Source: an optimization exercise on an open RTL-to-GDS flow (aim: small area, a short achievable clock period and few clock cycles). Production flows keep margins and buffers that such runs may drop.
Where RTL was checked, it was by simulation tests only, not by an equivalence proof against the original.
Not every run is shown, and edits may drop behaviour that the tests do not exercise.
The RTL of run 12 was laid out without a check of its function.

**design/flow/design.v**
```verilog
parameter LOOP_BIT = 8;  
parameter MEM_SIZE = 16;
parameter DATA_SIZE = 8;
parameter INTE = 4;
parameter FRAC = DATA_SIZE - INTE;
module cnn_ctrl(
clk,
rst,
en,
pset_done,
conv_done,
eras_done,
maxp_done,
done,
pset_en,
conv_en,
eras_en,
maxp_en
);
parameter LOOP_BIT = 8;  
parameter MEM_SIZE = 16;
parameter DATA_SIZE = 8;
parameter INTE = 4;
parameter FRAC = DATA_SIZE - INTE;
parameter
ST_PSET = 4,
ST_CONV = 0,
ST_ERAS = 1,
ST_MAXP = 2,
ST_DONE = 3;
input clk;
input rst;
input en;
input pset_done;
input conv_done;
input eras_done;
input maxp_done;
output done;
output pset_en;  
output conv_en;  
output eras_en;  
output maxp_en;  
reg done;
reg pset_en;  
reg conv_en;  
reg eras_en;  
reg maxp_en;  
reg [2:0] ns;
reg [2:0] cs;
wire [1:0]  mode;
assign mode = 2'b11;
always@(*) begin
  ns = cs;
  case(cs)
  ST_PSET: begin
    if(!pset_en && pset_done) begin
      if(mode[1]) ns = ST_CONV;
      else        ns = ST_ERAS;
    end
  end
  ST_CONV: begin
    if(!conv_en && conv_done)
      if(mode[0]) ns = ST_ERAS;
      else        ns = ST_DONE;
  end
  ST_ERAS: begin
    if(!eras_en && eras_done)
      ns = ST_MAXP;
  end
  ST_MAXP: begin
    if(!maxp_en && maxp_done)
      ns = ST_DONE;
  end
  ST_DONE: begin
    if(en)
      ns = ST_PSET;
  end
  default: ns = cs;
  endcase
end
always@(posedge clk or posedge rst) begin
  if(rst) begin
    done    <= 0;
    pset_en <= 0;
    conv_en <= 0;
    eras_en <= 0;
    maxp_en <= 0;
  end
  else begin
    case(cs)
    ST_PSET: begin
      pset_en <= 0;
      if(!pset_en && pset_done)
        if(mode[1]) conv_en <= 1;
        else        eras_en <= 1;
    end
    ST_CONV: begin
      conv_en <= 0;
      if(!conv_en && conv_done)
        if(mode[0]) eras_en <= 1;
        else        done    <= 1;
    end
    ST_ERAS: begin
      eras_en <= 0;
      if(!eras_en && eras_done)
        maxp_en <= 1;
    end
    ST_MAXP: begin
      maxp_en <= 0;
      if(!maxp_en && maxp_done)
        done <= 1;
    end
    ST_DONE: begin
      if(en) begin
        done    <= 0;
	      pset_en <= 1;
      end
    end
    default: begin
      done    <= 0;
      pset_en <= 0;
      conv_en <= 0;
      eras_en <= 0;
      maxp_en <= 0;
    end
    endcase
  end
end
always@(posedge clk or posedge rst) begin
  if(rst) begin
    cs <= ST_DONE;
  end
  else begin
    cs <= ns;
  end
end
endmodule
module cnn_mem_sel(
clk,
rst,
conv_en,
eras_en,
maxp_en,
conv_in_ra,
eras_in_we,
eras_in_wa,
eras_in_wd,
maxp_in_we,
maxp_in_wa,
maxp_in_wd,
conv_out_wa,
maxp_out_ra,
in_we,
in_ad,
in_wd,
out_ad
);
parameter LOOP_BIT = 8;  
parameter MEM_SIZE = 16;
parameter DATA_SIZE = 8;
parameter INTE = 4;
parameter FRAC = DATA_SIZE - INTE;
input clk;
input rst;
input conv_en;  
input eras_en;  
input maxp_en;  
input [MEM_SIZE-1:0]  conv_in_ra;
input                 eras_in_we;
input [MEM_SIZE-1:0]  eras_in_wa;
input [DATA_SIZE-1:0] eras_in_wd;
input                 maxp_in_we;
input [MEM_SIZE-1:0]  maxp_in_wa;
input [DATA_SIZE-1:0] maxp_in_wd;
input [MEM_SIZE-1:0]  conv_out_wa;
input [MEM_SIZE-1:0]  maxp_out_ra;
output                 in_we;
output [MEM_SIZE-1:0]  in_ad;
output [DATA_SIZE-1:0] in_wd;
output [MEM_SIZE-1:0]  out_ad;
reg                 in_we;
reg [MEM_SIZE-1:0]  in_ad;
reg [DATA_SIZE-1:0] in_wd;
reg [MEM_SIZE-1:0]  out_ad;
reg       in_we_sel;
reg [1:0] in_ad_sel;
reg out_ad_sel;
always@(*) begin
  in_we  = eras_in_we;
  in_wd  = eras_in_wd;
  in_ad  = conv_in_ra;
  out_ad = conv_out_wa;
  case(in_we_sel)
  0:begin
    in_we = eras_in_we;
    in_wd = eras_in_wd;
  end
  1:begin
    in_we = maxp_in_we; 
    in_wd = maxp_in_wd;
  end
  default: begin
    in_we  = eras_in_we;
    in_wd  = eras_in_wd;
  end
  endcase
  case(in_ad_sel)
  0:in_ad = conv_in_ra;
  1:in_ad = eras_in_wa;
  2:in_ad = maxp_in_wa;
  default: in_ad  = conv_in_ra;
  endcase
  case(out_ad_sel)
  0:out_ad = conv_out_wa;
  1:out_ad = maxp_out_ra;
  default: out_ad = conv_out_wa;
  endcase
end
always@(posedge clk or posedge rst) begin
  if(rst) begin
    in_we_sel  <= 0;
    in_ad_sel  <= 0;
    out_ad_sel <= 0;
  end
  else begin
    if(conv_en) begin
      in_ad_sel  <= 0;
      out_ad_sel <= 0;
    end
    else if(eras_en) begin
      in_we_sel  <= 0;
      in_ad_sel  <= 1;
    end
    else if(maxp_en) begin
      in_we_sel  <= 1;
      in_ad_sel  <= 2;
      out_ad_sel <= 1;
    end
  end
end
endmodule
module cnn_pset(
clk,
rst,
en,
ps_rd,
done,
ps_ra,
R,
C,
M,
N,
K,
S,
IR,
IC,
nIR,
nIC,
nP,
MP
);
parameter LOOP_BIT = 8;  
parameter MEM_SIZE = 16;
parameter DATA_SIZE = 8;
parameter INTE = 4;
parameter FRAC = DATA_SIZE - INTE;
input clk;
input rst;
input en;
input [DATA_SIZE-1:0] ps_rd;
output done;
output [MEM_SIZE-1:0]  ps_ra;
output [DATA_SIZE-1:0] R;
output [DATA_SIZE-1:0] C;
output [DATA_SIZE-1:0] M;
output [DATA_SIZE-1:0] N;
output [DATA_SIZE-1:0] K;
output [DATA_SIZE-1:0] S;
output [DATA_SIZE-1:0] IR;
output [DATA_SIZE-1:0] IC;
output [DATA_SIZE-1:0] nIR;
output [DATA_SIZE-1:0] nIC;
output [DATA_SIZE-1:0] nP;
output [DATA_SIZE-1:0] MP;
reg done;
reg [MEM_SIZE-1:0]  ps_ra;
reg en_reg;
reg [DATA_SIZE-1:0] sf_reg [0:11];
parameter
DONE = 0,
LOAD = 1;
reg ns;
reg cs;
assign R   = sf_reg[0]; 
assign C   = sf_reg[1];
assign M   = sf_reg[2];
assign N   = sf_reg[3];
assign K   = sf_reg[4];
assign S   = sf_reg[5];
assign IR  = sf_reg[6];
assign IC  = sf_reg[7];
assign nIR = sf_reg[8];
assign nIC = sf_reg[9];
assign nP  = sf_reg[10];
assign MP  = sf_reg[11];
always@(*) begin
  ns = cs;
  case(cs)
  LOAD:begin
    if(ps_ra==12)
      ns = DONE;
  end
  DONE:begin
    if(en)
      ns = LOAD;
  end
  default: ns = cs;
  endcase
end
integer i;
always@(posedge clk or posedge rst) begin
  if(rst) begin
    done   <= 1;
    ps_ra  <= 0;
    en_reg <= 0;
  end
  else begin
    case(cs)
    LOAD:begin
      if(ps_ra==12) begin
        en_reg <= 0;
	      done   <= 1; 
      end
      else begin
        ps_ra  <= ps_ra + 1;
        en_reg <= 1;
      end
    end
    DONE:begin
      if(en) begin
        done <= 0;
        ps_ra  <= 0;
      end
    end
    default: begin
      done   <= 1;
      ps_ra  <= 0;
      en_reg <= 0;
    end
    endcase
  end
end
always@(posedge clk or posedge rst) begin
  if(rst) begin
    for(i=0;i<12;i=i+1)
      sf_reg[i] <= 0;
  end
  else begin
    if(en_reg) begin
      sf_reg[11] <= ps_rd;
      for(i=10;i>=0;i=i-1)
        sf_reg[i] <= sf_reg[i+1];
    end
  end
end
always@(posedge clk or posedge rst) begin
  if(rst) begin
    cs <= DONE;
  end
  else begin
    cs <= ns;
  end
end
endmodule
module conv_ctrl(
clk,
rst,
en,
we,
N,
K,
rr,
cc,
mm,
nn,
ii,
jj,
done,
loop_en,
unit_en_d2,
set_b_d2
);
parameter LOOP_BIT = 8;  
parameter MEM_SIZE = 16;
parameter DATA_SIZE = 8;
parameter INTE = 4;
parameter FRAC = DATA_SIZE - INTE;
parameter
ST_LOOP = 0,
ST_BIAS = 1,
ST_DONE = 2;
input clk;
input rst;
input en;
input we;
input [DATA_SIZE-1:0] N;
input [DATA_SIZE-1:0] K;
input [LOOP_BIT-1:0] rr;
input [LOOP_BIT-1:0] cc;
input [LOOP_BIT-1:0] mm;
input [LOOP_BIT-1:0] nn;
input [LOOP_BIT-1:0] ii;
input [LOOP_BIT-1:0] jj;
output done;
output loop_en;
output unit_en_d2;
output set_b_d2;
reg done;
reg loop_en;
reg unit_en_d2;
reg set_b_d2;
reg unit_en;
reg unit_en_d1;
reg set_b;
reg set_b_d1;
reg [1:0] ns;
reg [1:0] cs;
always@(*) begin
  ns = cs;
  case(cs)
  ST_LOOP:begin 
    if( (nn==N-1)&&(ii==K-1)&&(jj==K-1) )
      ns = ST_BIAS;
  end
  ST_BIAS:begin
    if( (rr==0)&&(cc==0)&&(mm==0) )
      ns = ST_DONE;
    else 
      ns = ST_LOOP;
  end
  ST_DONE:begin
    if(en) ns = ST_LOOP;
  end
  default: ns = cs;
  endcase
end
always@(posedge clk or posedge rst) begin
  if(rst) begin
    done       <= 1;
    loop_en    <= 0;
    unit_en    <= 0;
    unit_en_d1 <= 0;
    unit_en_d2 <= 0;
    set_b      <= 0;
    set_b_d1   <= 0;
    set_b_d2   <= 0;
  end
  else begin
    unit_en_d1 <= unit_en;
    unit_en_d2 <= unit_en_d1;
    set_b_d1   <= set_b;
    set_b_d2   <= set_b_d1;
    case(cs)
    ST_LOOP:begin   
      if( (nn==N-1)&&(ii==K-1)&&(jj==K-1) ) begin
        loop_en <= 0;
        set_b   <= 1;
      end
    end
    ST_BIAS:begin
      set_b <= 0;
      if( (rr==0)&&(cc==0)&&(mm==0) ) begin
        loop_en <= 0;
	      unit_en <= 0;
      end
      else begin
        loop_en <= 1;
      end
    end
    ST_DONE:begin
      if(we)
        done    <= 1;
      if(en) begin
        loop_en <= 1;
        done    <= 0;
        unit_en <= 1;
      end
    end
    default:begin
      set_b   <= set_b;
      loop_en <= loop_en;
      done    <= done;
      unit_en <= unit_en;
    end
    endcase
  end
end
always@(posedge clk or posedge rst) begin
  if(rst) begin
    cs <= ST_DONE;
  end
  else begin
    cs <= ns;
  end
end
endmodule
module conv_loop(
clk,
rst,
en,
R,
C,
M,
N,
K,
rr, 
cc,
mm,
nn,
ii,
jj
);
parameter LOOP_BIT = 8;  
parameter MEM_SIZE = 16;
parameter DATA_SIZE = 8;
parameter INTE = 4;
parameter FRAC = DATA_SIZE - INTE;
input clk;
input rst;
input en;
input [DATA_SIZE-1:0] R;
input [DATA_SIZE-1:0] C;
input [DATA_SIZE-1:0] M;
input [DATA_SIZE-1:0] N;
input [DATA_SIZE-1:0] K;
output [LOOP_BIT-1:0] rr;
output [LOOP_BIT-1:0] cc;
output [LOOP_BIT-1:0] mm;
output [LOOP_BIT-1:0] nn;
output [LOOP_BIT-1:0] ii;
output [LOOP_BIT-1:0] jj;
reg [LOOP_BIT-1:0] rr;
reg [LOOP_BIT-1:0] cc;
reg [LOOP_BIT-1:0] mm;
reg [LOOP_BIT-1:0] nn;
reg [LOOP_BIT-1:0] ii;
reg [LOOP_BIT-1:0] jj;
wire	r1;
wire	c1;
wire	m1;
wire	n1;
wire	i1;
wire	j1;
assign	r1 = (jj==K-1) && (ii==K-1) && (nn==N-1) && (mm==M-1) && (cc==C-1) && (rr==R-1);
assign	c1 = (jj==K-1) && (ii==K-1) && (nn==N-1) && (mm==M-1) && (cc==C-1);
assign	m1 = (jj==K-1) && (ii==K-1) && (nn==N-1) && (mm==M-1);
assign	n1 = (jj==K-1) && (ii==K-1) && (nn==N-1);
assign	i1 = (jj==K-1) && (ii==K-1);
assign	j1 = (jj==K-1);
always@(posedge clk or posedge rst) begin
	if(rst) begin
    	jj <= 0;
    	ii <= 0;
    	nn <= 0;
    	mm <= 0;
    	cc <= 0;
    	rr <= 0;
	end
	else begin
		jj <= 	(en) 	   ? (j1 ? 0 : jj + 1) : jj;
		ii <= 	(en && j1) ? (i1 ? 0 : ii + 1) : ii;
		nn <= 	(en && i1) ? (n1 ? 0 : nn + 1) : nn;
		mm <= 	(en && n1) ? (m1 ? 0 : mm + 1) : mm;
		cc <= 	(en && m1) ? (c1 ? 0 : cc + 1) : cc;
		rr <= 	(en && c1) ? (r1 ? 0 : rr + 1) : rr;
	end
end
endmodule
module conv_addr(
clk,
rst,
en,
R,
C,
K,
S,
IR,
IC,
rr, 
cc,
mm,
nn,
ii,
jj,
in_addr,
out_addr_d1,
w_addr,
b_addr
);
parameter LOOP_BIT = 8;  
parameter MEM_SIZE = 16;
parameter DATA_SIZE = 8;
parameter INTE = 4;
parameter FRAC = DATA_SIZE - INTE;
input clk;
input rst;
input en;
input [DATA_SIZE-1:0] R;
input [DATA_SIZE-1:0] C;
input [DATA_SIZE-1:0] K;
input [DATA_SIZE-1:0] S;
input [DATA_SIZE-1:0] IR;
input [DATA_SIZE-1:0] IC;
input [LOOP_BIT-1:0] rr;
input [LOOP_BIT-1:0] cc;
input [LOOP_BIT-1:0] mm;
input [LOOP_BIT-1:0] nn;
input [LOOP_BIT-1:0] ii;
input [LOOP_BIT-1:0] jj;
output [MEM_SIZE-1:0] in_addr;
output [MEM_SIZE-1:0] out_addr_d1;
output [MEM_SIZE-1:0] w_addr;
output [MEM_SIZE-1:0] b_addr;
reg [MEM_SIZE-1:0] in_addr;
reg [MEM_SIZE-1:0] out_addr_d1;
reg [MEM_SIZE-1:0] w_addr;
reg [MEM_SIZE-1:0] b_addr;
reg [MEM_SIZE-1:0] out_addr;
wire r0;
wire c0;
wire m0;
wire n0;
wire i0;
wire j0;
assign r0 = (rr==0);
assign c0 = (cc==0);
assign m0 = (mm==0);
assign n0 = (nn==0);
assign i0 = (ii==0);
assign j0 = (jj==0);
always@(posedge clk or posedge rst) begin
  if(rst) begin
    in_addr <= 0;
  end
  else begin
    if(en) begin
      if(n0 && i0 && j0)
        in_addr <= S*rr*IC + S*cc;
      else if(i0 && j0)
        in_addr <= in_addr + IR*IC - (K-1)*IC - (K-1);
      else if(j0)
        in_addr <= in_addr + IC - (K-1);
      else
        in_addr <= in_addr + 1;
    end
  end
end
always@(posedge clk or posedge rst) begin
  if(rst) begin
    out_addr    <= 0;
    out_addr_d1 <= 0;
  end
  else begin
    out_addr_d1 <= out_addr;
    if(en) begin
      if(r0 && c0 && m0 && n0 && i0 && j0)
        out_addr <= 0;
      else if(m0 && n0 && i0 && j0)
        out_addr <= rr*C + cc;
      else if(n0 && i0 && j0)
        out_addr <= out_addr + R*C;
    end
  end
end
always@(posedge clk or posedge rst) begin
  if(rst) begin
    w_addr <= 0;
  end
  else begin
    if(en) begin
      if(m0 && n0 && i0 && j0)
        w_addr <= 0;
      else
        w_addr <= w_addr + 1;
    end
  end
end
always@(posedge clk or posedge rst) begin
  if(rst) begin
    b_addr <= 0;
  end
  else begin
    if(en) begin
      if(m0 && n0 && i0 && j0)
        b_addr <= 0;
      else if(n0 && i0 && j0)
        b_addr <= b_addr + 1;
    end
  end
end
endmodule
module conv_unit(
clk,
rst,
en,
set_b,
in_data,
w_data,
b_data,
out_wa_in,
out_we_d2,
out_wa_d2,
out_wd_d2
);
parameter LOOP_BIT = 8;  
parameter MEM_SIZE = 16;
parameter DATA_SIZE = 8;
parameter INTE = 4;
parameter FRAC = DATA_SIZE - INTE;
parameter HALF_SIZE = DATA_SIZE/2;
input clk;
input rst;
input set_b;
input en;
input [DATA_SIZE-1:0] in_data;
input [DATA_SIZE-1:0] w_data;
input [DATA_SIZE-1:0] b_data;
input [MEM_SIZE-1:0]  out_wa_in;
output out_we_d2;
output [MEM_SIZE-1:0]  out_wa_d2;
output [DATA_SIZE-1:0] out_wd_d2;
reg r_en;
reg r_set_b;
reg [HALF_SIZE+DATA_SIZE-1:0] r_in_data;
reg [HALF_SIZE+DATA_SIZE-1:0] r_w_data;
reg [HALF_SIZE+DATA_SIZE-1:0] r_b_data;
reg [MEM_SIZE-1:0]         r_out_wa_in;
reg  zero_buf;
reg [HALF_SIZE+DATA_SIZE-1:0] tmp_in_w;
reg [HALF_SIZE+DATA_SIZE-1:0] tmp_data;
reg [HALF_SIZE+DATA_SIZE-1:0] add_num;
reg [HALF_SIZE+DATA_SIZE-1:0] add_num2;
reg out_we_d1;
reg [MEM_SIZE-1:0]  out_wa_d1;
reg [HALF_SIZE+DATA_SIZE-1:0] out_wd_d1;
reg out_we_d2;
reg [MEM_SIZE-1:0]  out_wa_d2;
reg [DATA_SIZE-1:0] out_wd_d2;
wire in0;
assign in0 = (in_data[7:0] == 8'b0);
always@(posedge clk or posedge rst) begin
  if(rst) begin
    r_en          <= 0;
    r_set_b       <= 0;
    r_in_data     <= 0;
    zero_buf      <= 0;
    r_w_data      <= 0;
    r_b_data      <= 0;
    r_out_wa_in   <= 0;
  end
  else begin
    r_en          <= en;
    r_set_b       <= set_b;
    r_in_data     <= (in0) ? 0 : {{HALF_SIZE{in_data[DATA_SIZE-1]}}, in_data};
    r_w_data      <= {{HALF_SIZE{ w_data[DATA_SIZE-1]}},  w_data};            
    r_b_data      <= {{HALF_SIZE{ b_data[DATA_SIZE-1]}},  b_data} << FRAC;    
    r_out_wa_in   <= out_wa_in;
    zero_buf      <= (in0) ? 1 : 0;
  end
end
always@(*) begin
  tmp_in_w = zero_buf ? 0 : r_in_data * r_w_data;
  tmp_data = r_set_b ? r_b_data : tmp_in_w;
  add_num =  tmp_data + out_wd_d1;
  if(out_we_d1)
    add_num = tmp_in_w;
end
always@(posedge clk or posedge rst) begin
  if(rst) begin
    out_we_d1 <= 0;
    out_wa_d1 <= 0;
    out_wd_d1 <= 0;
  end
  else begin
    if(r_en) begin
      out_we_d1 <= r_set_b;
      out_wa_d1 <= r_out_wa_in;
      out_wd_d1 <= add_num;
    end
    else begin
      out_we_d1 <= 0;  
      out_wa_d1 <= 0;
      out_wd_d1 <= 0;
    end
  end
end
always@(posedge clk or posedge rst) begin
  if(rst) begin
    out_we_d2 <= 0;
    out_wa_d2 <= 0;
    out_wd_d2 <= 0;
  end
  else begin
    out_we_d2 <= out_we_d1;
    out_wa_d2 <= out_wa_d1;
    out_wd_d2 <= out_wd_d1[HALF_SIZE+DATA_SIZE-1] ? 0 : 
                 out_wd_d1[HALF_SIZE+DATA_SIZE-1-INTE:FRAC] + out_wd_d1[FRAC-1];
  end
end
endmodule
module conv(
clk,
rst,
en,
R,
C,
M,
N,
K,
S,
IR,
IC,
in_rd,
w_rd,
b_rd,
done,
in_ra,
w_ra,
b_ra,
out_we,
out_wa,
out_wd
);
parameter LOOP_BIT = 8;  
parameter MEM_SIZE = 16;
parameter DATA_SIZE = 8;
parameter INTE = 4;
parameter FRAC = DATA_SIZE - INTE;
input clk;
input rst;
input en;
input [DATA_SIZE-1:0] R;
input [DATA_SIZE-1:0] C;
input [DATA_SIZE-1:0] M;
input [DATA_SIZE-1:0] N;
input [DATA_SIZE-1:0] K;
input [DATA_SIZE-1:0] S;
input [DATA_SIZE-1:0] IR;
input [DATA_SIZE-1:0] IC;
input [DATA_SIZE-1:0] in_rd;
input [DATA_SIZE-1:0] w_rd;
input [DATA_SIZE-1:0] b_rd;
output done;
output [MEM_SIZE-1:0]  in_ra;
output [MEM_SIZE-1:0]  w_ra;
output [MEM_SIZE-1:0]  b_ra;
output                 out_we;
output [MEM_SIZE-1:0]  out_wa;
output [DATA_SIZE-1:0] out_wd;
wire loop_en;
wire unit_en_d2;
wire set_b_d2;
wire [LOOP_BIT-1:0] rr;
wire [LOOP_BIT-1:0] cc;
wire [LOOP_BIT-1:0] mm;
wire [LOOP_BIT-1:0] nn;
wire [LOOP_BIT-1:0] ii;
wire [LOOP_BIT-1:0] jj;
wire [MEM_SIZE-1:0] out_addr_d1;
conv_ctrl ctrl0(
.clk(clk),
.rst(rst),
.en(en),
.we(out_we),
.N(N),
.K(K),
.rr(rr),
.cc(cc),
.mm(mm),
.nn(nn),
.ii(ii),
.jj(jj),
.done(done),
.loop_en(loop_en),
.unit_en_d2(unit_en_d2),
.set_b_d2(set_b_d2)
);
conv_loop loop0(
.clk(clk),
.rst(rst),
.en(loop_en),
.R(R),
.C(C),
.M(M),
.N(N),
.K(K),
.rr(rr), 
.cc(cc),
.mm(mm),
.nn(nn),
.ii(ii),
.jj(jj)
);
conv_addr addr0(
.clk(clk),
.rst(rst),
.en(loop_en),
.R(R),
.C(C),
.K(K),
.S(S),
.IR(IR),
.IC(IC),
.rr(rr), 
.cc(cc),
.mm(mm),
.nn(nn),
.ii(ii),
.jj(jj),
.in_addr(in_ra),
.out_addr_d1(out_addr_d1),
.w_addr(w_ra),
.b_addr(b_ra)
);
conv_unit unit0(
.clk(clk),
.rst(rst),
.en(unit_en_d2),
.set_b(set_b_d2),
.in_data(in_rd),
.w_data(w_rd),
.b_data(b_rd),
.out_wa_in(out_addr_d1),
.out_we_d2(out_we),
.out_wa_d2(out_wa),
.out_wd_d2(out_wd)
);
endmodule
module eras(
clk,
rst,
en,
M,
nIR,
nIC,
done,
in_we,
in_wa,
in_wd
);
parameter LOOP_BIT = 8;  
parameter MEM_SIZE = 16;
parameter DATA_SIZE = 8;
parameter INTE = 4;
parameter FRAC = DATA_SIZE - INTE;
parameter
ST_ERAS = 0,
ST_DONE = 1;
input clk;
input rst;
input en;
input [DATA_SIZE-1:0] M;
input [DATA_SIZE-1:0] nIR;
input [DATA_SIZE-1:0] nIC;
output done;
output                 in_we;
output [MEM_SIZE-1:0]  in_wa;
output [DATA_SIZE-1:0] in_wd;
reg done;
reg                 in_we;
reg [MEM_SIZE-1:0]  in_wa;
reg ns;
reg cs;
always@(*) begin
  ns = cs;
  case(cs)
  ST_ERAS:begin
    if(in_wa == M*nIR*nIC-1)
      ns = ST_DONE;
  end
  ST_DONE:begin
    if(en)
      ns = ST_ERAS;
  end
  default: ns = cs;
  endcase
end
assign in_wd = 0;
always@(posedge clk or posedge rst) begin
  if(rst) begin
    done  <= 1;
    in_we <= 0;
    in_wa <= 0;
  end
  else begin
    case(cs)
    ST_ERAS:begin
      if(in_wa == M*nIR*nIC-1) begin
        done  <= 1;
        in_we <= 0;
        in_wa <= 0;
      end
      else begin
        in_wa <= in_wa + 1;
      end
    end
    ST_DONE:begin
      if(en) begin
        done  <= 0;
	      in_we <= 1;
      end
    end
    default: begin
      done  <= done;
      in_we <= in_we;
      in_wa <= in_wa;
    end
    endcase
  end
end
always@(posedge clk or posedge rst) begin
  if(rst) begin
    cs <= ST_DONE;
  end
  else begin
    cs <= ns;
  end
end
endmodule
module maxp_ctrl(
clk,
rst,
en,
unit_we,
M,
nIR,
nIC,
nP,
MP,
mm,
nirr,
nicc,
ii,
jj,
done,
loop_en,
unit_en_d2,
in_we_d1
);
parameter LOOP_BIT = 8;  
parameter MEM_SIZE = 16;
parameter DATA_SIZE = 8;
parameter INTE = 4;
parameter FRAC = DATA_SIZE - INTE;
parameter
ST_LOOP = 0,
ST_DONE = 1;
input clk;
input rst;
input en;
input unit_we;
input [DATA_SIZE-1:0] M;
input [DATA_SIZE-1:0] nIR;
input [DATA_SIZE-1:0] nIC;
input [DATA_SIZE-1:0] nP;
input [DATA_SIZE-1:0] MP;
input [LOOP_BIT-1:0] mm;
input [LOOP_BIT-1:0] nirr;
input [LOOP_BIT-1:0] nicc;
input [LOOP_BIT-1:0] ii;
input [LOOP_BIT-1:0] jj;
output done;
output loop_en;
output unit_en_d2;
output in_we_d1;
reg done;
reg loop_en;
reg loop_en_d1;
reg unit_en_d2;
reg in_we_d1;
reg in_we;
reg ns;
reg cs;
wire em;
wire enir;
wire enic;
wire ei;
wire ej;
assign em   = (mm==M-1);
assign enir = (nirr==nIR-1-nP);
assign enic = (nicc==nIC-1-nP);
assign ei   = (ii==MP-1);
assign ej   = (jj==MP-1);
always@(*) begin
  ns = cs;
  case(cs)
  ST_LOOP:begin 
    if( em && enir && enic && ei && ej )
      ns = ST_DONE;
  end
  ST_DONE:begin
    if(en) ns = ST_LOOP;
  end
  default: ns = cs;
  endcase
end
always@(posedge clk or posedge rst) begin
  if(rst) begin
    done       <= 1;
    loop_en    <= 0;
    loop_en_d1 <= 0;
    unit_en_d2 <= 0;
    in_we_d1   <= 0;
    in_we      <= 0;
  end
  else begin
    in_we_d1   <= in_we;
    loop_en_d1 <= loop_en;
    unit_en_d2 <= loop_en_d1;
    case(cs)
    ST_LOOP:begin   
      if( em && enir && enic && ei && ej ) begin
        loop_en <= 0;
      end
      in_we <= (ei && ej);
    end
    ST_DONE:begin
      in_we <= 0;
      if(unit_we)
        done    <= 1;
      if(en) begin
        loop_en <= 1;
	      done    <= 0;
      end
    end
    default:begin
      loop_en <= loop_en;   
      in_we   <= in_we; 
      done    <= done; 
    end
    endcase
  end
end
always@(posedge clk or posedge rst) begin
  if(rst) begin
    cs <= ST_DONE;
  end
  else begin
    cs <= ns;
  end
end
endmodule
module maxp_loop(
clk,
rst,
en,
M,
nIR,
nIC,
nP,
MP,
mm,
nirr,
nicc,
niro,
nico,
ii,
jj
);
parameter LOOP_BIT = 8;  
parameter MEM_SIZE = 16;
parameter DATA_SIZE = 8;
parameter INTE = 4;
parameter FRAC = DATA_SIZE - INTE;
input clk;
input rst;
input en;
input [DATA_SIZE-1:0] M;
input [DATA_SIZE-1:0] nIR;
input [DATA_SIZE-1:0] nIC;
input [DATA_SIZE-1:0] nP;
input [DATA_SIZE-1:0] MP;
output [LOOP_BIT-1:0] mm;
output [LOOP_BIT-1:0] nirr;
output [LOOP_BIT-1:0] nicc;
output [LOOP_BIT-1:0] niro;
output [LOOP_BIT-1:0] nico;
output [LOOP_BIT-1:0] ii;
output [LOOP_BIT-1:0] jj;
reg [LOOP_BIT-1:0] mm;
reg [LOOP_BIT-1:0] nirr;
reg [LOOP_BIT-1:0] nicc;
reg [LOOP_BIT-1:0] niro;
reg [LOOP_BIT-1:0] nico;
reg [LOOP_BIT-1:0] ii;
reg [LOOP_BIT-1:0] jj;
always@(posedge clk or posedge rst) begin
  if(rst) begin
    mm   <= 0;
    nirr <= 0;
    nicc <= 0;
    niro <= 0;
    nico <= 0;
    ii   <= 0;
    jj   <= 0;
  end
  else begin
    if(en) begin
      if(jj != MP-1) begin
        jj <= jj + 1;
      end
      else begin
        jj <= 0;
	if(ii != MP-1) begin
          ii <= ii + 1; 
	end
	else begin
          ii <= 0;
	  if(nicc != nIC-1-nP) begin
            nicc <= nicc + 1;
            nico <= nico + 1;
	  end
	  else begin
            nicc <= nP;
            nico <= 0;
	    if(nirr != nIR-1-nP) begin
	      nirr <= nirr + 1;
	      niro <= niro + 1;
	    end
	    else begin
	      nirr <= nP;
	      niro <= 0;
	      if(mm != M-1) begin
	        mm <= mm + 1;
	      end
	      else begin
	        mm <= 0;
	      end
	    end
	  end
	end
      end
    end
    else begin  
      nirr <= nP;
      nicc <= nP;
    end
  end
end
endmodule
module maxp_addr(
clk,
rst,
en,
R,
C,
nIC,
nP,
MP,
mm,
nirr,
nicc,
niro,
nico,
ii,
jj,
in_addr_d1,
out_addr
);
parameter LOOP_BIT = 8;  
parameter MEM_SIZE = 16;
parameter DATA_SIZE = 8;
parameter INTE = 4;
parameter FRAC = DATA_SIZE - INTE;
input clk;
input rst;
input en;
input [DATA_SIZE-1:0] R;
input [DATA_SIZE-1:0] C;
input [DATA_SIZE-1:0] nIC;
input [DATA_SIZE-1:0] nP;
input [DATA_SIZE-1:0] MP;
input [LOOP_BIT-1:0] mm;
input [LOOP_BIT-1:0] nirr;
input [LOOP_BIT-1:0] nicc;
input [LOOP_BIT-1:0] niro;
input [LOOP_BIT-1:0] nico;
input [LOOP_BIT-1:0] ii;
input [LOOP_BIT-1:0] jj;
output [MEM_SIZE-1:0] in_addr_d1;
output [MEM_SIZE-1:0] out_addr;
reg [MEM_SIZE-1:0] in_addr_d1;
reg [MEM_SIZE-1:0] in_addr;
reg [MEM_SIZE-1:0] out_addr;
wire m0;
wire nirp;
wire nicp;
wire nir0;
wire nic0;
wire i0;
wire j0;
assign m0   = (mm==0);
assign nirp = (nirr==nP);
assign nicp = (nicc==nP);
assign nir0 = (niro==0);
assign nic0 = (nico==0);
assign i0   = (ii==0);
assign j0   = (jj==0);
always@(posedge clk or posedge rst) begin
  if(rst) begin
    in_addr  <= 0;
    in_addr_d1 <= 0;
  end
  else begin
    in_addr_d1 <= in_addr;
    if(en) begin
      if(m0 && nirp && nicp && i0 && j0)
        in_addr <= nP*nIC + nP;
      else if(nirp && nicp && i0 && j0)
        in_addr <= in_addr + nP + 1 + 2*nP*nIC + nP;
      else if(nicp && i0 && j0)
        in_addr <= in_addr + 2*nP + 1;
      else if(i0 && j0)
        in_addr <= in_addr + 1;
    end
  end
end
always@(posedge clk or posedge rst) begin
  if(rst) begin
    out_addr    <= 0;
  end
  else begin
    if(en) begin
      if(m0 && nir0 && nic0 && i0 && j0)
        out_addr <= 0;
      else if(nic0 && i0 && j0)
        out_addr <= out_addr + 1;
      else if(i0 && j0)
        out_addr <= out_addr - C + 1;
      else if(j0)
        out_addr <= out_addr + C - MP + 1;
      else
        out_addr <= out_addr + 1;
    end
  end
end
endmodule
module maxp_unit(
clk,
rst,
en,
we_in,
wa_in,
in_data,
we_d1,
wa_d1,
wd_d1
);
parameter LOOP_BIT = 8;  
parameter MEM_SIZE = 16;
parameter DATA_SIZE = 8;
parameter INTE = 4;
parameter FRAC = DATA_SIZE - INTE;
input clk;
input rst;
input en;
input we_in;
input [MEM_SIZE-1:0]  wa_in;
input [DATA_SIZE-1:0] in_data;
output we_d1;
output [MEM_SIZE-1:0]  wa_d1;
output [DATA_SIZE-1:0] wd_d1;
reg we_d1;
reg [MEM_SIZE-1:0]  wa_d1;
reg [DATA_SIZE-1:0] wd_d1;
reg r_en;
reg r_we_in;
reg [MEM_SIZE-1:0]  r_wa_in;
reg [DATA_SIZE-1:0] r_in_data;
reg [DATA_SIZE-1:0] sub_data;
always@(posedge clk or posedge rst) begin
  if(rst) begin
    r_en      <= 0;
    r_we_in   <= 0;
    r_wa_in   <= 0;
    r_in_data <= 0;
  end
  else begin
    r_en      <= en     ;
    r_we_in   <= we_in  ;
    r_wa_in   <= wa_in  ;
    r_in_data <= in_data;
  end
end
always@(*) begin
  sub_data  = wd_d1 - r_in_data;
end
always@(posedge clk or posedge rst) begin
  if(rst) begin
    we_d1 <= 0;
    wa_d1 <= 0;
    wd_d1 <= 0;
  end
  else begin
    we_d1 <= r_we_in;
    wa_d1 <= r_wa_in;
    if(r_en) begin
      if(we_d1 || sub_data[DATA_SIZE-1]) begin
        wd_d1 <= r_in_data;
      end
    end
    else begin
      wd_d1 <= 0;
    end
  end
end
endmodule
module maxp(
clk,
rst,
en,
R,
C,
M,
nIR,
nIC,
nP,
MP,
out_rd,
done,
out_ra,
in_we,
in_wa,
in_wd
);
parameter LOOP_BIT = 8;  
parameter MEM_SIZE = 16;
parameter DATA_SIZE = 8;
parameter INTE = 4;
parameter FRAC = DATA_SIZE - INTE;
input clk;
input rst;
input en;
input [DATA_SIZE-1:0] R;
input [DATA_SIZE-1:0] C;
input [DATA_SIZE-1:0] M;
input [DATA_SIZE-1:0] nIR;
input [DATA_SIZE-1:0] nIC;
input [DATA_SIZE-1:0] nP;
input [DATA_SIZE-1:0] MP;
input [DATA_SIZE-1:0] out_rd;
output done;
output [MEM_SIZE-1:0] out_ra;
output in_we;
output [MEM_SIZE-1:0]  in_wa;
output [DATA_SIZE-1:0] in_wd;
wire loop_en;
wire unit_en;
wire ctrl_in_we;
wire [LOOP_BIT-1:0] mm;
wire [LOOP_BIT-1:0] nirr;
wire [LOOP_BIT-1:0] nicc;
wire [LOOP_BIT-1:0] niro;
wire [LOOP_BIT-1:0] nico;
wire [LOOP_BIT-1:0] ii;
wire [LOOP_BIT-1:0] jj;
wire [MEM_SIZE-1:0] in_addr;
maxp_ctrl ctrl0(
.clk(clk),
.rst(rst),
.en(en),
.unit_we(in_we),
.M(M),
.nIR(nIR),
.nIC(nIC),
.nP(nP),
.MP(MP),
.mm(mm),
.nirr(nirr),
.nicc(nicc),
.ii(ii),
.jj(jj),
.done(done),
.loop_en(loop_en),
.unit_en_d2(unit_en),
.in_we_d1(ctrl_in_we)
);
maxp_loop loop0(
.clk(clk),
.rst(rst),
.en(loop_en),
.M(M),
.nIR(nIR),
.nIC(nIC),
.nP(nP),
.MP(MP),
.mm(mm),
.nirr(nirr),
.nicc(nicc),
.niro(niro),
.nico(nico),
.ii(ii),
.jj(jj)
);
maxp_addr addr0(
.clk(clk),
.rst(rst),
.en(loop_en),
.R(R),
.C(C),
.nIC(nIC),
.nP(nP),
.MP(MP),
.mm(mm),
.nirr(nirr),
.nicc(nicc),
.niro(niro),
.nico(nico),
.ii(ii),
.jj(jj),
.in_addr_d1(in_addr),
.out_addr(out_ra)
);
maxp_unit unit0(
.clk(clk),
.rst(rst),
.en(unit_en),
.we_in(ctrl_in_we),
.wa_in(in_addr),
.in_data(out_rd),
.we_d1(in_we),
.wa_d1(in_wa),
.wd_d1(in_wd)
);
endmodule
module cnn(
clk,
rst,
en,
ps_rd,  
in_rd,  
w_rd,  
b_rd,  
out_rd,  
done,
ps_ra,
in_ad,
in_we,
in_wd,
w_ra,
b_ra,
out_ad,
out_we,
out_wd
);
parameter LOOP_BIT = 8;  
parameter MEM_SIZE = 16;
parameter DATA_SIZE = 8;
parameter INTE = 4;
parameter FRAC = DATA_SIZE - INTE;
input clk;
input rst;
input en;
input [DATA_SIZE-1:0]  ps_rd;
input [DATA_SIZE-1:0]  in_rd;
input [DATA_SIZE-1:0]  w_rd;
input [DATA_SIZE-1:0]  b_rd;
input [DATA_SIZE-1:0]  out_rd;
output done;
output [MEM_SIZE-1:0]  ps_ra;
output [MEM_SIZE-1:0]  in_ad;
output                 in_we;
output [DATA_SIZE-1:0] in_wd;
output [MEM_SIZE-1:0]  w_ra;
output [MEM_SIZE-1:0]  b_ra;
output [MEM_SIZE-1:0]  out_ad;
output                 out_we;
output [DATA_SIZE-1:0] out_wd;
wire pset_en;  
wire conv_en;  
wire eras_en;  
wire maxp_en;  
wire pset_done;
wire [DATA_SIZE-1:0] R;
wire [DATA_SIZE-1:0] C;
wire [DATA_SIZE-1:0] M;
wire [DATA_SIZE-1:0] N;
wire [DATA_SIZE-1:0] K;
wire [DATA_SIZE-1:0] S;
wire [DATA_SIZE-1:0] IR;
wire [DATA_SIZE-1:0] IC;
wire [DATA_SIZE-1:0] nIR;
wire [DATA_SIZE-1:0] nIC;
wire [DATA_SIZE-1:0] nP;
wire [DATA_SIZE-1:0] MP;
wire conv_done;
wire [MEM_SIZE-1:0]  conv_in_ra;
wire [MEM_SIZE-1:0]  conv_out_wa;
wire eras_done;
wire                 eras_in_we;
wire [MEM_SIZE-1:0]  eras_in_wa;
wire [DATA_SIZE-1:0] eras_in_wd;
wire maxp_done;
wire [MEM_SIZE-1:0]  maxp_out_ra;
wire                 maxp_in_we;
wire [MEM_SIZE-1:0]  maxp_in_wa;
wire [DATA_SIZE-1:0] maxp_in_wd;
cnn_ctrl ctrl0(
.clk(clk),
.rst(rst),
.en(en),
.pset_done(pset_done),
.conv_done(conv_done),
.eras_done(eras_done),
.maxp_done(maxp_done),
.done(done),
.pset_en(pset_en),
.conv_en(conv_en),
.eras_en(eras_en),
.maxp_en(maxp_en)
);
cnn_mem_sel mem_sel0(
.clk(clk),
.rst(rst),
.conv_en(conv_en),
.eras_en(eras_en),
.maxp_en(maxp_en),
.conv_in_ra(conv_in_ra),
.eras_in_we(eras_in_we),
.eras_in_wa(eras_in_wa),
.eras_in_wd(eras_in_wd),
.maxp_in_we(maxp_in_we),
.maxp_in_wa(maxp_in_wa),
.maxp_in_wd(maxp_in_wd),
.conv_out_wa(conv_out_wa),
.maxp_out_ra(maxp_out_ra),
.in_we(in_we),
.in_ad(in_ad),
.in_wd(in_wd),
.out_ad(out_ad)
);
cnn_pset pset0(
.clk(clk),
.rst(rst),
.en(pset_en),
.ps_rd(ps_rd),
.done(pset_done),
.ps_ra(ps_ra),
.R(R),
.C(C),
.M(M),
.N(N),
.K(K),
.S(S),
.IR(IR),
.IC(IC),
.nIR(nIR),
.nIC(nIC),
.nP(nP),
.MP(MP)
);
conv conv0(
.clk(clk),
.rst(rst),
.en(conv_en),
.R(R),
.C(C),
.M(M),
.N(N),
.K(K),
.S(S),
.IR(IR),
.IC(IC),
.in_rd(in_rd),
.w_rd(w_rd),
.b_rd(b_rd),
.done(conv_done),
.in_ra(conv_in_ra),
.w_ra(w_ra),
.b_ra(b_ra),
.out_we(out_we),
.out_wa(conv_out_wa),
.out_wd(out_wd)
);
eras eras0(
.clk(clk),
.rst(rst),
.en(eras_en),
.M(M),
.nIR(nIR),
.nIC(nIC),
.done(eras_done),
.in_we(eras_in_we),
.in_wa(eras_in_wa),
.in_wd(eras_in_wd)
);
maxp maxp0(
.clk(clk),
.rst(rst),
.en(maxp_en),
.R(R),
.C(C),
.M(M),
.nIR(nIR),
.nIC(nIC),
.nP(nP),
.MP(MP),
.out_rd(out_rd),
.done(maxp_done),
.out_ra(maxp_out_ra),
.in_we(maxp_in_we),
.in_wa(maxp_in_wa),
.in_wd(maxp_in_wd)
);
endmodule
```
**design/flow/run.sh**
```bash
#!/bin/bash
# synth_recipe.tcl (not shown) runs the flow's synth.tcl, then flattens the netlist and writes it again
# the make line also repeats each setting of config.mk as NAME=value (left out here)
make -C /OpenROAD-flow-scripts/flow DESIGN_CONFIG=/design/flow/config.mk WORK_HOME=/design/flow/orfs CLKGATE_MAP_FILE= SYNTH_SCRIPT=/design/flow/synth_recipe.tcl finish
```
**design/flow/config.mk**
```make
export PLATFORM = sky130hd
export DESIGN_NAME = cnn
export DESIGN_NICKNAME = cnn
export VERILOG_FILES = /design/flow/design.v
export SDC_FILE = /design/flow/constraint.sdc
export NUM_CORES = 4
export LEC_CHECK = 0
export CAP_MARGIN = 20
export CORE_MARGIN = 2
export CORE_UTILIZATION = 40
export PLACE_DENSITY = 0.6
export SLEW_MARGIN = 20
```
**design/flow/constraint.sdc**
```tcl
create_clock -name core_clock -period 11.0 [get_ports {clk}]
set_input_delay 2.2000 -clock core_clock [delete_from_list [all_inputs] [get_ports {clk}]]
set_output_delay 2.2000 -clock core_clock [all_outputs]
set_load 0.01 [all_outputs]
```
==> run notes, run 1 <==
reg2reg end eras0.done$_DFFE_PP1P_; most numerous cell in the Yosys netlist inv_1; placed instance area 63700 µm²; post-synthesis cell count 6668; Final Skew approximately 29 ps; R2R depth 37; Final HPWL DP 121 mm; largest net degree at the start of global routing ~160; top cells by area, synth dfrtp_1, fa_1, ha_1; NonClk Buf Share 0.0308; Syn Std Cell Area 60200 µm²; Maximum Capacitance Violations 0; WP data required 11610 ps; EDFF count, synth 0; Worst Setup EP eras0.done$_DFFE_PP1P_; CP Capture Type flip-flop; crit-path max cell delay 620 ps; share of layout cells above drive strength 1 0.0528; crit share post-route 0.927; crit path from pset0.sf_reg[2][2]$_DFFE_PP0P_; WP data arrival 10800 ps; Adder-Cell Fraction of Synth Area 0.331; Final #Nets 7941; sequential share of the synthesized area 0.225; flops & latches, synth 540; hold_sp conv0.unit0.out_wa_d1[5]$_DFF_PP0_; clk slew on worst S/H paths ~60 ps; cell family with most CP delay adder cells; min Tclk post-route ~10000 ps; Core Footprint 150000 µm²; first-pass GRT wire length 259 mm; antenna violations before repair 4; Ant. Diodes 0; Sum Neg Setup Slack 0 ps; RSZ-0062 raised after global routing false; area delta synth->final 10.2%; main combinational cell family by area after synthesis adder cells; Die ar. roughly 150000 µm²; Boundary Pins 142; drt pass-1 iters 5; max reg flops 96; fraction of area in multi-input gates 0.630; FFs & Latches 540; logic depth of the worst path, buffers included 37; worst-path fanout max 9; CP startpoint kind flip-flop; Post-synth top cells inv_1, nand2_1, fa_1, ha_1, dfrtp_1; multi-input gates 4820; area of the multi-input gates roughly 42000 µm²; hold path depth 0; Async SR Flop Fraction 1.00; actual slew at the worst max-slew pin 1130 ps; XOR/XNOR Fraction of Synth Area 0.0699; Final Cell Area around 66000 µm²; Taps Inserted 2016; H-tree depth 3; Fmax 98.1 MHz; Slowest cell on crit path or4_1; DR vias/cell 5.22; most used cell, CP fa_1; Non-CTS buffers 220; Fill cells 14500; mux contribution to synthesized area 0.0255; clock sinks 540; Hold Vio Cnt, Final 0; r2r setup slk approximately 800 ps; routability congestion estimate approximately 0.87; TritonCTS clock tree yes; total CTS buffers 71; final setup violation count 0; reg2reg start pset0.sf_reg[2][2]$_DFFE_PP0P_; simple-gate portion of the synthesized area 0.171; Cell Rows 142; Clock Network Area Fraction 0.0383; Clk Latency, worst-skew pair 700 ps; pins over their slew limit 0; Initial Util 0.402; outcome complete, no violations; root buf cell clkbuf_16; share of the synthesized area in the top cell type 0.221; sequential share of cell area 0.204; Die W 392 µm; Top FF cell, synth dfrtp_1; Hold/Removal Path Class reg2reg; post-synth cell types 99
Testbench counts for the RTL of run 1, summed over its fixed seeds: cycles 9,392,656.
==> run 1: cell families (layout without fill, tap and decap cells) <==
kind of cell               Yosys count  count (layout)
muxes                              142             142
other                                1               3
xor gates and xnor gates           465             465
adders and majority gates         1208            1208
buffers and inverters             1310            1387
DFF                                540             540
AOI/OAI and AO/OA                  921             921
and+or+nand+nor                   2081            2081
==> run 1: layout by cell type (no fill, tap or decap), types with 12 or more instances in the layout <==
| cell type | count |
|---|---|
| inv_1 | 1027 |
| nand2_1 | 683 |
| fa_1 | 642 |
| ha_1 | 566 |
| dfrtp_1 | 526 |
| and2_1 | 396 |
| nor2_1 | 339 |
| xnor2_1 | 308 |
| o21ai_0 | 301 |
| a21oi_1 | 226 |
| xor2_1 | 146 |
| clkdlybuf4s50_1 | 138 |
| nand3_1 | 136 |
| nor3_1 | 122 |
| mux2_2 | 88 |
| buf_4 | 79 |
| nor2b_1 | 73 |
| clkbuf_16 | 71 |
| nand4_1 | 55 |
| and3_1 | 53 |
| mux2i_1 | 53 |
| a21o_1 | 47 |
| nand2b_1 | 44 |
| or3_1 | 43 |
| o21a_1 | 32 |
| a31oi_1 | 32 |
| o31ai_1 | 32 |
| nor4_1 | 29 |
| o22ai_1 | 26 |
| a21boi_0 | 22 |
| o211ai_1 | 22 |
| a22oi_1 | 21 |
| a211oi_1 | 21 |
| o21bai_1 | 20 |
| or2_2 | 18 |
| nor4b_1 | 14 |
| or4_1 | 13 |
| nand3b_1 | 12 |
==> run 1: per-stage QoR <==
step / hold WS, ps / std cells
6_report: 345 / 8763
4_1_cts: 347 / 8758
3_3_place_gp: 332 / 8628
2_1_floorplan: 331 / 6670
3_5_place_dp: 335 / 8628
5_1_grt: 353 / 8763
==> run 1: routing by layer <==
layer,up-vias,global-route usage,wire length (µm)
met5,-,0,0
met4,0,0.0580,4090
met3,205,0.0273,7900
met2,1038,0.339,73400
met1,22900,0.298,73700
li1,21600,-,-
==> run 1: what timing repair did <==
item | CTS | global route
gates resized for setup | 0 | 7
setup endpoints to repair | 0 | 17
hold buffers | 0 | 0
buffers inserted | 0 | 4
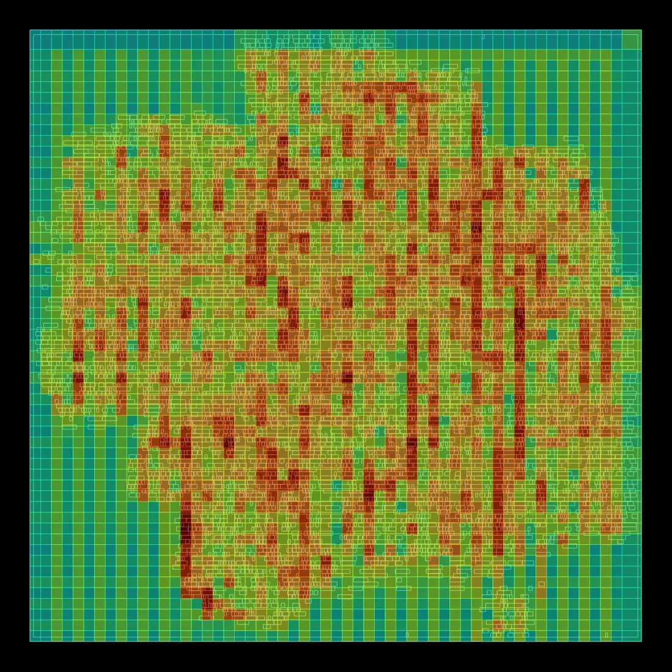
Figure 1: run 1, routing congestion.
routing usage on met1: 0.298
met2 Use GR: 0.339
Final Util: 0.444

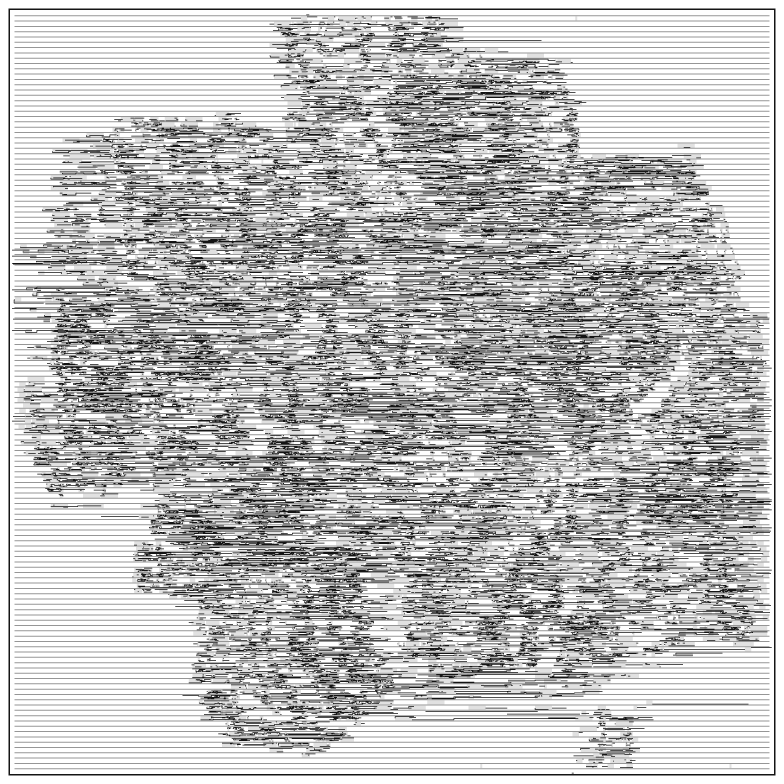
Figure 2: run 1, the metal 1 layer.
Supply wires on this layer in grey. Cells faint in the background.
wire length on this layer: 73.7 mm
share of all routed wire: 46%
main direction: horizontal
nets with wire on the layer: 7366
longest straight run: 71.3 µm
total number of vias: 45800
Routed WL: 159 mm

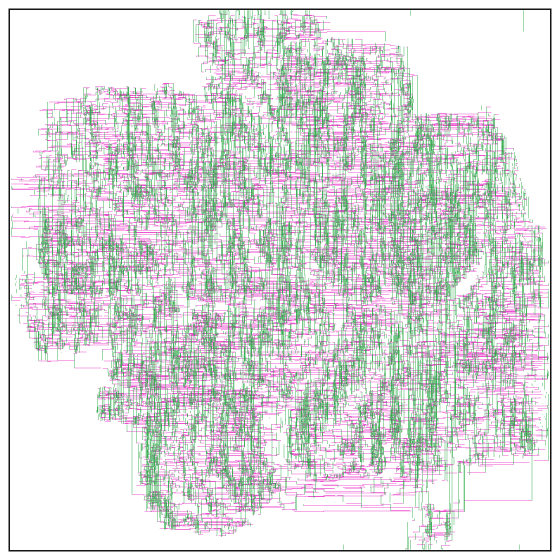
Figure 3: run 1, wiring by layer.
Only two layers are drawn.
[metal 2] green | wire length: 73.4 mm
[metal 1] magenta | wire length: 73.7 mm
gr usage total: 0.211
wire per inst: 18.2 µm

Figure 4. Routed metal per tile (run 1).
The die is cut into 39 by 39 equal tiles; black is low, pale yellow is high, scaled to the fullest tile. Values are wire area over tile area, all layers added.
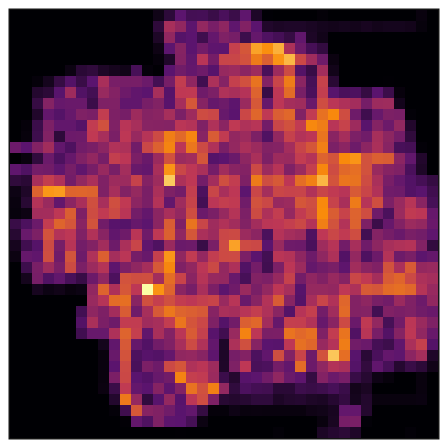

## Run 2: files that changed since run 1, shown whole
==> design/flow/design.v <==
module cnn(
  input             clk,
  input             rst,
  input             en,
  input      [7:0]  ps_rd,
  input      [7:0]  in_rd,
  input      [7:0]  w_rd,
  input      [7:0]  b_rd,
  input      [7:0]  out_rd,
  output reg        done,
  output     [15:0] ps_ra,
  output     [15:0] in_ad,
  output reg        in_we,
  output     [7:0]  in_wd,
  output     [15:0] w_ra,
  output     [15:0] b_ra,
  output     [15:0] out_ad,
  output reg        out_we,
  output     [7:0]  out_wd
);
localparam ST_IDLE = 3'd0, ST_LOAD = 3'd1, ST_CALC = 3'd2, ST_CONV = 3'd3,
           ST_CDRN = 3'd4, ST_POOL = 3'd5, ST_PDRN = 3'd6, ST_INIT = 3'd7;
reg [2:0] st;
reg [7:0] pR, pC, pM, pN, pK, pS, pIR, pIC, pnIR, pnIC, pnP;
reg [3:0] pa;             
assign ps_ra = {12'd0, pa};
wire       pair  = (pS == 8'd1);
wire [7:0] kmax  = pK - 8'd1;
wire [7:0] tmax  = pair ? pK : kmax;           
wire [7:0] nmax  = pN - 8'd1;
wire [7:0] cmax  = pair ? {1'b0, pC[7:1]} - 8'd1 : pC - 8'd1;
wire [7:0] rmax  = pR - 8'd1;
wire [7:0] mmax  = pM - 8'd1;
wire [7:0] dI    = pIC - tmax;                 
wire [7:0] sstep = pair ? 8'd2 : pS;
wire [7:0] itN   = pIR - kmax;                 
wire [7:0] itR   = pS - 8'd1;                  
reg [15:0] dN;    
reg [15:0] dR;    
reg [7:0] t, i, n, c, r, m;
reg [15:0] ia, pb, wa, wb, oa;
reg [7:0] bm;      
wire tl = (t == tmax);
wire il = (i == kmax);
wire nl = (n == nmax);
wire cl = (c == cmax);
wire rl = (r == rmax);
wire ml = (m == mmax);
wire pix_done   = tl & il & nl;
wire plane_done = pix_done & cl & rl;
wire        wv      = ~(pair & tl);            
wire [15:0] wa_inc  = wa + {15'd0, wv};
wire [15:0] pb_next = cl ? (rl ? 16'd0 : pb + dR) : pb + {8'd0, sstep};
assign in_ad  = ia;
assign w_ra   = wa;
assign b_ra   = {8'd0, bm};
assign out_ad = oa;
reg [1:0] q;
wire xl  = (c == pnIC - 8'd1);
wire yl  = (r == pnIR - 8'd1);
wire xin = (c >= pnP) && (c < pnIC - pnP);
wire yin = (r >= pnP) && (r < pnIR - pnP);
wire inner = xin & yin;
wire xlin  = (c == pnIC - pnP - 8'd1);         
wire el    = ~inner | (q == 2'd3);             
wire [7:0] cm1 = pC - 8'd1;
reg v0_1, v1_1, fs_1, pd_1;
reg v0_2, v1_2, fs_2, pd_2;
reg fs_3, pd_3;
reg pd_4;
reg pend;
reg pe_1, pi_1, pf_1;    
reg pe_2, pi_2, pf_2;
reg [7:0]  xr, wr, w1, br;
reg [11:0] p0, p1, acc0, acc1;
reg [4:0]  hold1, owd, iwd, mx;
reg [4:0]  ordr;
assign out_wd = {3'd0, owd};
assign in_wd  = {3'd0, iwd};
wire [11:0] xs = {{4{xr[7]}}, xr};
wire [11:0] ws = {{4{wr[7]}}, wr};
wire [11:0] w1s = {{4{w1[7]}}, w1};
wire [11:0] bias = {br, 4'd0};
function [4:0] relu;
  input [11:0] a;
  relu = a[11] ? 5'd0 : {1'b0, a[7:4]} + {4'd0, a[3]};
endfunction
always @(posedge clk) begin
  xr <= in_rd;
  wr <= w_rd;
  w1 <= wr;
  br <= b_rd;
  bm <= m;
  ordr <= out_rd[4:0];
  p0 <= v0_2 ? xs * ws : 12'd0;
  p1 <= v1_2 ? xs * w1s : 12'd0;
  acc0 <= (fs_3 ? bias : acc0) + p0;
  acc1 <= (fs_3 ? bias : acc1) + p1;
  if (pd_4) hold1 <= relu(acc1);
  mx <= pf_2 ? ordr : (ordr > mx ? ordr : mx);
end
wire [4:0] mxn = (ordr > mx) ? ordr : mx;
wire conv_issue = (st == ST_CONV);
wire pool_issue = (st == ST_POOL);
always @(posedge clk or posedge rst) begin
  if (rst) begin
    st <= ST_IDLE;
    done <= 1'b0;
    pa <= 4'd0;
    pR <= 8'd0; pC <= 8'd0; pM <= 8'd0; pN <= 8'd0; pK <= 8'd0; pS <= 8'd0;
    pIR <= 8'd0; pIC <= 8'd0; pnIR <= 8'd0; pnIC <= 8'd0; pnP <= 8'd0;
    dN <= 16'd0; dR <= 16'd0;
    t <= 8'd0; i <= 8'd0; n <= 8'd0; c <= 8'd0; r <= 8'd0; m <= 8'd0;
    ia <= 16'd0; pb <= 16'd0; wa <= 16'd0; wb <= 16'd0; oa <= 16'd0;
    q <= 2'd0;
    v0_1 <= 1'b0; v1_1 <= 1'b0; fs_1 <= 1'b0; pd_1 <= 1'b0;
    v0_2 <= 1'b0; v1_2 <= 1'b0; fs_2 <= 1'b0; pd_2 <= 1'b0;
    fs_3 <= 1'b0; pd_3 <= 1'b0; pd_4 <= 1'b0; pend <= 1'b0;
    pe_1 <= 1'b0; pi_1 <= 1'b0; pf_1 <= 1'b0;
    pe_2 <= 1'b0; pi_2 <= 1'b0; pf_2 <= 1'b0;
    out_we <= 1'b0; owd <= 5'd0;
    in_we <= 1'b0; iwd <= 5'd0;
  end else begin
    v0_1 <= conv_issue & wv;
    v1_1 <= conv_issue & pair & (t != 8'd0);
    fs_1 <= conv_issue & (t == 8'd0) & (i == 8'd0) & (n == 8'd0);
    pd_1 <= conv_issue & pix_done;
    v0_2 <= v0_1; v1_2 <= v1_1; fs_2 <= fs_1; pd_2 <= pd_1;
    fs_3 <= fs_2; pd_3 <= pd_2;
    pd_4 <= pd_3;
    if (pd_4) begin
      out_we <= 1'b1;
      owd <= relu(acc0);
      pend <= pair;
    end else if (pend) begin
      out_we <= 1'b1;
      owd <= hold1;
      pend <= 1'b0;
    end else begin
      out_we <= 1'b0;
    end
    pe_1 <= pool_issue & el;
    pi_1 <= pool_issue & inner;
    pf_1 <= pool_issue & (q == 2'd0);
    pe_2 <= pe_1; pi_2 <= pi_1; pf_2 <= pf_1;
    in_we <= pe_2;
    if (pe_2) iwd <= pi_2 ? mxn : 5'd0;
    case (st)
    ST_IDLE: begin
      if (en) begin
        done <= 1'b0;
        st <= ST_LOAD;
        pa <= 4'd1;
      end
    end
    ST_LOAD: begin
      pR <= pC; pC <= pM; pM <= pN; pN <= pK; pK <= pS; pS <= pIR; pIR <= pIC;
      pIC <= pnIR; pnIR <= pnIC; pnIC <= pnP; pnP <= ps_rd;
      pa <= pa + 4'd1;
      if (pa == 4'd11) begin
        st <= ST_INIT;
        pa <= 4'd0;
        t <= 8'd0;
      end
    end
    ST_INIT: begin
      dN <= 16'd0 - {8'd0, tmax};
      dR <= {8'd0, pK} + {15'd0, pair};
      st <= ST_CALC;
    end
    ST_CALC: begin
      if (t < itN) dN <= dN + {8'd0, pIC};
      if (t < itR) dR <= dR + {8'd0, pIC};
      if ({1'b0, t} + 9'd1 >= {1'b0, itN} && {1'b0, t} + 9'd1 >= {1'b0, itR}) begin
        st <= ST_CONV;
        t <= 8'd0; i <= 8'd0; n <= 8'd0; c <= 8'd0; r <= 8'd0; m <= 8'd0;
        ia <= 16'd0; pb <= 16'd0; wa <= 16'd0; wb <= 16'd0; oa <= 16'd0;
      end else
        t <= t + 8'd1;
    end
    ST_CONV: begin
      t <= tl ? 8'd0 : t + 8'd1;
      if (tl) i <= il ? 8'd0 : i + 8'd1;
      if (tl & il) n <= nl ? 8'd0 : n + 8'd1;
      if (pix_done) c <= cl ? 8'd0 : c + 8'd1;
      if (pix_done & cl) r <= rl ? 8'd0 : r + 8'd1;
      if (plane_done) m <= m + 8'd1;
      ia <= ~tl ? ia + 16'd1 : ~il ? ia + {8'd0, dI} : ~nl ? ia + dN : pb_next;
      if (pix_done) pb <= pb_next;
      wa <= (pix_done & ~(cl & rl)) ? wb : wa_inc;
      if (plane_done) wb <= wa_inc;
      if (plane_done & ml) st <= ST_CDRN;
    end
    ST_CDRN: begin
      t <= t + 8'd1;
      if (t == 8'd7) begin
        st <= ST_POOL;
        c <= 8'd0; r <= 8'd0; m <= 8'd0; q <= 2'd0;
        ia <= 16'd0; oa <= 16'd0;
      end
    end
    ST_POOL: begin
      if (inner) begin
        q <= q + 2'd1;
        case (q)
        2'd0: oa <= oa + 16'd1;
        2'd1: oa <= oa + {8'd0, cm1};
        2'd2: oa <= oa + 16'd1;
        default: oa <= xlin ? oa + 16'd1 : oa - {8'd0, cm1};
        endcase
      end
      if (el) begin
        c <= xl ? 8'd0 : c + 8'd1;
        if (xl) r <= yl ? 8'd0 : r + 8'd1;
        if (xl & yl) m <= m + 8'd1;
        if (xl & yl & ml) begin
          st <= ST_PDRN;
          t <= 8'd0;
        end
      end
    end
    ST_PDRN: begin
      t <= t + 8'd1;
      if (t == 8'd2) begin
        st <= ST_IDLE;
        done <= 1'b1;
      end
    end
    default: st <= ST_IDLE;
    endcase
    if (st == ST_POOL || st == ST_PDRN) begin
      if (in_we) ia <= ia + 16'd1;
    end
    if (st == ST_CONV || st == ST_CDRN) begin
      if (out_we) oa <= oa + 16'd1;
    end
  end
end
endmodule
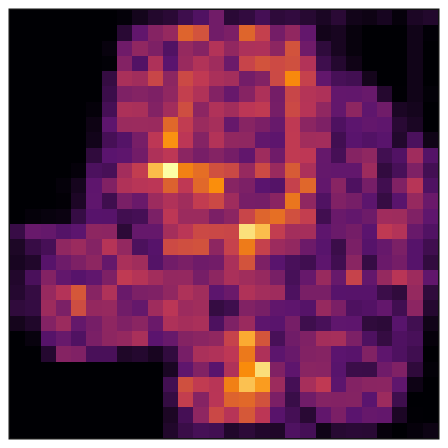
Figure 5: run 2, routed metal per tile.
The die is cut into 28 by 28 equal tiles; black is low, pale yellow is high, scaled to the fullest tile. Values are wire area over tile area, all layers added.
fullest tile: 0.63
nearly empty tiles: 20%
densest ninth of the die: centre
mean over tiles: 0.16

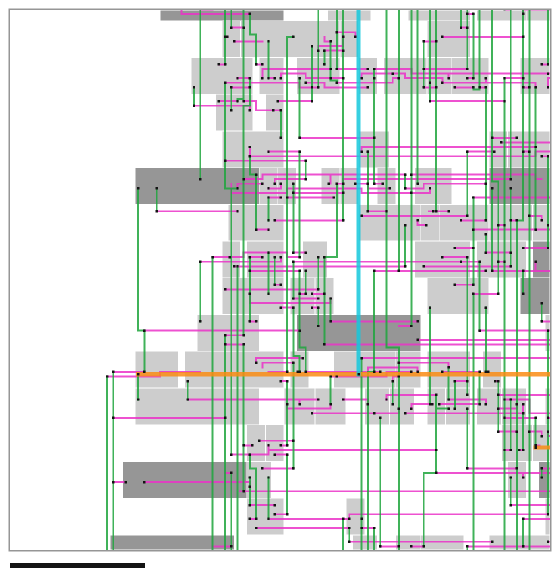
Figure 6: run 2, a small window of the routed layout.
Scale bar: 10 µm. Region (51, 192) to (91, 232) µm. Cells in grey, sequential cells in the stronger grey; small squares are vias.
[metal 4] cyan
[metal 3] orange
[metal 2] green
[metal 1] magenta
sequential cells in the window: 3
netlist names of flops here include: dR (2), dN (1)
cells with their middle in the window: 66
most frequent: inv_1 (11), ha_1 (7)

==> run 2 against run 1 <==
- sequential cell count shrank 149
- critical endpoint is now i[4]$_DFFE_PP0P_
- still clean on timing, DRC and antenna
- first-iteration DRC count shrank 39%
- sequential share of layout area grew 6.4 points
- largest cell class unchanged
==> run notes, run 2 <==
outcome complete, no violations; Yosys warnings 1; Sum Neg Setup Slack 0 ps; Fill cells 7555; most used cell, CP a21oi_1; antenna violations before repair 1; min Tclk post-route 6610 ps; Final HPWL DP between 60 and 70 mm; area delta synth->final 12.0%; pins over their slew limit 0; Top FF cell, synth dfrtp_1; Core Footprint 77200 µm²; Setup CP Type reg2reg; Initial Util 0.403; actual slew at the worst max-slew pin 1150 ps; flops & latches, synth roughly 390; Async SR Flop Fraction 0.737; share of layout cells above drive strength 1 0.0515; Final #Nets 4020; EDFF count, synth 5; Die W 283 µm; cell family with most CP delay adder cells; final setup violation count 0; H-tree depth 2; Seq. cell area approximately 9300 µm²; Final Skew 22.2 ps; root buf cell clkbuf_16; postcts setup bufs 0; Syn Std Cell Area 31100 µm²; Clk Latency, worst-skew pair 610 ps; Slew headroom 0.225; die extent in y 283 µm; Fmax 151 MHz; CP startpoint kind flip-flop; Cell Rows around 100; WP buf/inv 1; drt pass-1 iters 7; DR vias/cell 5.37; top cells by area, synth dfrtp_1, ha_1, dfxtp_1; Die ar. 80000 µm²; Post-CTS Hold Buffers 0; Hold Vio Cnt, Final 0; WP data arrival ~7100 ps; Yosys top cell by area dfrtp_1; grt ovf 0; crit-path max cell delay 850 ps; total CTS buffers 49; WP data required between 10000 and 15000 ps; most frequent cells in the layout nand2_1, dfrtp_1, ha_1, inv_1, o21ai_0; Boundary Pins 142; input/output buffers around 110; post-synthesis cell count around 3600; area of the multi-input gates between 20000 and 25000 µm²; post-synth cell types 97; post_cts resized 0; clk slew on worst S/H paths 60 ps; sequential share of the synthesized area 0.300; most numerous cell in the Yosys netlist nand2_1; routability congestion estimate between 0.8 and 0.9; worst-path fanout max 13; DR iter-0 viols approximately 1800; clock sinks ~390; Hold/Removal Path Class reg2reg; Post-synth top cells nand2_1, dfrtp_1, ha_1, inv_1, o21ai_0; ANT nets after route 0; TritonCTS clock tree yes; crit path cell chain inv_1 > ha_1 > xnor2_1 > ha_1 > o21ai_0 > nand2b_1 > maj3_1 > maj3_1 > maj3_1 > a21oi_1 > xnor2_1 > ha_1 > nand4_1 > a21oi_1 > o32ai_1 > a21oi_1 > nor2_1 > a21oi_1 > nand4_1 > xor2_1 > nor2_1; largest net degree at the start of global routing 88; Maximum Capacitance Violations 0; syn_area_per_cell 8.69 µm²; RSZ-0062 raised after global routing false; Ant. Diodes 0; Slowest cell on crit path nor2_1; share of the synthesized area in the top cell type 0.232; most common cell after layout, fill and taps aside nand2_1; vias in the first global route approximately 24000; crit share post-route 0.601; first-pass GRT wire length 133 mm; CP Capture Type flip-flop
Testbench counts for the RTL of run 2, summed over its fixed seeds: cycles 6,186,320.
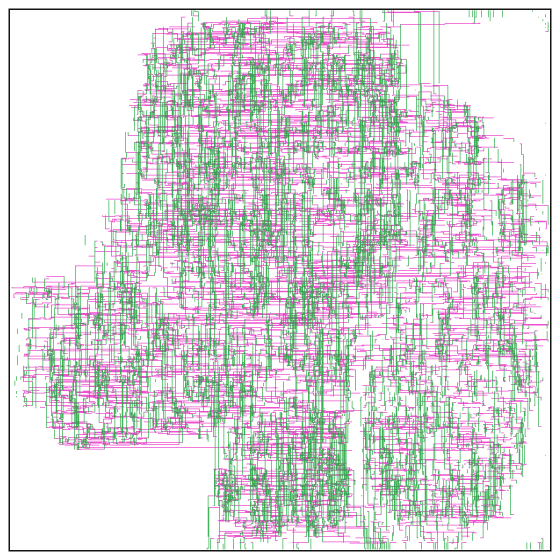
Figure 7: run 2, wiring by layer.
Only two layers are drawn.
[metal 1] magenta | wire length: 39.1 mm
[metal 2] green | wire length: 37.0 mm
Routed WL: 82.6 mm
total number of vias: 25200
wire per inst: 17.6 µm
gr usage total: 0.207

run 2: changes by cell type in the layout (fill, tap and decap cells not counted), sizes merged, moves of 77 or more:
cell   change
nor2     -191
dfrtp    -243
nand2    -244
fa       -555
and2     -283
ha       -289
dfxtp     +98
xnor2     -88
mux2      -77
inv      -765
run 2: path summary, 6_finish.rpt:
path | from | end | slack, ps | depth (start not counted)
setup / recovery | pK[0]$_DFFE_PP0P_ | i[4]$_DFFE_PP0P_ | 4390 | 21
min in group asynchronous | rst | ia[12]$_DFF_PP0_ | 2110 | 2
hold / removal | pe_1$_DFF_PP0_ | pe_2$_DFF_PP0_ | 350 | 0
max in group asynchronous | rst | oa[5]$_DFF_PP0_ | 7400 | 3
hold reg to reg | pe_1$_DFF_PP0_ | pe_2$_DFF_PP0_ | 350 | 0
setup reg to reg | pK[0]$_DFFE_PP0P_ | i[4]$_DFFE_PP0P_ | 4390 | 21
run 2: routing by layer:
metal,global-route usage,vias to the layer above,share of wire
li1,-,12400,-
met4,0.0677,0,0.030
met5,0,-,0
met3,0.0280,131,0.049
met1,0.291,12100,0.47
met2,0.329,583,0.45
run 2: area by class of cell:
| class | instances | share of cell area |
|---|---|---|
| clock buffers | 64 | 0.0401 |
| clock inverters | 28 | 0.0108 |
| inverters | 264 | 0.0288 |
| multi-input cells | 2772 | 0.578 |
| flip-flops and latches | 391 | 0.268 |
| well taps | 1040 | 0.0374 |
| repair buffers | 135 | 0.0372 |
run 2: through the flow:
step | instances | hold slack (ps) | worst slack (ps) | area, µm² | util
after floorplan | 3600 | 331 | 851 | 31200 | -
after global placement | 4602 | 331 | 4530 | 33000 | 0.428
after detailed placement | 4602 | 336 | 4490 | 33000 | 0.428
after CTS | 4694 | 349 | 4500 | 34800 | 0.451
after global routing | 4694 | 357 | 4020 | 34800 | 0.451
final | 4694 | 348 | 4390 | 34800 | 0.451
run 2: kinds of logic after synthesis:
group,count (synthesis),share of synthesized area
multiplexers,68,0.0225
other,1,0.000121
buffers and inverters,437,0.0579
AO/OA/AOI/OAI,788,0.163
AND/OR/NAND/NOR,1183,0.188
adder cells (fa/ha/maj),377,0.172
flip-flops,391,0.300
XOR/XNOR,330,0.0966
Figure 8. The metal 1 layer (run 2).
Supply wires on this layer in grey. Cells faint in the background.
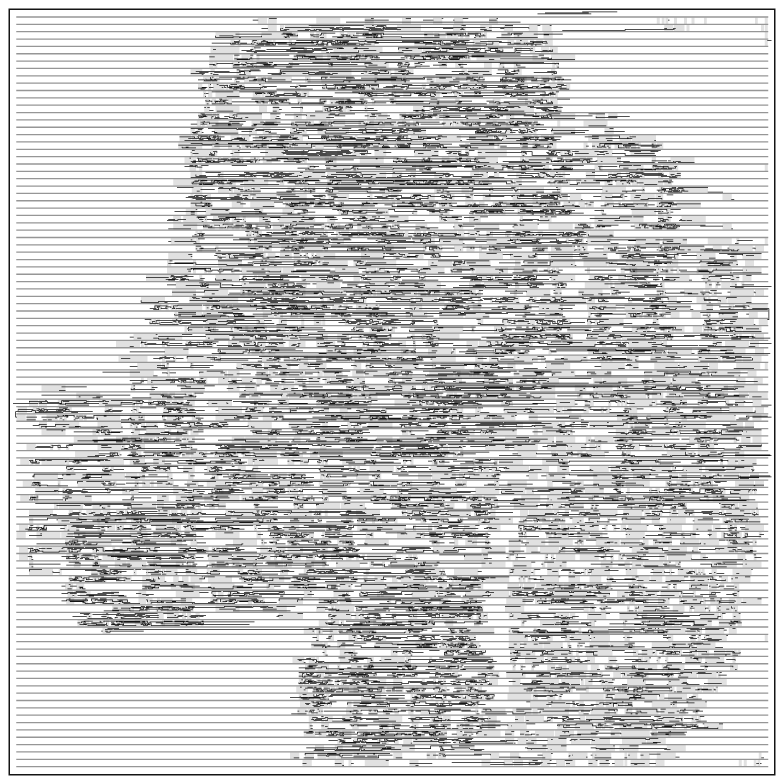

## Run 3: files that changed since run 2, shown whole
==> design/flow/design.v <==
module cnn(
  input             clk,
  input             rst,
  input             en,
  input      [7:0]  ps_rd,
  input      [7:0]  in_rd,
  input      [7:0]  w_rd,
  input      [7:0]  b_rd,
  input      [7:0]  out_rd,
  output reg        done,
  output     [15:0] ps_ra,
  output     [15:0] in_ad,
  output reg        in_we,
  output     [7:0]  in_wd,
  output     [15:0] w_ra,
  output     [15:0] b_ra,
  output     [15:0] out_ad,
  output reg        out_we,
  output     [7:0]  out_wd
);
localparam ST_IDLE = 3'd0, ST_LOAD = 3'd1, ST_INIT = 3'd2, ST_CALC = 3'd3,
           ST_CONV = 3'd4, ST_CDRN = 3'd5, ST_POOL = 3'd6, ST_PDRN = 3'd7;
reg [2:0] st;
reg [7:0] pR, pC, pM, pN, pK, pS, pIR, pIC, pnIR, pnIC, pnP;
reg [3:0] pa;
assign ps_ra = {12'd0, pa};
wire [7:0] kmax  = pK - 8'd1;
wire [7:0] nmax  = pN - 8'd1;
wire [7:0] tcmax = {1'b0, pC[7:1]} - 8'd1;
wire [7:0] trmax = {1'b0, pR[7:1]} - 8'd1;
wire [7:0] dI    = pIC - kmax;                  
wire [7:0] cm1   = pC - 8'd1;
reg [15:0] dN;     
reg [15:0] dT;     
reg [15:0] SmS;    
reg [15:0] dCh;    
reg [15:0] NKK;    
reg        nkdone;
reg [1:0]  q;                  
reg [7:0]  j, i, n, tc, tr;    
reg [5:0]  mq;                 
reg [15:0] la, vb, tb;         
wire jl  = (j == kmax);
wire il  = (i == kmax);
wire nl  = (n == nmax);
wire tcl = (tc == tcmax);
wire trl = (tr == trmax);
wire ql  = ({mq, 2'b11} >= {1'b0, pM} - 9'd1) ;   
wire tap_first = (j == 8'd0) & (i == 8'd0) & (n == 8'd0);
wire blk_last  = jl & il & nl;
wire quad_last = blk_last & tcl & trl;
wire conv_last = quad_last & ql;
wire [15:0] tb_next = tcl ? (trl ? 16'd0 : tb + dT) : tb + {7'd0, pS, 1'b0};
wire [15:0] vb_next = blk_last ? tb_next : vb + (~jl ? 16'd1 : ~il ? {8'd0, dI} : dN);
reg [15:0] wv, wa, wb;
reg        wval, wfirst, wlast, wqlast;
reg [5:0]  wmq;
wire [15:0] wa_add = wa + ((q == 2'd3) ? 16'd1 : NKK);
wire [15:0] wv_next = wval ? (wlast ? (wqlast ? wa_add : wb) : wv + 16'd1) : wv;
assign in_ad  = la;
assign w_ra   = wa;
assign b_ra   = {8'd0, wmq, q};
reg [7:0]  wr, br, br2;
reg [31:0] sh, xm;             
reg [11:0] p0, p1, p2, p3;
reg [11:0] a00, a01, a02, a03, a10, a11, a12, a13;
reg [11:0] a20, a21, a22, a23, a30, a31, a32, a33;
reg [19:0] h0, h1, h2, h3;     
reg v1, f1, l1, v2, f2, l2, f3, l3, l4;
wire cap = l4;
function [11:0] mul;
  input [7:0] x, w;
  mul = {{4{x[7]}}, x} * {{4{w[7]}}, w};
endfunction
function [4:0] relu;
  input [11:0] a;
  relu = a[11] ? 5'd0 : {1'b0, a[7:4]} + {4'd0, a[3]};
endfunction
wire [11:0] bias = {br2, 4'd0};
always @(posedge clk) begin
  wr  <= w_rd;
  br  <= b_rd;
  br2 <= br;
  sh  <= {in_rd, sh[31:8]};
  if (q == 2'd1) xm <= sh;
  p0 <= v2 ? mul(xm[7:0],   wr) : 12'd0;
  p1 <= v2 ? mul(xm[15:8],  wr) : 12'd0;
  p2 <= v2 ? mul(xm[23:16], wr) : 12'd0;
  p3 <= v2 ? mul(xm[31:24], wr) : 12'd0;
  a00 <= a01; a01 <= a02; a02 <= a03; a03 <= (f3 ? bias : a00) + p0;
  a10 <= a11; a11 <= a12; a12 <= a13; a13 <= (f3 ? bias : a10) + p1;
  a20 <= a21; a21 <= a22; a22 <= a23; a23 <= (f3 ? bias : a20) + p2;
  a30 <= a31; a31 <= a32; a32 <= a33; a33 <= (f3 ? bias : a30) + p3;
end
reg        wbusy, wfin, wpend;
reg [3:0]  wk;
reg [15:0] wo, ob;
reg        crow, cqend;
reg [5:0]  cmq;
reg [4:0]  owd;
assign out_wd = {3'd0, owd};
assign out_ad = wo;
wire hshift = cap | (wbusy & (wk[1:0] == 2'd3));
always @(posedge clk) begin
  if (hshift) begin
    h0 <= {relu(a03), h0[19:5]};
    h1 <= {relu(a13), h1[19:5]};
    h2 <= {relu(a23), h2[19:5]};
    h3 <= {relu(a33), h3[19:5]};
  end
end
wire [4:0] hsel = (wk[1:0] == 2'd0) ? h0[4:0] : (wk[1:0] == 2'd1) ? h1[4:0] :
                  (wk[1:0] == 2'd2) ? h2[4:0] : h3[4:0];
wire chv = ({1'b0, cmq, wk[3:2]} < {1'b0, pM});
reg [1:0] pq;
wire xl    = (j == pnIC - 8'd1);
wire yl    = (i == pnIR - 8'd1);
wire ml    = (n == pM - 8'd1);
wire xin   = (j >= pnP) && (j < pnIC - pnP);
wire yin   = (i >= pnP) && (i < pnIR - pnP);
wire inner = xin & yin;
wire xlin  = (j == pnIC - pnP - 8'd1);
wire el    = ~inner | (pq == 2'd3);
reg pe_1, pi_1, pf_1, pe_2, pi_2, pf_2;
reg [4:0] ordr, mx, iwd;
assign in_wd = {3'd0, iwd};
wire [4:0] mxn = (ordr > mx) ? ordr : mx;
always @(posedge clk) begin
  ordr <= out_rd[4:0];
  mx <= pf_2 ? ordr : mxn;
  if (pe_2) iwd <= pi_2 ? mxn : 5'd0;
end
wire [15:0] wo_d = (st == ST_POOL) ?
                     ((pq == 2'd1) ? {8'd0, cm1} : (pq == 2'd3 && !xlin) ? 16'd0 - {8'd0, cm1} : 16'd1) :
                     ((wk[1:0] == 2'd0) ? dCh : (wk[1:0] == 2'd2) ? {8'd0, cm1} : 16'd1);
wire [15:0] wo_add = wo + wo_d;
wire conv = (st == ST_CONV);
wire pool_issue = (st == ST_POOL);
wire [8:0] it = la[8:0];
wire calc_done = nkdone && (it >= {1'b0, pIR} - {1'b0, kmax}) && (it >= {pS, 1'b0} - 9'd1) &&
                 (it >= {1'b0, pS} - 9'd1) && (it >= {1'b0, pR});
wire pool_end = el & xl & yl & ml;
wire stall = blk_last & wpend;
wire slot_end = (q == 2'd3);
always @(posedge clk or posedge rst) begin
  if (rst) begin
    st <= ST_IDLE;
    done <= 1'b0;
    pa <= 4'd0;
    wval <= 1'b0;
    v1 <= 1'b0; f1 <= 1'b0; l1 <= 1'b0; v2 <= 1'b0; f2 <= 1'b0; l2 <= 1'b0;
    f3 <= 1'b0; l3 <= 1'b0; l4 <= 1'b0;
    wbusy <= 1'b0; wfin <= 1'b0; wpend <= 1'b0;
    out_we <= 1'b0;
    pe_1 <= 1'b0; pi_1 <= 1'b0; pf_1 <= 1'b0; pe_2 <= 1'b0; pi_2 <= 1'b0; pf_2 <= 1'b0;
    in_we <= 1'b0;
  end else begin
    if (slot_end) wval <= conv & ~stall;
    v1 <= wval; f1 <= wval & wfirst; l1 <= wval & wlast;
    v2 <= v1; f2 <= f1; l2 <= l1;
    f3 <= f2; l3 <= l2;
    l4 <= l3;
    if (conv & slot_end & ~stall & blk_last) wpend <= 1'b1;
    if (l4 & (q == 2'd3)) wbusy <= 1'b1;       
    if (wbusy & (wk == 4'd15)) wbusy <= 1'b0;
    wfin <= wbusy & (wk == 4'd15);
    if (wfin) wpend <= 1'b0;
    out_we <= wbusy & chv;
    pe_1 <= pool_issue & el;
    pi_1 <= pool_issue & inner;
    pf_1 <= pool_issue & (pq == 2'd0);
    pe_2 <= pe_1; pi_2 <= pi_1; pf_2 <= pf_1;
    in_we <= pe_2;
    case (st)
    ST_IDLE: if (en) begin done <= 1'b0; st <= ST_LOAD; pa <= 4'd1; end
    ST_LOAD: begin
      pa <= (pa == 4'd11) ? 4'd0 : pa + 4'd1;
      if (pa == 4'd11) st <= ST_INIT;
    end
    ST_INIT: st <= ST_CALC;
    ST_CALC: if (calc_done) st <= ST_CONV;
    ST_CONV: if (slot_end & ~stall & conv_last) st <= ST_CDRN;
    ST_CDRN: if (~wpend & slot_end & ~wval & ~v1 & ~v2 & ~l3 & ~l4) st <= ST_POOL;
    ST_POOL: if (pool_end) st <= ST_PDRN;
    ST_PDRN: if (pq == 2'd2) begin st <= ST_IDLE; done <= 1'b1; end
    default: st <= ST_IDLE;
    endcase
  end
end
always @(posedge clk) begin
  q <= q + 2'd1;
  if (wbusy) begin
    owd <= hsel;
    wk <= wk + 4'd1;
    wo <= (wk == 4'd0) ? ob : wo_add;
  end else
    wk <= 4'd0;
  if (wfin) ob <= cqend ? wo + 16'd1 : crow ? ob + {8'd0, pC} + 16'd2 : ob + 16'd2;
  case (st)
  ST_LOAD: begin
    pR <= pC; pC <= pM; pM <= pN; pN <= pK; pK <= pS; pS <= pIR; pIR <= pIC;
    pIC <= pnIR; pnIR <= pnIC; pnIC <= pnP; pnP <= ps_rd;
  end
  ST_INIT: begin
    dN  <= 16'd1 - {8'd0, pK};
    dT  <= {8'd0, pK} + {8'd0, pS};
    SmS <= {8'd0, pIC} - {8'd0, pS};
    dCh <= 16'd0 - {8'd0, pC} - 16'd1;
    NKK <= 16'd0;
    nkdone <= 1'b0;
    la <= 16'd0; i <= 8'd0; n <= 8'd0;
  end
  ST_CALC: begin
    la <= la + 16'd1;
    if (it < {1'b0, pIR} - {1'b0, kmax}) dN <= dN + {8'd0, pIC};
    if (it < {pS, 1'b0} - 9'd1) dT <= dT + {8'd0, pIC};
    if (it < {1'b0, pS} - 9'd1) SmS <= SmS + {8'd0, pIC};
    if (it < {1'b0, pR}) dCh <= dCh + {8'd0, pC};
    if (!nkdone) begin
      NKK <= NKK + {8'd0, pK};
      i <= il ? 8'd0 : i + 8'd1;
      if (il) n <= n + 8'd1;
      if (il & nl) nkdone <= 1'b1;
    end
    if (calc_done) begin
      q <= 2'd0;
      j <= 8'd0; i <= 8'd0; n <= 8'd0; tc <= 8'd0; tr <= 8'd0; mq <= 6'd0;
      la <= 16'd0; vb <= 16'd0; tb <= 16'd0;
      wv <= 16'd0; wa <= 16'd0; wb <= 16'd0; ob <= 16'd0;
    end
  end
  ST_CONV: begin
    if (slot_end) begin
      if (~stall) begin
        j <= jl ? 8'd0 : j + 8'd1;
        if (jl) i <= il ? 8'd0 : i + 8'd1;
        if (jl & il) n <= nl ? 8'd0 : n + 8'd1;
        if (blk_last) begin
          tc <= tcl ? 8'd0 : tc + 8'd1;
          if (tcl) tr <= trl ? 8'd0 : tr + 8'd1;
          if (tcl & trl) mq <= mq + 6'd1;
          tb <= tb_next;
          crow <= tcl; cqend <= tcl & trl; cmq <= mq;
        end
        vb <= vb_next;
        la <= vb_next;
      end else
        la <= vb;
      wfirst <= tap_first; wlast <= blk_last; wqlast <= quad_last; wmq <= mq;
    end else
      la <= la + ((q == 2'd1) ? SmS : {8'd0, pS});
  end
  ST_CDRN: begin
    j <= 8'd0; i <= 8'd0; n <= 8'd0; pq <= 2'd0;
    la <= 16'd0;
    if (~wpend & slot_end & ~wval & ~v1 & ~v2 & ~l3 & ~l4) wo <= 16'd0;
  end
  ST_POOL: begin
    la <= la + {15'd0, in_we};
    if (inner) begin
      pq <= pq + 2'd1;
      wo <= wo_add;
    end
    if (el) begin
      j <= xl ? 8'd0 : j + 8'd1;
      if (xl) i <= yl ? 8'd0 : i + 8'd1;
      if (xl & yl) n <= n + 8'd1;
    end
    if (pool_end) pq <= 2'd0;
  end
  ST_PDRN: begin
    la <= la + {15'd0, in_we};
    pq <= pq + 2'd1;
  end
  default: ;
  endcase
  if (st == ST_CONV || st == ST_CDRN) begin
    if (slot_end) begin
      wa <= wv_next;
      wv <= wv_next;
      if (wval & wlast & wqlast) wb <= wa_add;
    end else if (wval)
      wa <= wa_add;
  end
end
endmodule
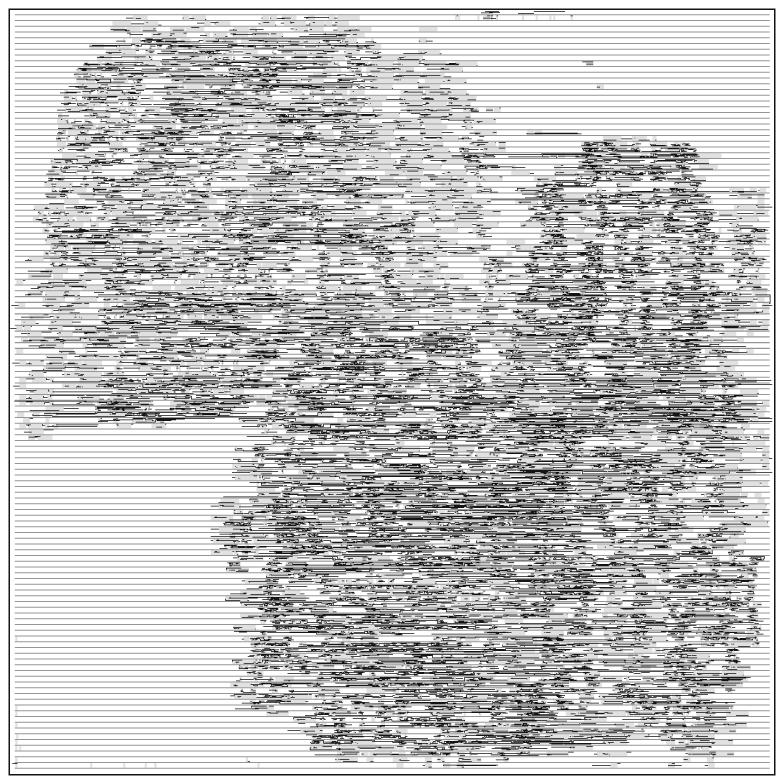
Figure 9: run 3, the metal 1 layer.
Supply wires on this layer in grey. Cells faint in the background.
longest straight run: 67.6 µm
wire length on this layer: 58.6 mm
nets with wire on the layer: 5554
share of all routed wire: 46%
main direction: horizontal
Routed WL: 128 mm
routing usage on met1: 0.266
total number of vias: 36500

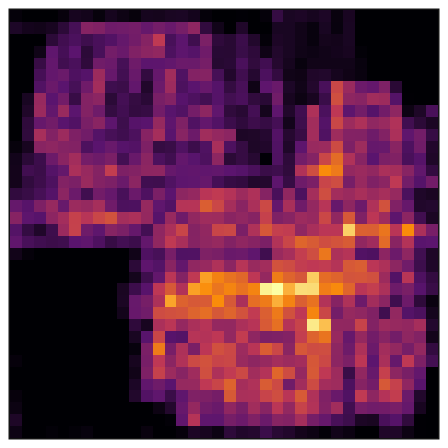
Figure 10: run 3, routed metal per tile.
The die is cut into 36 by 36 equal tiles; black is low, pale yellow is high, scaled to the fullest tile. Values are wire area over tile area, all layers added.
tiles over half the peak: 13%
nearly empty tiles: 20%
fullest tile: 0.60
emptiest ninth of the die: south-west
mean over tiles: 0.16
gr usage total: 0.195
wire per inst: 18.4 µm

==> run 3 against run 2 <==
- first-iteration DRC count rose by 42%
- cell count is 48% higher
- global-route usage fell by 1.2 points
- sequential share of layout area rose by 9.3 points
- via count is 45% higher
- sequential cell count up 434
- register-to-register slack worse by 840 ps
- maximum frequency is 11% lower
- critical path type unchanged
- critical endpoint is now mq[4]$_SDFFCE_PN0P_
- largest cell class unchanged
- highest routed layer unchanged
==> run notes, run 3 <==
Cell Rows 131; min Tclk post-route roughly 7500 ps; die extent in y approximately 360 µm; clock sinks 825; Core Footprint 127000 µm²; share of the synthesized area in the top cell type 0.238; Final #Nets 5873; Fmax 134 MHz; Initial Util 0.401; actual slew at the worst max-slew pin 1190 ps; Hold/Removal Path Class reg2reg; DR vias/cell 5.25; crit path cell chain inv_1 > ha_1 > ha_1 > nor2b_1 > o21ai_0 > nand2b_1 > and2_1 > o21ai_0 > nand2b_1 > a21o_1 > a21oi_1 > xor2_1 > ha_1 > a21o_1 > a21oi_1 > a221oi_1 > inv_1 > a311oi_1 > nand3_1 > nor2_4 > buf_4 > o21ai_0 > a21oi_1; most numerous cell in the Yosys netlist ha_1; cell family with most CP delay compound AO/OA/AOI/OAI gates; Yosys warnings 1; final setup violation count 0; root buf cell clkbuf_16; ANT nets after route 0; top flop regs sh x32, xm x32; Final Util 0.451; Post-CTS Hold Buffers 0; drt pass-1 iters 8; first-pass GRT wire length 202 mm; area of the multi-input gates 28100 µm²; Maximum Capacitance Violations 0; input/output buffers 112; Hold Vio Cnt, Final 0; Seq. cell area 20700 µm²; total CTS buffers 95; pins over their slew limit 0; Place WS 3480 ps; post-synth cell types 104; CP Capture Type flip-flop; TritonCTS clock tree yes; RSZ-0062 raised after global routing false; post_cts resized 0; crit share post-route 0.677; CP startpoint kind flip-flop; Sum Neg Setup Slack 0 ps; Final HPWL DP 93.4 mm; outcome complete, no violations; Boundary Pins 142; top cells by area, synth edfxtp_1, dfxtp_1, ha_1; Top FF cell, synth edfxtp_1; postcts setup bufs 0; worst-path fanout max 23; EDFF count, synth 404; Async SR Flop Fraction 0.0352; routability congestion estimate ~0.9; WP buf/inv 3; grt ovf 0; Clk Latency, worst-skew pair 730 ps; crit-path max cell delay 720 ps; H-tree depth 3; vias in the first global route 35800; Setup CP Type reg2reg; Yosys top cell by area edfxtp_1; WP data arrival around 7800 ps; most common cell after layout, fill and taps aside ha_1; clk slew on worst S/H paths 70 ps; Die W 361 µm; Post-synth top cells ha_1, inv_1, edfxtp_1, dfxtp_1, nor2_1; fin worst setup slack between 3000 and 4000 ps; area delta synth->final 12.3%; largest net degree at the start of global routing 81; WP data required roughly 11000 ps; post-synthesis cell count roughly 5000; # DRC 0; Die ar. 131000 µm²; DR iter-0 viols 2492; Slowest cell on crit path a311oi_1; antenna violations before repair 0; sequential share of the synthesized area 0.405; Fill cells 12000; syn_area_per_cell 10.0 µm²; Slew headroom 0.201; flops & latches, synth 825; share of layout cells above drive strength 1 0.0488; most frequent cells in the layout ha_1, inv_1, edfxtp_1, dfxtp_1, nor2_1; Syn Std Cell Area 51100 µm²; Final Skew 66.0 ps; CTS max path bufs 3
Testbench counts for the RTL of run 3, summed over its fixed seeds: cycles 2,423,728.
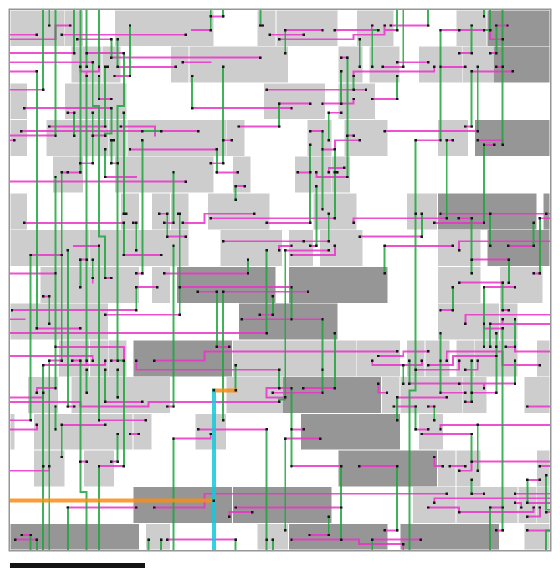
Figure 11: run 3, a small window of the routed layout.
Scale bar: 10 µm. Region (70, 251) to (110, 291) µm. Cells in grey, sequential cells in the stronger grey; small squares are vias.
[metal 3] orange
[metal 2] green
[metal 4] cyan
[metal 1] magenta
netlist names of flops here include: p1 (3), p2 (3), a12 (2)
cells with their middle in the window: 97
sequential cells in the window: 17
most frequent: inv_1 (16), dfxtp_1 (16), fa_1 (11)

[run 3: changes by cell type in the layout (fill, tap and decap cells not counted), moves of 79 or more]
cell	before	now
a21oi_1	164	248
and2_1	112	226
dfrtp_1	288	28
dfxtp_1	98	392
edfxtp_1	5	404
fa_1	87	170
ha_1	277	453
inv_1	260	441
nand2_1	434	326
nor2_1	152	358
xnor2_1	220	299
[run 3: routing by layer]
layer  vias up  share of wire  GRT usage
li1      17900              -          -
met4         0          0.024     0.0541
met2       857           0.46      0.317
met3       183          0.060     0.0343
met5         -              0          0
met1     17600           0.46      0.266
[run 3: cell type report]
cell class,instances,share of cell area
clock inverter,50,0.0112
tap,1662,0.0363
timing repair buffer,163,0.0268
inverter,446,0.0292
multi-input combinational,3674,0.489
clock buffer,128,0.0461
sequential,825,0.361
antenna,1,0.0000436
[run 3: through the flow]
| step | cells | hold WS [ps] | cell area, µm² |
|---|---|---|---|
| final | 6949 | 314 | 57300 |
| after floorplan | 5127 | 310 | 51200 |
| after global placement | 6767 | 310 | 54000 |
| after CTS | 6945 | 316 | 57300 |
| after detailed placement | 6767 | 312 | 54000 |
| after global routing | 6948 | 317 | 57300 |
[run 3: cells by family after synthesis]
group | share of synthesized area
xor+xnor | 0.0800
buf+inv | 0.0484
simple gates | 0.146
compound gates | 0.131
mux | 0.0113
fa+ha+maj | 0.178
other cells | 0.0000734
flops | 0.405
[run 3: path summary, 6_finish.rpt]
check | startpoint | endpoint | slack [ps] | depth (start not counted)
setup / recovery | pK[1]$_DFFE_PP_ | mq[4]$_SDFFCE_PN0P_ | 3550 | 23
hold / removal | a11[10]$_DFF_P_ | a10[10]$_DFF_P_ | 310 | 0
setup reg to reg | pK[1]$_DFFE_PP_ | mq[4]$_SDFFCE_PN0P_ | 3550 | 23
hold reg to reg | a11[10]$_DFF_P_ | a10[10]$_DFF_P_ | 310 | 0
max in group asynchronous | rst | wval$_DFFE_PP0P_ | 8750 | 3
min in group asynchronous | rst | out_we$_DFF_PP0_ | 1880 | 3
Figure 12. Wiring by layer (run 3).
Only two layers are drawn.
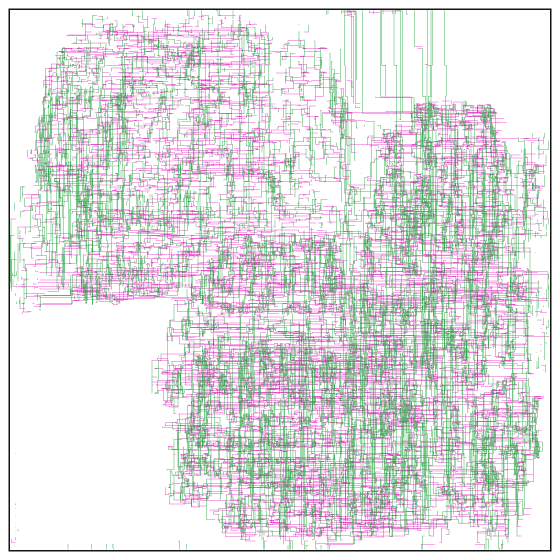

==> run 4: a larger rewrite; changed files in full <==
==> design/flow/design.v <==
module cnn(
  input             clk,
  input             rst,
  input             en,
  input      [7:0]  ps_rd,
  input      [7:0]  in_rd,
  input      [7:0]  w_rd,
  input      [7:0]  b_rd,
  input      [7:0]  out_rd,
  output reg        done,
  output     [15:0] ps_ra,
  output     [15:0] in_ad,
  output reg        in_we,
  output     [7:0]  in_wd,
  output     [15:0] w_ra,
  output     [15:0] b_ra,
  output     [15:0] out_ad,
  output reg        out_we,
  output     [7:0]  out_wd
);
localparam ST_IDLE = 3'd0, ST_LOAD = 3'd1, ST_INIT = 3'd2, ST_CALC = 3'd3,
           ST_CONV = 3'd4, ST_CDRN = 3'd5, ST_POOL = 3'd6, ST_PDRN = 3'd7;
reg [2:0] st;
reg [7:0] pR, pC, pM, pN, pK, pS, pIR, pIC, pnIR, pnIC, pnP;
reg [3:0] pa;
assign ps_ra = {12'd0, pa};
wire [7:0] dI    = pIC - pK + 8'd1;            
wire [7:0] cm1   = pC - 8'd1;
reg [15:0] dN;     
reg [15:0] dT;     
reg [15:0] SmS;    
reg [15:0] dCh;    
reg [15:0] NKK;    
reg        nkdone;
reg [1:0]  q;                  
reg [7:0]  j, i, n, tc, tr;    
reg [5:0]  mq;                 
reg [15:0] la, vb, tb;         
wire [7:0] j1 = j + 8'd1, i1 = i + 8'd1, n1 = n + 8'd1, tc1 = tc + 8'd1, tr1 = tr + 8'd1;
wire [6:0] mq1 = {1'b0, mq} + 7'd1;
wire jl_c  = (j1 == pK);
wire il    = (i1 == pK);
wire nl    = (n1 == pN);
wire tcl_c = (tc1 == {1'b0, pC[7:1]});
wire trl_c = (tr1 == {1'b0, pR[7:1]});
reg jl, il_r, nl_r, tcl, trl, ql, tap_first, blk_last, quad_last, conv_last;
always @(posedge clk) begin
  jl <= jl_c; il_r <= il; nl_r <= nl; tcl <= tcl_c; trl <= trl_c;
  ql <= ({mq1, 2'b00} >= {1'b0, pM});
  tap_first <= (j == 8'd0) & (i == 8'd0) & (n == 8'd0);
  blk_last  <= jl_c & il & nl;
  quad_last <= jl_c & il & nl & tcl_c & trl_c;
  conv_last <= jl_c & il & nl & tcl_c & trl_c & ({mq1, 2'b00} >= {1'b0, pM});
end
wire [15:0] tb_next = tcl ? (trl ? 16'd0 : tb + dT) : tb + {7'd0, pS, 1'b0};
wire [15:0] vb_next = blk_last ? tb_next : vb + (~jl ? 16'd1 : ~il_r ? {8'd0, dI} : dN);
reg [15:0] wv, wa, wb;
reg        wval, wfirst, wlast, wqlast;
reg [5:0]  wmq;
wire [15:0] wa_add = wa + ((q == 2'd3) ? 16'd1 : NKK);
wire [15:0] wv_next = wval ? (wlast ? (wqlast ? wa_add : wb) : wv + 16'd1) : wv;
assign in_ad  = la;
assign w_ra   = wa;
assign b_ra   = {8'd0, wmq, q};
reg [7:0]  wr, br, br2;
reg [31:0] sh, xm;             
reg [11:0] p0, p1, p2, p3;     
reg [7:0]  g0, g1, g2, g3;     
reg [11:0] a00, a01, a02, a03, a10, a11, a12, a13;
reg [11:0] a20, a21, a22, a23, a30, a31, a32, a33;
reg [19:0] h0, h1, h2, h3;     
reg v1, f1, l1, v2, f2, l2, f3, l3, l4;
wire cap = l4;
function [11:0] mlo;
  input [7:0] x;
  input [3:0] w;
  mlo = {{4{x[7]}}, x} * {8'd0, w};
endfunction
function [7:0] mhi;
  input [7:0] x;
  input [3:0] w;
  mhi = x * {{4{w[3]}}, w};
endfunction
function [4:0] relu;
  input [11:0] a;
  relu = a[11] ? 5'd0 : {1'b0, a[7:4]} + {4'd0, a[3]};
endfunction
wire [11:0] bias = {br2, 4'd0};
always @(posedge clk) begin
  wr  <= w_rd;
  br  <= b_rd;
  br2 <= br;
  sh  <= {in_rd, sh[31:8]};
  if (q == 2'd1) xm <= sh;
  p0 <= v2 ? mlo(xm[7:0],   wr[3:0]) : 12'd0;
  p1 <= v2 ? mlo(xm[15:8],  wr[3:0]) : 12'd0;
  p2 <= v2 ? mlo(xm[23:16], wr[3:0]) : 12'd0;
  p3 <= v2 ? mlo(xm[31:24], wr[3:0]) : 12'd0;
  g0 <= v2 ? mhi(xm[7:0],   wr[7:4]) : 8'd0;
  g1 <= v2 ? mhi(xm[15:8],  wr[7:4]) : 8'd0;
  g2 <= v2 ? mhi(xm[23:16], wr[7:4]) : 8'd0;
  g3 <= v2 ? mhi(xm[31:24], wr[7:4]) : 8'd0;
  a00 <= a01; a01 <= a02; a02 <= a03; a03 <= (f3 ? bias : a00) + p0 + {g0, 4'd0};
  a10 <= a11; a11 <= a12; a12 <= a13; a13 <= (f3 ? bias : a10) + p1 + {g1, 4'd0};
  a20 <= a21; a21 <= a22; a22 <= a23; a23 <= (f3 ? bias : a20) + p2 + {g2, 4'd0};
  a30 <= a31; a31 <= a32; a32 <= a33; a33 <= (f3 ? bias : a30) + p3 + {g3, 4'd0};
end
reg        wbusy, wfin, wpend;
reg [3:0]  wk;
reg [15:0] wo, ob;
reg        crow, cqend;
reg [5:0]  cmq;
reg [4:0]  owd;
assign out_wd = {3'd0, owd};
assign out_ad = wo;
wire hshift = cap | (wbusy & (wk[1:0] == 2'd3));
always @(posedge clk) begin
  if (hshift) begin
    h0 <= {relu(a03), h0[19:5]};
    h1 <= {relu(a13), h1[19:5]};
    h2 <= {relu(a23), h2[19:5]};
    h3 <= {relu(a33), h3[19:5]};
  end
end
wire [4:0] hsel = (wk[1:0] == 2'd0) ? h0[4:0] : (wk[1:0] == 2'd1) ? h1[4:0] :
                  (wk[1:0] == 2'd2) ? h2[4:0] : h3[4:0];
wire chv = ({1'b0, cmq, wk[3:2]} < {1'b0, pM});
reg [1:0] pq;
wire xl    = (j1 == pnIC);
wire yl    = (i1 == pnIR);
wire ml    = (n1 == pM);
wire [7:0] xn = xl ? 8'd0 : j1;                 
wire [7:0] yn = xl ? (yl ? 8'd0 : i1) : i;
wire [8:0] xd = {1'b0, xn} - {1'b0, pnP};
wire [8:0] yd = {1'b0, yn} - {1'b0, pnP};
reg inner, xlin;
wire el    = ~inner | (pq == 2'd3);
reg pe_1, pi_1, pf_1, pe_2, pi_2, pf_2;
reg [4:0] ordr, mx, iwd;
assign in_wd = {3'd0, iwd};
wire [4:0] mxn = (ordr > mx) ? ordr : mx;
always @(posedge clk) begin
  ordr <= out_rd[4:0];
  mx <= pf_2 ? ordr : mxn;
  if (pe_2) iwd <= pi_2 ? mxn : 5'd0;
end
wire [15:0] wo_d = (st == ST_POOL) ?
                     ((pq == 2'd1) ? {8'd0, cm1} : (pq == 2'd3 && !xlin) ? 16'd0 - {8'd0, cm1} : 16'd1) :
                     ((wk[1:0] == 2'd0) ? dCh : (wk[1:0] == 2'd2) ? {8'd0, cm1} : 16'd1);
wire [15:0] wo_add = wo + wo_d;
wire conv = (st == ST_CONV);
wire pool_issue = (st == ST_POOL);
wire cN = (j == pIR);
wire cT = (la[8:0] == {pS, 1'b0});
wire cS = (tc == pS);
wire cR = (tr == pR);
wire calc_done = nkdone & cN & cT & cS & cR;
wire pool_end = el & xl & yl & ml;
wire stall = blk_last & wpend;
wire slot_end = (q == 2'd3);
always @(posedge clk or posedge rst) begin
  if (rst) begin
    st <= ST_IDLE;
    done <= 1'b0;
    pa <= 4'd0;
    wval <= 1'b0;
    v1 <= 1'b0; f1 <= 1'b0; l1 <= 1'b0; v2 <= 1'b0; f2 <= 1'b0; l2 <= 1'b0;
    f3 <= 1'b0; l3 <= 1'b0; l4 <= 1'b0;
    wbusy <= 1'b0; wfin <= 1'b0; wpend <= 1'b0;
    out_we <= 1'b0;
    pe_1 <= 1'b0; pi_1 <= 1'b0; pf_1 <= 1'b0; pe_2 <= 1'b0; pi_2 <= 1'b0; pf_2 <= 1'b0;
    in_we <= 1'b0;
  end else begin
    if (slot_end) wval <= conv & ~stall;
    v1 <= wval; f1 <= wval & wfirst; l1 <= wval & wlast;
    v2 <= v1; f2 <= f1; l2 <= l1;
    f3 <= f2; l3 <= l2;
    l4 <= l3;
    if (conv & slot_end & ~stall & blk_last) wpend <= 1'b1;
    if (l4 & (q == 2'd3)) wbusy <= 1'b1;       
    if (wbusy & (wk == 4'd15)) wbusy <= 1'b0;
    wfin <= wbusy & (wk == 4'd15);
    if (wfin) wpend <= 1'b0;
    out_we <= wbusy & chv;
    pe_1 <= pool_issue & el;
    pi_1 <= pool_issue & inner;
    pf_1 <= pool_issue & (pq == 2'd0);
    pe_2 <= pe_1; pi_2 <= pi_1; pf_2 <= pf_1;
    in_we <= pe_2;
    case (st)
    ST_IDLE: if (en) begin done <= 1'b0; st <= ST_LOAD; pa <= 4'd1; end
    ST_LOAD: begin
      pa <= (pa == 4'd11) ? 4'd0 : pa + 4'd1;
      if (pa == 4'd11) st <= ST_INIT;
    end
    ST_INIT: st <= ST_CALC;
    ST_CALC: if (calc_done) st <= ST_CONV;
    ST_CONV: if (slot_end & ~stall & conv_last) st <= ST_CDRN;
    ST_CDRN: if (~wpend & slot_end & ~wval & ~v1 & ~v2 & ~l3 & ~l4) st <= ST_POOL;
    ST_POOL: if (pool_end) st <= ST_PDRN;
    ST_PDRN: if (pq == 2'd2) begin st <= ST_IDLE; done <= 1'b1; end
    default: st <= ST_IDLE;
    endcase
  end
end
always @(posedge clk) begin
  q <= q + 2'd1;
  if (wbusy) begin
    owd <= hsel;
    wk <= wk + 4'd1;
    wo <= (wk == 4'd0) ? ob : wo_add;
  end else
    wk <= 4'd0;
  if (wfin) ob <= cqend ? wo + 16'd1 : crow ? ob + {8'd0, pC} + 16'd2 : ob + 16'd2;
  case (st)
  ST_LOAD: begin
    pR <= pC; pC <= pM; pM <= pN; pN <= pK; pK <= pS; pS <= pIR; pIR <= pIC;
    pIC <= pnIR; pnIR <= pnIC; pnIC <= pnP; pnP <= ps_rd;
  end
  ST_INIT: begin
    dN  <= 16'd1 - {8'd0, pK};
    dT  <= {8'd0, pK} + {8'd0, pS};
    SmS <= {8'd0, pIC} - {8'd0, pS};
    dCh <= 16'd0 - {8'd0, pC} - 16'd1;
    NKK <= 16'd0;
    nkdone <= 1'b0;
    la <= 16'd1; i <= 8'd0; n <= 8'd0;
    j <= pK - 8'd1; tc <= 8'd1; tr <= 8'd0;
  end
  ST_CALC: begin
    if (!cN) begin dN <= dN + {8'd0, pIC}; j <= j1; end
    if (!cT) begin dT <= dT + {8'd0, pIC}; la <= la + 16'd1; end
    if (!cS) begin SmS <= SmS + {8'd0, pIC}; tc <= tc1; end
    if (!cR) begin dCh <= dCh + {8'd0, pC}; tr <= tr1; end
    if (!nkdone) begin
      NKK <= NKK + {8'd0, pK};
      i <= il ? 8'd0 : i1;
      if (il) n <= n1;
      if (il & nl) nkdone <= 1'b1;
    end
    if (calc_done) begin
      q <= 2'd0;
      j <= 8'd0; i <= 8'd0; n <= 8'd0; tc <= 8'd0; tr <= 8'd0; mq <= 6'd0;
      la <= 16'd0; vb <= 16'd0; tb <= 16'd0;
      wv <= 16'd0; wa <= 16'd0; wb <= 16'd0; ob <= 16'd0;
    end
  end
  ST_CONV: begin
    if (slot_end) begin
      if (~stall) begin
        j <= jl ? 8'd0 : j1;
        if (jl) i <= il_r ? 8'd0 : i1;
        if (jl & il_r) n <= nl_r ? 8'd0 : n1;
        if (blk_last) begin
          tc <= tcl ? 8'd0 : tc1;
          if (tcl) tr <= trl ? 8'd0 : tr1;
          if (tcl & trl) mq <= mq1[5:0];
          tb <= tb_next;
          crow <= tcl; cqend <= tcl & trl; cmq <= mq;
        end
        vb <= vb_next;
        la <= vb_next;
      end else
        la <= vb;
      wfirst <= tap_first; wlast <= blk_last; wqlast <= quad_last; wmq <= mq;
    end else
      la <= la + ((q == 2'd1) ? SmS : {8'd0, pS});
  end
  ST_CDRN: begin
    j <= 8'd0; i <= 8'd0; n <= 8'd0; pq <= 2'd0;
    inner <= (pnP == 8'd0);
    xlin  <= (pnP == 8'd0) && (pC[7:1] == 7'd1);
    la <= 16'd0;
    if (~wpend & slot_end & ~wval & ~v1 & ~v2 & ~l3 & ~l4) wo <= 16'd0;
  end
  ST_POOL: begin
    la <= la + {15'd0, in_we};
    if (inner) begin
      pq <= pq + 2'd1;
      wo <= wo_add;
    end
    if (el) begin
      inner <= (xd < {2'b0, pC[7:1]}) & (yd < {2'b0, pR[7:1]});
      xlin  <= (xd[7:0] + 8'd1 == {1'b0, pC[7:1]});
      j <= xl ? 8'd0 : j1;
      if (xl) i <= yl ? 8'd0 : i1;
      if (xl & yl) n <= n1;
    end
    if (pool_end) pq <= 2'd0;
  end
  ST_PDRN: begin
    la <= la + {15'd0, in_we};
    pq <= pq + 2'd1;
  end
  default: ;
  endcase
  if (st == ST_CONV || st == ST_CDRN) begin
    if (slot_end) begin
      wa <= wv_next;
      wv <= wv_next;
      if (wval & wlast & wqlast) wb <= wa_add;
    end else if (wval)
      wa <= wa_add;
  end
end
endmodule
==> design/flow/config.mk <==
export PLATFORM = sky130hd
export DESIGN_NAME = cnn
export DESIGN_NICKNAME = cnn
export VERILOG_FILES = /design/flow/design.v
export SDC_FILE = /design/flow/constraint.sdc
export NUM_CORES = 4
export LEC_CHECK = 0
export CAP_MARGIN = 20
export CORE_MARGIN = 2
export CORE_UTILIZATION = 40
export PLACE_DENSITY = 0.6
export SETUP_SLACK_MARGIN = 5
export SLEW_MARGIN = 20
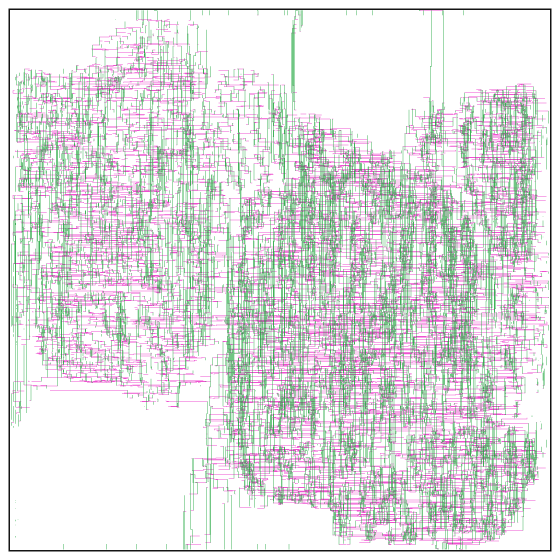
Figure 13: run 4, wiring by layer.
Only two layers are drawn.
[metal 2] green | wire length: 60.2 mm
[metal 1] magenta | wire length: 57.7 mm
Routed WL: 128 mm
total number of vias: 36600
wire per inst: 18.5 µm
gr usage total: 0.194

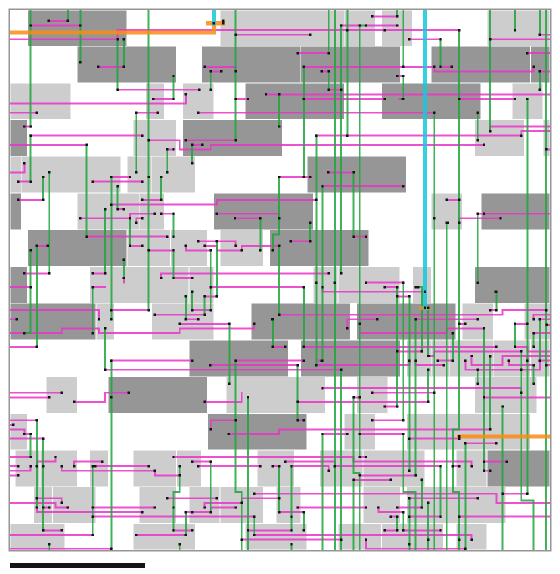
Figure 14: run 4, a small window of the routed layout.
Scale bar: 10 µm. Region (70, 251) to (110, 291) µm. Cells in grey, sequential cells in the stronger grey; small squares are vias.
[metal 4] cyan
[metal 3] orange
[metal 2] green
[metal 1] magenta
cells with their middle in the window: 83
sequential cells in the window: 22
most frequent: dfxtp_1 (22), and2_1 (9), ha_1 (9)
netlist names of flops here include: p1 (6), a10 (4), a11 (4)

==> run 4 against run 3 <==
- still clean
- clock skew fell by 20 ps
- maximum frequency is 34% higher
- largest cell class unchanged
- critical path depth shrank 1
==> run notes, run 4 <==
outcome complete, no violations; Final #Nets 5798; worst-path fanout max 9; Hold Vio Cnt, Final 0; flops & latches, synth 868; share of the synthesized area in the top cell type 0.238; Initial Util 0.402; area delta synth->final 12.3%; Final Cell Area 57600 µm²; drt pass-1 iters 6; routability congestion estimate 0.901; reg2reg end inner$_DFFE_PP_; largest net degree at the start of global routing 82; pins over their slew limit 0; Boundary Pins 142; Hold/Removal Path Class reg2reg; most frequent cells in the layout ha_1, dfxtp_1, edfxtp_1, inv_1, nand2_1; top flop regs sh x32, xm x32; Slew headroom 0.251; ANT nets after route 0; clock sinks 868; Clk Latency, worst-skew pair ~720 ps; top cells by area, synth edfxtp_1, dfxtp_1, ha_1; min Tclk post-route 5580 ps; Yosys top cell by area edfxtp_1; Async SR Flop Fraction 0.0334; TritonCTS clock tree yes; post-synth cell types 97; CTS max path bufs 3; Sum Neg Setup Slack 0 ps; WP data arrival 6070 ps; CP startpoint kind flip-flop; r2r setup slk 5420 ps; R2R depth 22; Fmax roughly 180 MHz; Core Footprint ~130000 µm²; hold path depth 0; H-tree depth 3; grt ovf 0; postcts setup bufs 0; syn_area_per_cell 10.1 µm²; WP data required 11490 ps; Die W 362 µm; worst hold endpoint a22[1]$_DFF_P_; sequential share of the synthesized area 0.421; Final HPWL DP 94.4 mm; Top FF cell, synth dfxtp_1; Final Util 0.452; Cell Rows between 100 and 150; final setup violation count 0; Worst Setup EP inner$_DFFE_PP_; Yosys warnings 1; first-pass GRT wire length 202 mm; Maximum Capacitance Violations 0; antenna violations before repair 2; # DRC 0; crit path from i[0]$_DFFE_PP_; Fill cells 11900; Post-CTS Hold Buffers 0; root buf cell clkbuf_16; Syn Std Cell Area 51300 µm²; DR iter-0 viols 2703; clk slew on worst S/H paths around 60 ps; Place WS 5190 ps; Setup CP Type reg2reg; die extent in y between 300 and 400 µm; reg2reg start i[0]$_DFFE_PP_; most numerous cell in the Yosys netlist ha_1; Ant. Diodes 0; total CTS buffers 98; input/output buffers between 100 and 150; hold_sp a23[1]$_DFF_P_; Final Skew 45.7 ps; Post-synth top cells ha_1, dfxtp_1, edfxtp_1, inv_1, nand2_1; CP Capture Type flip-flop; vias in the first global route roughly 36000; post-synthesis cell count 5062; share of layout cells above drive strength 1 0.0545; EDFF count, synth 406; most common cell after layout, fill and taps aside ha_1; RSZ-0062 raised after global routing false; Die ar. 131000 µm²; actual slew at the worst max-slew pin between 1000 and 1500 ps; crit share post-route 0.507; placed instance area roughly 54000 µm²; DR vias/cell 5.30; fin worst setup slack 5420 ps
Testbench counts for the RTL of run 4, summed over its fixed seeds: cycles 2,423,728.
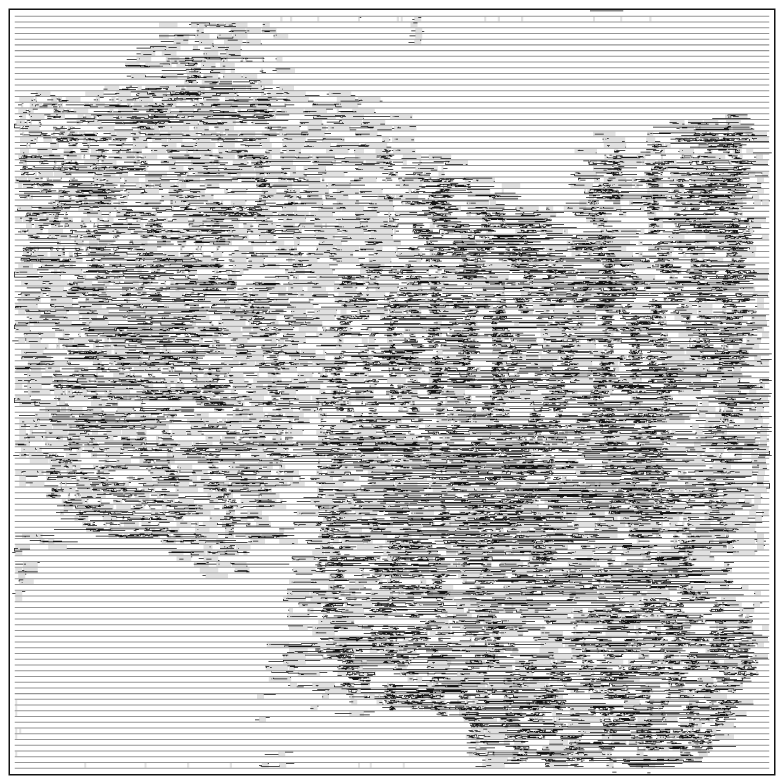
Figure 15: run 4, the metal 1 layer.
Supply wires on this layer in grey. Cells faint in the background.
main direction: horizontal
longest straight run: 62.6 µm
nets with wire on the layer: 5484

-- run 4: cell types whose count changed in the layout (fill, tap and decap cells not counted), sizes merged, moves of 19 or more --
| cell | previous run | this run |
|---|---|---|
| nor2 | 363 | 318 |
| nand2b | 67 | 45 |
| inv | 450 | 415 |
| o21bai | 24 | 43 |
| xnor2 | 301 | 331 |
| dfxtp | 392 | 433 |
| o21ai | 322 | 272 |
-- run 4: logic make-up after synthesis --
logic type,after synthesis,synth area share
AO/OA/AOI/OAI,1041,0.130
multiplexers,60,0.0120
AND/OR/NAND/NOR,1420,0.140
flip-flops,868,0.421
adder cells (fa/ha/maj),594,0.167
XOR/XNOR,483,0.0841
other,1,0.0000732
buffers and inverters,595,0.0459
-- run 4: routing by layer --
metal,vias to the layer above,track usage,share of wire,wire [µm]
li1,17800,-,-,-
met1,17600,0.261,0.45,57700
met2,1002,0.326,0.47,60200
met3,184,0.0277,0.055,6980
met4,0,0.0551,0.024,3130
met5,-,0,0,0
-- run 4: through the flow --
step	hold WS (ps)	cells
CTS	322	6908
finish	321	6908
global placement	310	6723
detailed placement	312	6723
global route	326	6908
floorplan	310	5087
-- run 4: layout make-up --
class / count / area, µm² / area share
multi-input cells: 3624 / 27500 / 0.477
flip-flops and latches: 868 / 21600 / 0.375
clock buffers: 128 / 2700 / 0.0468
well taps: 1662 / 2080 / 0.0361
repair buffers: 165 / 1520 / 0.0264
inverters: 404 / 1520 / 0.0263
clock inverters: 57 / 699 / 0.0122
-- run 4: what timing repair did --
item / 4_1_cts / 5_1_grt
endpoints found under the hold margin: 0 / 0
setup endpoints to repair: 0 / 1
gates resized for setup: 0 / 4
-- run 4: worst max-delay path: stages (launching register included) --
cell       delay [ps]
edfxtp_1          550
ha_1              460
nand4_1           220
nor2_1            380
xnor2_1           170
o211a_1           160
nand4_1           270
nand2b_2          330
o21a_1            180
ha_1              170
inv_1              50
fa_1              390
nand2_1            80
nand2_1            60
a21oi_1           210
o21bai_1           90
a21oi_1           240
xnor2_1           160
ha_1              260
a22o_1            200
nor4_1            170
o2111ai_1         180
o31ai_2           360
Figure 16. Routed metal per tile (run 4).
The die is cut into 36 by 36 equal tiles; black is low, pale yellow is high, scaled to the fullest tile. Values are wire area over tile area, all layers added.
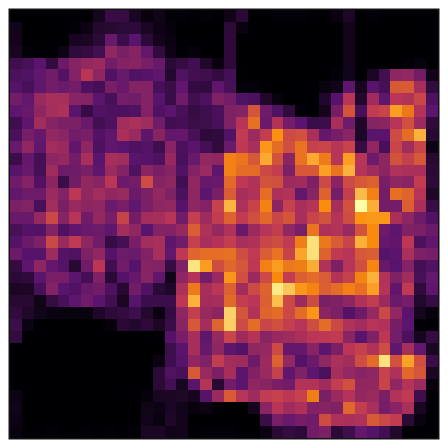

## Run 5: what changed since run 4
--- a/design/flow/config.mk
+++ b/design/flow/config.mk
@@ -9,5 +9,4 @@
 export CORE_MARGIN = 2
 export CORE_UTILIZATION = 40
 export PLACE_DENSITY = 0.6
-export SETUP_SLACK_MARGIN = 5
 export SLEW_MARGIN = 20
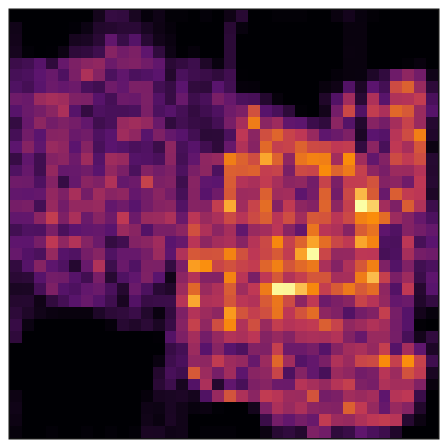
Figure 17: run 5, routed metal per tile.
The die is cut into 36 by 36 equal tiles; black is low, pale yellow is high, scaled to the fullest tile. Values are wire area over tile area, all layers added.
mean over tiles: 0.16
tiles over half the peak: 15%
nearly empty tiles: 20%
Routed WL: 128 mm
total number of vias: 36600
wire per inst: 18.5 µm

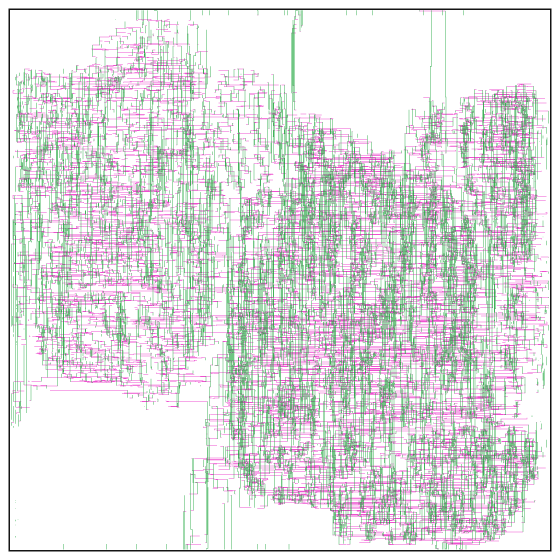
Figure 18: run 5, wiring by layer.
Only two layers are drawn.
[metal 1] magenta | wire length: 57.8 mm
[metal 2] green | wire length: 60.1 mm

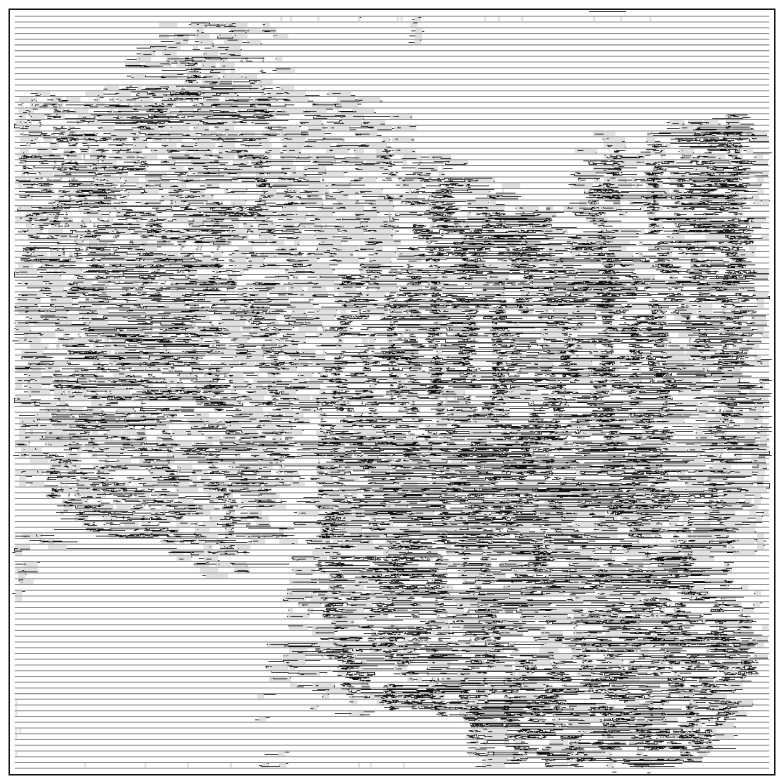
Figure 19: run 5, the metal 1 layer.
Supply wires on this layer in grey. Cells faint in the background.
nets with wire on the layer: 5474
share of all routed wire: 45%

==> run 5 against run 4 <==
- still clean on timing, DRC and antenna
- first-iteration DRC count is 1.7% higher
- wire length is essentially flat
- core utilization about the same
- register-to-register slack got worse by 300 ps
- via count about the same
- critical path depth unchanged
- cell count unchanged
- maximum frequency is 5.0% lower
- global-route usage is the same
==> run notes, run 5 <==
routability congestion estimate 0.901; Async SR Flop Fraction 0.0334; clk slew on worst S/H paths about 60 ps; syn_area_per_cell 10.1 µm²; Die W 362 µm; most frequent cells in the layout ha_1, dfxtp_1, edfxtp_1, inv_1, nand2_1; share of layout cells above drive strength 1 0.0539; final non-filler cell total 6908; WHS 322 ps; CP startpoint kind flip-flop; CP Capture Type flip-flop; Core Footprint 127000 µm²; Final #Nets between 5000 and 6000; Ant. Diodes 0; fin worst setup slack 5120 ps; Syn Std Cell Area a little over 50000 µm²; Clk Latency, worst-skew pair 720 ps; gr usage total 0.194; cell family with most CP delay compound AO/OA/AOI/OAI gates; H-tree depth 3; TritonCTS clock tree yes; Final Cell Area 57500 µm²; Fmax around 170 MHz; total CTS buffers approximately 100; sequential share of the synthesized area 0.421; Final Skew around 47 ps; most numerous cell in the Yosys netlist ha_1; Initial Util 0.402; WP buf/inv 1; worst-path fanout max 9; Post-synth top cells ha_1, dfxtp_1, edfxtp_1, inv_1, nand2_1; grt ovf 0; input/output buffers 112; top cells by area, synth edfxtp_1, dfxtp_1, ha_1; post_cts resized 0; Place WS 5190 ps; largest net degree at the start of global routing 82; antenna violations before repair 2; Final Util 0.452; actual slew at the worst max-slew pin between 1000 and 1500 ps; RSZ-0062 raised after global routing false; Final HPWL DP between 90 and 100 mm; DR iter-0 viols 2750; EDFF count, synth ~410; Fill cells ~12000; area of the multi-input gates 27400 µm²; most used cell, CP ha_1; WP data required 11440 ps; final setup violation count 0; ANT nets after route 0; drt pass-1 iters 6; top flop regs sh x32, xm x32; Maximum Capacitance Violations 0; clock sinks 868; Yosys warnings 1; Slowest cell on crit path edfxtp_1; Top FF cell, synth dfxtp_1; placed instance area 54100 µm²; crit share post-route 0.534; min Tclk post-route around 5900 ps; crit-path max cell delay ~560 ps; flops & latches, synth around 870; crit path cell chain ha_1 > nand3_1 > xor2_1 > xnor2_1 > a211oi_1 > nand4_1 > nand2b_1 > o21a_1 > ha_1 > inv_1 > fa_1 > nand2_1 > nand2_1 > a21oi_1 > o21bai_1 > a21oi_1 > xnor2_1 > ha_1 > a22o_1 > nor4_1 > o2111ai_1 > o31ai_1; area delta synth->final 12.3%; first-pass GRT wire length 202 mm; Yosys top cell by area edfxtp_1; Seq. cell area between 20000 and 25000 µm²; Hold Vio Cnt, Final 0; CTS max path bufs 3; # DRC 0; Sum Neg Setup Slack 0 ps; Post-CTS Hold Buffers 0; Die ar. 131000 µm²; post-synth cell types 97; pins over their slew limit 0; Boundary Pins 142; dpl cells 6723; postcts setup bufs 0; outcome complete, no violations; share of the synthesized area in the top cell type 0.238; die extent in y 362 µm; Slew headroom 0.280; Setup CP Type reg2reg; Cell Rows 131; DR vias/cell 5.30; post-synthesis cell count 5062; WP data arrival 6320 ps; vias in the first global route 36100; most common cell after layout, fill and taps aside ha_1; Hold/Removal Path Class reg2reg; root buf cell clkbuf_16
-- run 5: cell counts after synthesis --
No cell type changed its count.
-- run 5: logic make-up after synthesis --
| logic type | Yosys count | synth area share |
|---|---|---|
| simple gates | 1420 | 0.140 |
| compound gates | 1041 | 0.130 |
| fa+ha+maj | 594 | 0.167 |
| flops | 868 | 0.421 |
| mux | 60 | 0.0120 |
| other cells | 1 | 0.0000732 |
| xor+xnor | 483 | 0.0841 |
| buf+inv | 595 | 0.0459 |
-- run 5: metal layers --
| layer | part of all wire | GRT usage |
|---|---|---|
| met5 | 0 | 0 |
| met1 | 0.45 | 0.261 |
| met2 | 0.47 | 0.326 |
| met4 | 0.025 | 0.0551 |
| met3 | 0.055 | 0.0277 |
-- run 5: final cells by class --
| cell class | instances | area share |
|---|---|---|
| Sequential cell | 868 | 0.375 |
| Clock inverter | 57 | 0.0122 |
| Multi-Input combinational cell | 3624 | 0.477 |
| Timing Repair Buffer | 165 | 0.0264 |
| Inverter | 404 | 0.0264 |
| Clock buffer | 128 | 0.0469 |
| Tap cell | 1662 | 0.0361 |
-- run 5: path summary, 6_finish.rpt --
check                                   endpoint  slack, ps      startpoint  depth (start not counted)
worst max register to register   inner$_DFFE_PP_       5120  i[0]$_DFFE_PP_                         22
worst min register to register    a00[7]$_DFF_P_        320  a01[7]$_DFF_P_                          0
worst max-delay path             inner$_DFFE_PP_       5120  i[0]$_DFFE_PP_                         22
max in group asynchronous           f3$_DFF_PP0_       8810             rst                          3
worst min-delay path              a00[7]$_DFF_P_        320  a01[7]$_DFF_P_                          0
min in group asynchronous       done$_DFFE_PP0P_       1870             rst                          3
-- run 5: worst register-to-register path: stages (launching register included) --
cell,delay [ps]
edfxtp_1,560
ha_1,460
nand3_1,150
xor2_1,430
xnor2_1,120
a211oi_1,220
nand4_1,290
nand2b_1,450
o21a_1,190
ha_1,160
inv_1,60
fa_1,390
nand2_1,80
nand2_1,60
a21oi_1,220
o21bai_1,90
a21oi_1,230
xnor2_1,150
ha_1,260
a22o_1,200
nor4_1,170
o2111ai_1,160
o31ai_1,500
Figure 20. Routing congestion (run 5).
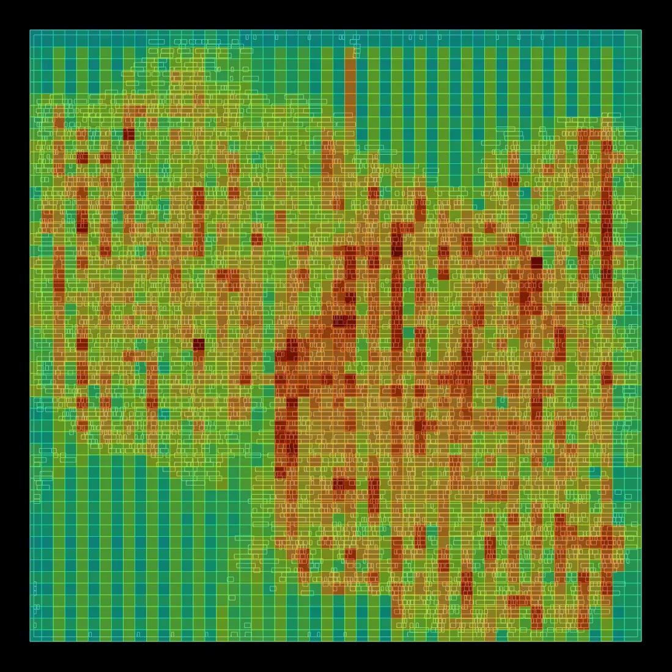

==> run 6: a larger rewrite; changed files in full <==
==> design/flow/design.v <==
module cnn(
  input             clk,
  input             rst,
  input             en,
  input      [7:0]  ps_rd,
  input      [7:0]  in_rd,
  input      [7:0]  w_rd,
  input      [7:0]  b_rd,
  input      [7:0]  out_rd,
  output reg        done,
  output     [15:0] ps_ra,
  output     [15:0] in_ad,
  output reg        in_we,
  output     [7:0]  in_wd,
  output     [15:0] w_ra,
  output     [15:0] b_ra,
  output     [15:0] out_ad,
  output reg        out_we,
  output     [7:0]  out_wd
);
reg s_idle, s_load, s_init, s_calc, s_conv, s_cdrn, s_pool, s_pdrn;
reg [7:0] pR, pC, pM, pN, pK, pS, pIR, pIC, pnIR, pnIC, pnP;
reg [3:0] pa;
assign ps_ra = {12'd0, pa};
reg [15:0] dN;     
reg [15:0] dT;     
reg [15:0] SmS;    
reg [15:0] dCh;    
reg [15:0] NKK;    
reg        nkdone;
reg [1:0]  q;                  
reg [7:0]  j, i, n, tc, tr;    
reg [5:0]  mq;                 
reg [15:0] la, vb, tb;         
wire [7:0] j1 = j + 8'd1, i1 = i + 8'd1, n1 = n + 8'd1, tc1 = tc + 8'd1, tr1 = tr + 8'd1;
wire [6:0] mq1 = {1'b0, mq} + 7'd1;
wire il  = (i1 == pK);
wire nl  = (n1 == pN);
reg jl, il_r, nl_r, tcl, trl, tap_first, blk_last, quad_last, conv_last;
always @(posedge clk) begin
  jl <= (j1 == pK); il_r <= il; nl_r <= nl;
  tcl <= (tc == {1'b0, pC[7:1]});
  trl <= (tr == {1'b0, pR[7:1]});
  tap_first <= (j == 8'd0) & (i == 8'd0) & (n == 8'd0);
  blk_last  <= (j1 == pK) & il & nl;
  quad_last <= (j1 == pK) & il & nl & (tc == {1'b0, pC[7:1]}) & (tr == {1'b0, pR[7:1]});
  conv_last <= (j1 == pK) & il & nl & (tc == {1'b0, pC[7:1]}) & (tr == {1'b0, pR[7:1]}) &
               ({mq1, 2'b00} >= {1'b0, pM});
end
wire [15:0] tb_next = tcl ? (trl ? 16'd0 : tb + dT) : tb + {7'd0, pS, 1'b0};
wire [15:0] vb_next = blk_last ? tb_next : vb + (~jl ? 16'd1 : ~il_r ? {8'd0, pIC} : dN);
reg [15:0] wv, wa, wb;
reg        wval, wfirst, wlast, wqlast;
reg [5:0]  wmq;
wire [15:0] wa_add = wa + ((q == 2'd3) ? 16'd1 : NKK);
wire [15:0] wv_next = wval ? (wlast ? (wqlast ? wa_add : wb) : wv + 16'd1) : wv;
assign in_ad  = la;
assign w_ra   = wa;
assign b_ra   = {8'd0, wmq, q};
reg [7:0]  wr, br, br2;
reg [31:0] sh, xm;             
reg [11:0] p0, p1, p2, p3;     
reg [7:0]  g0, g1, g2, g3;     
reg [11:0] a00, a01, a02, a03, a10, a11, a12, a13;
reg [11:0] a20, a21, a22, a23, a30, a31, a32, a33;
reg [19:0] h0, h1, h2, h3;     
reg v1, f1, l1, v2, f2, l2, f3, l3, l4;
function [11:0] mlo;
  input [7:0] x;
  input [3:0] w;
  mlo = {{4{x[7]}}, x} * {8'd0, w};
endfunction
function [7:0] mhi;
  input [7:0] x;
  input [3:0] w;
  mhi = x * {{4{w[3]}}, w};
endfunction
function [4:0] relu;
  input [11:0] a;
  relu = a[11] ? 5'd0 : {1'b0, a[7:4]} + {4'd0, a[3]};
endfunction
wire [11:0] bias = {br2, 4'd0};
always @(posedge clk) begin
  wr  <= w_rd;
  br  <= b_rd;
  br2 <= br;
  sh  <= {in_rd, sh[31:8]};
  if (q == 2'd1) xm <= sh;
  p0 <= v2 ? mlo(xm[7:0],   wr[3:0]) : 12'd0;
  p1 <= v2 ? mlo(xm[15:8],  wr[3:0]) : 12'd0;
  p2 <= v2 ? mlo(xm[23:16], wr[3:0]) : 12'd0;
  p3 <= v2 ? mlo(xm[31:24], wr[3:0]) : 12'd0;
  g0 <= v2 ? mhi(xm[7:0],   wr[7:4]) : 8'd0;
  g1 <= v2 ? mhi(xm[15:8],  wr[7:4]) : 8'd0;
  g2 <= v2 ? mhi(xm[23:16], wr[7:4]) : 8'd0;
  g3 <= v2 ? mhi(xm[31:24], wr[7:4]) : 8'd0;
  a00 <= a01; a01 <= a02; a02 <= a03; a03 <= (f3 ? bias : a00) + p0 + {g0, 4'd0};
  a10 <= a11; a11 <= a12; a12 <= a13; a13 <= (f3 ? bias : a10) + p1 + {g1, 4'd0};
  a20 <= a21; a21 <= a22; a22 <= a23; a23 <= (f3 ? bias : a20) + p2 + {g2, 4'd0};
  a30 <= a31; a31 <= a32; a32 <= a33; a33 <= (f3 ? bias : a30) + p3 + {g3, 4'd0};
end
reg        wbusy, wfin, wpend;
reg [3:0]  wk;
reg [15:0] wo, ob;
reg        crow, cqend;
reg [5:0]  cmq;
reg [4:0]  owd;
assign out_wd = {3'd0, owd};
assign out_ad = wo;
wire hshift = l4 | (wbusy & (wk[1:0] == 2'd3));
always @(posedge clk) begin
  if (hshift) begin
    h0 <= {relu(a03), h0[19:5]};
    h1 <= {relu(a13), h1[19:5]};
    h2 <= {relu(a23), h2[19:5]};
    h3 <= {relu(a33), h3[19:5]};
  end
end
wire [4:0] hsel = (wk[1:0] == 2'd0) ? h0[4:0] : (wk[1:0] == 2'd1) ? h1[4:0] :
                  (wk[1:0] == 2'd2) ? h2[4:0] : h3[4:0];
wire chv = ({1'b0, cmq, wk[3:2]} < {1'b0, pM});
reg [1:0] pq;
reg xin, yin;
wire xl    = (j1 == pnIC);
wire yl    = (i1 == pnIR);
wire ml    = (n1 == pM);
wire inner = xin & yin;
wire xlin  = (tc == {1'b0, pC[7:1]});           
wire ylin  = (tr == {1'b0, pR[7:1]});           
wire el    = ~inner | (pq == 2'd3);
wire np0   = (pnP == 8'd0);
reg pe_1, pi_1, pf_1, pe_2, pi_2, pf_2;
reg [4:0] ordr, mx, iwd;
assign in_wd = {3'd0, iwd};
wire [4:0] mxn = (ordr > mx) ? ordr : mx;
always @(posedge clk) begin
  ordr <= out_rd[4:0];
  mx <= pf_2 ? ordr : mxn;
  if (pe_2) iwd <= pi_2 ? mxn : 5'd0;
end
wire [15:0] wo_d = s_pool ?
                     ((pq == 2'd1) ? {8'd0, pC} : (pq == 2'd3 && !xlin) ? 16'd0 - {8'd0, pC} : 16'd1) :
                     ((wk[1:0] == 2'd0) ? dCh : (wk[1:0] == 2'd2) ? {8'd0, pC} : 16'd1);
wire [15:0] wo_add = wo + wo_d;
wire cN = (j == pIR);
wire cT = (la[8:0] == {pS, 1'b0});
wire cS = (tc == pS);
wire cR = (tr == pR);
wire calc_done = nkdone & cN & cT & cS & cR;
wire pool_end = el & xl & yl & ml;
wire stall = blk_last & wpend;
wire slot_end = (q == 2'd3);
wire cdrn_done = ~wpend & slot_end & ~wval & ~v1 & ~v2 & ~l3 & ~l4;
always @(posedge clk or posedge rst) begin
  if (rst) begin
    s_idle <= 1'b1; s_load <= 1'b0; s_init <= 1'b0; s_calc <= 1'b0;
    s_conv <= 1'b0; s_cdrn <= 1'b0; s_pool <= 1'b0; s_pdrn <= 1'b0;
    done <= 1'b0;
    pa <= 4'd0;
    wval <= 1'b0;
    v1 <= 1'b0; f1 <= 1'b0; l1 <= 1'b0; v2 <= 1'b0; f2 <= 1'b0; l2 <= 1'b0;
    f3 <= 1'b0; l3 <= 1'b0; l4 <= 1'b0;
    wbusy <= 1'b0; wfin <= 1'b0; wpend <= 1'b0;
    out_we <= 1'b0;
    pe_1 <= 1'b0; pi_1 <= 1'b0; pf_1 <= 1'b0; pe_2 <= 1'b0; pi_2 <= 1'b0; pf_2 <= 1'b0;
    in_we <= 1'b0;
  end else begin
    if (slot_end) wval <= s_conv & ~stall;
    v1 <= wval; f1 <= wval & wfirst; l1 <= wval & wlast;
    v2 <= v1; f2 <= f1; l2 <= l1;
    f3 <= f2; l3 <= l2;
    l4 <= l3;
    if (s_conv & slot_end & ~stall & blk_last) wpend <= 1'b1;
    if (l4 & (q == 2'd3)) wbusy <= 1'b1;       
    if (wbusy & (wk == 4'd15)) wbusy <= 1'b0;
    wfin <= wbusy & (wk == 4'd15);
    if (wfin) wpend <= 1'b0;
    out_we <= wbusy & chv;
    pe_1 <= s_pool & el;
    pi_1 <= s_pool & inner;
    pf_1 <= s_pool & (pq == 2'd0);
    pe_2 <= pe_1; pi_2 <= pi_1; pf_2 <= pf_1;
    in_we <= pe_2;
    if (s_idle & en) begin s_idle <= 1'b0; s_load <= 1'b1; done <= 1'b0; pa <= 4'd1; end
    if (s_load) begin
      pa <= (pa == 4'd11) ? 4'd0 : pa + 4'd1;
      if (pa == 4'd11) begin s_load <= 1'b0; s_init <= 1'b1; end
    end
    if (s_init) begin s_init <= 1'b0; s_calc <= 1'b1; end
    if (s_calc & calc_done) begin s_calc <= 1'b0; s_conv <= 1'b1; end
    if (s_conv & slot_end & ~stall & conv_last) begin s_conv <= 1'b0; s_cdrn <= 1'b1; end
    if (s_cdrn & cdrn_done) begin s_cdrn <= 1'b0; s_pool <= 1'b1; end
    if (s_pool & pool_end) begin s_pool <= 1'b0; s_pdrn <= 1'b1; end
    if (s_pdrn & (pq == 2'd2)) begin s_pdrn <= 1'b0; s_idle <= 1'b1; done <= 1'b1; end
  end
end
always @(posedge clk) begin
  q <= q + 2'd1;
  if (wbusy) begin
    owd <= hsel;
    wk <= wk + 4'd1;
    wo <= (wk == 4'd0) ? ob : wo_add;
  end else
    wk <= 4'd0;
  if (wfin) ob <= cqend ? wo + 16'd1 : crow ? ob + {8'd0, pC} + 16'd3 : ob + 16'd2;
  if (s_load) begin
    pR <= pC; pC <= pM; pM <= pN; pN <= pK; pK <= pS; pS <= pIR; pIR <= pIC;
    pIC <= pnIR; pnIR <= pnIC; pnIC <= pnP; pnP <= ps_rd;
  end
  if (s_init) begin
    dN  <= 16'd1 - {8'd0, pK};
    dT  <= {8'd0, pK} + {8'd0, pS};
    SmS <= {8'd0, pIC} - {8'd0, pS};
    dCh <= 16'd0 - {8'd0, pC} - 16'd1;
    NKK <= 16'd0;
    nkdone <= 1'b0;
    la <= 16'd1; i <= 8'd0; n <= 8'd0;
    j <= pK - 8'd1; tc <= 8'd1; tr <= 8'd0;
  end
  if (s_calc) begin
    if (!cN) begin dN <= dN + {8'd0, pIC}; j <= j1; end
    if (!cT) begin dT <= dT + {8'd0, pIC}; la <= la + 16'd1; end
    if (!cS) begin SmS <= SmS + {8'd0, pIC}; tc <= tc1; end
    if (!cR) begin dCh <= dCh + {8'd0, pC}; tr <= tr1; end
    if (!nkdone) begin
      NKK <= NKK + {8'd0, pK};
      i <= il ? 8'd0 : i1;
      if (il) n <= n1;
      if (il & nl) nkdone <= 1'b1;
    end
    if (calc_done) begin
      pIC <= pIC - pK + 8'd1;
      pC <= pC - 8'd1;
      pR <= pR - 8'd1;
      q <= 2'd0;
      j <= 8'd0; i <= 8'd0; n <= 8'd0; tc <= 8'd0; tr <= 8'd0; mq <= 6'd0;
      la <= 16'd0; vb <= 16'd0; tb <= 16'd0;
      wv <= 16'd0; wa <= 16'd0; wb <= 16'd0; ob <= 16'd0;
    end
  end
  if (s_conv) begin
    if (slot_end) begin
      if (~stall) begin
        j <= jl ? 8'd0 : j1;
        if (jl) i <= il_r ? 8'd0 : i1;
        if (jl & il_r) n <= nl_r ? 8'd0 : n1;
        if (blk_last) begin
          tc <= tcl ? 8'd0 : tc1;
          if (tcl) tr <= trl ? 8'd0 : tr1;
          if (tcl & trl) mq <= mq1[5:0];
          tb <= tb_next;
          crow <= tcl; cqend <= tcl & trl; cmq <= mq;
        end
        vb <= vb_next;
        la <= vb_next;
      end else
        la <= vb;
      wfirst <= tap_first; wlast <= blk_last; wqlast <= quad_last; wmq <= mq;
    end else
      la <= la + ((q == 2'd1) ? SmS : {8'd0, pS});
  end
  if (s_cdrn) begin
    j <= 8'd0; i <= 8'd0; n <= 8'd0; tc <= 8'd0; tr <= 8'd0; pq <= 2'd0;
    xin <= np0; yin <= np0;
    la <= 16'd0;
    if (cdrn_done) wo <= 16'd0;
  end
  if (s_pool) begin
    la <= la + {15'd0, in_we};
    if (inner) begin
      pq <= pq + 2'd1;
      wo <= wo_add;
    end
    if (el) begin
      if (xl) begin
        j <= 8'd0; tc <= 8'd0; xin <= np0;
        if (yl) begin
          i <= 8'd0; tr <= 8'd0; yin <= np0; n <= n1;
        end else begin
          i <= i1;
          if (yin) tr <= tr1;
          if (i1 == pnP) yin <= 1'b1;
          else if (yin & ylin) yin <= 1'b0;
        end
      end else begin
        j <= j1;
        if (xin) tc <= tc1;
        if (j1 == pnP) xin <= 1'b1;
        else if (xin & xlin) xin <= 1'b0;
      end
    end
    if (pool_end) pq <= 2'd0;
  end
  if (s_pdrn) begin
    la <= la + {15'd0, in_we};
    pq <= pq + 2'd1;
  end
  if (s_conv | s_cdrn) begin
    if (slot_end) begin
      wa <= wv_next;
      wv <= wv_next;
      if (wval & wlast & wqlast) wb <= wa_add;
    end else if (wval)
      wa <= wa_add;
  end
end
endmodule
==> design/flow/config.mk <==
export PLATFORM = sky130hd
export DESIGN_NAME = cnn
export DESIGN_NICKNAME = cnn
export VERILOG_FILES = /design/flow/design.v
export SDC_FILE = /design/flow/constraint.sdc
export NUM_CORES = 4
export LEC_CHECK = 0
export CAP_MARGIN = 40
export CORE_MARGIN = 2
export CORE_UTILIZATION = 40
export PLACE_DENSITY = 0.6
export SETUP_SLACK_MARGIN = 5
export SLEW_MARGIN = 60
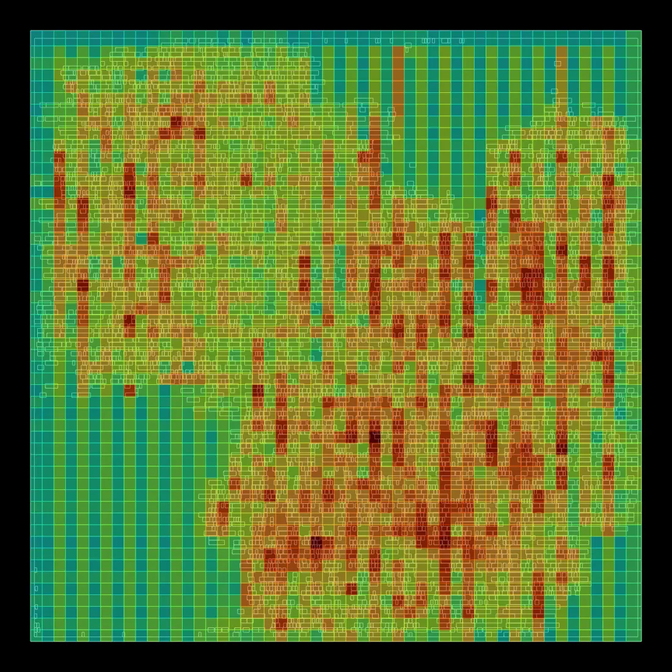
Figure 21: run 6, routing congestion.
met2 Use GR: 0.334
busiest grt layer: met2
Final Util: 0.457

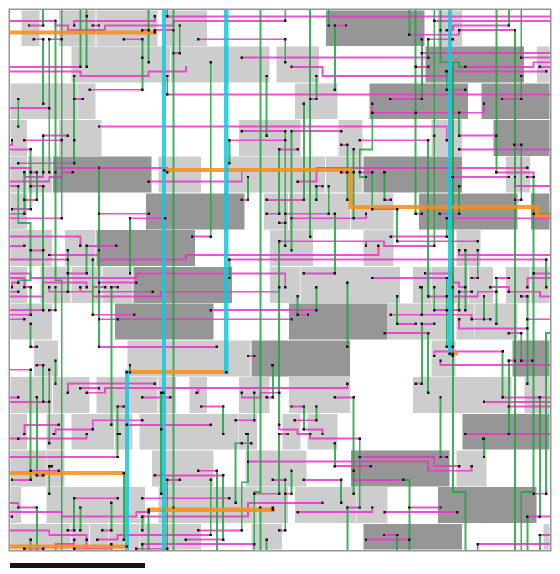
Figure 22: run 6, a small window of the routed layout.
Scale bar: 10 µm. Region (70, 251) to (110, 291) µm. Cells in grey, sequential cells in the stronger grey; small squares are vias.
[metal 2] green
[metal 3] orange
[metal 1] magenta
[metal 4] cyan
most frequent: dfxtp_1 (18), and2_1 (13), ha_1 (12)
cells with their middle in the window: 97
sequential cells in the window: 18
netlist names of flops here include: g3 (6), p3 (4), a31 (2)

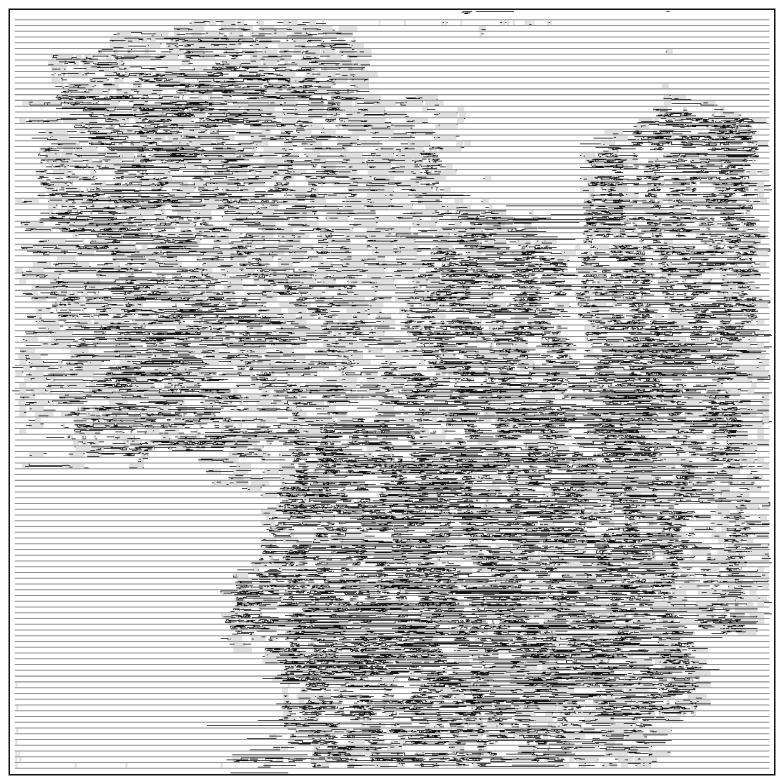
Figure 23: run 6, the metal 1 layer.
Supply wires on this layer in grey. Cells faint in the background.
main direction: horizontal
wire length on this layer: 61.9 mm
longest straight run: 67.2 µm
total number of vias: 38500
Routed WL: 134 mm
routing usage on met1: 0.273

==> run 6 against run 5 <==
- cell count grew 4.2%
- die area shrank 0.57%
- worst hold slack lost 48 ps
- sequential share of layout area shrank 3.3 points
- global-route usage grew 0.83 points
- count of clock-buffer cells in the layout is the same
- maximum frequency grew 27%
- first-iteration DRC count grew 9.3%
- via count grew 5.1%
- core utilization grew 0.51 points
- largest cell class unchanged
==> run notes, run 6 <==
root buf cell clkbuf_16; Yosys warnings 1; WP buf/inv 2; die extent in y approximately 360 µm; hold_sp a03[8]$_DFF_P_; WP data arrival around 5200 ps; Post-synth top cells dfxtp_1, nand2_1, ha_1, inv_1, a21oi_1; ANT nets after route 0; drt pass-1 iters 6; Syn Std Cell Area between 50000 and 60000 µm²; Die W 361 µm; syn_area_per_cell 9.44 µm²; top cells by area, synth dfxtp_1, edfxtp_1, ha_1; Hold/Removal Path Class reg2reg; Final Skew 61.3 ps; pins over their slew limit 0; TritonCTS clock tree yes; area delta synth->final 13.0%; routability congestion estimate between 0.8 and 0.9; flops & latches, synth 873; Ant. Diodes 0; antenna violations before repair 2; crit share post-route 0.421; DR iter-0 viols between 3000 and 4000; reg2reg start pC[7]$_DFF_P_; Post-CTS Hold Buffers 0; Slowest cell on crit path dfxtp_2; logic depth of the worst path, buffers included 19; Cell Rows 130; worst-path fanout max 13; Final HPWL DP just under 100 mm; most frequent cells in the layout dfxtp_1, nand2_1, ha_1, inv_1, a21oi_1; met3 Use GR 0.0287; crit-path max cell delay around 600 ps; Core Footprint 126000 µm²; clock sinks 873; Initial Util 0.404; RSZ-0062 raised after global routing false; Die ar. roughly 130000 µm²; total CTS buffers 98; Top FF cell, synth dfxtp_1; cell family with most CP delay compound AO/OA/AOI/OAI gates; Setup CP Type reg2reg; Sum Neg Setup Slack 0 ps; reg2reg end wo[14]$_DFF_P_; r2r setup slk 6370 ps; Hold Vio Cnt, Final 0; Fmax 216 MHz; WHS 274 ps; Yosys top cell by area dfxtp_1; CP Capture Type flip-flop; R2R depth 19; final setup violation count 0; crit path cell chain xor2_1 > nor4_1 > nand2_1 > nand2_1 > inv_1 > o21a_1 > a21oi_1 > ha_1 > inv_1 > fa_1 > nand3b_1 > a21oi_1 > o31a_1 > o41ai_1 > o21ai_0 > a31oi_1 > xnor2_1 > a32oi_1 > o21ai_0; vias in the first global route about 37000; most common cell after layout, fill and taps aside dfxtp_1; Clk Latency, worst-skew pair 740 ps; EDFF count, synth around 200; first-pass GRT wire length between 200 and 250 mm; Final #Nets 6067; WP data required roughly 12000 ps; post-synthesis cell count 5401; hold path depth 0; worst hold endpoint a02[8]$_DFF_P_; min Tclk post-route 4630 ps; post_cts resized 0; share of the synthesized area in the top cell type 0.250; CTS max path bufs 3; DR vias/cell between 5 and 6; wire per inst about 19 µm; dpl cells 7011; grt ovf 0; post-synth cell types roughly 110; outcome complete, no violations; top flop regs sh x32, xm x32; # DRC 0; CP startpoint kind flip-flop
Testbench counts for the RTL of run 6, summed over its fixed seeds: cycles 2,423,728.
-- run 6: layout make-up --
class                           count  area (µm²)
Clock buffer                      128        2740
Clock inverter                     58         873
Fill cell                       11900       68500
Inverter                          403        1520
Tap cell                         1650        2060
Sequential cell                   873       19700
Timing Repair Buffer              179        1750
Multi-Input combinational cell   3908       29000
-- run 6: how the worst max path moves through the flow --
stage | to | start
after floorplan | g1[7]$_SDFF_PN0_ | wr[7]$_DFF_P_
after global placement | wo[14]$_DFF_P_ | pC[7]$_DFF_P_
after detailed placement | wo[14]$_DFF_P_ | pC[7]$_DFF_P_
after CTS | wo[14]$_DFF_P_ | pC[7]$_DFF_P_
after global routing | wo[14]$_DFF_P_ | pC[7]$_DFF_P_
final | wo[14]$_DFF_P_ | pC[7]$_DFF_P_
-- run 6: logic make-up (layout without fill, tap and decap cells) --
logic type      Yosys count  in the layout  share of synthesized area
simple gates           1560           1560                      0.154
compound gates         1238           1238                      0.152
flops                   873            873                      0.386
buf+inv                 645            768                     0.0513
fa+ha+maj               561            561                      0.160
xor+xnor                446            446                     0.0808
mux                      77             77                     0.0154
other cells               1             26                  0.0000736
-- run 6: layer usage --
metal / share of wire / routed length (µm) / up-vias
li1: - / - / 18800
met1: 0.46 / 61900 / 18500
met2: 0.46 / 61500 / 950
met3: 0.048 / 6370 / 230
met4: 0.031 / 4160 / 0
met5: 0 / 0 / -
-- run 6: metrics by stage --
step | cell area [µm²] | setup WS (ps)
finish | 57600 | 6370
global route | 57600 | 6080
CTS | 57500 | 6370
detailed placement | 53900 | 6470
global placement | 53600 | 6320
floorplan | 51100 | 7150
Figure 24. Routed metal per tile (run 6).
The die is cut into 36 by 36 equal tiles; black is low, pale yellow is high, scaled to the fullest tile. Values are wire area over tile area, all layers added.
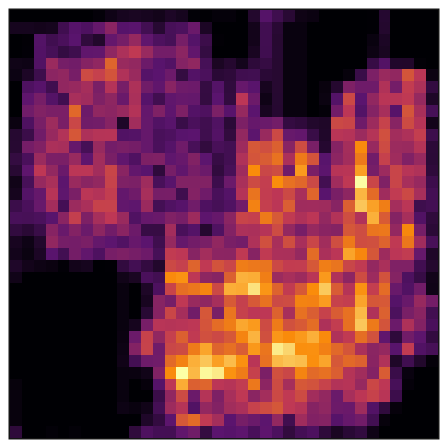

## Run 7: what changed since run 6
==> design/flow/config.mk (replaced) <==
export PLATFORM = sky130hd
export DESIGN_NAME = cnn
export DESIGN_NICKNAME = cnn
export VERILOG_FILES = /design/flow/design.v
export SDC_FILE = /design/flow/constraint.sdc
export NUM_CORES = 4
export LEC_CHECK = 0
export CAP_MARGIN = 20
export CORE_MARGIN = 2
export CORE_UTILIZATION = 40
export PLACE_DENSITY = 0.6
export SLEW_MARGIN = 20
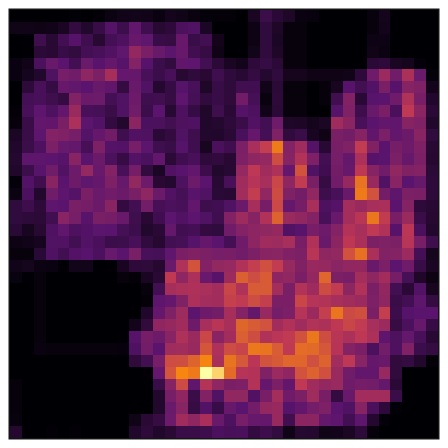
Figure 25: run 7, routed metal per tile.
The die is cut into 36 by 36 equal tiles; black is low, pale yellow is high, scaled to the fullest tile. Values are wire area over tile area, all layers added.
nearly empty tiles: 21%
mean over tiles: 0.16
emptiest ninth of the die: south-west
tiles over half the peak: 7.2%
total number of vias: 38300
wire per inst: 18.5 µm
Routed WL: 133 mm

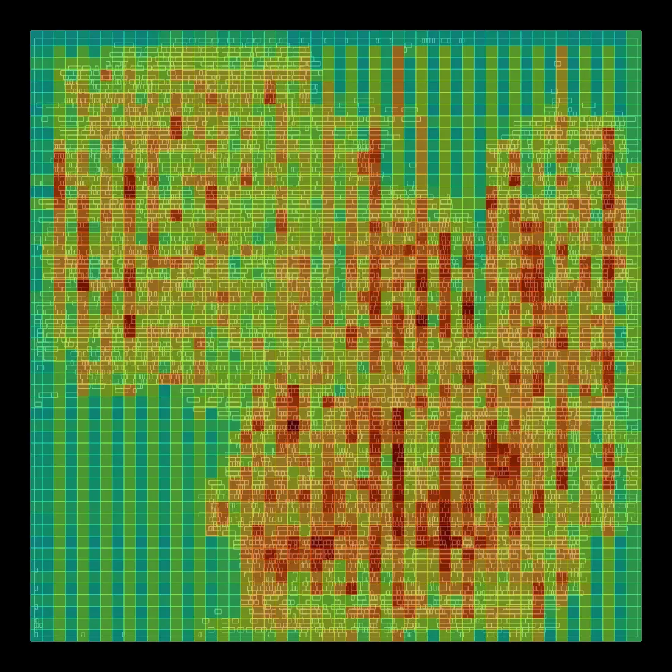
Figure 26: run 7, routing congestion.
met3 Use GR: 0.0293
routing usage on met1: 0.273
Final Util: 0.454
gr usage total: 0.202

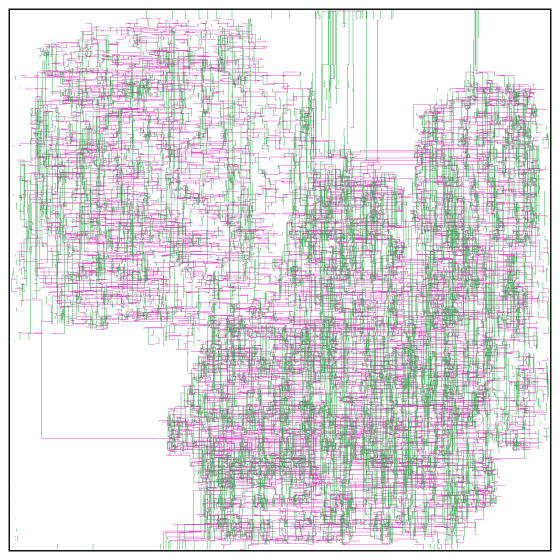
Figure 27: run 7, wiring by layer.
Only two layers are drawn.
[metal 1] magenta | wire length: 61.4 mm
[metal 2] green | wire length: 60.9 mm

==> run 7 against run 6 <==
- cell area decreased by 0.61%
- count of clock-buffer cells in the layout grew 5
- register-to-register slack got worse by 160 ps
- core utilization down 0.28 points
- critical path type unchanged
==> run notes, run 7 <==
worst-path fanout max 13; die extent in y ~360 µm; Final #Nets 6054; hold_sp a11[6]$_DFF_P_; vias in the first global route 37100; first-pass GRT wire length between 200 and 250 mm; reg2reg start pC[7]$_DFF_P_; Ant. Diodes 0; R2R depth 19; postcts setup bufs 0; Die W 361 µm; largest net degree at the start of global routing 82; mux contribution to synthesized area 0.0154; WP data arrival between 5000 and 6000 ps; routability congestion estimate slightly below 0.9; Slew headroom 0.239; input/output buffers about 110; WP buf/inv 2; Syn Std Cell Area approximately 50000 µm²; TritonCTS clock tree yes; RSZ-0062 raised after global routing false; area delta synth->final 12.3%; Yosys top cell by area dfxtp_1; CP Capture Type flip-flop; clock sinks about 870; share of layout cells above drive strength 1 0.0555; antenna violations before repair 0; Async SR Flop Fraction 0.0389; drt pass-1 iters 6; Final Skew 62.2 ps; pins over their slew limit 0; Hold Vio Cnt, Final 0; H-tree depth 3; actual slew at the worst max-slew pin 1130 ps; clk slew on worst S/H paths 60 ps; outcome complete, no violations; DR iter-0 viols approximately 3000; top flop regs sh x32, xm x32; Synth Area in Compound Gates 0.152; min Tclk post-route ~4800 ps; Adder-Cell Fraction of Synth Area 0.160; Initial Util 0.404; Core Footprint 126000 µm²; total CTS buffers 99; Top FF cell, synth dfxtp_1; post-synth cell types 113; crit share post-route 0.435; Cell Rows between 100 and 150; post_cts resized 0; EDFF count, synth about 200; crit-path max cell delay 810 ps; CP startpoint kind flip-flop; crit path cell chain xor2_1 > nor4_1 > nand2_1 > nand2_1 > inv_1 > o21a_1 > a21oi_1 > ha_1 > inv_1 > fa_1 > nand3b_1 > a21oi_1 > o31a_1 > o41ai_1 > o21ai_0 > a31oi_1 > xnor2_1 > a32oi_1 > o21ai_0; XOR/XNOR Fraction of Synth Area 0.0808; worst hold endpoint a10[6]$_DFF_P_; syn_area_per_cell around 9.4 µm²; cell family with most CP delay compound AO/OA/AOI/OAI gates; Slowest cell on crit path dfxtp_1; Clk Latency, worst-skew pair 740 ps; Setup CP Type reg2reg; grt ovf 0; DR vias/cell about 5.3; root buf cell clkbuf_16; r2r setup slk 6210 ps; # DRC 0; Hold/Removal Path Class reg2reg; Final HPWL DP slightly below 100 mm; main combinational cell family by area after synthesis adder cells; Die ar. approximately 130000 µm²
## run 7: cell counts after synthesis
Identical to the previous run, type by type.
## run 7: cells by family after synthesis
logic type      Yosys count
compound gates         1238
mux                      77
fa+ha+maj               561
buf+inv                 645
flops                   873
simple gates           1560
other cells               1
xor+xnor                446
## run 7: layer usage
layer	vias to the layer above	GRT usage	share of wire
met5	-	0	0
met4	0	0.0721	0.032
met3	241	0.0293	0.050
met2	955	0.329	0.46
met1	18300	0.273	0.46
li1	18800	-	-
## run 7: metrics by stage
step / cell area, µm² / hold WS (ps) / std cells / setup WS, ps / util
5_1_grt: 57200 / 304 / 7185 / 5870 / 0.454
2_1_floorplan: 51100 / 310 / 5426 / 7150 / -
3_3_place_gp: 53600 / 310 / 6999 / 6320 / 0.425
4_1_cts: 57200 / 301 / 7185 / 6210 / 0.454
6_report: 57200 / 297 / 7185 / 6210 / 0.454
3_5_place_dp: 53600 / 312 / 6999 / 6250 / 0.425
## run 7: area by class of cell
type,count,area (µm²)
inverter,403,1510
multi-input combinational,3908,28800
fill,12000,68800
timing repair buffer,165,1520
clock inverter,53,842
clock buffer,133,2840
tap,1650,2060
sequential,873,19700
## run 7: worst max-delay path by stage
| stage | end | cells after the start |
|---|---|---|
| after floorplan | g1[7]$_SDFF_PN0_ | 17 |
| after global placement | wo[14]$_DFF_P_ | 19 |
| after detailed placement | wo[14]$_DFF_P_ | 19 |
| after CTS | wo[14]$_DFF_P_ | 19 |
| after global routing | wo[14]$_DFF_P_ | 19 |
| final | wo[14]$_DFF_P_ | 19 |
Figure 28. A small window of the routed layout (run 7).
Scale bar: 10 µm. Region (70, 251) to (110, 291) µm. Cells in grey, sequential cells in the stronger grey; small squares are vias.
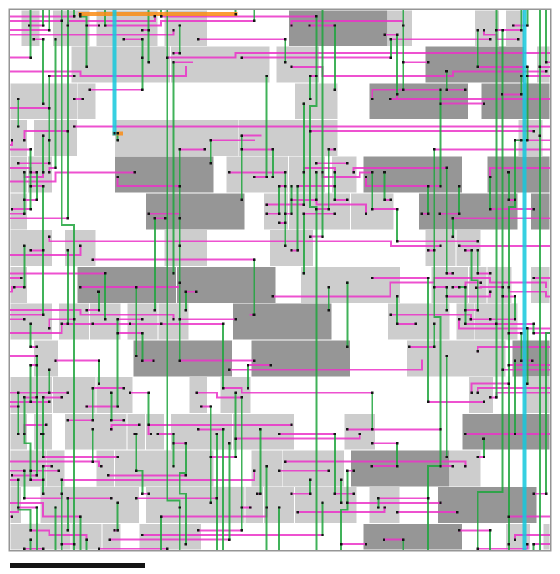

## Run 8: what changed since run 7
--- a/design/flow/design.v
+++ b/design/flow/design.v
@@ -29,6 +29,8 @@
 reg [15:0] NKK;    
 reg        nkdone;
 reg [1:0]  q;                  
+reg        ph1, ph2, ph3;      
+reg        se_conv, adv, adv_blk, adv_row, adv_quad, adv_last;   
 reg [7:0]  j, i, n, tc, tr;    
 reg [5:0]  mq;                 
 reg [15:0] la, vb, tb;         
@@ -52,12 +54,12 @@
 reg [15:0] wv, wa, wb;
 reg        wval, wfirst, wlast, wqlast;
 reg [5:0]  wmq;
-wire [15:0] wa_add = wa + ((q == 2'd3) ? 16'd1 : NKK);
+wire [15:0] wa_add = wa + (ph3 ? 16'd1 : NKK);
 wire [15:0] wv_next = wval ? (wlast ? (wqlast ? wa_add : wb) : wv + 16'd1) : wv;
 assign in_ad  = la;
 assign w_ra   = wa;
 assign b_ra   = {8'd0, wmq, q};
-reg [7:0]  wr, br, br2;
+reg [7:0]  wr0, wr1, wr2, wr3, br, br2;    
 reg [31:0] sh, xm;             
 reg [11:0] p0, p1, p2, p3;     
 reg [7:0]  g0, g1, g2, g3;     
@@ -81,19 +83,22 @@
 endfunction
 wire [11:0] bias = {br2, 4'd0};
 always @(posedge clk) begin
-  wr  <= w_rd;
+  wr0 <= v1 ? w_rd : 8'd0;
+  wr1 <= v1 ? w_rd : 8'd0;
+  wr2 <= v1 ? w_rd : 8'd0;
+  wr3 <= v1 ? w_rd : 8'd0;
   br  <= b_rd;
   br2 <= br;
   sh  <= {in_rd, sh[31:8]};
-  if (q == 2'd1) xm <= sh;
-  p0 <= v2 ? mlo(xm[7:0],   wr[3:0]) : 12'd0;
-  p1 <= v2 ? mlo(xm[15:8],  wr[3:0]) : 12'd0;
-  p2 <= v2 ? mlo(xm[23:16], wr[3:0]) : 12'd0;
-  p3 <= v2 ? mlo(xm[31:24], wr[3:0]) : 12'd0;
-  g0 <= v2 ? mhi(xm[7:0],   wr[7:4]) : 8'd0;
-  g1 <= v2 ? mhi(xm[15:8],  wr[7:4]) : 8'd0;
-  g2 <= v2 ? mhi(xm[23:16], wr[7:4]) : 8'd0;
-  g3 <= v2 ? mhi(xm[31:24], wr[7:4]) : 8'd0;
+  if (ph1) xm <= sh;
+  p0 <= mlo(xm[7:0],   wr0[3:0]);
+  p1 <= mlo(xm[15:8],  wr1[3:0]);
+  p2 <= mlo(xm[23:16], wr2[3:0]);
+  p3 <= mlo(xm[31:24], wr3[3:0]);
+  g0 <= mhi(xm[7:0],   wr0[7:4]);
+  g1 <= mhi(xm[15:8],  wr1[7:4]);
+  g2 <= mhi(xm[23:16], wr2[7:4]);
+  g3 <= mhi(xm[31:24], wr3[7:4]);
   a00 <= a01; a01 <= a02; a02 <= a03; a03 <= (f3 ? bias : a00) + p0 + {g0, 4'd0};
   a10 <= a11; a11 <= a12; a12 <= a13; a13 <= (f3 ? bias : a10) + p1 + {g1, 4'd0};
   a20 <= a21; a21 <= a22; a22 <= a23; a23 <= (f3 ? bias : a20) + p2 + {g2, 4'd0};
@@ -125,8 +130,11 @@
 wire yl    = (i1 == pnIR);
 wire ml    = (n1 == pM);
 wire inner = xin & yin;
-wire xlin  = (tc == {1'b0, pC[7:1]});           
-wire ylin  = (tr == {1'b0, pR[7:1]});           
+reg  xlin, ylin;                                
+always @(posedge clk) begin
+  xlin <= (tc == {1'b0, pC[7:1]});
+  ylin <= (tr == {1'b0, pR[7:1]});
+end
 wire el    = ~inner | (pq == 2'd3);
 wire np0   = (pnP == 8'd0);
 reg pe_1, pi_1, pf_1, pe_2, pi_2, pf_2;
@@ -148,9 +156,19 @@
 wire cR = (tr == pR);
 wire calc_done = nkdone & cN & cT & cS & cR;
 wire pool_end = el & xl & yl & ml;
-wire stall = blk_last & wpend;
-wire slot_end = (q == 2'd3);
-wire cdrn_done = ~wpend & slot_end & ~wval & ~v1 & ~v2 & ~l3 & ~l4;
+wire cdrn_done = ~wpend & ph3 & ~wval & ~v1 & ~v2 & ~l3 & ~l4;
+wire calc_exit = s_calc & calc_done;
+always @(posedge clk) begin
+  ph1 <= ~calc_exit & (q == 2'd0);
+  ph2 <= ~calc_exit & (q == 2'd1);
+  ph3 <= ~calc_exit & (q == 2'd2);
+  se_conv  <= ph2 & s_conv;
+  adv      <= ph2 & s_conv & ~(blk_last & wpend);
+  adv_blk  <= ph2 & s_conv & blk_last & ~wpend;
+  adv_row  <= ph2 & s_conv & blk_last & ~wpend & tcl;
+  adv_quad <= ph2 & s_conv & blk_last & ~wpend & tcl & trl;
+  adv_last <= ph2 & s_conv & blk_last & ~wpend & conv_last;
+end
 always @(posedge clk or posedge rst) begin
   if (rst) begin
     s_idle <= 1'b1; s_load <= 1'b0; s_init <= 1'b0; s_calc <= 1'b0;
@@ -165,13 +183,13 @@
     pe_1 <= 1'b0; pi_1 <= 1'b0; pf_1 <= 1'b0; pe_2 <= 1'b0; pi_2 <= 1'b0; pf_2 <= 1'b0;
     in_we <= 1'b0;
   end else begin
-    if (slot_end) wval <= s_conv & ~stall;
+    if (ph3) wval <= adv;
     v1 <= wval; f1 <= wval & wfirst; l1 <= wval & wlast;
     v2 <= v1; f2 <= f1; l2 <= l1;
     f3 <= f2; l3 <= l2;
     l4 <= l3;
-    if (s_conv & slot_end & ~stall & blk_last) wpend <= 1'b1;
-    if (l4 & (q == 2'd3)) wbusy <= 1'b1;       
+    if (adv_blk) wpend <= 1'b1;
+    if (l4 & ph3) wbusy <= 1'b1;       
     if (wbusy & (wk == 4'd15)) wbusy <= 1'b0;
     wfin <= wbusy & (wk == 4'd15);
     if (wfin) wpend <= 1'b0;
@@ -188,7 +206,7 @@
     end
     if (s_init) begin s_init <= 1'b0; s_calc <= 1'b1; end
     if (s_calc & calc_done) begin s_calc <= 1'b0; s_conv <= 1'b1; end
-    if (s_conv & slot_end & ~stall & conv_last) begin s_conv <= 1'b0; s_cdrn <= 1'b1; end
+    if (adv_last) begin s_conv <= 1'b0; s_cdrn <= 1'b1; end
     if (s_cdrn & cdrn_done) begin s_cdrn <= 1'b0; s_pool <= 1'b1; end
     if (s_pool & pool_end) begin s_pool <= 1'b0; s_pdrn <= 1'b1; end
     if (s_pdrn & (pq == 2'd2)) begin s_pdrn <= 1'b0; s_idle <= 1'b1; done <= 1'b1; end
@@ -239,26 +257,26 @@
     end
   end
   if (s_conv) begin
-    if (slot_end) begin
-      if (~stall) begin
+    if (ph3) begin
+      if (adv) begin
         j <= jl ? 8'd0 : j1;
         if (jl) i <= il_r ? 8'd0 : i1;
         if (jl & il_r) n <= nl_r ? 8'd0 : n1;
-        if (blk_last) begin
-          tc <= tcl ? 8'd0 : tc1;
-          if (tcl) tr <= trl ? 8'd0 : tr1;
-          if (tcl & trl) mq <= mq1[5:0];
-          tb <= tb_next;
-          crow <= tcl; cqend <= tcl & trl; cmq <= mq;
-        end
         vb <= vb_next;
         la <= vb_next;
       end else
         la <= vb;
       wfirst <= tap_first; wlast <= blk_last; wqlast <= quad_last; wmq <= mq;
     end else
-      la <= la + ((q == 2'd1) ? SmS : {8'd0, pS});
+      la <= la + (ph1 ? SmS : {8'd0, pS});
+  end
+  if (adv_blk) begin
+    tc <= adv_row ? 8'd0 : tc1;
+    tb <= tb_next;
+    crow <= tcl; cqend <= tcl & trl; cmq <= mq;
   end
+  if (adv_row) tr <= adv_quad ? 8'd0 : tr1;
+  if (adv_quad) mq <= mq1[5:0];
   if (s_cdrn) begin
     j <= 8'd0; i <= 8'd0; n <= 8'd0; tc <= 8'd0; tr <= 8'd0; pq <= 2'd0;
     xin <= np0; yin <= np0;
@@ -296,7 +314,7 @@
     pq <= pq + 2'd1;
   end
   if (s_conv | s_cdrn) begin
-    if (slot_end) begin
+    if (ph3) begin
       wa <= wv_next;
       wv <= wv_next;
       if (wval & wlast & wqlast) wb <= wa_add;
--- a/design/flow/config.mk
+++ b/design/flow/config.mk
@@ -7,6 +7,8 @@
 export LEC_CHECK = 0
 export CAP_MARGIN = 20
 export CORE_MARGIN = 2
-export CORE_UTILIZATION = 40
-export PLACE_DENSITY = 0.6
+export CORE_UTILIZATION = 65
+export CTS_BUF_LIST = sky130_fd_sc_hd__clkbuf_8
+export PLACE_DENSITY = 0.75
+export SETUP_SLACK_MARGIN = 5
 export SLEW_MARGIN = 20
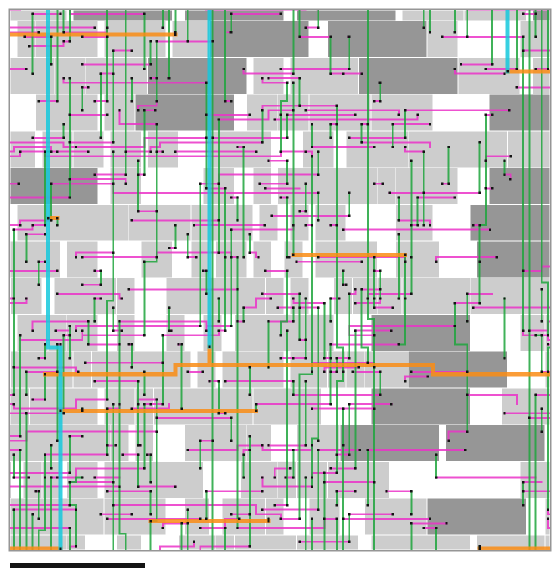
Figure 29: run 8, a small window of the routed layout.
Scale bar: 10 µm. Region (51, 192) to (91, 232) µm. Cells in grey, sequential cells in the stronger grey; small squares are vias.
[metal 4] cyan
[metal 2] green
[metal 3] orange
[metal 1] magenta
most frequent: and2_1 (26), ha_1 (21), inv_1 (20)
sequential cells in the window: 16
netlist names of flops here include: p0 (8), g0 (4), g1 (2)
cells with their middle in the window: 120

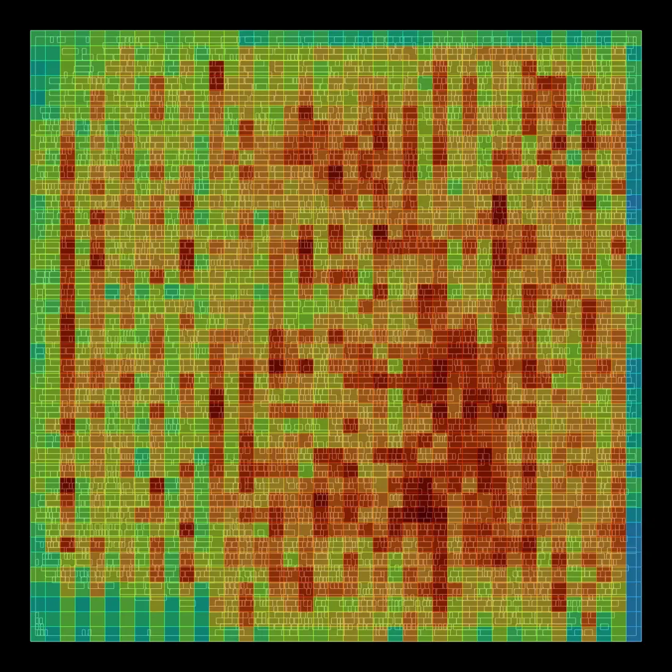
Figure 30: run 8, routing congestion.
wire per inst: 19.4 µm
met2 Use GR: 0.531
gr usage total: 0.315

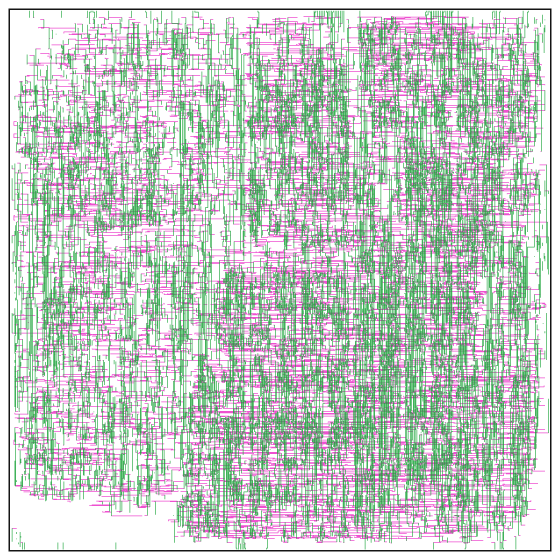
Figure 31: run 8, wiring by layer.
Only two layers are drawn.
[metal 2] green | wire length: 60.6 mm
[metal 1] magenta | wire length: 52.5 mm

==> run 8 against run 7 <==
- still clean on timing, DRC and antenna
- cell count fell by 8.5%
- wire length fell by 4.1%
- clock skew fell by 18 ps
- via count rose by 1.4%
- sequential share of layout area rose by 1.7 points
- worst setup slack improved by 270 ps
- critical endpoint is now ob[13]$_DFF_P_
- largest cell class unchanged
==> run notes, run 8 <==
outcome complete, no violations; r2r setup slk 6480 ps; RSZ-0062 raised after global routing false; postcts setup bufs 0; Maximum Capacitance Violations 0; crit path cell chain inv_1 > ha_1 > inv_1 > ha_1 > fa_1 > a21o_1 > a21oi_1 > o21bai_1 > a21o_1 > a2111oi_0 > nor3_1 > a31o_2 > a21oi_1 > a211oi_1; Core Footprint 77200 µm²; reg2reg end ob[13]$_DFF_P_; sequential share of the synthesized area 0.396; CTS max path bufs 3; final setup violation count 0; Final Util 0.720; flops & latches, synth a little under 900; Hold/Removal Path Class reg2reg; largest net degree at the start of global routing 81; CP startpoint kind flip-flop; vias in the first global route about 38000; area delta synth->final 9.90%; Routed WL 128 mm; clk slew on worst S/H paths 70 ps; Syn Std Cell Area 50600 µm²; post_cts resized 0; WP data required 11660 ps; WHS 296 ps; top cells by area, synth dfxtp_1, edfxtp_1, ha_1; Async SR Flop Fraction 0.0386; Boundary Pins 142; Final HPWL DP 92.7 mm; DR vias/cell 5.90; Hold Vio Cnt, Final 0; input/output buffers around 110; crit-path max cell delay 940 ps; Clk Latency, worst-skew pair 850 ps; die extent in y between 200 and 300 µm; grt ovf 0; Cell Rows between 100 and 150; Slew headroom 0.157; first-pass GRT wire length 201 mm; # DRC 0; most common cell after layout, fill and taps aside dfxtp_1; worst-path fanout max 7; Worst Setup EP ob[13]$_DFF_P_; R2R depth 14; clock sinks 881; Slowest cell on crit path a2111oi_0; drt pass-1 iters 6; total CTS buffers around 150; Fill cells 5825; Fmax 221 MHz; antenna violations before repair 4; WP data arrival slightly above 5000 ps; total number of vias 38800; Final #Nets 6011; reg2reg start pC[1]$_DFF_P_; H-tree depth 4; share of the synthesized area in the top cell type 0.246; Die W 283 µm; CP Capture Type flip-flop; actual slew at the worst max-slew pin approximately 1300 ps; EDFF count, synth 225; most numerous cell in the Yosys netlist dfxtp_1; crit share post-route 0.411; DR iter-0 viols 3292; Top FF cell, synth dfxtp_1; min Tclk post-route between 4000 and 5000 ps; ANT nets after route 0; Final Skew 44.0 ps; dpl cells between 6000 and 7000; crit path from pC[1]$_DFF_P_; Sum Neg Setup Slack 0 ps; share of layout cells above drive strength 1 0.0598; root buf cell clkbuf_8; Seq. cell area 20100 µm²; Initial Util 0.655; post-synth cell types 96; post-synthesis cell count 5294; top flop regs sh x32, xm x32; Yosys warnings 1; Die ar. 80100 µm²; TritonCTS clock tree yes; most frequent cells in the layout dfxtp_1, inv_1, ha_1, nand2_1, a21oi_1; routability congestion estimate roughly 0.95; syn_area_per_cell 9.56 µm²; Setup CP Type reg2reg; Post-synth top cells dfxtp_1, inv_1, ha_1, nand2_1, a21oi_1; Post-CTS Hold Buffers 0; area of the multi-input gates 28000 µm²; final non-filler cell total 6575; Yosys top cell by area dfxtp_1; pins over their slew limit 0
Testbench counts for the RTL of run 8, summed over its fixed seeds: cycles 2,423,728.
-- run 8: critical path: cells and delay by family, from the launching register on --
kind	cells	cell delay, ps
buf+inv	2	280
fa+ha+maj	3	980
simple gates	1	360
compound gates	8	2240
flops	1	510
-- run 8: routing by layer --
| metal | track usage | part of all wire | wire length, µm |
|---|---|---|---|
| met4 | 0.144 | 0.042 | 5420 |
| met1 | 0.399 | 0.41 | 52500 |
| met3 | 0.0503 | 0.072 | 9230 |
| met2 | 0.531 | 0.47 | 60600 |
| met5 | 0 | 0 | 0 |
-- run 8: layout make-up --
type / count / area share
clock inverter: 107 / 0.0139
inverter: 433 / 0.0292
tap: 1040 / 0.0234
multi-input combinational: 3778 / 0.503
clock buffer: 169 / 0.0418
antenna: 2 / 0.0000900
sequential: 881 / 0.361
timing repair buffer: 165 / 0.0273
-- run 8: worst min-delay path by stage --
stage	start	endpoint	slack, ps	cells past startpoint
after floorplan	a01[0]$_DFF_P_	a00[0]$_DFF_P_	310	0
after CTS	a22[10]$_DFF_P_	a21[10]$_DFF_P_	300	0
after detailed placement	a11[9]$_DFF_P_	a10[9]$_DFF_P_	310	0
final	a22[10]$_DFF_P_	a21[10]$_DFF_P_	300	0
after global placement	a33[1]$_DFF_P_	a32[1]$_DFF_P_	310	0
after global routing	a22[10]$_DFF_P_	a21[10]$_DFF_P_	290	0
-- run 8: kinds of logic after synthesis --
family	count (synthesis)	share of synthesized area
adders and majority gates	562	0.161
other	1	0.0000741
muxes	70	0.0141
DFF	881	0.396
and+or+nand+nor	1452	0.143
buffers and inverters	660	0.0524
xor gates and xnor gates	444	0.0817
AOI/OAI and AO/OA	1224	0.151
-- run 8: stage by stage --
step	cell area (µm²)	setup slack, ps
global route	55600	6230
floorplan	50700	7360
global placement	52500	6710
detailed placement	52500	6590
CTS	55600	6480
finish	55600	6480
Figure 32. Routed metal per tile (run 8).
The die is cut into 28 by 28 equal tiles; black is low, pale yellow is high, scaled to the fullest tile. Values are wire area over tile area, all layers added.
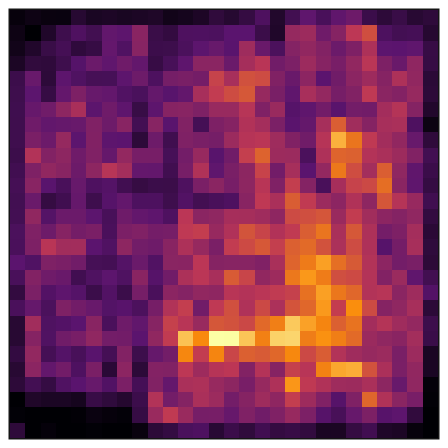

## Run 9: what changed since run 8
--- a/design/flow/config.mk
+++ b/design/flow/config.mk
@@ -7,8 +7,7 @@
 export LEC_CHECK = 0
 export CAP_MARGIN = 20
 export CORE_MARGIN = 2
-export CORE_UTILIZATION = 65
-export CTS_BUF_LIST = sky130_fd_sc_hd__clkbuf_8
-export PLACE_DENSITY = 0.75
+export CORE_UTILIZATION = 40
+export PLACE_DENSITY = 0.6
 export SETUP_SLACK_MARGIN = 5
 export SLEW_MARGIN = 20
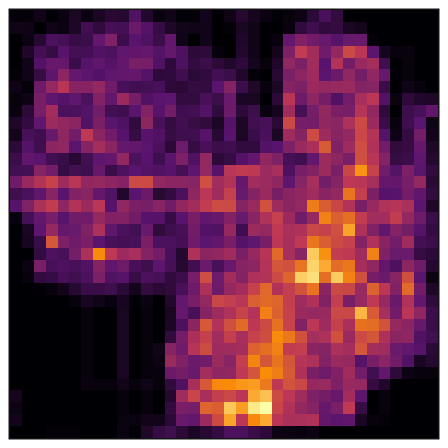
Figure 33: run 9, routed metal per tile.
The die is cut into 36 by 36 equal tiles; black is low, pale yellow is high, scaled to the fullest tile. Values are wire area over tile area, all layers added.
mean over tiles: 0.16
emptiest ninth of the die: south-west
tiles over half the peak: 13%
total number of vias: 37800
gr usage total: 0.202
Routed WL: 133 mm
wire per inst: 18.7 µm

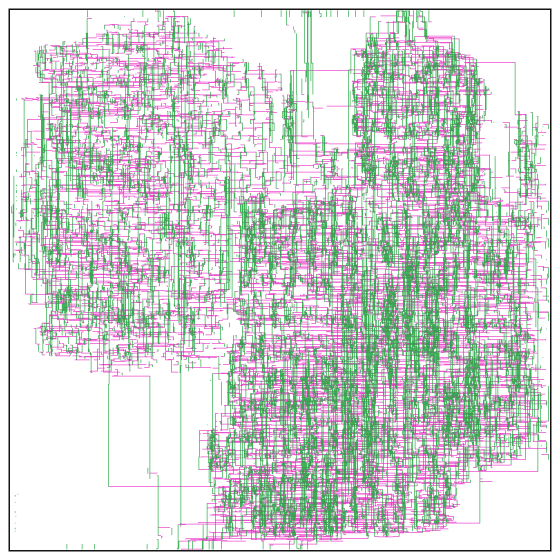
Figure 34: run 9, wiring by layer.
Only two layers are drawn.
[metal 1] magenta | wire length: 60.2 mm
[metal 2] green | wire length: 60.9 mm

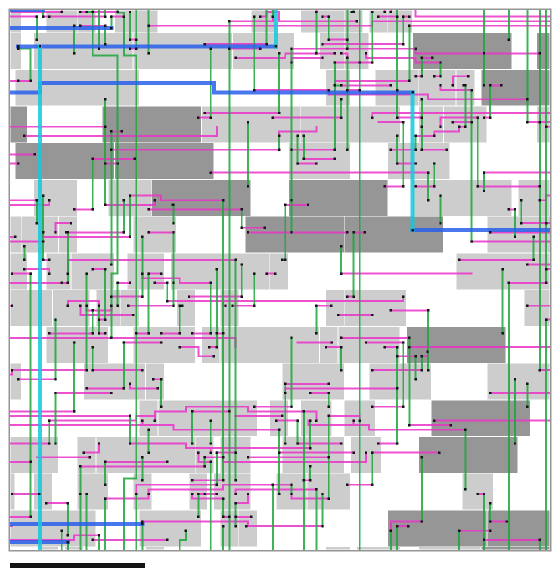
Figure 35: run 9, a small window of the routed layout.
Scale bar: 10 µm. Region (70, 250) to (110, 290) µm. Cells in grey, sequential cells in the stronger grey; small squares are vias.
[metal 4] cyan
[metal 2] green
[metal 3] blue
[metal 1] magenta
most frequent: inv_1 (16), dfxtp_1 (14), ha_1 (13)
netlist names of flops here include: g0 (7), p0 (5), a03 (2)
sequential cells in the window: 14
cells with their middle in the window: 96

==> run 9 against run 8 <==
- sequential share of layout area down 0.78 points
- count of clock-buffer cells in the layout fell by 39
- die area up 62%
- critical path depth stayed put
- worst hold slack improved by 26 ps
- critical path type unchanged
- non-clock buffer count grew 1
- register-to-register slack improved by 20 ps
- largest cell class unchanged
==> run notes, run 9 <==
# DRC 0; Post-CTS Hold Buffers 0; drt pass-1 iters 7; root buf cell clkbuf_16; most common cell after layout, fill and taps aside dfxtp_1; CP Capture Type flip-flop; die extent in y approximately 360 µm; flops & latches, synth 881; WP buf/inv 2; Cell Rows 130; Final HPWL DP 95.8 mm; Maximum Capacitance Violations 0; vias in the first global route 36200; final non-filler cell total 7096; Yosys warnings 1; routability congestion estimate 0.913; Final Util 0.453; crit-path max cell delay 880 ps; EDFF count, synth 225; top cells by area, synth dfxtp_1, edfxtp_1, ha_1; WHS 321 ps; Post-synth top cells dfxtp_1, inv_1, ha_1, nand2_1, a21oi_1; Slew headroom 0.280; reg2reg start pIC[1]$_DFF_P_; H-tree depth 3; Boundary Pins 142; CP startpoint kind flip-flop; crit path from pIC[1]$_DFF_P_; Slowest cell on crit path a2111oi_0; Place WS about 6700 ps; RSZ-0062 raised after global routing false; min Tclk post-route 4500 ps; DR vias/cell 5.33; Fmax 222 MHz; cell family with most CP delay compound AO/OA/AOI/OAI gates; most frequent cells in the layout dfxtp_1, inv_1, ha_1, nand2_1, a21oi_1; pins over their slew limit 0; Core Footprint 126000 µm²; Ant. Diodes 0; Worst Setup EP la[13]$_DFF_P_; share of the synthesized area in the top cell type 0.246; clock sinks between 800 and 900; crit path cell chain inv_1 > o21ai_0 > nand2_1 > inv_1 > ha_1 > a211oi_1 > o21ai_0 > nor2_1 > o31ai_1 > o41ai_1 > xnor2_1 > mux2_2 > a2111oi_0 > nor2_1; worst-path fanout max 7; Sum Neg Setup Slack 0 ps; post-synthesis cell count 5294; WP data required 11580 ps; Setup CP Type reg2reg; WP data arrival around 5100 ps; first-pass GRT wire length between 200 and 250 mm; syn_area_per_cell 9.56 µm²; Die W 360 µm; largest net degree at the start of global routing 81; antenna violations before repair 3; top flop regs sh x32, xm x32; final setup violation count 0; Final Skew approximately 43 ps; placed instance area 53300 µm²; grt ovf 0; Syn Std Cell Area 50600 µm²; dpl cells 6908; TritonCTS clock tree yes; Fill cells 11900; share of layout cells above drive strength 1 0.0521; Yosys top cell by area dfxtp_1; R2R depth 14; total CTS buffers 99; reg2reg end la[13]$_DFF_P_; ANT nets after route 0; post-synth cell types 96; CTS max path bufs 3; Top FF cell, synth dfxtp_1; r2r setup slk 6500 ps; clk slew on worst S/H paths 60 ps; Final Cell Area 56800 µm²; Hold/Removal Path Class reg2reg; Initial Util 0.403; area delta synth->final 12.3%; outcome complete, no violations; fin worst setup slack 6500 ps; logic depth of the worst path, buffers included 14; most numerous cell in the Yosys netlist dfxtp_1; postcts setup bufs 0; DR iter-0 viols roughly 2900; actual slew at the worst max-slew pin 1080 ps; Clk Latency, worst-skew pair 750 ps
run 9: worst min-delay path by stage:
stage,startpoint,end,slack [ps],cells after the start
floorplan,a01[0]$_DFF_P_,a00[0]$_DFF_P_,310,0
finish,a22[3]$_DFF_P_,a21[3]$_DFF_P_,320,0
detailed placement,a11[11]$_DFF_P_,a10[11]$_DFF_P_,310,0
global placement,a22[1]$_DFF_P_,a21[1]$_DFF_P_,310,0
global route,a11[3]$_DFF_P_,a10[3]$_DFF_P_,320,0
CTS,a22[10]$_DFF_P_,a21[10]$_DFF_P_,320,0
run 9: cells by family (layout without fill, tap and decap cells):
family	after synthesis	count (layout)	synth area share
flip-flops	881	881	0.396
buffers and inverters	660	787	0.0524
multiplexers	70	70	0.0141
other	1	26	0.0000741
adder cells (fa/ha/maj)	562	562	0.161
AO/OA/AOI/OAI	1224	1224	0.151
XOR/XNOR	444	444	0.0817
AND/OR/NAND/NOR	1452	1452	0.143
run 9: final cells by class:
type	count	area, µm²	share of cell area
Multi-Input combinational cell	3778	28000	0.493
Clock inverter	58	738	0.0130
Sequential cell	881	20100	0.353
Tap cell	1650	2060	0.0363
Timing Repair Buffer	166	1530	0.0269
Clock buffer	130	2820	0.0496
Inverter	433	1630	0.0286
run 9: metal layers:
layer	up-vias	track usage	share of wire
li1	18500	-	-
met1	18100	0.271	0.45
met2	968	0.333	0.46
met3	194	0.0371	0.061
met4	2	0.0550	0.025
met5	-	0	0.000098
Figure 36. Routing congestion (run 9).
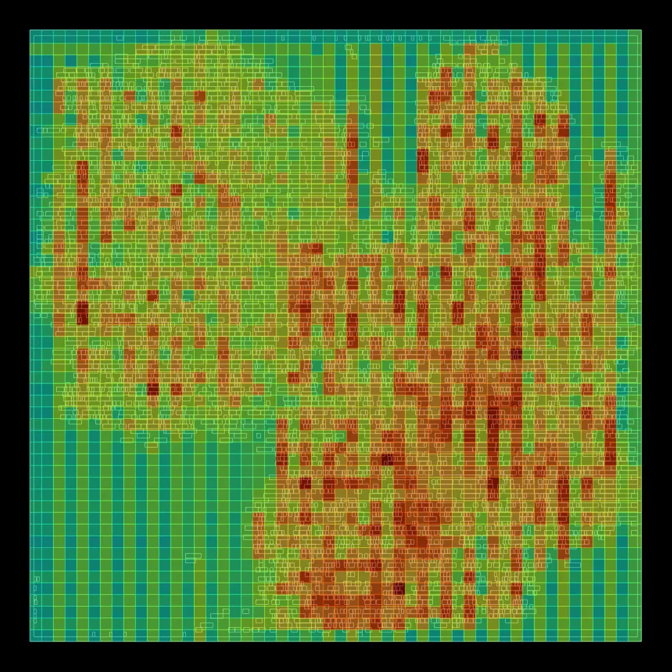

## Run 10: what changed since run 9
--- a/design/flow/design.v
+++ b/design/flow/design.v
@@ -50,7 +50,8 @@
                ({mq1, 2'b00} >= {1'b0, pM});
 end
 wire [15:0] tb_next = tcl ? (trl ? 16'd0 : tb + dT) : tb + {7'd0, pS, 1'b0};
-wire [15:0] vb_next = blk_last ? tb_next : vb + (~jl ? 16'd1 : ~il_r ? {8'd0, pIC} : dN);
+reg  [15:0] vb_next;    
+always @(posedge clk) vb_next <= blk_last ? tb_next : vb + (~jl ? 16'd1 : ~il_r ? {8'd0, pIC} : dN);
 reg [15:0] wv, wa, wb;
 reg        wval, wfirst, wlast, wqlast;
 reg [5:0]  wmq;
@@ -154,7 +155,9 @@
 wire cT = (la[8:0] == {pS, 1'b0});
 wire cS = (tc == pS);
 wire cR = (tr == pR);
-wire calc_done = nkdone & cN & cT & cS & cR;
+wire calc_done_c = nkdone & cN & cT & cS & cR;
+reg  calc_done;    
+always @(posedge clk) calc_done <= s_calc & calc_done_c;
 wire pool_end = el & xl & yl & ml;
 wire cdrn_done = ~wpend & ph3 & ~wval & ~v1 & ~v2 & ~l3 & ~l4;
 wire calc_exit = s_calc & calc_done;
@@ -220,7 +223,8 @@
     wo <= (wk == 4'd0) ? ob : wo_add;
   end else
     wk <= 4'd0;
-  if (wfin) ob <= cqend ? wo + 16'd1 : crow ? ob + {8'd0, pC} + 16'd3 : ob + 16'd2;
+  if ((wbusy & (wk == 4'd1) & ~crow) | (wbusy & (wk == 4'd3) & crow) | (wfin & cqend))
+    ob <= wo + (wfin ? 16'd1 : 16'd2);
   if (s_load) begin
     pR <= pC; pC <= pM; pM <= pN; pN <= pK; pK <= pS; pS <= pIR; pIR <= pIC;
     pIC <= pnIR; pnIR <= pnIC; pnIC <= pnP; pnP <= ps_rd;
--- a/design/flow/config.mk
+++ b/design/flow/config.mk
@@ -7,7 +7,8 @@
 export LEC_CHECK = 0
 export CAP_MARGIN = 20
 export CORE_MARGIN = 2
-export CORE_UTILIZATION = 40
-export PLACE_DENSITY = 0.6
+export CORE_UTILIZATION = 65
+export CTS_BUF_LIST = sky130_fd_sc_hd__clkbuf_8
+export PLACE_DENSITY = 0.75
 export SETUP_SLACK_MARGIN = 5
 export SLEW_MARGIN = 20
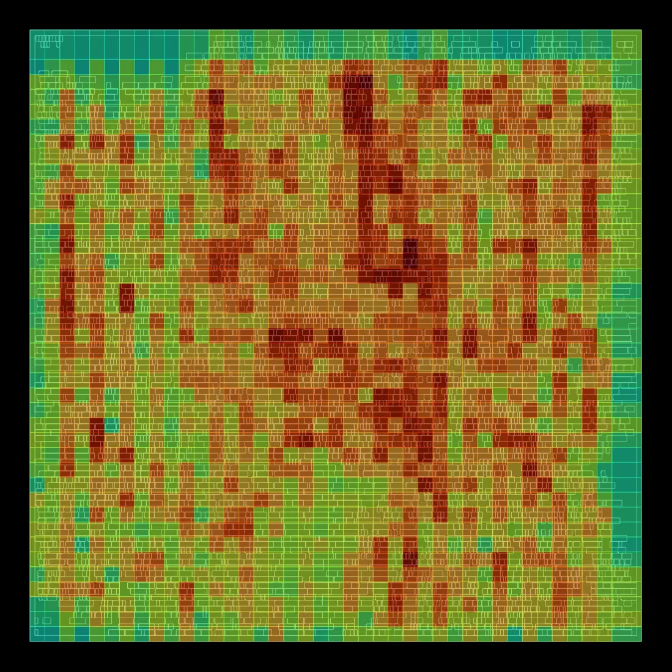
Figure 37: run 10, routing congestion.
wire per inst: 18.8 µm
gr usage total: 0.310
met2 Use GR: 0.531

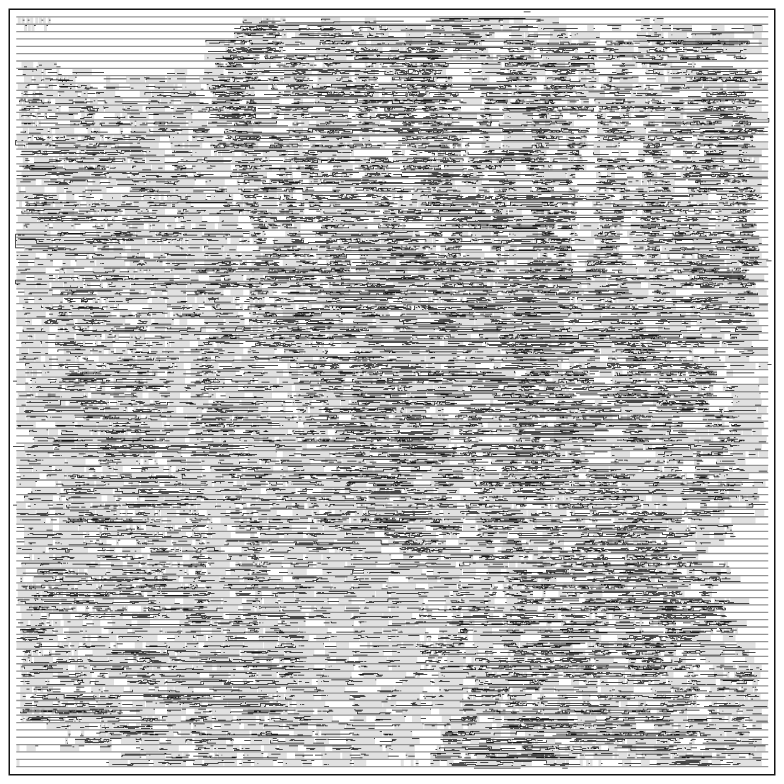
Figure 38: run 10, the metal 1 layer.
Supply wires on this layer in grey. Cells faint in the background.
main direction: horizontal
wire length on this layer: 50.7 mm

==> run 10 against run 9 <==
- still clean on timing, DRC and antenna
- global-route usage grew 11 points
- synthesized cell count is 0.53% lower
- core utilization rose by 27 points
- maximum frequency is 0.39% lower
- worst setup slack worse by 18 ps
- first-iteration DRC count fell by 5.3%
- critical endpoint is now wo[15]$_DFF_P_
- largest cell class unchanged
- highest routed layer unchanged
==> run notes, run 10 <==
post-synthesis cell count 5266; first-pass GRT wire length 196 mm; Routed WL approximately 120 mm; sequential share of the synthesized area 0.404; DR iter-0 viols 2781; Top FF cell, synth dfxtp_1; Final HPWL DP 88.9 mm; worst-path fanout max 26; min Tclk post-route about 4500 ps; Post-synth top cells dfxtp_1, nand2_1, ha_1, inv_1, a21oi_1; postcts setup bufs 0; Post-CTS Hold Buffers 0; most frequent cells in the layout dfxtp_1, nand2_1, inv_1, ha_1, a21oi_1; top cells by area, synth dfxtp_1, edfxtp_1, ha_1; WHS ~320 ps; CP startpoint kind flip-flop; Hold/Removal Path Class reg2reg; clock sinks 898; Cell Rows 102; final setup violation count 0; total number of vias 38100; Yosys warnings 1; Slew headroom 0.368; total CTS buffers 151; antenna violations before repair 3; RSZ-0062 raised after global routing false; Maximum Capacitance Violations 0; DR vias/cell approximately 5.8; WP data arrival around 5200 ps; actual slew at the worst max-slew pin 944 ps; TritonCTS clock tree yes; Syn Std Cell Area 50500 µm²; CTS max path bufs 3; Initial Util 0.654; clk slew on worst S/H paths roughly 60 ps; root buf cell clkbuf_8; Final #Nets 5946; vias in the first global route 37300; area delta synth->final 9.91%; Clk Latency, worst-skew pair 820 ps; Setup CP Type reg2reg; EDFF count, synth 225; Core Footprint approximately 77000 µm²; routability congestion estimate 0.903; post-synth cell types 99; dpl cells 6244; CP Capture Type flip-flop; outcome complete, no violations; flops & latches, synth between 800 and 900; Fmax 221 MHz; share of the synthesized area in the top cell type 0.253; Die W 283 µm; largest net degree at the start of global routing 81; final non-filler cell total 6524; Die ar. 79900 µm²; share of layout cells above drive strength 1 0.0604; Async SR Flop Fraction 0.0379; Boundary Pins roughly 140; syn_area_per_cell 9.59 µm²; Final Skew 38.0 ps; drt pass-1 iters 6; most numerous cell in the Yosys netlist dfxtp_1; Sum Neg Setup Slack 0 ps; most common cell after layout, fill and taps aside dfxtp_1; post_cts resized 0; Yosys top cell by area dfxtp_1; die extent in y 283 µm; H-tree depth 4; input/output buffers 112; ANT nets after route 0; Hold Vio Cnt, Final 0; pins over their slew limit 0; Final Util 0.719; # DRC 0; WP data required 11710 ps; crit share post-route 0.410; top flop regs sh x32, xm x32; grt ovf 0
Testbench counts for the RTL of run 10, summed over its fixed seeds: cycles 2,423,744.
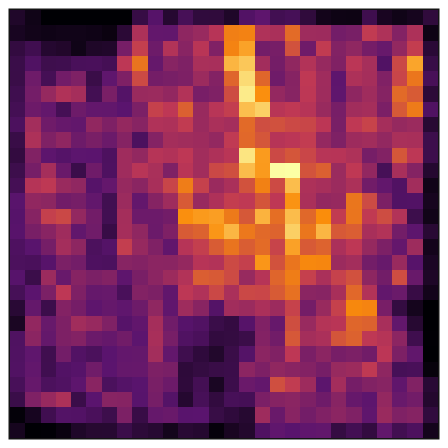
Figure 39: run 10, routed metal per tile.
The die is cut into 28 by 28 equal tiles; black is low, pale yellow is high, scaled to the fullest tile. Values are wire area over tile area, all layers added.
mean over tiles: 0.25
tiles over half the peak: 20%
fullest tile: 0.70
densest ninth of the die: centre
nearly empty tiles: 1.9%

run 10: cell count changes after synthesis, moves of 12 or more:
cell / delta
o21ai_0: -55
o21bai_1: -16
xnor2_1: -12
a21oi_1: -29
inv_1: -49
nand2_1: +35
dfxtp_1: +17
a21o_1: +19
ha_1: -16
nor2_1: +17
clkbuf_1: +24
run 10: layer usage:
metal / routed length [µm] / track usage
met1: 50700 / 0.391
met3: 8340 / 0.0551
met2: 59300 / 0.531
met4: 4300 / 0.121
met5: 14 / 0
run 10: layout make-up:
class	instances	area [µm²]
inverter	387	1450
antenna	1	2.50
clock inverter	100	703
sequential	898	20400
timing repair buffer	153	1430
fill	5802	21700
multi-input combinational	3766	27700
clock buffer	179	2460
tap	1040	1300
run 10: through the flow:
stage | instance area, µm² | worst slack [ps]
finish | 55500 | 6480
global route | 55500 | 6130
CTS | 55500 | 6550
detailed placement | 52300 | 6570
global placement | 52300 | 6620
floorplan | 50600 | 7190
run 10: cells by family after synthesis:
| kind of cell | Yosys count | synth area share |
|---|---|---|
| DFF | 898 | 0.404 |
| other | 1 | 0.0000743 |
| xor gates and xnor gates | 429 | 0.0775 |
| muxes | 89 | 0.0181 |
| and+or+nand+nor | 1529 | 0.150 |
| AOI/OAI and AO/OA | 1147 | 0.143 |
| adders and majority gates | 546 | 0.158 |
| buffers and inverters | 627 | 0.0492 |
run 10: critical path: stages, from the launching register on:
cell and delay, ps:
dfxtp_1 350, inv_1 90, ha_1 750, inv_1 410
and3_1 310, a211oi_1 210, a31oi_1 90, ha_1 350
o21ai_0 190, a21oi_1 110, and3_1 190, a221oi_1 610
o2111ai_1 220, a31oi_1 270, xnor2_1 90, a21o_1 170
run 10: final timing paths:
kind	start	depth (start not counted)	end	slack, ps
min in group asynchronous	rst	2	pi_1$_DFF_PP0_	1910
min reg2reg	a21[1]$_DFF_P_	0	a20[1]$_DFF_P_	320
max in group asynchronous	rst	2	s_load$_DFF_PP0_	8420
max reg2reg	wk[0]$_SDFF_PN0_	15	wo[15]$_DFF_P_	6480
max	wk[0]$_SDFF_PN0_	15	wo[15]$_DFF_P_	6480
min	a21[1]$_DFF_P_	0	a20[1]$_DFF_P_	320
Figure 40. A small window of the routed layout (run 10).
Scale bar: 10 µm. Region (51, 192) to (91, 232) µm. Cells in grey, sequential cells in the stronger grey; small squares are vias.
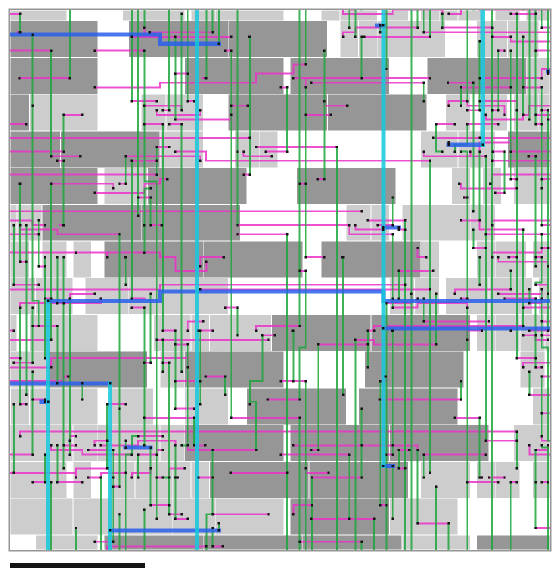

## Run 11: what changed since run 10
==> design/flow/flow/run.sh (new file) <==
#!/bin/bash
# The standard layout, with the port buffers made of buf_2 cells instead of the
# resizer's default pick; everything else is standard.sh unchanged.
set -euo pipefail
export BUFFER_PORTS_ARGS="-buffer_cell sky130_fd_sc_hd__buf_2"
bash standard.sh > standard.log 2>&1
==> design/flow/standard.sh (new file) <==
#!/bin/bash
# synth_recipe.tcl (not shown) runs the flow's synth.tcl, then flattens the netlist and writes it again
# the make line also repeats each setting of config.mk as NAME=value (left out here)
make -C /OpenROAD-flow-scripts/flow DESIGN_CONFIG=/design/flow/config.mk WORK_HOME=/design/flow/orfs CLKGATE_MAP_FILE= SYNTH_SCRIPT=/design/flow/synth_recipe.tcl "${@:-finish}"
removed: design/flow/run.sh
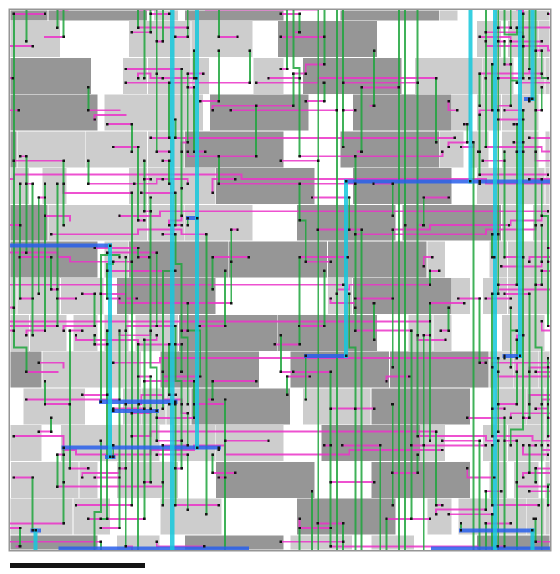
Figure 41: run 11, a small window of the routed layout.
Scale bar: 10 µm. Region (51, 192) to (91, 232) µm. Cells in grey, sequential cells in the stronger grey; small squares are vias.
[metal 4] cyan
[metal 1] magenta
[metal 2] green
[metal 3] blue
sequential cells in the window: 29
netlist names of flops here include: a01 (8), a00 (7), a02 (6)
most frequent: dfxtp_1 (29), o21ai_0 (14), inv_1 (11)
cells with their middle in the window: 106

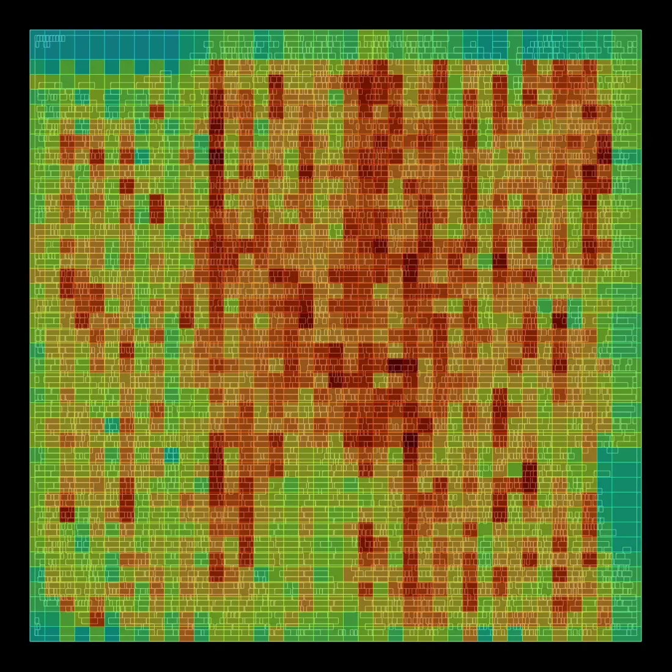
Figure 42: run 11, routing congestion.
met2 Use GR: 0.526
Final Util: 0.712
wire per inst: 18.8 µm
gr usage total: 0.312

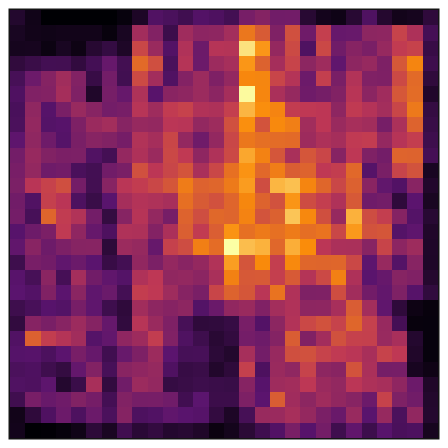
Figure 43: run 11, routed metal per tile.
The die is cut into 28 by 28 equal tiles; black is low, pale yellow is high, scaled to the fullest tile. Values are wire area over tile area, all layers added.
densest ninth of the die: centre
nearly empty tiles: 1.0%
tiles over half the peak: 25%
fullest tile: 0.67
total number of vias: 38100
Routed WL: 123 mm

==> run 11 against run 10 <==
- clock skew up 12 ps
- wire length barely moved
- core utilization fell by 0.71 points
- critical path type unchanged
- critical path depth did not move
- first-iteration DRC count grew 2.0%
- worst hold slack worse by 19 ps
- sequential share of layout area increased by 0.37 points
- maximum frequency up 0.56%
- via count barely moved
- critical endpoint unchanged
- still clean
==> run notes, run 11 <==
outcome complete, no violations; area delta synth->final 8.83%; Top FF cell, synth dfxtp_1; Final Skew around 50 ps; Async SR Flop Fraction 0.0379; ANT nets after route 0; vias in the first global route 37300; die extent in y 283 µm; Slew headroom 0.328; Fmax 223 MHz; routability congestion estimate around 0.9; drt pass-1 iters 6; # DRC 0; RSZ-0062 raised after global routing false; top cells by area, synth dfxtp_1, edfxtp_1, ha_1; total CTS buffers around 150; crit-path max cell delay around 770 ps; simple-gate portion of the synthesized area 0.150; Sum Neg Setup Slack 0 ps; largest net degree at the start of global routing 81; clock sinks 898; pins over their slew limit 0; flops & latches, synth 898; worst-path fanout max 26; input/output buffers between 100 and 150; share of the synthesized area in the top cell type 0.253; Yosys top cell by area dfxtp_1; DR iter-0 viols 2837; Cell Rows 102; Hold Vio Cnt, Final 0; most common cell after layout, fill and taps aside dfxtp_1; placed instance area 51700 µm²; clk slew on worst S/H paths around 60 ps; XOR/XNOR Fraction of Synth Area 0.0775; syn_area_per_cell 9.59 µm²; Setup CP Type reg2reg; TritonCTS clock tree yes; post-synth cell types 99; most frequent cells in the layout dfxtp_1, nand2_1, inv_1, ha_1, a21oi_1; top flop regs sh x32, xm x32; CP startpoint kind flip-flop; WP data required around 12000 ps; grt ovf 0; Initial Util 0.654; crit share post-route 0.408; mux contribution to synthesized area 0.0181; Maximum Capacitance Violations 0; Hold/Removal Path Class reg2reg; Final Cell Area 54900 µm²; Adder-Cell Fraction of Synth Area 0.158; Final #Nets 5941; DR vias/cell 5.85; actual slew at the worst max-slew pin slightly above 1000 ps; Yosys warnings 1; Die W 283 µm; Boundary Pins between 100 and 150; post-synthesis cell count 5266; postcts setup bufs 0; Final HPWL DP 89.1 mm; antenna violations before repair 2; CP Capture Type flip-flop; share of layout cells above drive strength 1 0.0803; Syn Std Cell Area between 50000 and 60000 µm²
run 11: cell types whose count changed in the layout (fill, tap and decap cells not counted), moves of 2 or more:
cell	change
buf_2	+112
inv_8	+2
clkbuf_8	-3
bufinv_16	+3
inv_1	-6
clkinv_1	+4
buf_4	-2
clkinv_8	-3
inv_6	-2
clkdlybuf4s50_1	-112
run 11: cell type report:
type / instances / area, µm² / share of cell area
multi-input cells: 3766 / 27700 / 0.505
flip-flops and latches: 898 / 20400 / 0.371
clock buffers: 176 / 2420 / 0.0441
inverters: 387 / 1450 / 0.0264
well taps: 1040 / 1300 / 0.0237
repair buffers: 151 / 853 / 0.0155
clock inverters: 100 / 774 / 0.0141
diodes: 1 / 2.50 / 0.0000455
run 11: worst max-delay path, delay by kind of cell, from the launching register on:
family | cells | cell delay (ps)
fa+ha+maj | 2 | 1130
compound gates | 8 | 1850
buf+inv | 2 | 470
xor+xnor | 1 | 90
flops | 1 | 350
simple gates | 2 | 470
run 11: metal layers:
metal	global-route usage	part of all wire	vias to the layer above
met5	0	0.000082	-
met2	0.526	0.48	1237
met3	0.0516	0.064	311
met4	0.137	0.040	2
met1	0.395	0.42	18100
li1	-	-	18400
run 11: metrics by stage:
stage               cells  hold WS, ps  setup WS, ps
CTS                  6518          306          6570
global route         6519          316          6060
detailed placement   6242          312          6580
finish               6519          300          6510
floorplan            5291          310          7190
global placement     6242          310          6660
run 11: path summary, 6_finish.rpt:
path | startpoint | to | slack (ps) | cells after the start
worst max-delay path | wk[0]$_SDFF_PN0_ | wo[15]$_DFF_P_ | 6510 | 15
worst min-delay path | a13[1]$_DFF_P_ | a12[1]$_DFF_P_ | 300 | 0
max in group asynchronous | rst | s_load$_DFF_PP0_ | 8750 | 2
min in group asynchronous | rst | pi_2$_DFF_PP0_ | 1590 | 2
worst max register to register | wk[0]$_SDFF_PN0_ | wo[15]$_DFF_P_ | 6510 | 15
worst min register to register | a13[1]$_DFF_P_ | a12[1]$_DFF_P_ | 300 | 0
Figure 44. Wiring by layer (run 11).
Only two layers are drawn.
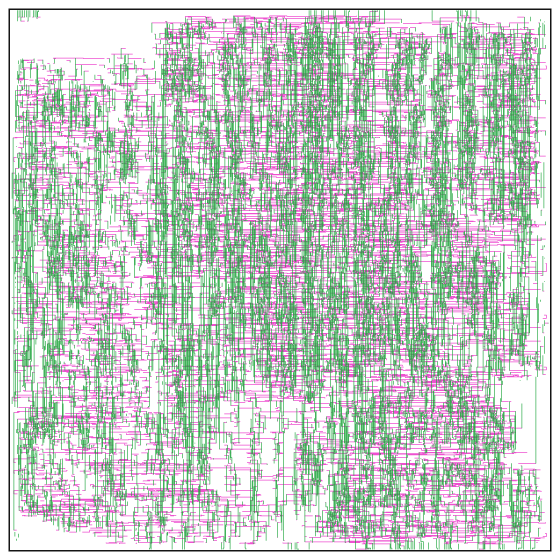

## Run 12: what changed since run 11
--- a/design/flow/design.v
+++ b/design/flow/design.v
@@ -147,9 +147,14 @@
   mx <= pf_2 ? ordr : mxn;
   if (pe_2) iwd <= pi_2 ? mxn : 5'd0;
 end
-wire [15:0] wo_d = s_pool ?
-                     ((pq == 2'd1) ? {8'd0, pC} : (pq == 2'd3 && !xlin) ? 16'd0 - {8'd0, pC} : 16'd1) :
-                     ((wk[1:0] == 2'd0) ? dCh : (wk[1:0] == 2'd2) ? {8'd0, pC} : 16'd1);
+wire cdrn_done = ~wpend & ph3 & ~wval & ~v1 & ~v2 & ~l3 & ~l4;
+reg  [15:0] wo_d;
+wire [1:0]  pq_n = (s_pool & inner) ? pq + 2'd1 : 2'd0;
+wire [3:0]  wk_n = wbusy ? wk + 4'd1 : 4'd0;
+always @(posedge clk)
+  wo_d <= (s_pool | (s_cdrn & cdrn_done)) ?
+            ((pq_n == 2'd1) ? {8'd0, pC} : (pq_n == 2'd3 && !xlin) ? 16'd0 - {8'd0, pC} : 16'd1) :
+            ((wk_n[1:0] == 2'd0) ? dCh : (wk_n[1:0] == 2'd2) ? {8'd0, pC} : 16'd1);
 wire [15:0] wo_add = wo + wo_d;
 wire cN = (j == pIR);
 wire cT = (la[8:0] == {pS, 1'b0});
@@ -159,7 +164,6 @@
 reg  calc_done;    
 always @(posedge clk) calc_done <= s_calc & calc_done_c;
 wire pool_end = el & xl & yl & ml;
-wire cdrn_done = ~wpend & ph3 & ~wval & ~v1 & ~v2 & ~l3 & ~l4;
 wire calc_exit = s_calc & calc_done;
 always @(posedge clk) begin
   ph1 <= ~calc_exit & (q == 2'd0);
==> design/flow/flow/run.sh (replaced) <==
#!/bin/bash
set -euo pipefail
export BUFFER_PORTS_ARGS="-buffer_cell sky130_fd_sc_hd__buf_2"
export SETUP_SLACK_MARGIN=7
bash standard.sh > standard.log 2>&1
--- a/design/flow/config.mk
+++ b/design/flow/config.mk
@@ -10,5 +10,4 @@
 export CORE_UTILIZATION = 65
 export CTS_BUF_LIST = sky130_fd_sc_hd__clkbuf_8
 export PLACE_DENSITY = 0.75
-export SETUP_SLACK_MARGIN = 5
 export SLEW_MARGIN = 20
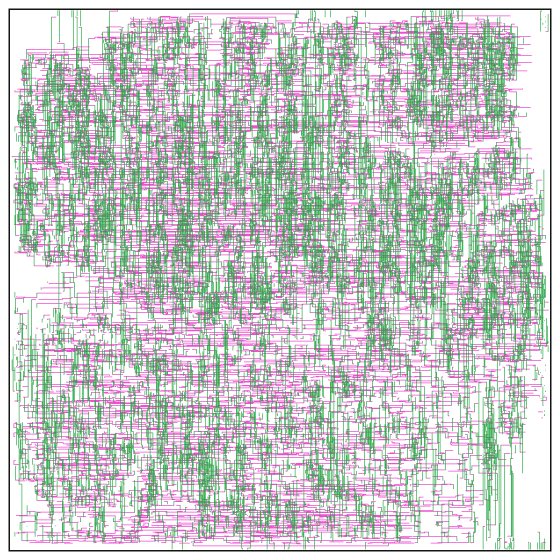
Figure 45: run 12, wiring by layer.
Only two layers are drawn.
[metal 2] green | wire length: 54.5 mm
[metal 1] magenta | wire length: 55.8 mm
Routed WL: 124 mm
wire per inst: 19.1 µm
gr usage total: 0.309

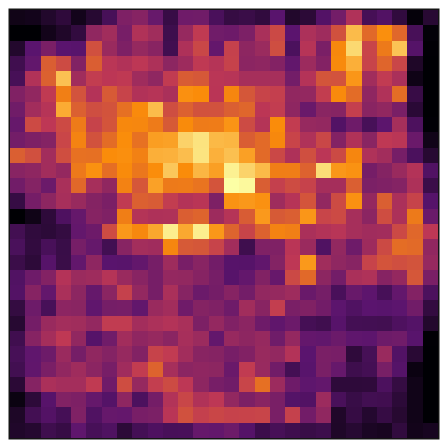
Figure 46: run 12, routed metal per tile.
The die is cut into 28 by 28 equal tiles; black is low, pale yellow is high, scaled to the fullest tile. Values are wire area over tile area, all layers added.
nearly empty tiles: 2.2%
densest ninth of the die: centre
emptiest ninth of the die: south-east
tiles over half the peak: 30%
fullest tile: 0.63
mean over tiles: 0.26

==> run 12 against run 11 <==
- sequential share of layout area increased by 0.33 points
- cell area increased by 0.69%
- clock skew decreased by 8.9 ps
- synthesized cell count decreased by 1.5%
- cell count decreased by 0.51%
- worst hold slack improved by 14 ps
- core utilization increased by 0.49 points
- global-route usage decreased by 0.27 points
==> run notes, run 12 <==
Syn Std Cell Area 50500 µm²; Maximum Capacitance Violations 0; total CTS buffers about 150; share of layout cells above drive strength 1 0.0851; die extent in y 283 µm; ANT nets after route 0; Cell Rows 102; crit-path max cell delay 640 ps; Die ar. 79900 µm²; WP data required 8800 ps; sequential share of the synthesized area 0.410; WP buf/inv 1; Final #Nets around 6000; actual slew at the worst max-slew pin about 1100 ps; R2R depth 7; Seq. cell area 20700 µm²; cell family with most CP delay flip-flops; flops & latches, synth a little over 900; Post-synth top cells dfxtp_1, inv_1, nand2_1, ha_1, a21oi_1; clk slew on worst S/H paths about 60 ps; CP Capture Type primary output; dpl cells 6185; post-synth cell types 95; crit share post-route 0.353; Setup CP Type reg2out; DR vias/cell 5.88; most numerous cell in the Yosys netlist dfxtp_1; total number of vias 38100; first-pass GRT wire length 194 mm; Initial Util 0.654; Fmax 258 MHz; worst hold endpoint a11[6]$_DFF_P_; Core Footprint between 70000 and 80000 µm²; H-tree depth 4; RSZ-0062 raised after global routing true; most common cell after layout, fill and taps aside dfxtp_1; final setup violation count 0; Slew headroom 0.268; Hold Vio Cnt, Final 0; Slowest cell on crit path dfxtp_1; vias in the first global route 36100; # DRC 0; Boundary Pins 142; TritonCTS clock tree yes; WP data arrival ~1700 ps; share of the synthesized area in the top cell type 0.260; pins over their slew limit 0; Final HPWL DP 88.1 mm; Yosys warnings 1; Fill cells 5849; Hold/Removal Path Class reg2reg; root buf cell clkbuf_8; area delta synth->final 9.61%; hold_sp a12[6]$_DFF_P_; largest net degree at the start of global routing 81; Final Cell Area roughly 55000 µm²; input/output buffers around 110; Clk Latency, worst-skew pair between 800 and 900 ps; CTS max path bufs 3; area of the multi-input gates 27400 µm²; routability congestion estimate 0.920; antenna violations before repair 3; logic depth of the worst path, buffers included 1; top cells by area, synth dfxtp_1, edfxtp_1, ha_1; Die W 283 µm; top flop regs sh x32, xm x32; reg2reg end tc[4]$_DFF_P_; Yosys top cell by area dfxtp_1; drt pass-1 iters 6; Async SR Flop Fraction 0.0372; Sum Neg Setup Slack 0 ps; clock sinks approximately 910; most frequent cells in the layout dfxtp_1, inv_1, nand2_1, ha_1, a21oi_1; Top FF cell, synth dfxtp_1; worst-path fanout max 9; CP startpoint kind flip-flop; r2r setup slk 7130 ps; crit path cell chain buf_2; EDFF count, synth 225; post-synthesis cell count between 5000 and 6000; grt ovf 0; final non-filler cell total approximately 6500; placed instance area between 50000 and 60000 µm²; hold path depth 0; DR iter-0 viols 3077; syn_area_per_cell 9.73 µm²; min Tclk post-route roughly 3900 ps; reg2reg start pS[6]$_DFFE_PP_; Final Skew 41.1 ps; outcome complete, no violations
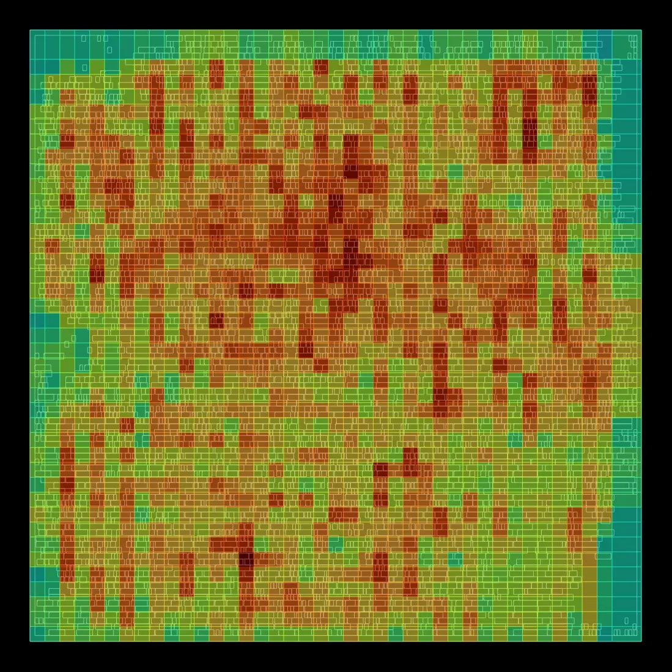
Figure 47: run 12, routing congestion.
met2 Use GR: 0.476
met3 Use GR: 0.0562
routing usage on met1: 0.440
Final Util: 0.717

[run 12: cell types whose count changed in the layout (fill, tap and decap cells not counted), moves of 20 or more]
cell,delta
a21oi_1,-37
nor2_1,-35
inv_1,+33
xnor2_1,-31
nand2_1,-27
nand3_1,-21
o221ai_1,+21
a21o_1,-20
[run 12: what timing repair did]
item                                    CTS  global route
setup buffers                             0            10
endpoints found under the setup margin   11            19
resized for setup                         1            10
cloned                                    0             1
hold buffers                              0             0
[run 12: layout make-up]
type,count,share of cell area
Inverter,412,0.0281
Tap cell,1040,0.0235
Multi-Input combinational cell,3664,0.495
Sequential cell,914,0.375
Clock buffer,183,0.0455
Clock inverter,102,0.0150
Timing Repair inverter,1,0.0000905
Antenna cell,5,0.000226
Timing Repair Buffer,165,0.0176
[run 12: worst max path at each step]
stage,start,to,slack [ps]
after CTS,wr0[3]$_SDFF_PN0_,p3[11]$_DFF_P_,7030
after detailed placement,wr0[3]$_SDFF_PN0_,p3[11]$_DFF_P_,6600
after global routing,xm[25]$_DFFE_PP_,p3[11]$_DFF_P_,6970
after floorplan,ph3$_DFF_P_,wa[14]$_DFF_P_,7290
after global placement,wr0[3]$_SDFF_PN0_,p3[11]$_DFF_P_,6730
final,la[0]$_DFF_P_,in_ad[0],7120
[run 12: cell families after synthesis]
| logic type | Yosys count | synth area share |
|---|---|---|
| AOI/OAI and AO/OA | 1125 | 0.143 |
| xor gates and xnor gates | 411 | 0.0754 |
| adders and majority gates | 544 | 0.157 |
| buffers and inverters | 633 | 0.0493 |
| DFF | 914 | 0.410 |
| muxes | 92 | 0.0187 |
| other | 1 | 0.0000743 |
| and+or+nand+nor | 1466 | 0.146 |
[run 12: routing by layer]
| metal | vias up | share of wire | GRT usage |
|---|---|---|---|
| li1 | 18300 | - | - |
| met3 | 237 | 0.081 | 0.0562 |
| met2 | 1451 | 0.44 | 0.476 |
| met4 | 4 | 0.028 | 0.102 |
| met5 | - | 0.00021 | 0 |
| met1 | 18100 | 0.45 | 0.440 |
[run 12: per-stage QoR]
| stage | hold WS [ps] | worst slack, ps |
|---|---|---|
| global route | 320 | 6970 |
| floorplan | 310 | 7290 |
| detailed placement | 312 | 6600 |
| CTS | 314 | 7030 |
| global placement | 310 | 6730 |
| finish | 315 | 7120 |
Figure 48. The metal 1 layer (run 12).
Supply wires on this layer in grey. Cells faint in the background.
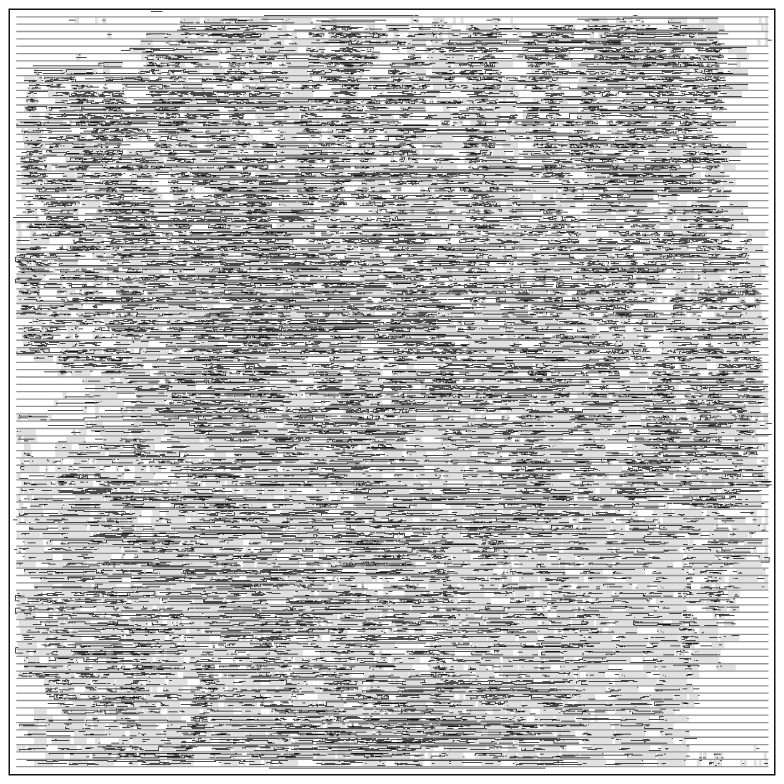

## Run 13: what changed since run 12
--- a/design/flow/design.v
+++ b/design/flow/design.v
@@ -60,14 +60,14 @@
 assign in_ad  = la;
 assign w_ra   = wa;
 assign b_ra   = {8'd0, wmq, q};
-reg [7:0]  wr0, wr1, wr2, wr3, br, br2;    
+reg [7:0]  wr0, wr1, wr2, wr3, br;    
 reg [31:0] sh, xm;             
 reg [11:0] p0, p1, p2, p3;     
 reg [7:0]  g0, g1, g2, g3;     
 reg [11:0] a00, a01, a02, a03, a10, a11, a12, a13;
 reg [11:0] a20, a21, a22, a23, a30, a31, a32, a33;
 reg [19:0] h0, h1, h2, h3;     
-reg v1, f1, l1, v2, f2, l2, f3, l3, l4;
+reg v1, f1, l1, v2, f2, l2, l3, l4;
 function [11:0] mlo;
   input [7:0] x;
   input [3:0] w;
@@ -82,14 +82,13 @@
   input [11:0] a;
   relu = a[11] ? 5'd0 : {1'b0, a[7:4]} + {4'd0, a[3]};
 endfunction
-wire [11:0] bias = {br2, 4'd0};
+wire [11:0] bias = {br, 4'd0};
 always @(posedge clk) begin
   wr0 <= v1 ? w_rd : 8'd0;
   wr1 <= v1 ? w_rd : 8'd0;
   wr2 <= v1 ? w_rd : 8'd0;
   wr3 <= v1 ? w_rd : 8'd0;
   br  <= b_rd;
-  br2 <= br;
   sh  <= {in_rd, sh[31:8]};
   if (ph1) xm <= sh;
   p0 <= mlo(xm[7:0],   wr0[3:0]);
@@ -100,10 +99,10 @@
   g1 <= mhi(xm[15:8],  wr1[7:4]);
   g2 <= mhi(xm[23:16], wr2[7:4]);
   g3 <= mhi(xm[31:24], wr3[7:4]);
-  a00 <= a01; a01 <= a02; a02 <= a03; a03 <= (f3 ? bias : a00) + p0 + {g0, 4'd0};
-  a10 <= a11; a11 <= a12; a12 <= a13; a13 <= (f3 ? bias : a10) + p1 + {g1, 4'd0};
-  a20 <= a21; a21 <= a22; a22 <= a23; a23 <= (f3 ? bias : a20) + p2 + {g2, 4'd0};
-  a30 <= a31; a31 <= a32; a32 <= a33; a33 <= (f3 ? bias : a30) + p3 + {g3, 4'd0};
+  a00 <= f2 ? bias : a01; a01 <= a02; a02 <= a03; a03 <= a00 + p0 + {g0, 4'd0};
+  a10 <= f2 ? bias : a11; a11 <= a12; a12 <= a13; a13 <= a10 + p1 + {g1, 4'd0};
+  a20 <= f2 ? bias : a21; a21 <= a22; a22 <= a23; a23 <= a20 + p2 + {g2, 4'd0};
+  a30 <= f2 ? bias : a31; a31 <= a32; a32 <= a33; a33 <= a30 + p3 + {g3, 4'd0};
 end
 reg        wbusy, wfin, wpend;
 reg [3:0]  wk;
@@ -127,9 +126,9 @@
 wire chv = ({1'b0, cmq, wk[3:2]} < {1'b0, pM});
 reg [1:0] pq;
 reg xin, yin;
-wire xl    = (j1 == pnIC);
-wire yl    = (i1 == pnIR);
-wire ml    = (n1 == pM);
+wire xl    = (j == pnIC);      
+wire yl    = (i == pnIR);
+wire ml    = (n == pM);
 wire inner = xin & yin;
 reg  xlin, ylin;                                
 always @(posedge clk) begin
@@ -184,7 +183,7 @@
     pa <= 4'd0;
     wval <= 1'b0;
     v1 <= 1'b0; f1 <= 1'b0; l1 <= 1'b0; v2 <= 1'b0; f2 <= 1'b0; l2 <= 1'b0;
-    f3 <= 1'b0; l3 <= 1'b0; l4 <= 1'b0;
+    l3 <= 1'b0; l4 <= 1'b0;
     wbusy <= 1'b0; wfin <= 1'b0; wpend <= 1'b0;
     out_we <= 1'b0;
     pe_1 <= 1'b0; pi_1 <= 1'b0; pf_1 <= 1'b0; pe_2 <= 1'b0; pi_2 <= 1'b0; pf_2 <= 1'b0;
@@ -193,7 +192,7 @@
     if (ph3) wval <= adv;
     v1 <= wval; f1 <= wval & wfirst; l1 <= wval & wlast;
     v2 <= v1; f2 <= f1; l2 <= l1;
-    f3 <= f2; l3 <= l2;
+    l3 <= l2;
     l4 <= l3;
     if (adv_blk) wpend <= 1'b1;
     if (l4 & ph3) wbusy <= 1'b1;       
@@ -256,6 +255,8 @@
     end
     if (calc_done) begin
       pIC <= pIC - pK + 8'd1;
+      pnIC <= pnIC - 8'd1;
+      pnIR <= pnIR - 8'd1;
       pC <= pC - 8'd1;
       pR <= pR - 8'd1;
       q <= 2'd0;
@@ -289,7 +290,7 @@
     j <= 8'd0; i <= 8'd0; n <= 8'd0; tc <= 8'd0; tr <= 8'd0; pq <= 2'd0;
     xin <= np0; yin <= np0;
     la <= 16'd0;
-    if (cdrn_done) wo <= 16'd0;
+    if (cdrn_done) begin wo <= 16'd0; pM <= pM - 8'd1; end
   end
   if (s_pool) begin
     la <= la + {15'd0, in_we};
==> design/flow/flow/run.sh (replaced) <==
#!/bin/bash
set -euo pipefail
export BUFFER_PORTS_ARGS="-buffer_cell sky130_fd_sc_hd__buf_2"
export SETUP_SLACK_MARGIN=8
bash standard.sh > standard.log 2>&1
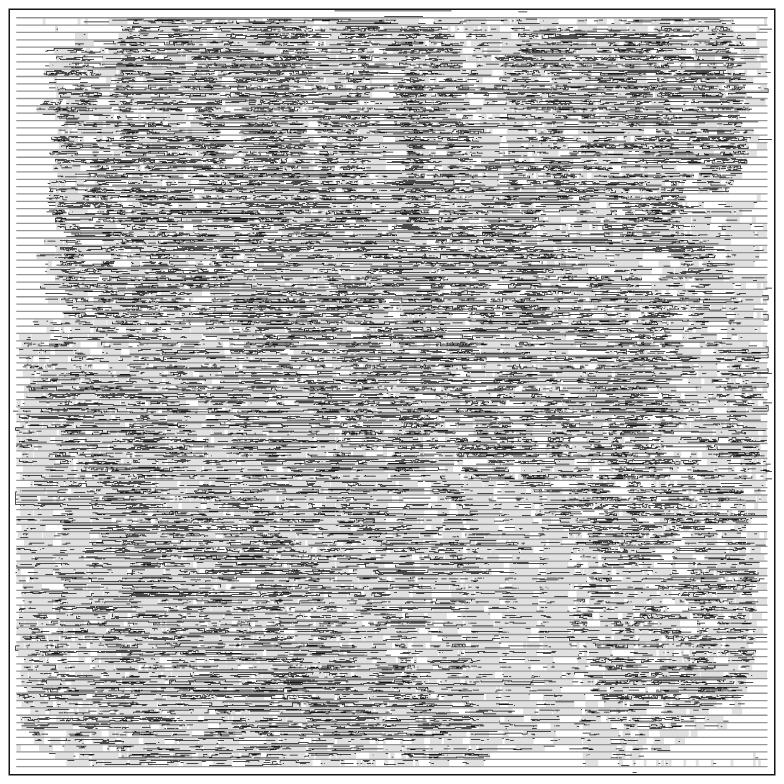
Figure 49: run 13, the metal 1 layer.
Supply wires on this layer in grey. Cells faint in the background.
main direction: horizontal
wire length on this layer: 56.7 mm

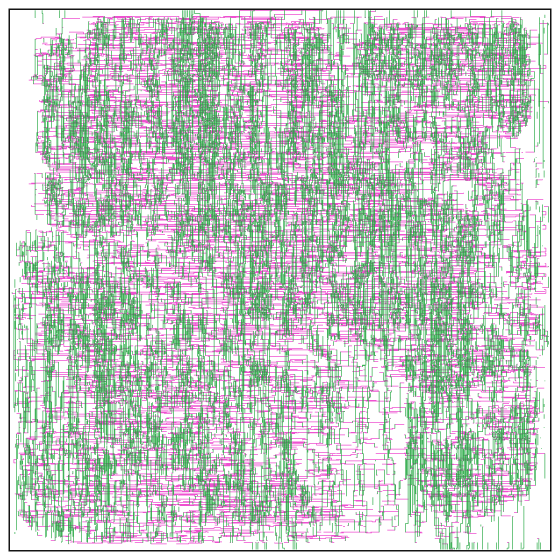
Figure 50: run 13, wiring by layer.
Only two layers are drawn.
[metal 2] green | wire length: 60.7 mm
[metal 1] magenta | wire length: 56.7 mm

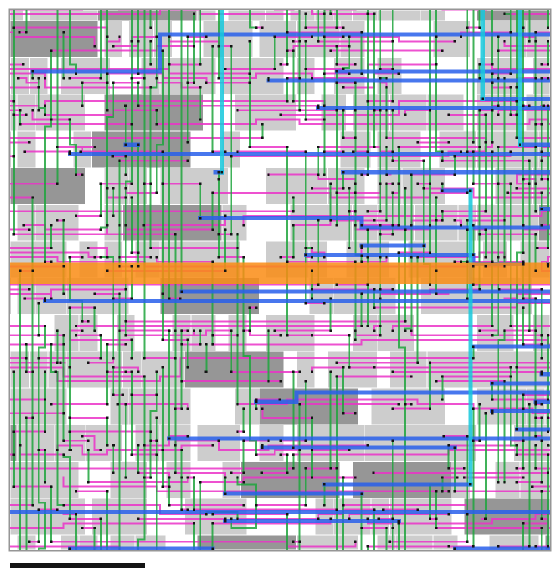
Figure 51: run 13, a small window of the routed layout.
Scale bar: 10 µm. Region (51, 192) to (91, 232) µm. Cells in grey, sequential cells in the stronger grey; small squares are vias.
[metal 2] green
[metal 1] magenta
[metal 5] orange
[metal 3] blue
[metal 4] cyan
cells with their middle in the window: 134
netlist names of flops here include: vb_next (6), vb (5)
most frequent: nand2_1 (17), ha_1 (13), dfxtp_1 (11)
sequential cells in the window: 11

==> run 13 against run 12 <==
- still clean on timing, DRC and antenna
- sequential share of layout area is 2.6 points lower
- clock skew grew 2.1 ps
- cell area is 6.3% higher
- worst setup slack better by 310 ps
- wire length is 9.1% higher
- highest routed layer unchanged
==> run notes, run 13 <==
flops & latches, synth 905; reg2reg start xm[2]$_DFFE_PP_; Hold Vio Cnt, Final 0; Maximum Capacitance Violations 0; Routed WL about 140 mm; WP buf/inv 1; Cell Rows ~100; Initial Util 0.655; H-tree depth 4; share of layout cells above drive strength 1 0.168; crit share post-route 0.325; outcome complete, no violations; largest net degree at the start of global routing 81; vias in the first global route 38600; clk slew on worst S/H paths 60 ps; reg2reg end g0[7]$_DFF_P_; Sum Neg Setup Slack 0 ps; root buf cell clkbuf_8; EDFF count, synth 201; main combinational cell family by area after synthesis adder cells; ANT nets after route 0; input/output buffers 112; total number of vias 40300; hold path depth 0; Place WS 7210 ps; Final #Nets 6207; most frequent cells in the layout dfxtp_1, nand2_1, inv_1, ha_1, nor2_1; gr usage total 0.326; placed instance area approximately 52000 µm²; R2R depth 14; Post-synth top cells dfxtp_1, nand2_1, inv_1, ha_1, nor2_1; TritonCTS clock tree yes; Synth Area in Compound Gates 0.144; Slew headroom 0.195; XOR/XNOR Fraction of Synth Area 0.0767; top cells by area, synth dfxtp_1, edfxtp_1, ha_1; Boundary Pins 142; Yosys warnings 1; post-synthesis cell count 5306; routability congestion estimate 0.937; simple-gate portion of the synthesized area 0.148; total CTS buffers 149; Adder-Cell Fraction of Synth Area 0.158; fin worst setup slack 7430 ps; first-pass GRT wire length 208 mm; most numerous cell in the Yosys netlist dfxtp_1; WP data required 8800 ps; Die ar. 80100 µm²; dpl cells approximately 6300; CP startpoint kind flip-flop; RSZ-0062 raised after global routing true; Clk Latency, worst-skew pair between 800 and 900 ps; clock sinks between 900 and 1000; r2r setup slk approximately 7500 ps; wire per inst ~20 µm; final setup violation count 0; die extent in y 283 µm; top flop regs sh x32, xm x32; Yosys top cell by area dfxtp_1; antenna violations before repair 4; crit path cell chain buf_6; worst-path fanout max 2; crit-path max cell delay roughly 440 ps; Die W 283 µm; hold_sp a23[10]$_DFF_P_; Final HPWL DP 88.6 mm; WHS roughly 320 ps; WP data arrival around 1400 ps; DR iter-0 viols 3874; cell family with most CP delay flip-flops; DR vias/cell between 5 and 6; most common cell after layout, fill and taps aside dfxtp_1; CP Capture Type primary output; Top FF cell, synth dfxtp_1; drt pass-1 iters 6; mux contribution to synthesized area 0.0209; CTS max path bufs 3; Final Util 0.762; Syn Std Cell Area around 51000 µm²; Setup CP Type reg2out; sequential share of the synthesized area 0.401; actual slew at the worst max-slew pin 1200 ps; worst hold endpoint a22[10]$_DFF_P_; post-synth cell types 105; min Tclk post-route between 3000 and 4000 ps; final non-filler cell total 6783; area delta synth->final 16.2%; Final Cell Area 58800 µm²; Fmax 280 MHz; share of the synthesized area in the top cell type 0.265; # DRC 0; Hold/Removal Path Class reg2reg; Final Skew about 43 ps; syn_area_per_cell 9.54 µm²; pins over their slew limit 0; Async SR Flop Fraction 0.0365; Core Footprint 77200 µm²; grt ovf 0; Slowest cell on crit path dfrtp_2
Testbench counts for the RTL of run 13, summed over its fixed seeds: cycles 2,423,744.
[run 13: cell count changes after synthesis, moves of 16 or more]
cell and change:
a21o_1 +25, buf_2 +31, dfxtp_1 +16, edfxtp_1 -24, nand2_1 +21, nor2_1 +58
o21ai_0 +37, xnor2_1 +36
[run 13: cells by family after synthesis]
family	count (synthesis)
other	1
buffers and inverters	650
AOI/OAI and AO/OA	1142
muxes	103
xor gates and xnor gates	437
adders and majority gates	547
DFF	905
and+or+nand+nor	1521
[run 13: timing repair]
action / CTS / global route
setup endpoints to repair: 212 / 212
buffers inserted: 165 / 68
resized for setup: 275 / 174
pin swaps: 91 / 119
gates cloned: 3 / 1
hold buffers: 0 / 0
[run 13: final cells by class]
cell class,count,area [µm²]
Tap cell,1040,1300
Clock inverter,108,752
Antenna cell,3,7.51
Timing Repair Buffer,384,3280
Fill cell,5291,18400
Multi-Input combinational cell,3777,29200
Inverter,400,1520
Sequential cell,905,20500
Clock buffer,166,2280
[run 13: per-layer routing]
metal  share of wire  up-vias  track usage
li1                -    19000            -
met1            0.42    19100        0.447
met2            0.45     1792        0.512
met3           0.090      378       0.0629
met4           0.040        4        0.128
met5          0.0012        -            0
[run 13: how the worst max path moves through the flow]
stage | start | to | slack (ps) | depth (start not counted)
after global routing | done$_DFFE_PP0P_ | done | 7370 | 1
after global placement | wr0[7]$_SDFF_PN0_ | g0[7]$_DFF_P_ | 7250 | 15
after floorplan | wr0[7]$_SDFF_PN0_ | g0[7]$_DFF_P_ | 7650 | 16
final | in_we$_DFF_PP0_ | in_we | 7430 | 1
after CTS | pa[2]$_DFFE_PP0P_ | ps_ra[2] | 7370 | 1
after detailed placement | wr0[7]$_SDFF_PN0_ | g0[7]$_DFF_P_ | 7210 | 15
Figure 52. Routed metal per tile (run 13).
The die is cut into 28 by 28 equal tiles; black is low, pale yellow is high, scaled to the fullest tile. Values are wire area over tile area, all layers added.
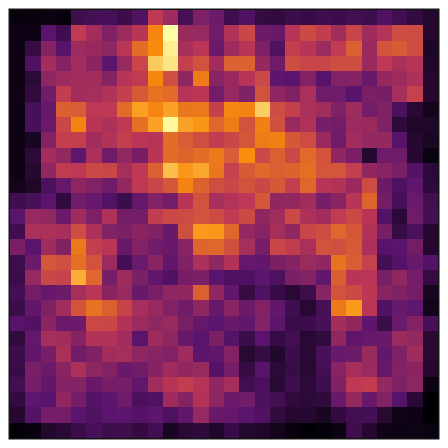

## Run 14: what changed since run 13
==> design/flow/flow/run.sh (replaced) <==
#!/bin/bash
set -euo pipefail
export BUFFER_PORTS_ARGS="-buffer_cell sky130_fd_sc_hd__buf_2"
export SETUP_SLACK_MARGIN=7
bash standard.sh > standard.log 2>&1
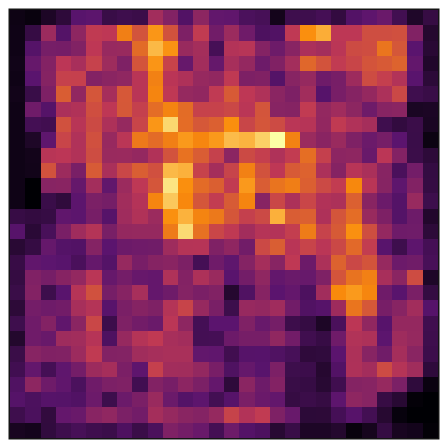
Figure 53: run 14, routed metal per tile.
The die is cut into 28 by 28 equal tiles; black is low, pale yellow is high, scaled to the fullest tile. Values are wire area over tile area, all layers added.
nearly empty tiles: 0.90%
fullest tile: 0.69
emptiest ninth of the die: south-east
mean over tiles: 0.26

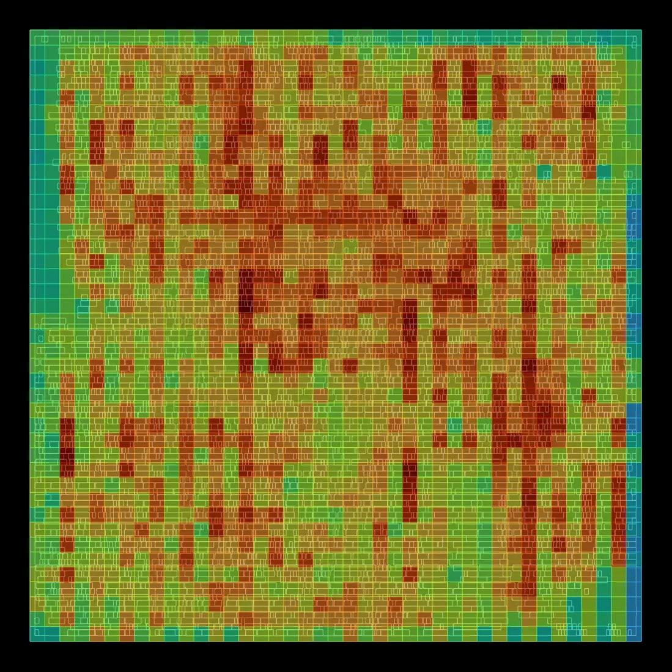
Figure 54: run 14, routing congestion.
met2 Use GR: 0.469
Final Util: 0.714

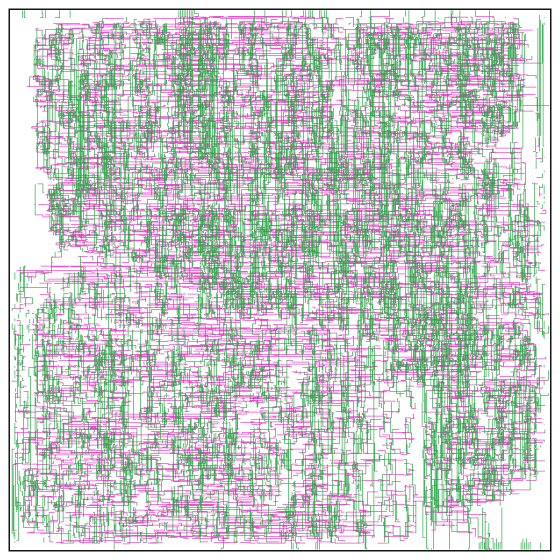
Figure 55: run 14, wiring by layer.
Only two layers are drawn.
[metal 2] green | wire length: 54.3 mm
[metal 1] magenta | wire length: 54.7 mm
wire per inst: 18.9 µm
gr usage total: 0.306
Routed WL: 124 mm
total number of vias: 38800

==> run 14 against run 13 <==
- cell area fell by 6.3%
- worst hold slack got worse by 8.0 ps
- non-clock buffer count fell by 222
- area after synthesis did not move
- core utilization fell by 4.8 points
- sequential share of layout area rose by 2.0 points
- highest routed layer is now met4
==> run notes, run 14 <==
outcome complete, no violations; cell family with most CP delay compound AO/OA/AOI/OAI gates; post-synthesis cell count 5306; CP Capture Type flip-flop; Final #Nets 5983; Sum Neg Setup Slack 0 ps; routability congestion estimate ~0.94; Die ar. 80100 µm²; Boundary Pins roughly 140; ANT nets after route 0; actual slew at the worst max-slew pin 1120 ps; hold path depth 0; share of the synthesized area in the top cell type 0.265; Final HPWL DP 88.2 mm; final non-filler cell total 6560; total CTS buffers 148; Core Footprint 77200 µm²; top flop regs sh x32, xm x32; Yosys warnings 1; worst hold endpoint a01[3]$_DFF_P_; WHS 309 ps; Hold Vio Cnt, Final 0; area delta synth->final 8.86%; final setup violation count 0; Yosys top cell by area dfxtp_1; pins over their slew limit 0; clock sinks ~910; most numerous cell in the Yosys netlist dfxtp_1; grt ovf 0; Syn Std Cell Area roughly 51000 µm²; Fmax 255 MHz; Top FF cell, synth dfxtp_1; Final Skew 42.9 ps; dpl cells 6279; reg2reg start pS[1]$_DFFE_PP_; top cells by area, synth dfxtp_1, edfxtp_1, ha_1; sequential share of the synthesized area 0.401; Post-synth top cells dfxtp_1, nand2_1, inv_1, ha_1, nor2_1; Place WS just under 7000 ps; worst-path fanout max 7; reg2reg end la[14]$_DFF_P_; antenna violations before repair 4; Initial Util 0.655; share of layout cells above drive strength 1 0.0844; Hold/Removal Path Class reg2reg; crit share post-route 0.356; vias in the first global route 36900; WP buf/inv 1; root buf cell clkbuf_8; RSZ-0062 raised after global routing true; first-pass GRT wire length 197 mm; Fill cells 5917; hold_sp a02[3]$_DFF_P_; crit path cell chain inv_1 > o21ai_0 > fa_1 > a211o_1 > o211ai_1 > nand2_1 > a41o_1 > o41ai_1 > o21ai_0 > xnor2_1 > o311ai_0; most frequent cells in the layout dfxtp_1, inv_1, nand2_1, ha_1, nor2_1; DR vias/cell around 5.9; Clk Latency, worst-skew pair 800 ps; R2R depth 11; largest net degree at the start of global routing 81; Slowest cell on crit path edfxtp_1; Die W between 200 and 300 µm; Slew headroom 0.254; Post-CTS Hold Buffers 0; CP startpoint kind flip-flop; crit-path max cell delay 630 ps; clk slew on worst S/H paths about 60 ps; Maximum Capacitance Violations 0; placed instance area 51800 µm²; Cell Rows 102; die extent in y 283 µm; min Tclk post-route 3920 ps; most used cell, CP o21ai_0; fin worst setup slack 7080 ps; DR iter-0 viols 3311; syn_area_per_cell approximately 9.5 µm²; WP data required 11670 ps; r2r setup slk approximately 7100 ps; post-synth cell types 105; H-tree depth 4; TritonCTS clock tree yes; # DRC 0; Async SR Flop Fraction 0.0365; Setup CP Type reg2reg; WP data arrival 4580 ps; flops & latches, synth 905; CTS max path bufs 3; Final Cell Area 55100 µm²; EDFF count, synth 201; input/output buffers 112; drt pass-1 iters 6; most common cell after layout, fill and taps aside dfxtp_1
==> run 14: cell counts after synthesis <==
No cell type changed its count.
==> run 14: metal layers <==
layer	wire, µm	vias up	global-route usage
li1	-	18600	-
met1	54700	18500	0.435
met2	54300	1499	0.469
met3	10600	307	0.0506
met4	4160	0	0.114
met5	0	-	0
==> run 14: worst register-to-register path: cells and delay by family, from the launching register on <==
| family | cells | cell delay, ps |
|---|---|---|
| flip-flops | 1 | 630 |
| AND/OR/NAND/NOR | 1 | 110 |
| AO/OA/AOI/OAI | 7 | 1990 |
| adder cells (fa/ha/maj) | 1 | 510 |
| buffers and inverters | 1 | 400 |
| XOR/XNOR | 1 | 160 |
==> run 14: worst max path at each step <==
stage                      startpoint        endpoint  slack [ps]  cells after the start
floorplan                 ph1$_DFF_P_  la[14]$_DFF_P_        7190                     11
finish                pS[1]$_DFFE_PP_  la[14]$_DFF_P_        7080                     11
CTS                 wr0[7]$_SDFF_PN0_   g0[7]$_DFF_P_        7050                     16
global placement    wr0[2]$_SDFF_PN0_  p3[11]$_DFF_P_        7030                     15
detailed placement        ph1$_DFF_P_  la[14]$_DFF_P_        6950                     12
global route              ph1$_DFF_P_  la[14]$_DFF_P_        6770                     12
==> run 14: final cells by class <==
cell class / instances / area, µm² / share of cell area
antenna: 1 / 2.50 / 0.0000454
clock buffer: 180 / 2480 / 0.0450
clock inverter: 96 / 719 / 0.0131
inverter: 400 / 1510 / 0.0273
multi-input combinational: 3776 / 27800 / 0.505
sequential: 905 / 20300 / 0.369
tap: 1040 / 1300 / 0.0236
timing repair buffer: 162 / 946 / 0.0172
==> run 14: repair_timing <==
| action | CTS | global route |
|---|---|---|
| setup buffers | 0 | 4 |
| resized for setup | 2 | 8 |
| setup endpoints to repair | 3 | 10 |
| pin swaps | 0 | 0 |
==> run 14: cell families after synthesis <==
logic type / Yosys count / share of synthesized area
simple gates: 1521 / 0.148
xor+xnor: 437 / 0.0767
fa+ha+maj: 547 / 0.158
buf+inv: 650 / 0.0514
mux: 103 / 0.0209
flops: 905 / 0.401
compound gates: 1142 / 0.144
other cells: 1 / 0.0000741
Figure 56. A small window of the routed layout (run 14).
Scale bar: 10 µm. Region (51, 192) to (91, 232) µm. Cells in grey, sequential cells in the stronger grey; small squares are vias.
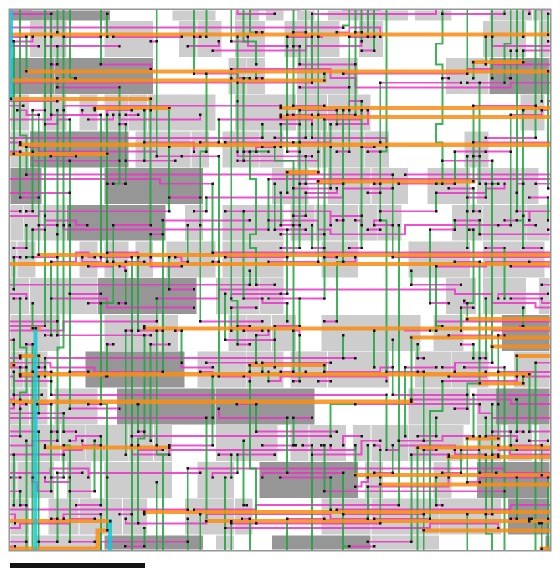

## Run 15: what changed since run 14
==> design/flow/flow/run.sh (replaced) <==
#!/bin/bash
set -euo pipefail
export BUFFER_PORTS_ARGS="-buffer_cell sky130_fd_sc_hd__buf_2"
export SETUP_SLACK_MARGIN=8
bash standard.sh > standard.log 2>&1
--- a/design/flow/config.mk
+++ b/design/flow/config.mk
@@ -8,6 +8,7 @@
 export CAP_MARGIN = 20
 export CORE_MARGIN = 2
 export CORE_UTILIZATION = 65
-export CTS_BUF_LIST = sky130_fd_sc_hd__clkbuf_8
+export CTS_BUF_LIST = sky130_fd_sc_hd__clkbuf_16
+export CTS_CLUSTER_SIZE = 30
 export PLACE_DENSITY = 0.75
 export SLEW_MARGIN = 20
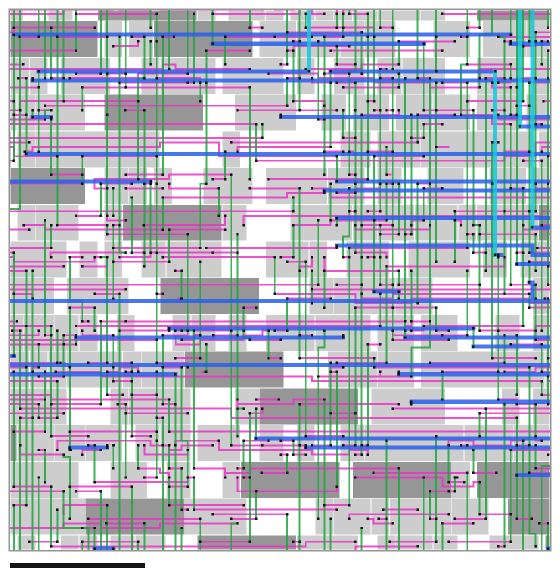
Figure 57: run 15, a small window of the routed layout.
Scale bar: 10 µm. Region (51, 192) to (91, 232) µm. Cells in grey, sequential cells in the stronger grey; small squares are vias.
[metal 2] green
[metal 1] magenta
[metal 3] blue
[metal 4] cyan
most frequent: nand2_1 (17), ha_1 (13), dfxtp_1 (12)
cells with their middle in the window: 134
sequential cells in the window: 12
netlist names of flops here include: vb_next (6), vb (5)

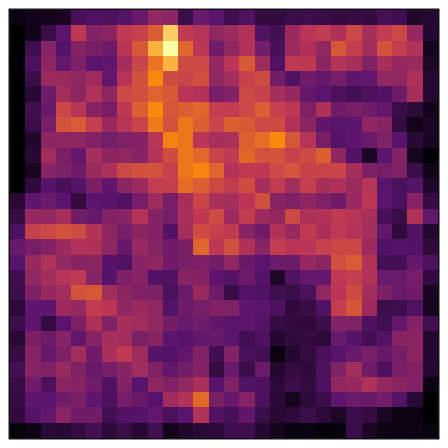
Figure 58: run 15, routed metal per tile.
The die is cut into 28 by 28 equal tiles; black is low, pale yellow is high, scaled to the fullest tile. Values are wire area over tile area, all layers added.
nearly empty tiles: 2.0%
emptiest ninth of the die: south-east
densest ninth of the die: north
fullest tile: 0.85
tiles over half the peak: 18%
mean over tiles: 0.28
Routed WL: 136 mm
total number of vias: 39900
wire per inst: 20.4 µm

==> run 15 against run 14 <==
- still clean
- critical path depth is 3 higher
- sequential share of layout area is 2.1 points lower
- die area stayed put
- first-iteration DRC count is 6.8% higher
- worst hold slack better by 14 ps
- core utilization is 5.1 points higher
- register-to-register slack better by 370 ps
- cell area is 7.2% higher
==> run notes, run 15 <==
Slew headroom 0.259; Post-CTS Hold Buffers 0; share of the synthesized area in the top cell type 0.265; Clk Latency, worst-skew pair 660 ps; Hold/Removal Path Class reg2reg; Yosys warnings 1; routability congestion estimate around 0.94; drt pass-1 iters 8; crit path cell chain and2_4 > fa_1 > inv_1 > fa_1 > fa_1 > inv_2 > ha_4 > inv_2 > fa_2 > inv_2 > a21o_1 > a21oi_2 > xnor2_1 > xnor2_1; clock sinks around 910; most common cell after layout, fill and taps aside dfxtp_1; sequential share of the synthesized area 0.401; Die W 283 µm; WP data arrival ~4100 ps; area delta synth->final 16.7%; RSZ-0062 raised after global routing true; Post-synth top cells dfxtp_1, nand2_1, inv_1, ha_1, nor2_1; gr usage total 0.327; flops & latches, synth 905; Hold Vio Cnt, Final 0; CTS max path bufs 3; top flop regs sh x32, xm x32; EDFF count, synth roughly 200; Fmax approximately 280 MHz; antenna violations before repair 3; most frequent cells in the layout dfxtp_1, nand2_1, inv_1, ha_1, nor2_1; Boundary Pins 142; outcome complete, no violations; syn_area_per_cell 9.54 µm²; worst-path fanout max 3; Async SR Flop Fraction 0.0365; ANT nets after route 0; largest net degree at the start of global routing 81; clk slew on worst S/H paths 70 ps; crit-path max cell delay 540 ps; final setup violation count 0; DR iter-0 viols between 3000 and 4000; hold_sp a12[11]$_DFF_P_; root buf cell clkbuf_16; fin worst setup slack 7460 ps; H-tree depth 3; dpl cells ~6300; Final Cell Area 59100 µm²; Top FF cell, synth dfxtp_1; Slowest cell on crit path fa_1; Core Footprint between 70000 and 80000 µm²; Final Skew 21.9 ps; Yosys top cell by area dfxtp_1; met1 WL around 57 mm; DR vias/cell ~6
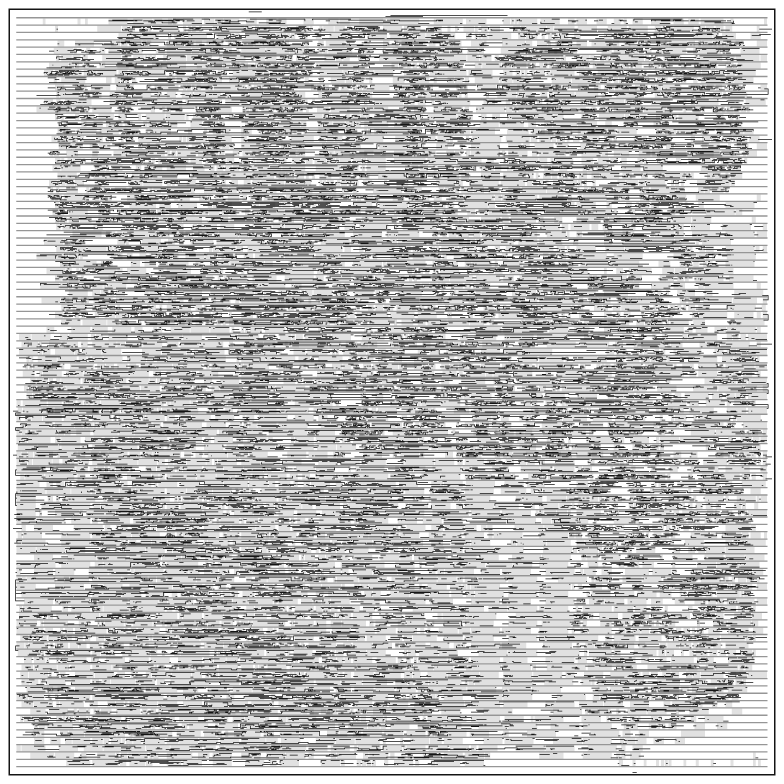
Figure 59: run 15, the metal 1 layer.
Supply wires on this layer in grey. Cells faint in the background.
nets with wire on the layer: 5805
share of all routed wire: 42%
routing usage on met1: 0.448

[run 15: cell count changes in the layout (fill, tap and decap cells not counted), moves of 41 or more]
cell / previous run / this run
a21oi_1: 289 / 248
buf_2: 112 / 59
buf_4: 48 / 219
buf_6: 1 / 76
clkbuf_16: 0 / 96
clkbuf_8: 181 / 0
dfxtp_1: 667 / 603
dfxtp_4: 1 / 49
ha_1: 396 / 351
ha_4: 0 / 42
inv_1: 434 / 371
[run 15: repair_timing]
action,CTS,global route
endpoints found under the setup margin,215,224
gates resized for setup,297,184
pin swaps,100,138
cloned,4,3
hold endpoints to repair,0,0
setup buffers,166,56
[run 15: logic make-up (layout without fill, tap and decap cells)]
logic type | Yosys count | after routing | share of synthesized area
simple gates | 1521 | 1522 | 0.148
compound gates | 1142 | 1143 | 0.144
flops | 905 | 905 | 0.401
buf+inv | 650 | 948 | 0.0514
fa+ha+maj | 547 | 547 | 0.158
xor+xnor | 437 | 437 | 0.0767
mux | 103 | 103 | 0.0209
other cells | 1 | 27 | 0.0000741
[run 15: path summary, 6_finish.rpt]
check	to	slack, ps	cells after the start
min in group asynchronous	pa[1]$_DFFE_PP0P_	1650	3
setup / recovery	g0[7]$_DFF_P_	7460	14
max in group asynchronous	in_we$_DFF_PP0_	8920	3
setup reg to reg	g0[7]$_DFF_P_	7460	14
hold / removal	a11[11]$_DFF_P_	320	0
hold reg to reg	a11[11]$_DFF_P_	320	0
[run 15: layer usage]
metal  up-vias  global-route usage
met3       314              0.0576
met1     19100               0.448
met5         -                   0
li1      18800                   -
met4         2               0.124
met2      1674               0.520
[run 15: cell type report]
type / instances / area, µm²
Multi-Input combinational cell: 3778 / 29300
Sequential cell: 905 / 20500
Fill cell: 5171 / 18200
Timing Repair Buffer: 375 / 3250
Clock buffer: 95 / 2380
Inverter: 400 / 1520
Tap cell: 1040 / 1300
Clock inverter: 78 / 754
Antenna cell: 1 / 2.50

==> notes/layouts.md <==
Pictures saved along the way, in no particular order.

Routing congestion.
(a)
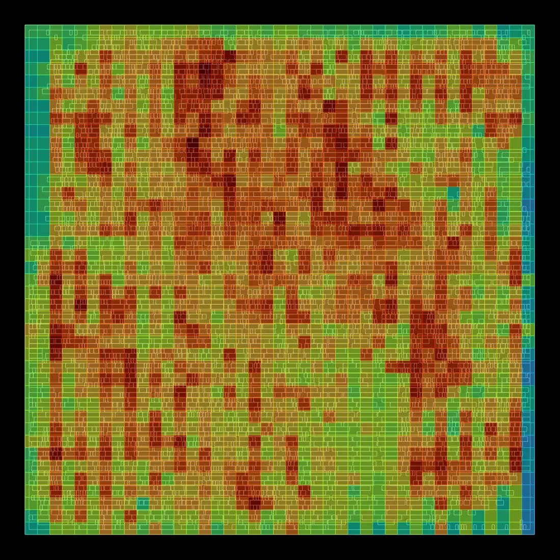
(b)
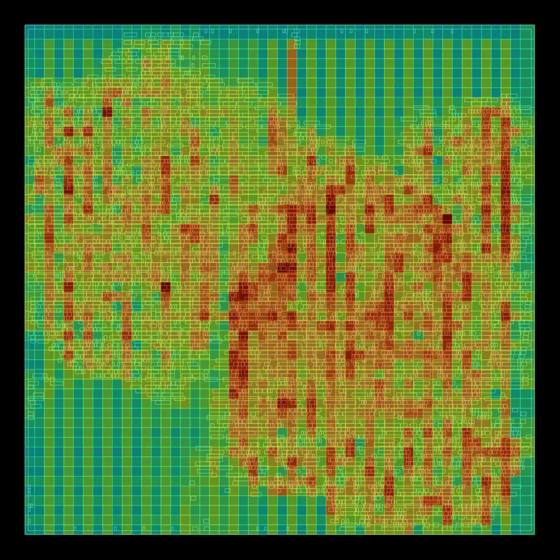
(c)
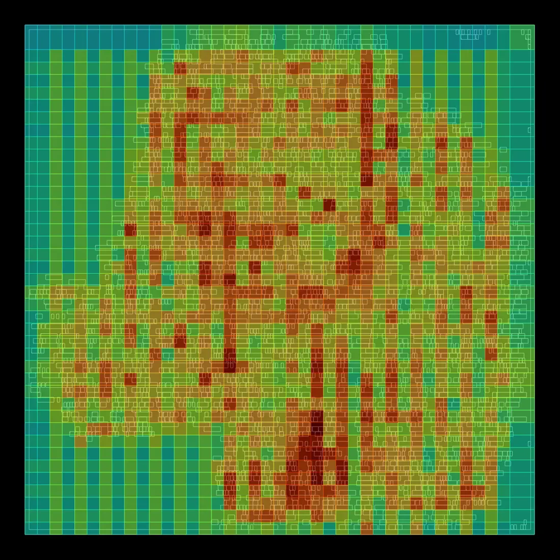
(a) -> run 15
(c) -> run 2
(b) -> run 4
Of these, highest utilization: (a)

separate check: timing with driven ports:
The results above use ideal ports. As a check the final layouts listed here were re-extracted and re-timed, cells and wires unchanged.
Step 1 assumes that a clkbuf_16 drives the clock port and a buf_2 every other input.
Step 2 also shifts input and output timing later by t, the mid clock arrival at the registers, as if the neighbouring blocks saw the same clock.
a / b / c = no drivers / after step 1 / after step 2; a / b = the first two.
| run | t (ns) | setup WS [ns] | worst slew at a driven data input, ns |
|---|---|---|---|
| run 1 | 0.760 | 0.801 / 0.801 / 0.801 | 0.08 |
| run 2 | 0.669 | 4.387 / 4.387 / 4.387 | 0.09 |
| run 3 | 0.772 | 3.550 / 3.550 / 3.550 | 0.05 |
| run 4 | 0.764 | 5.419 / 5.419 / 5.419 | 0.05 |
| run 5 | 0.764 | 5.124 / 5.124 / 5.124 | 0.05 |
| run 6 | 0.782 | 6.367 / 6.367 / 6.367 | 0.04 |
| run 7 | 0.782 | 6.211 / 6.211 / 6.211 | 0.04 |
| run 8 | 0.891 | 6.481 / 6.447 / 6.481 | 0.04 |
| run 9 | 0.793 | 6.503 / 6.503 / 6.503 | 0.05 |
| run 10 | 0.867 | 6.485 / 6.485 / 6.485 | 0.04 |
| run 11 | 0.859 | 6.510 / 6.510 / 6.510 | 0.03 |
| run 12 | 0.877 | 7.118 / 7.048 / 7.134 | 0.04 |
| run 13 | 0.870 | 7.428 / 7.367 / 7.446 | 0.05 |
| run 14 | 0.839 | 7.082 / 7.029 / 7.082 | 0.05 |
| run 15 | 0.718 | 7.456 / 7.456 / 7.456 | 0.06 |
After both steps setup and hold are still met in every run listed.
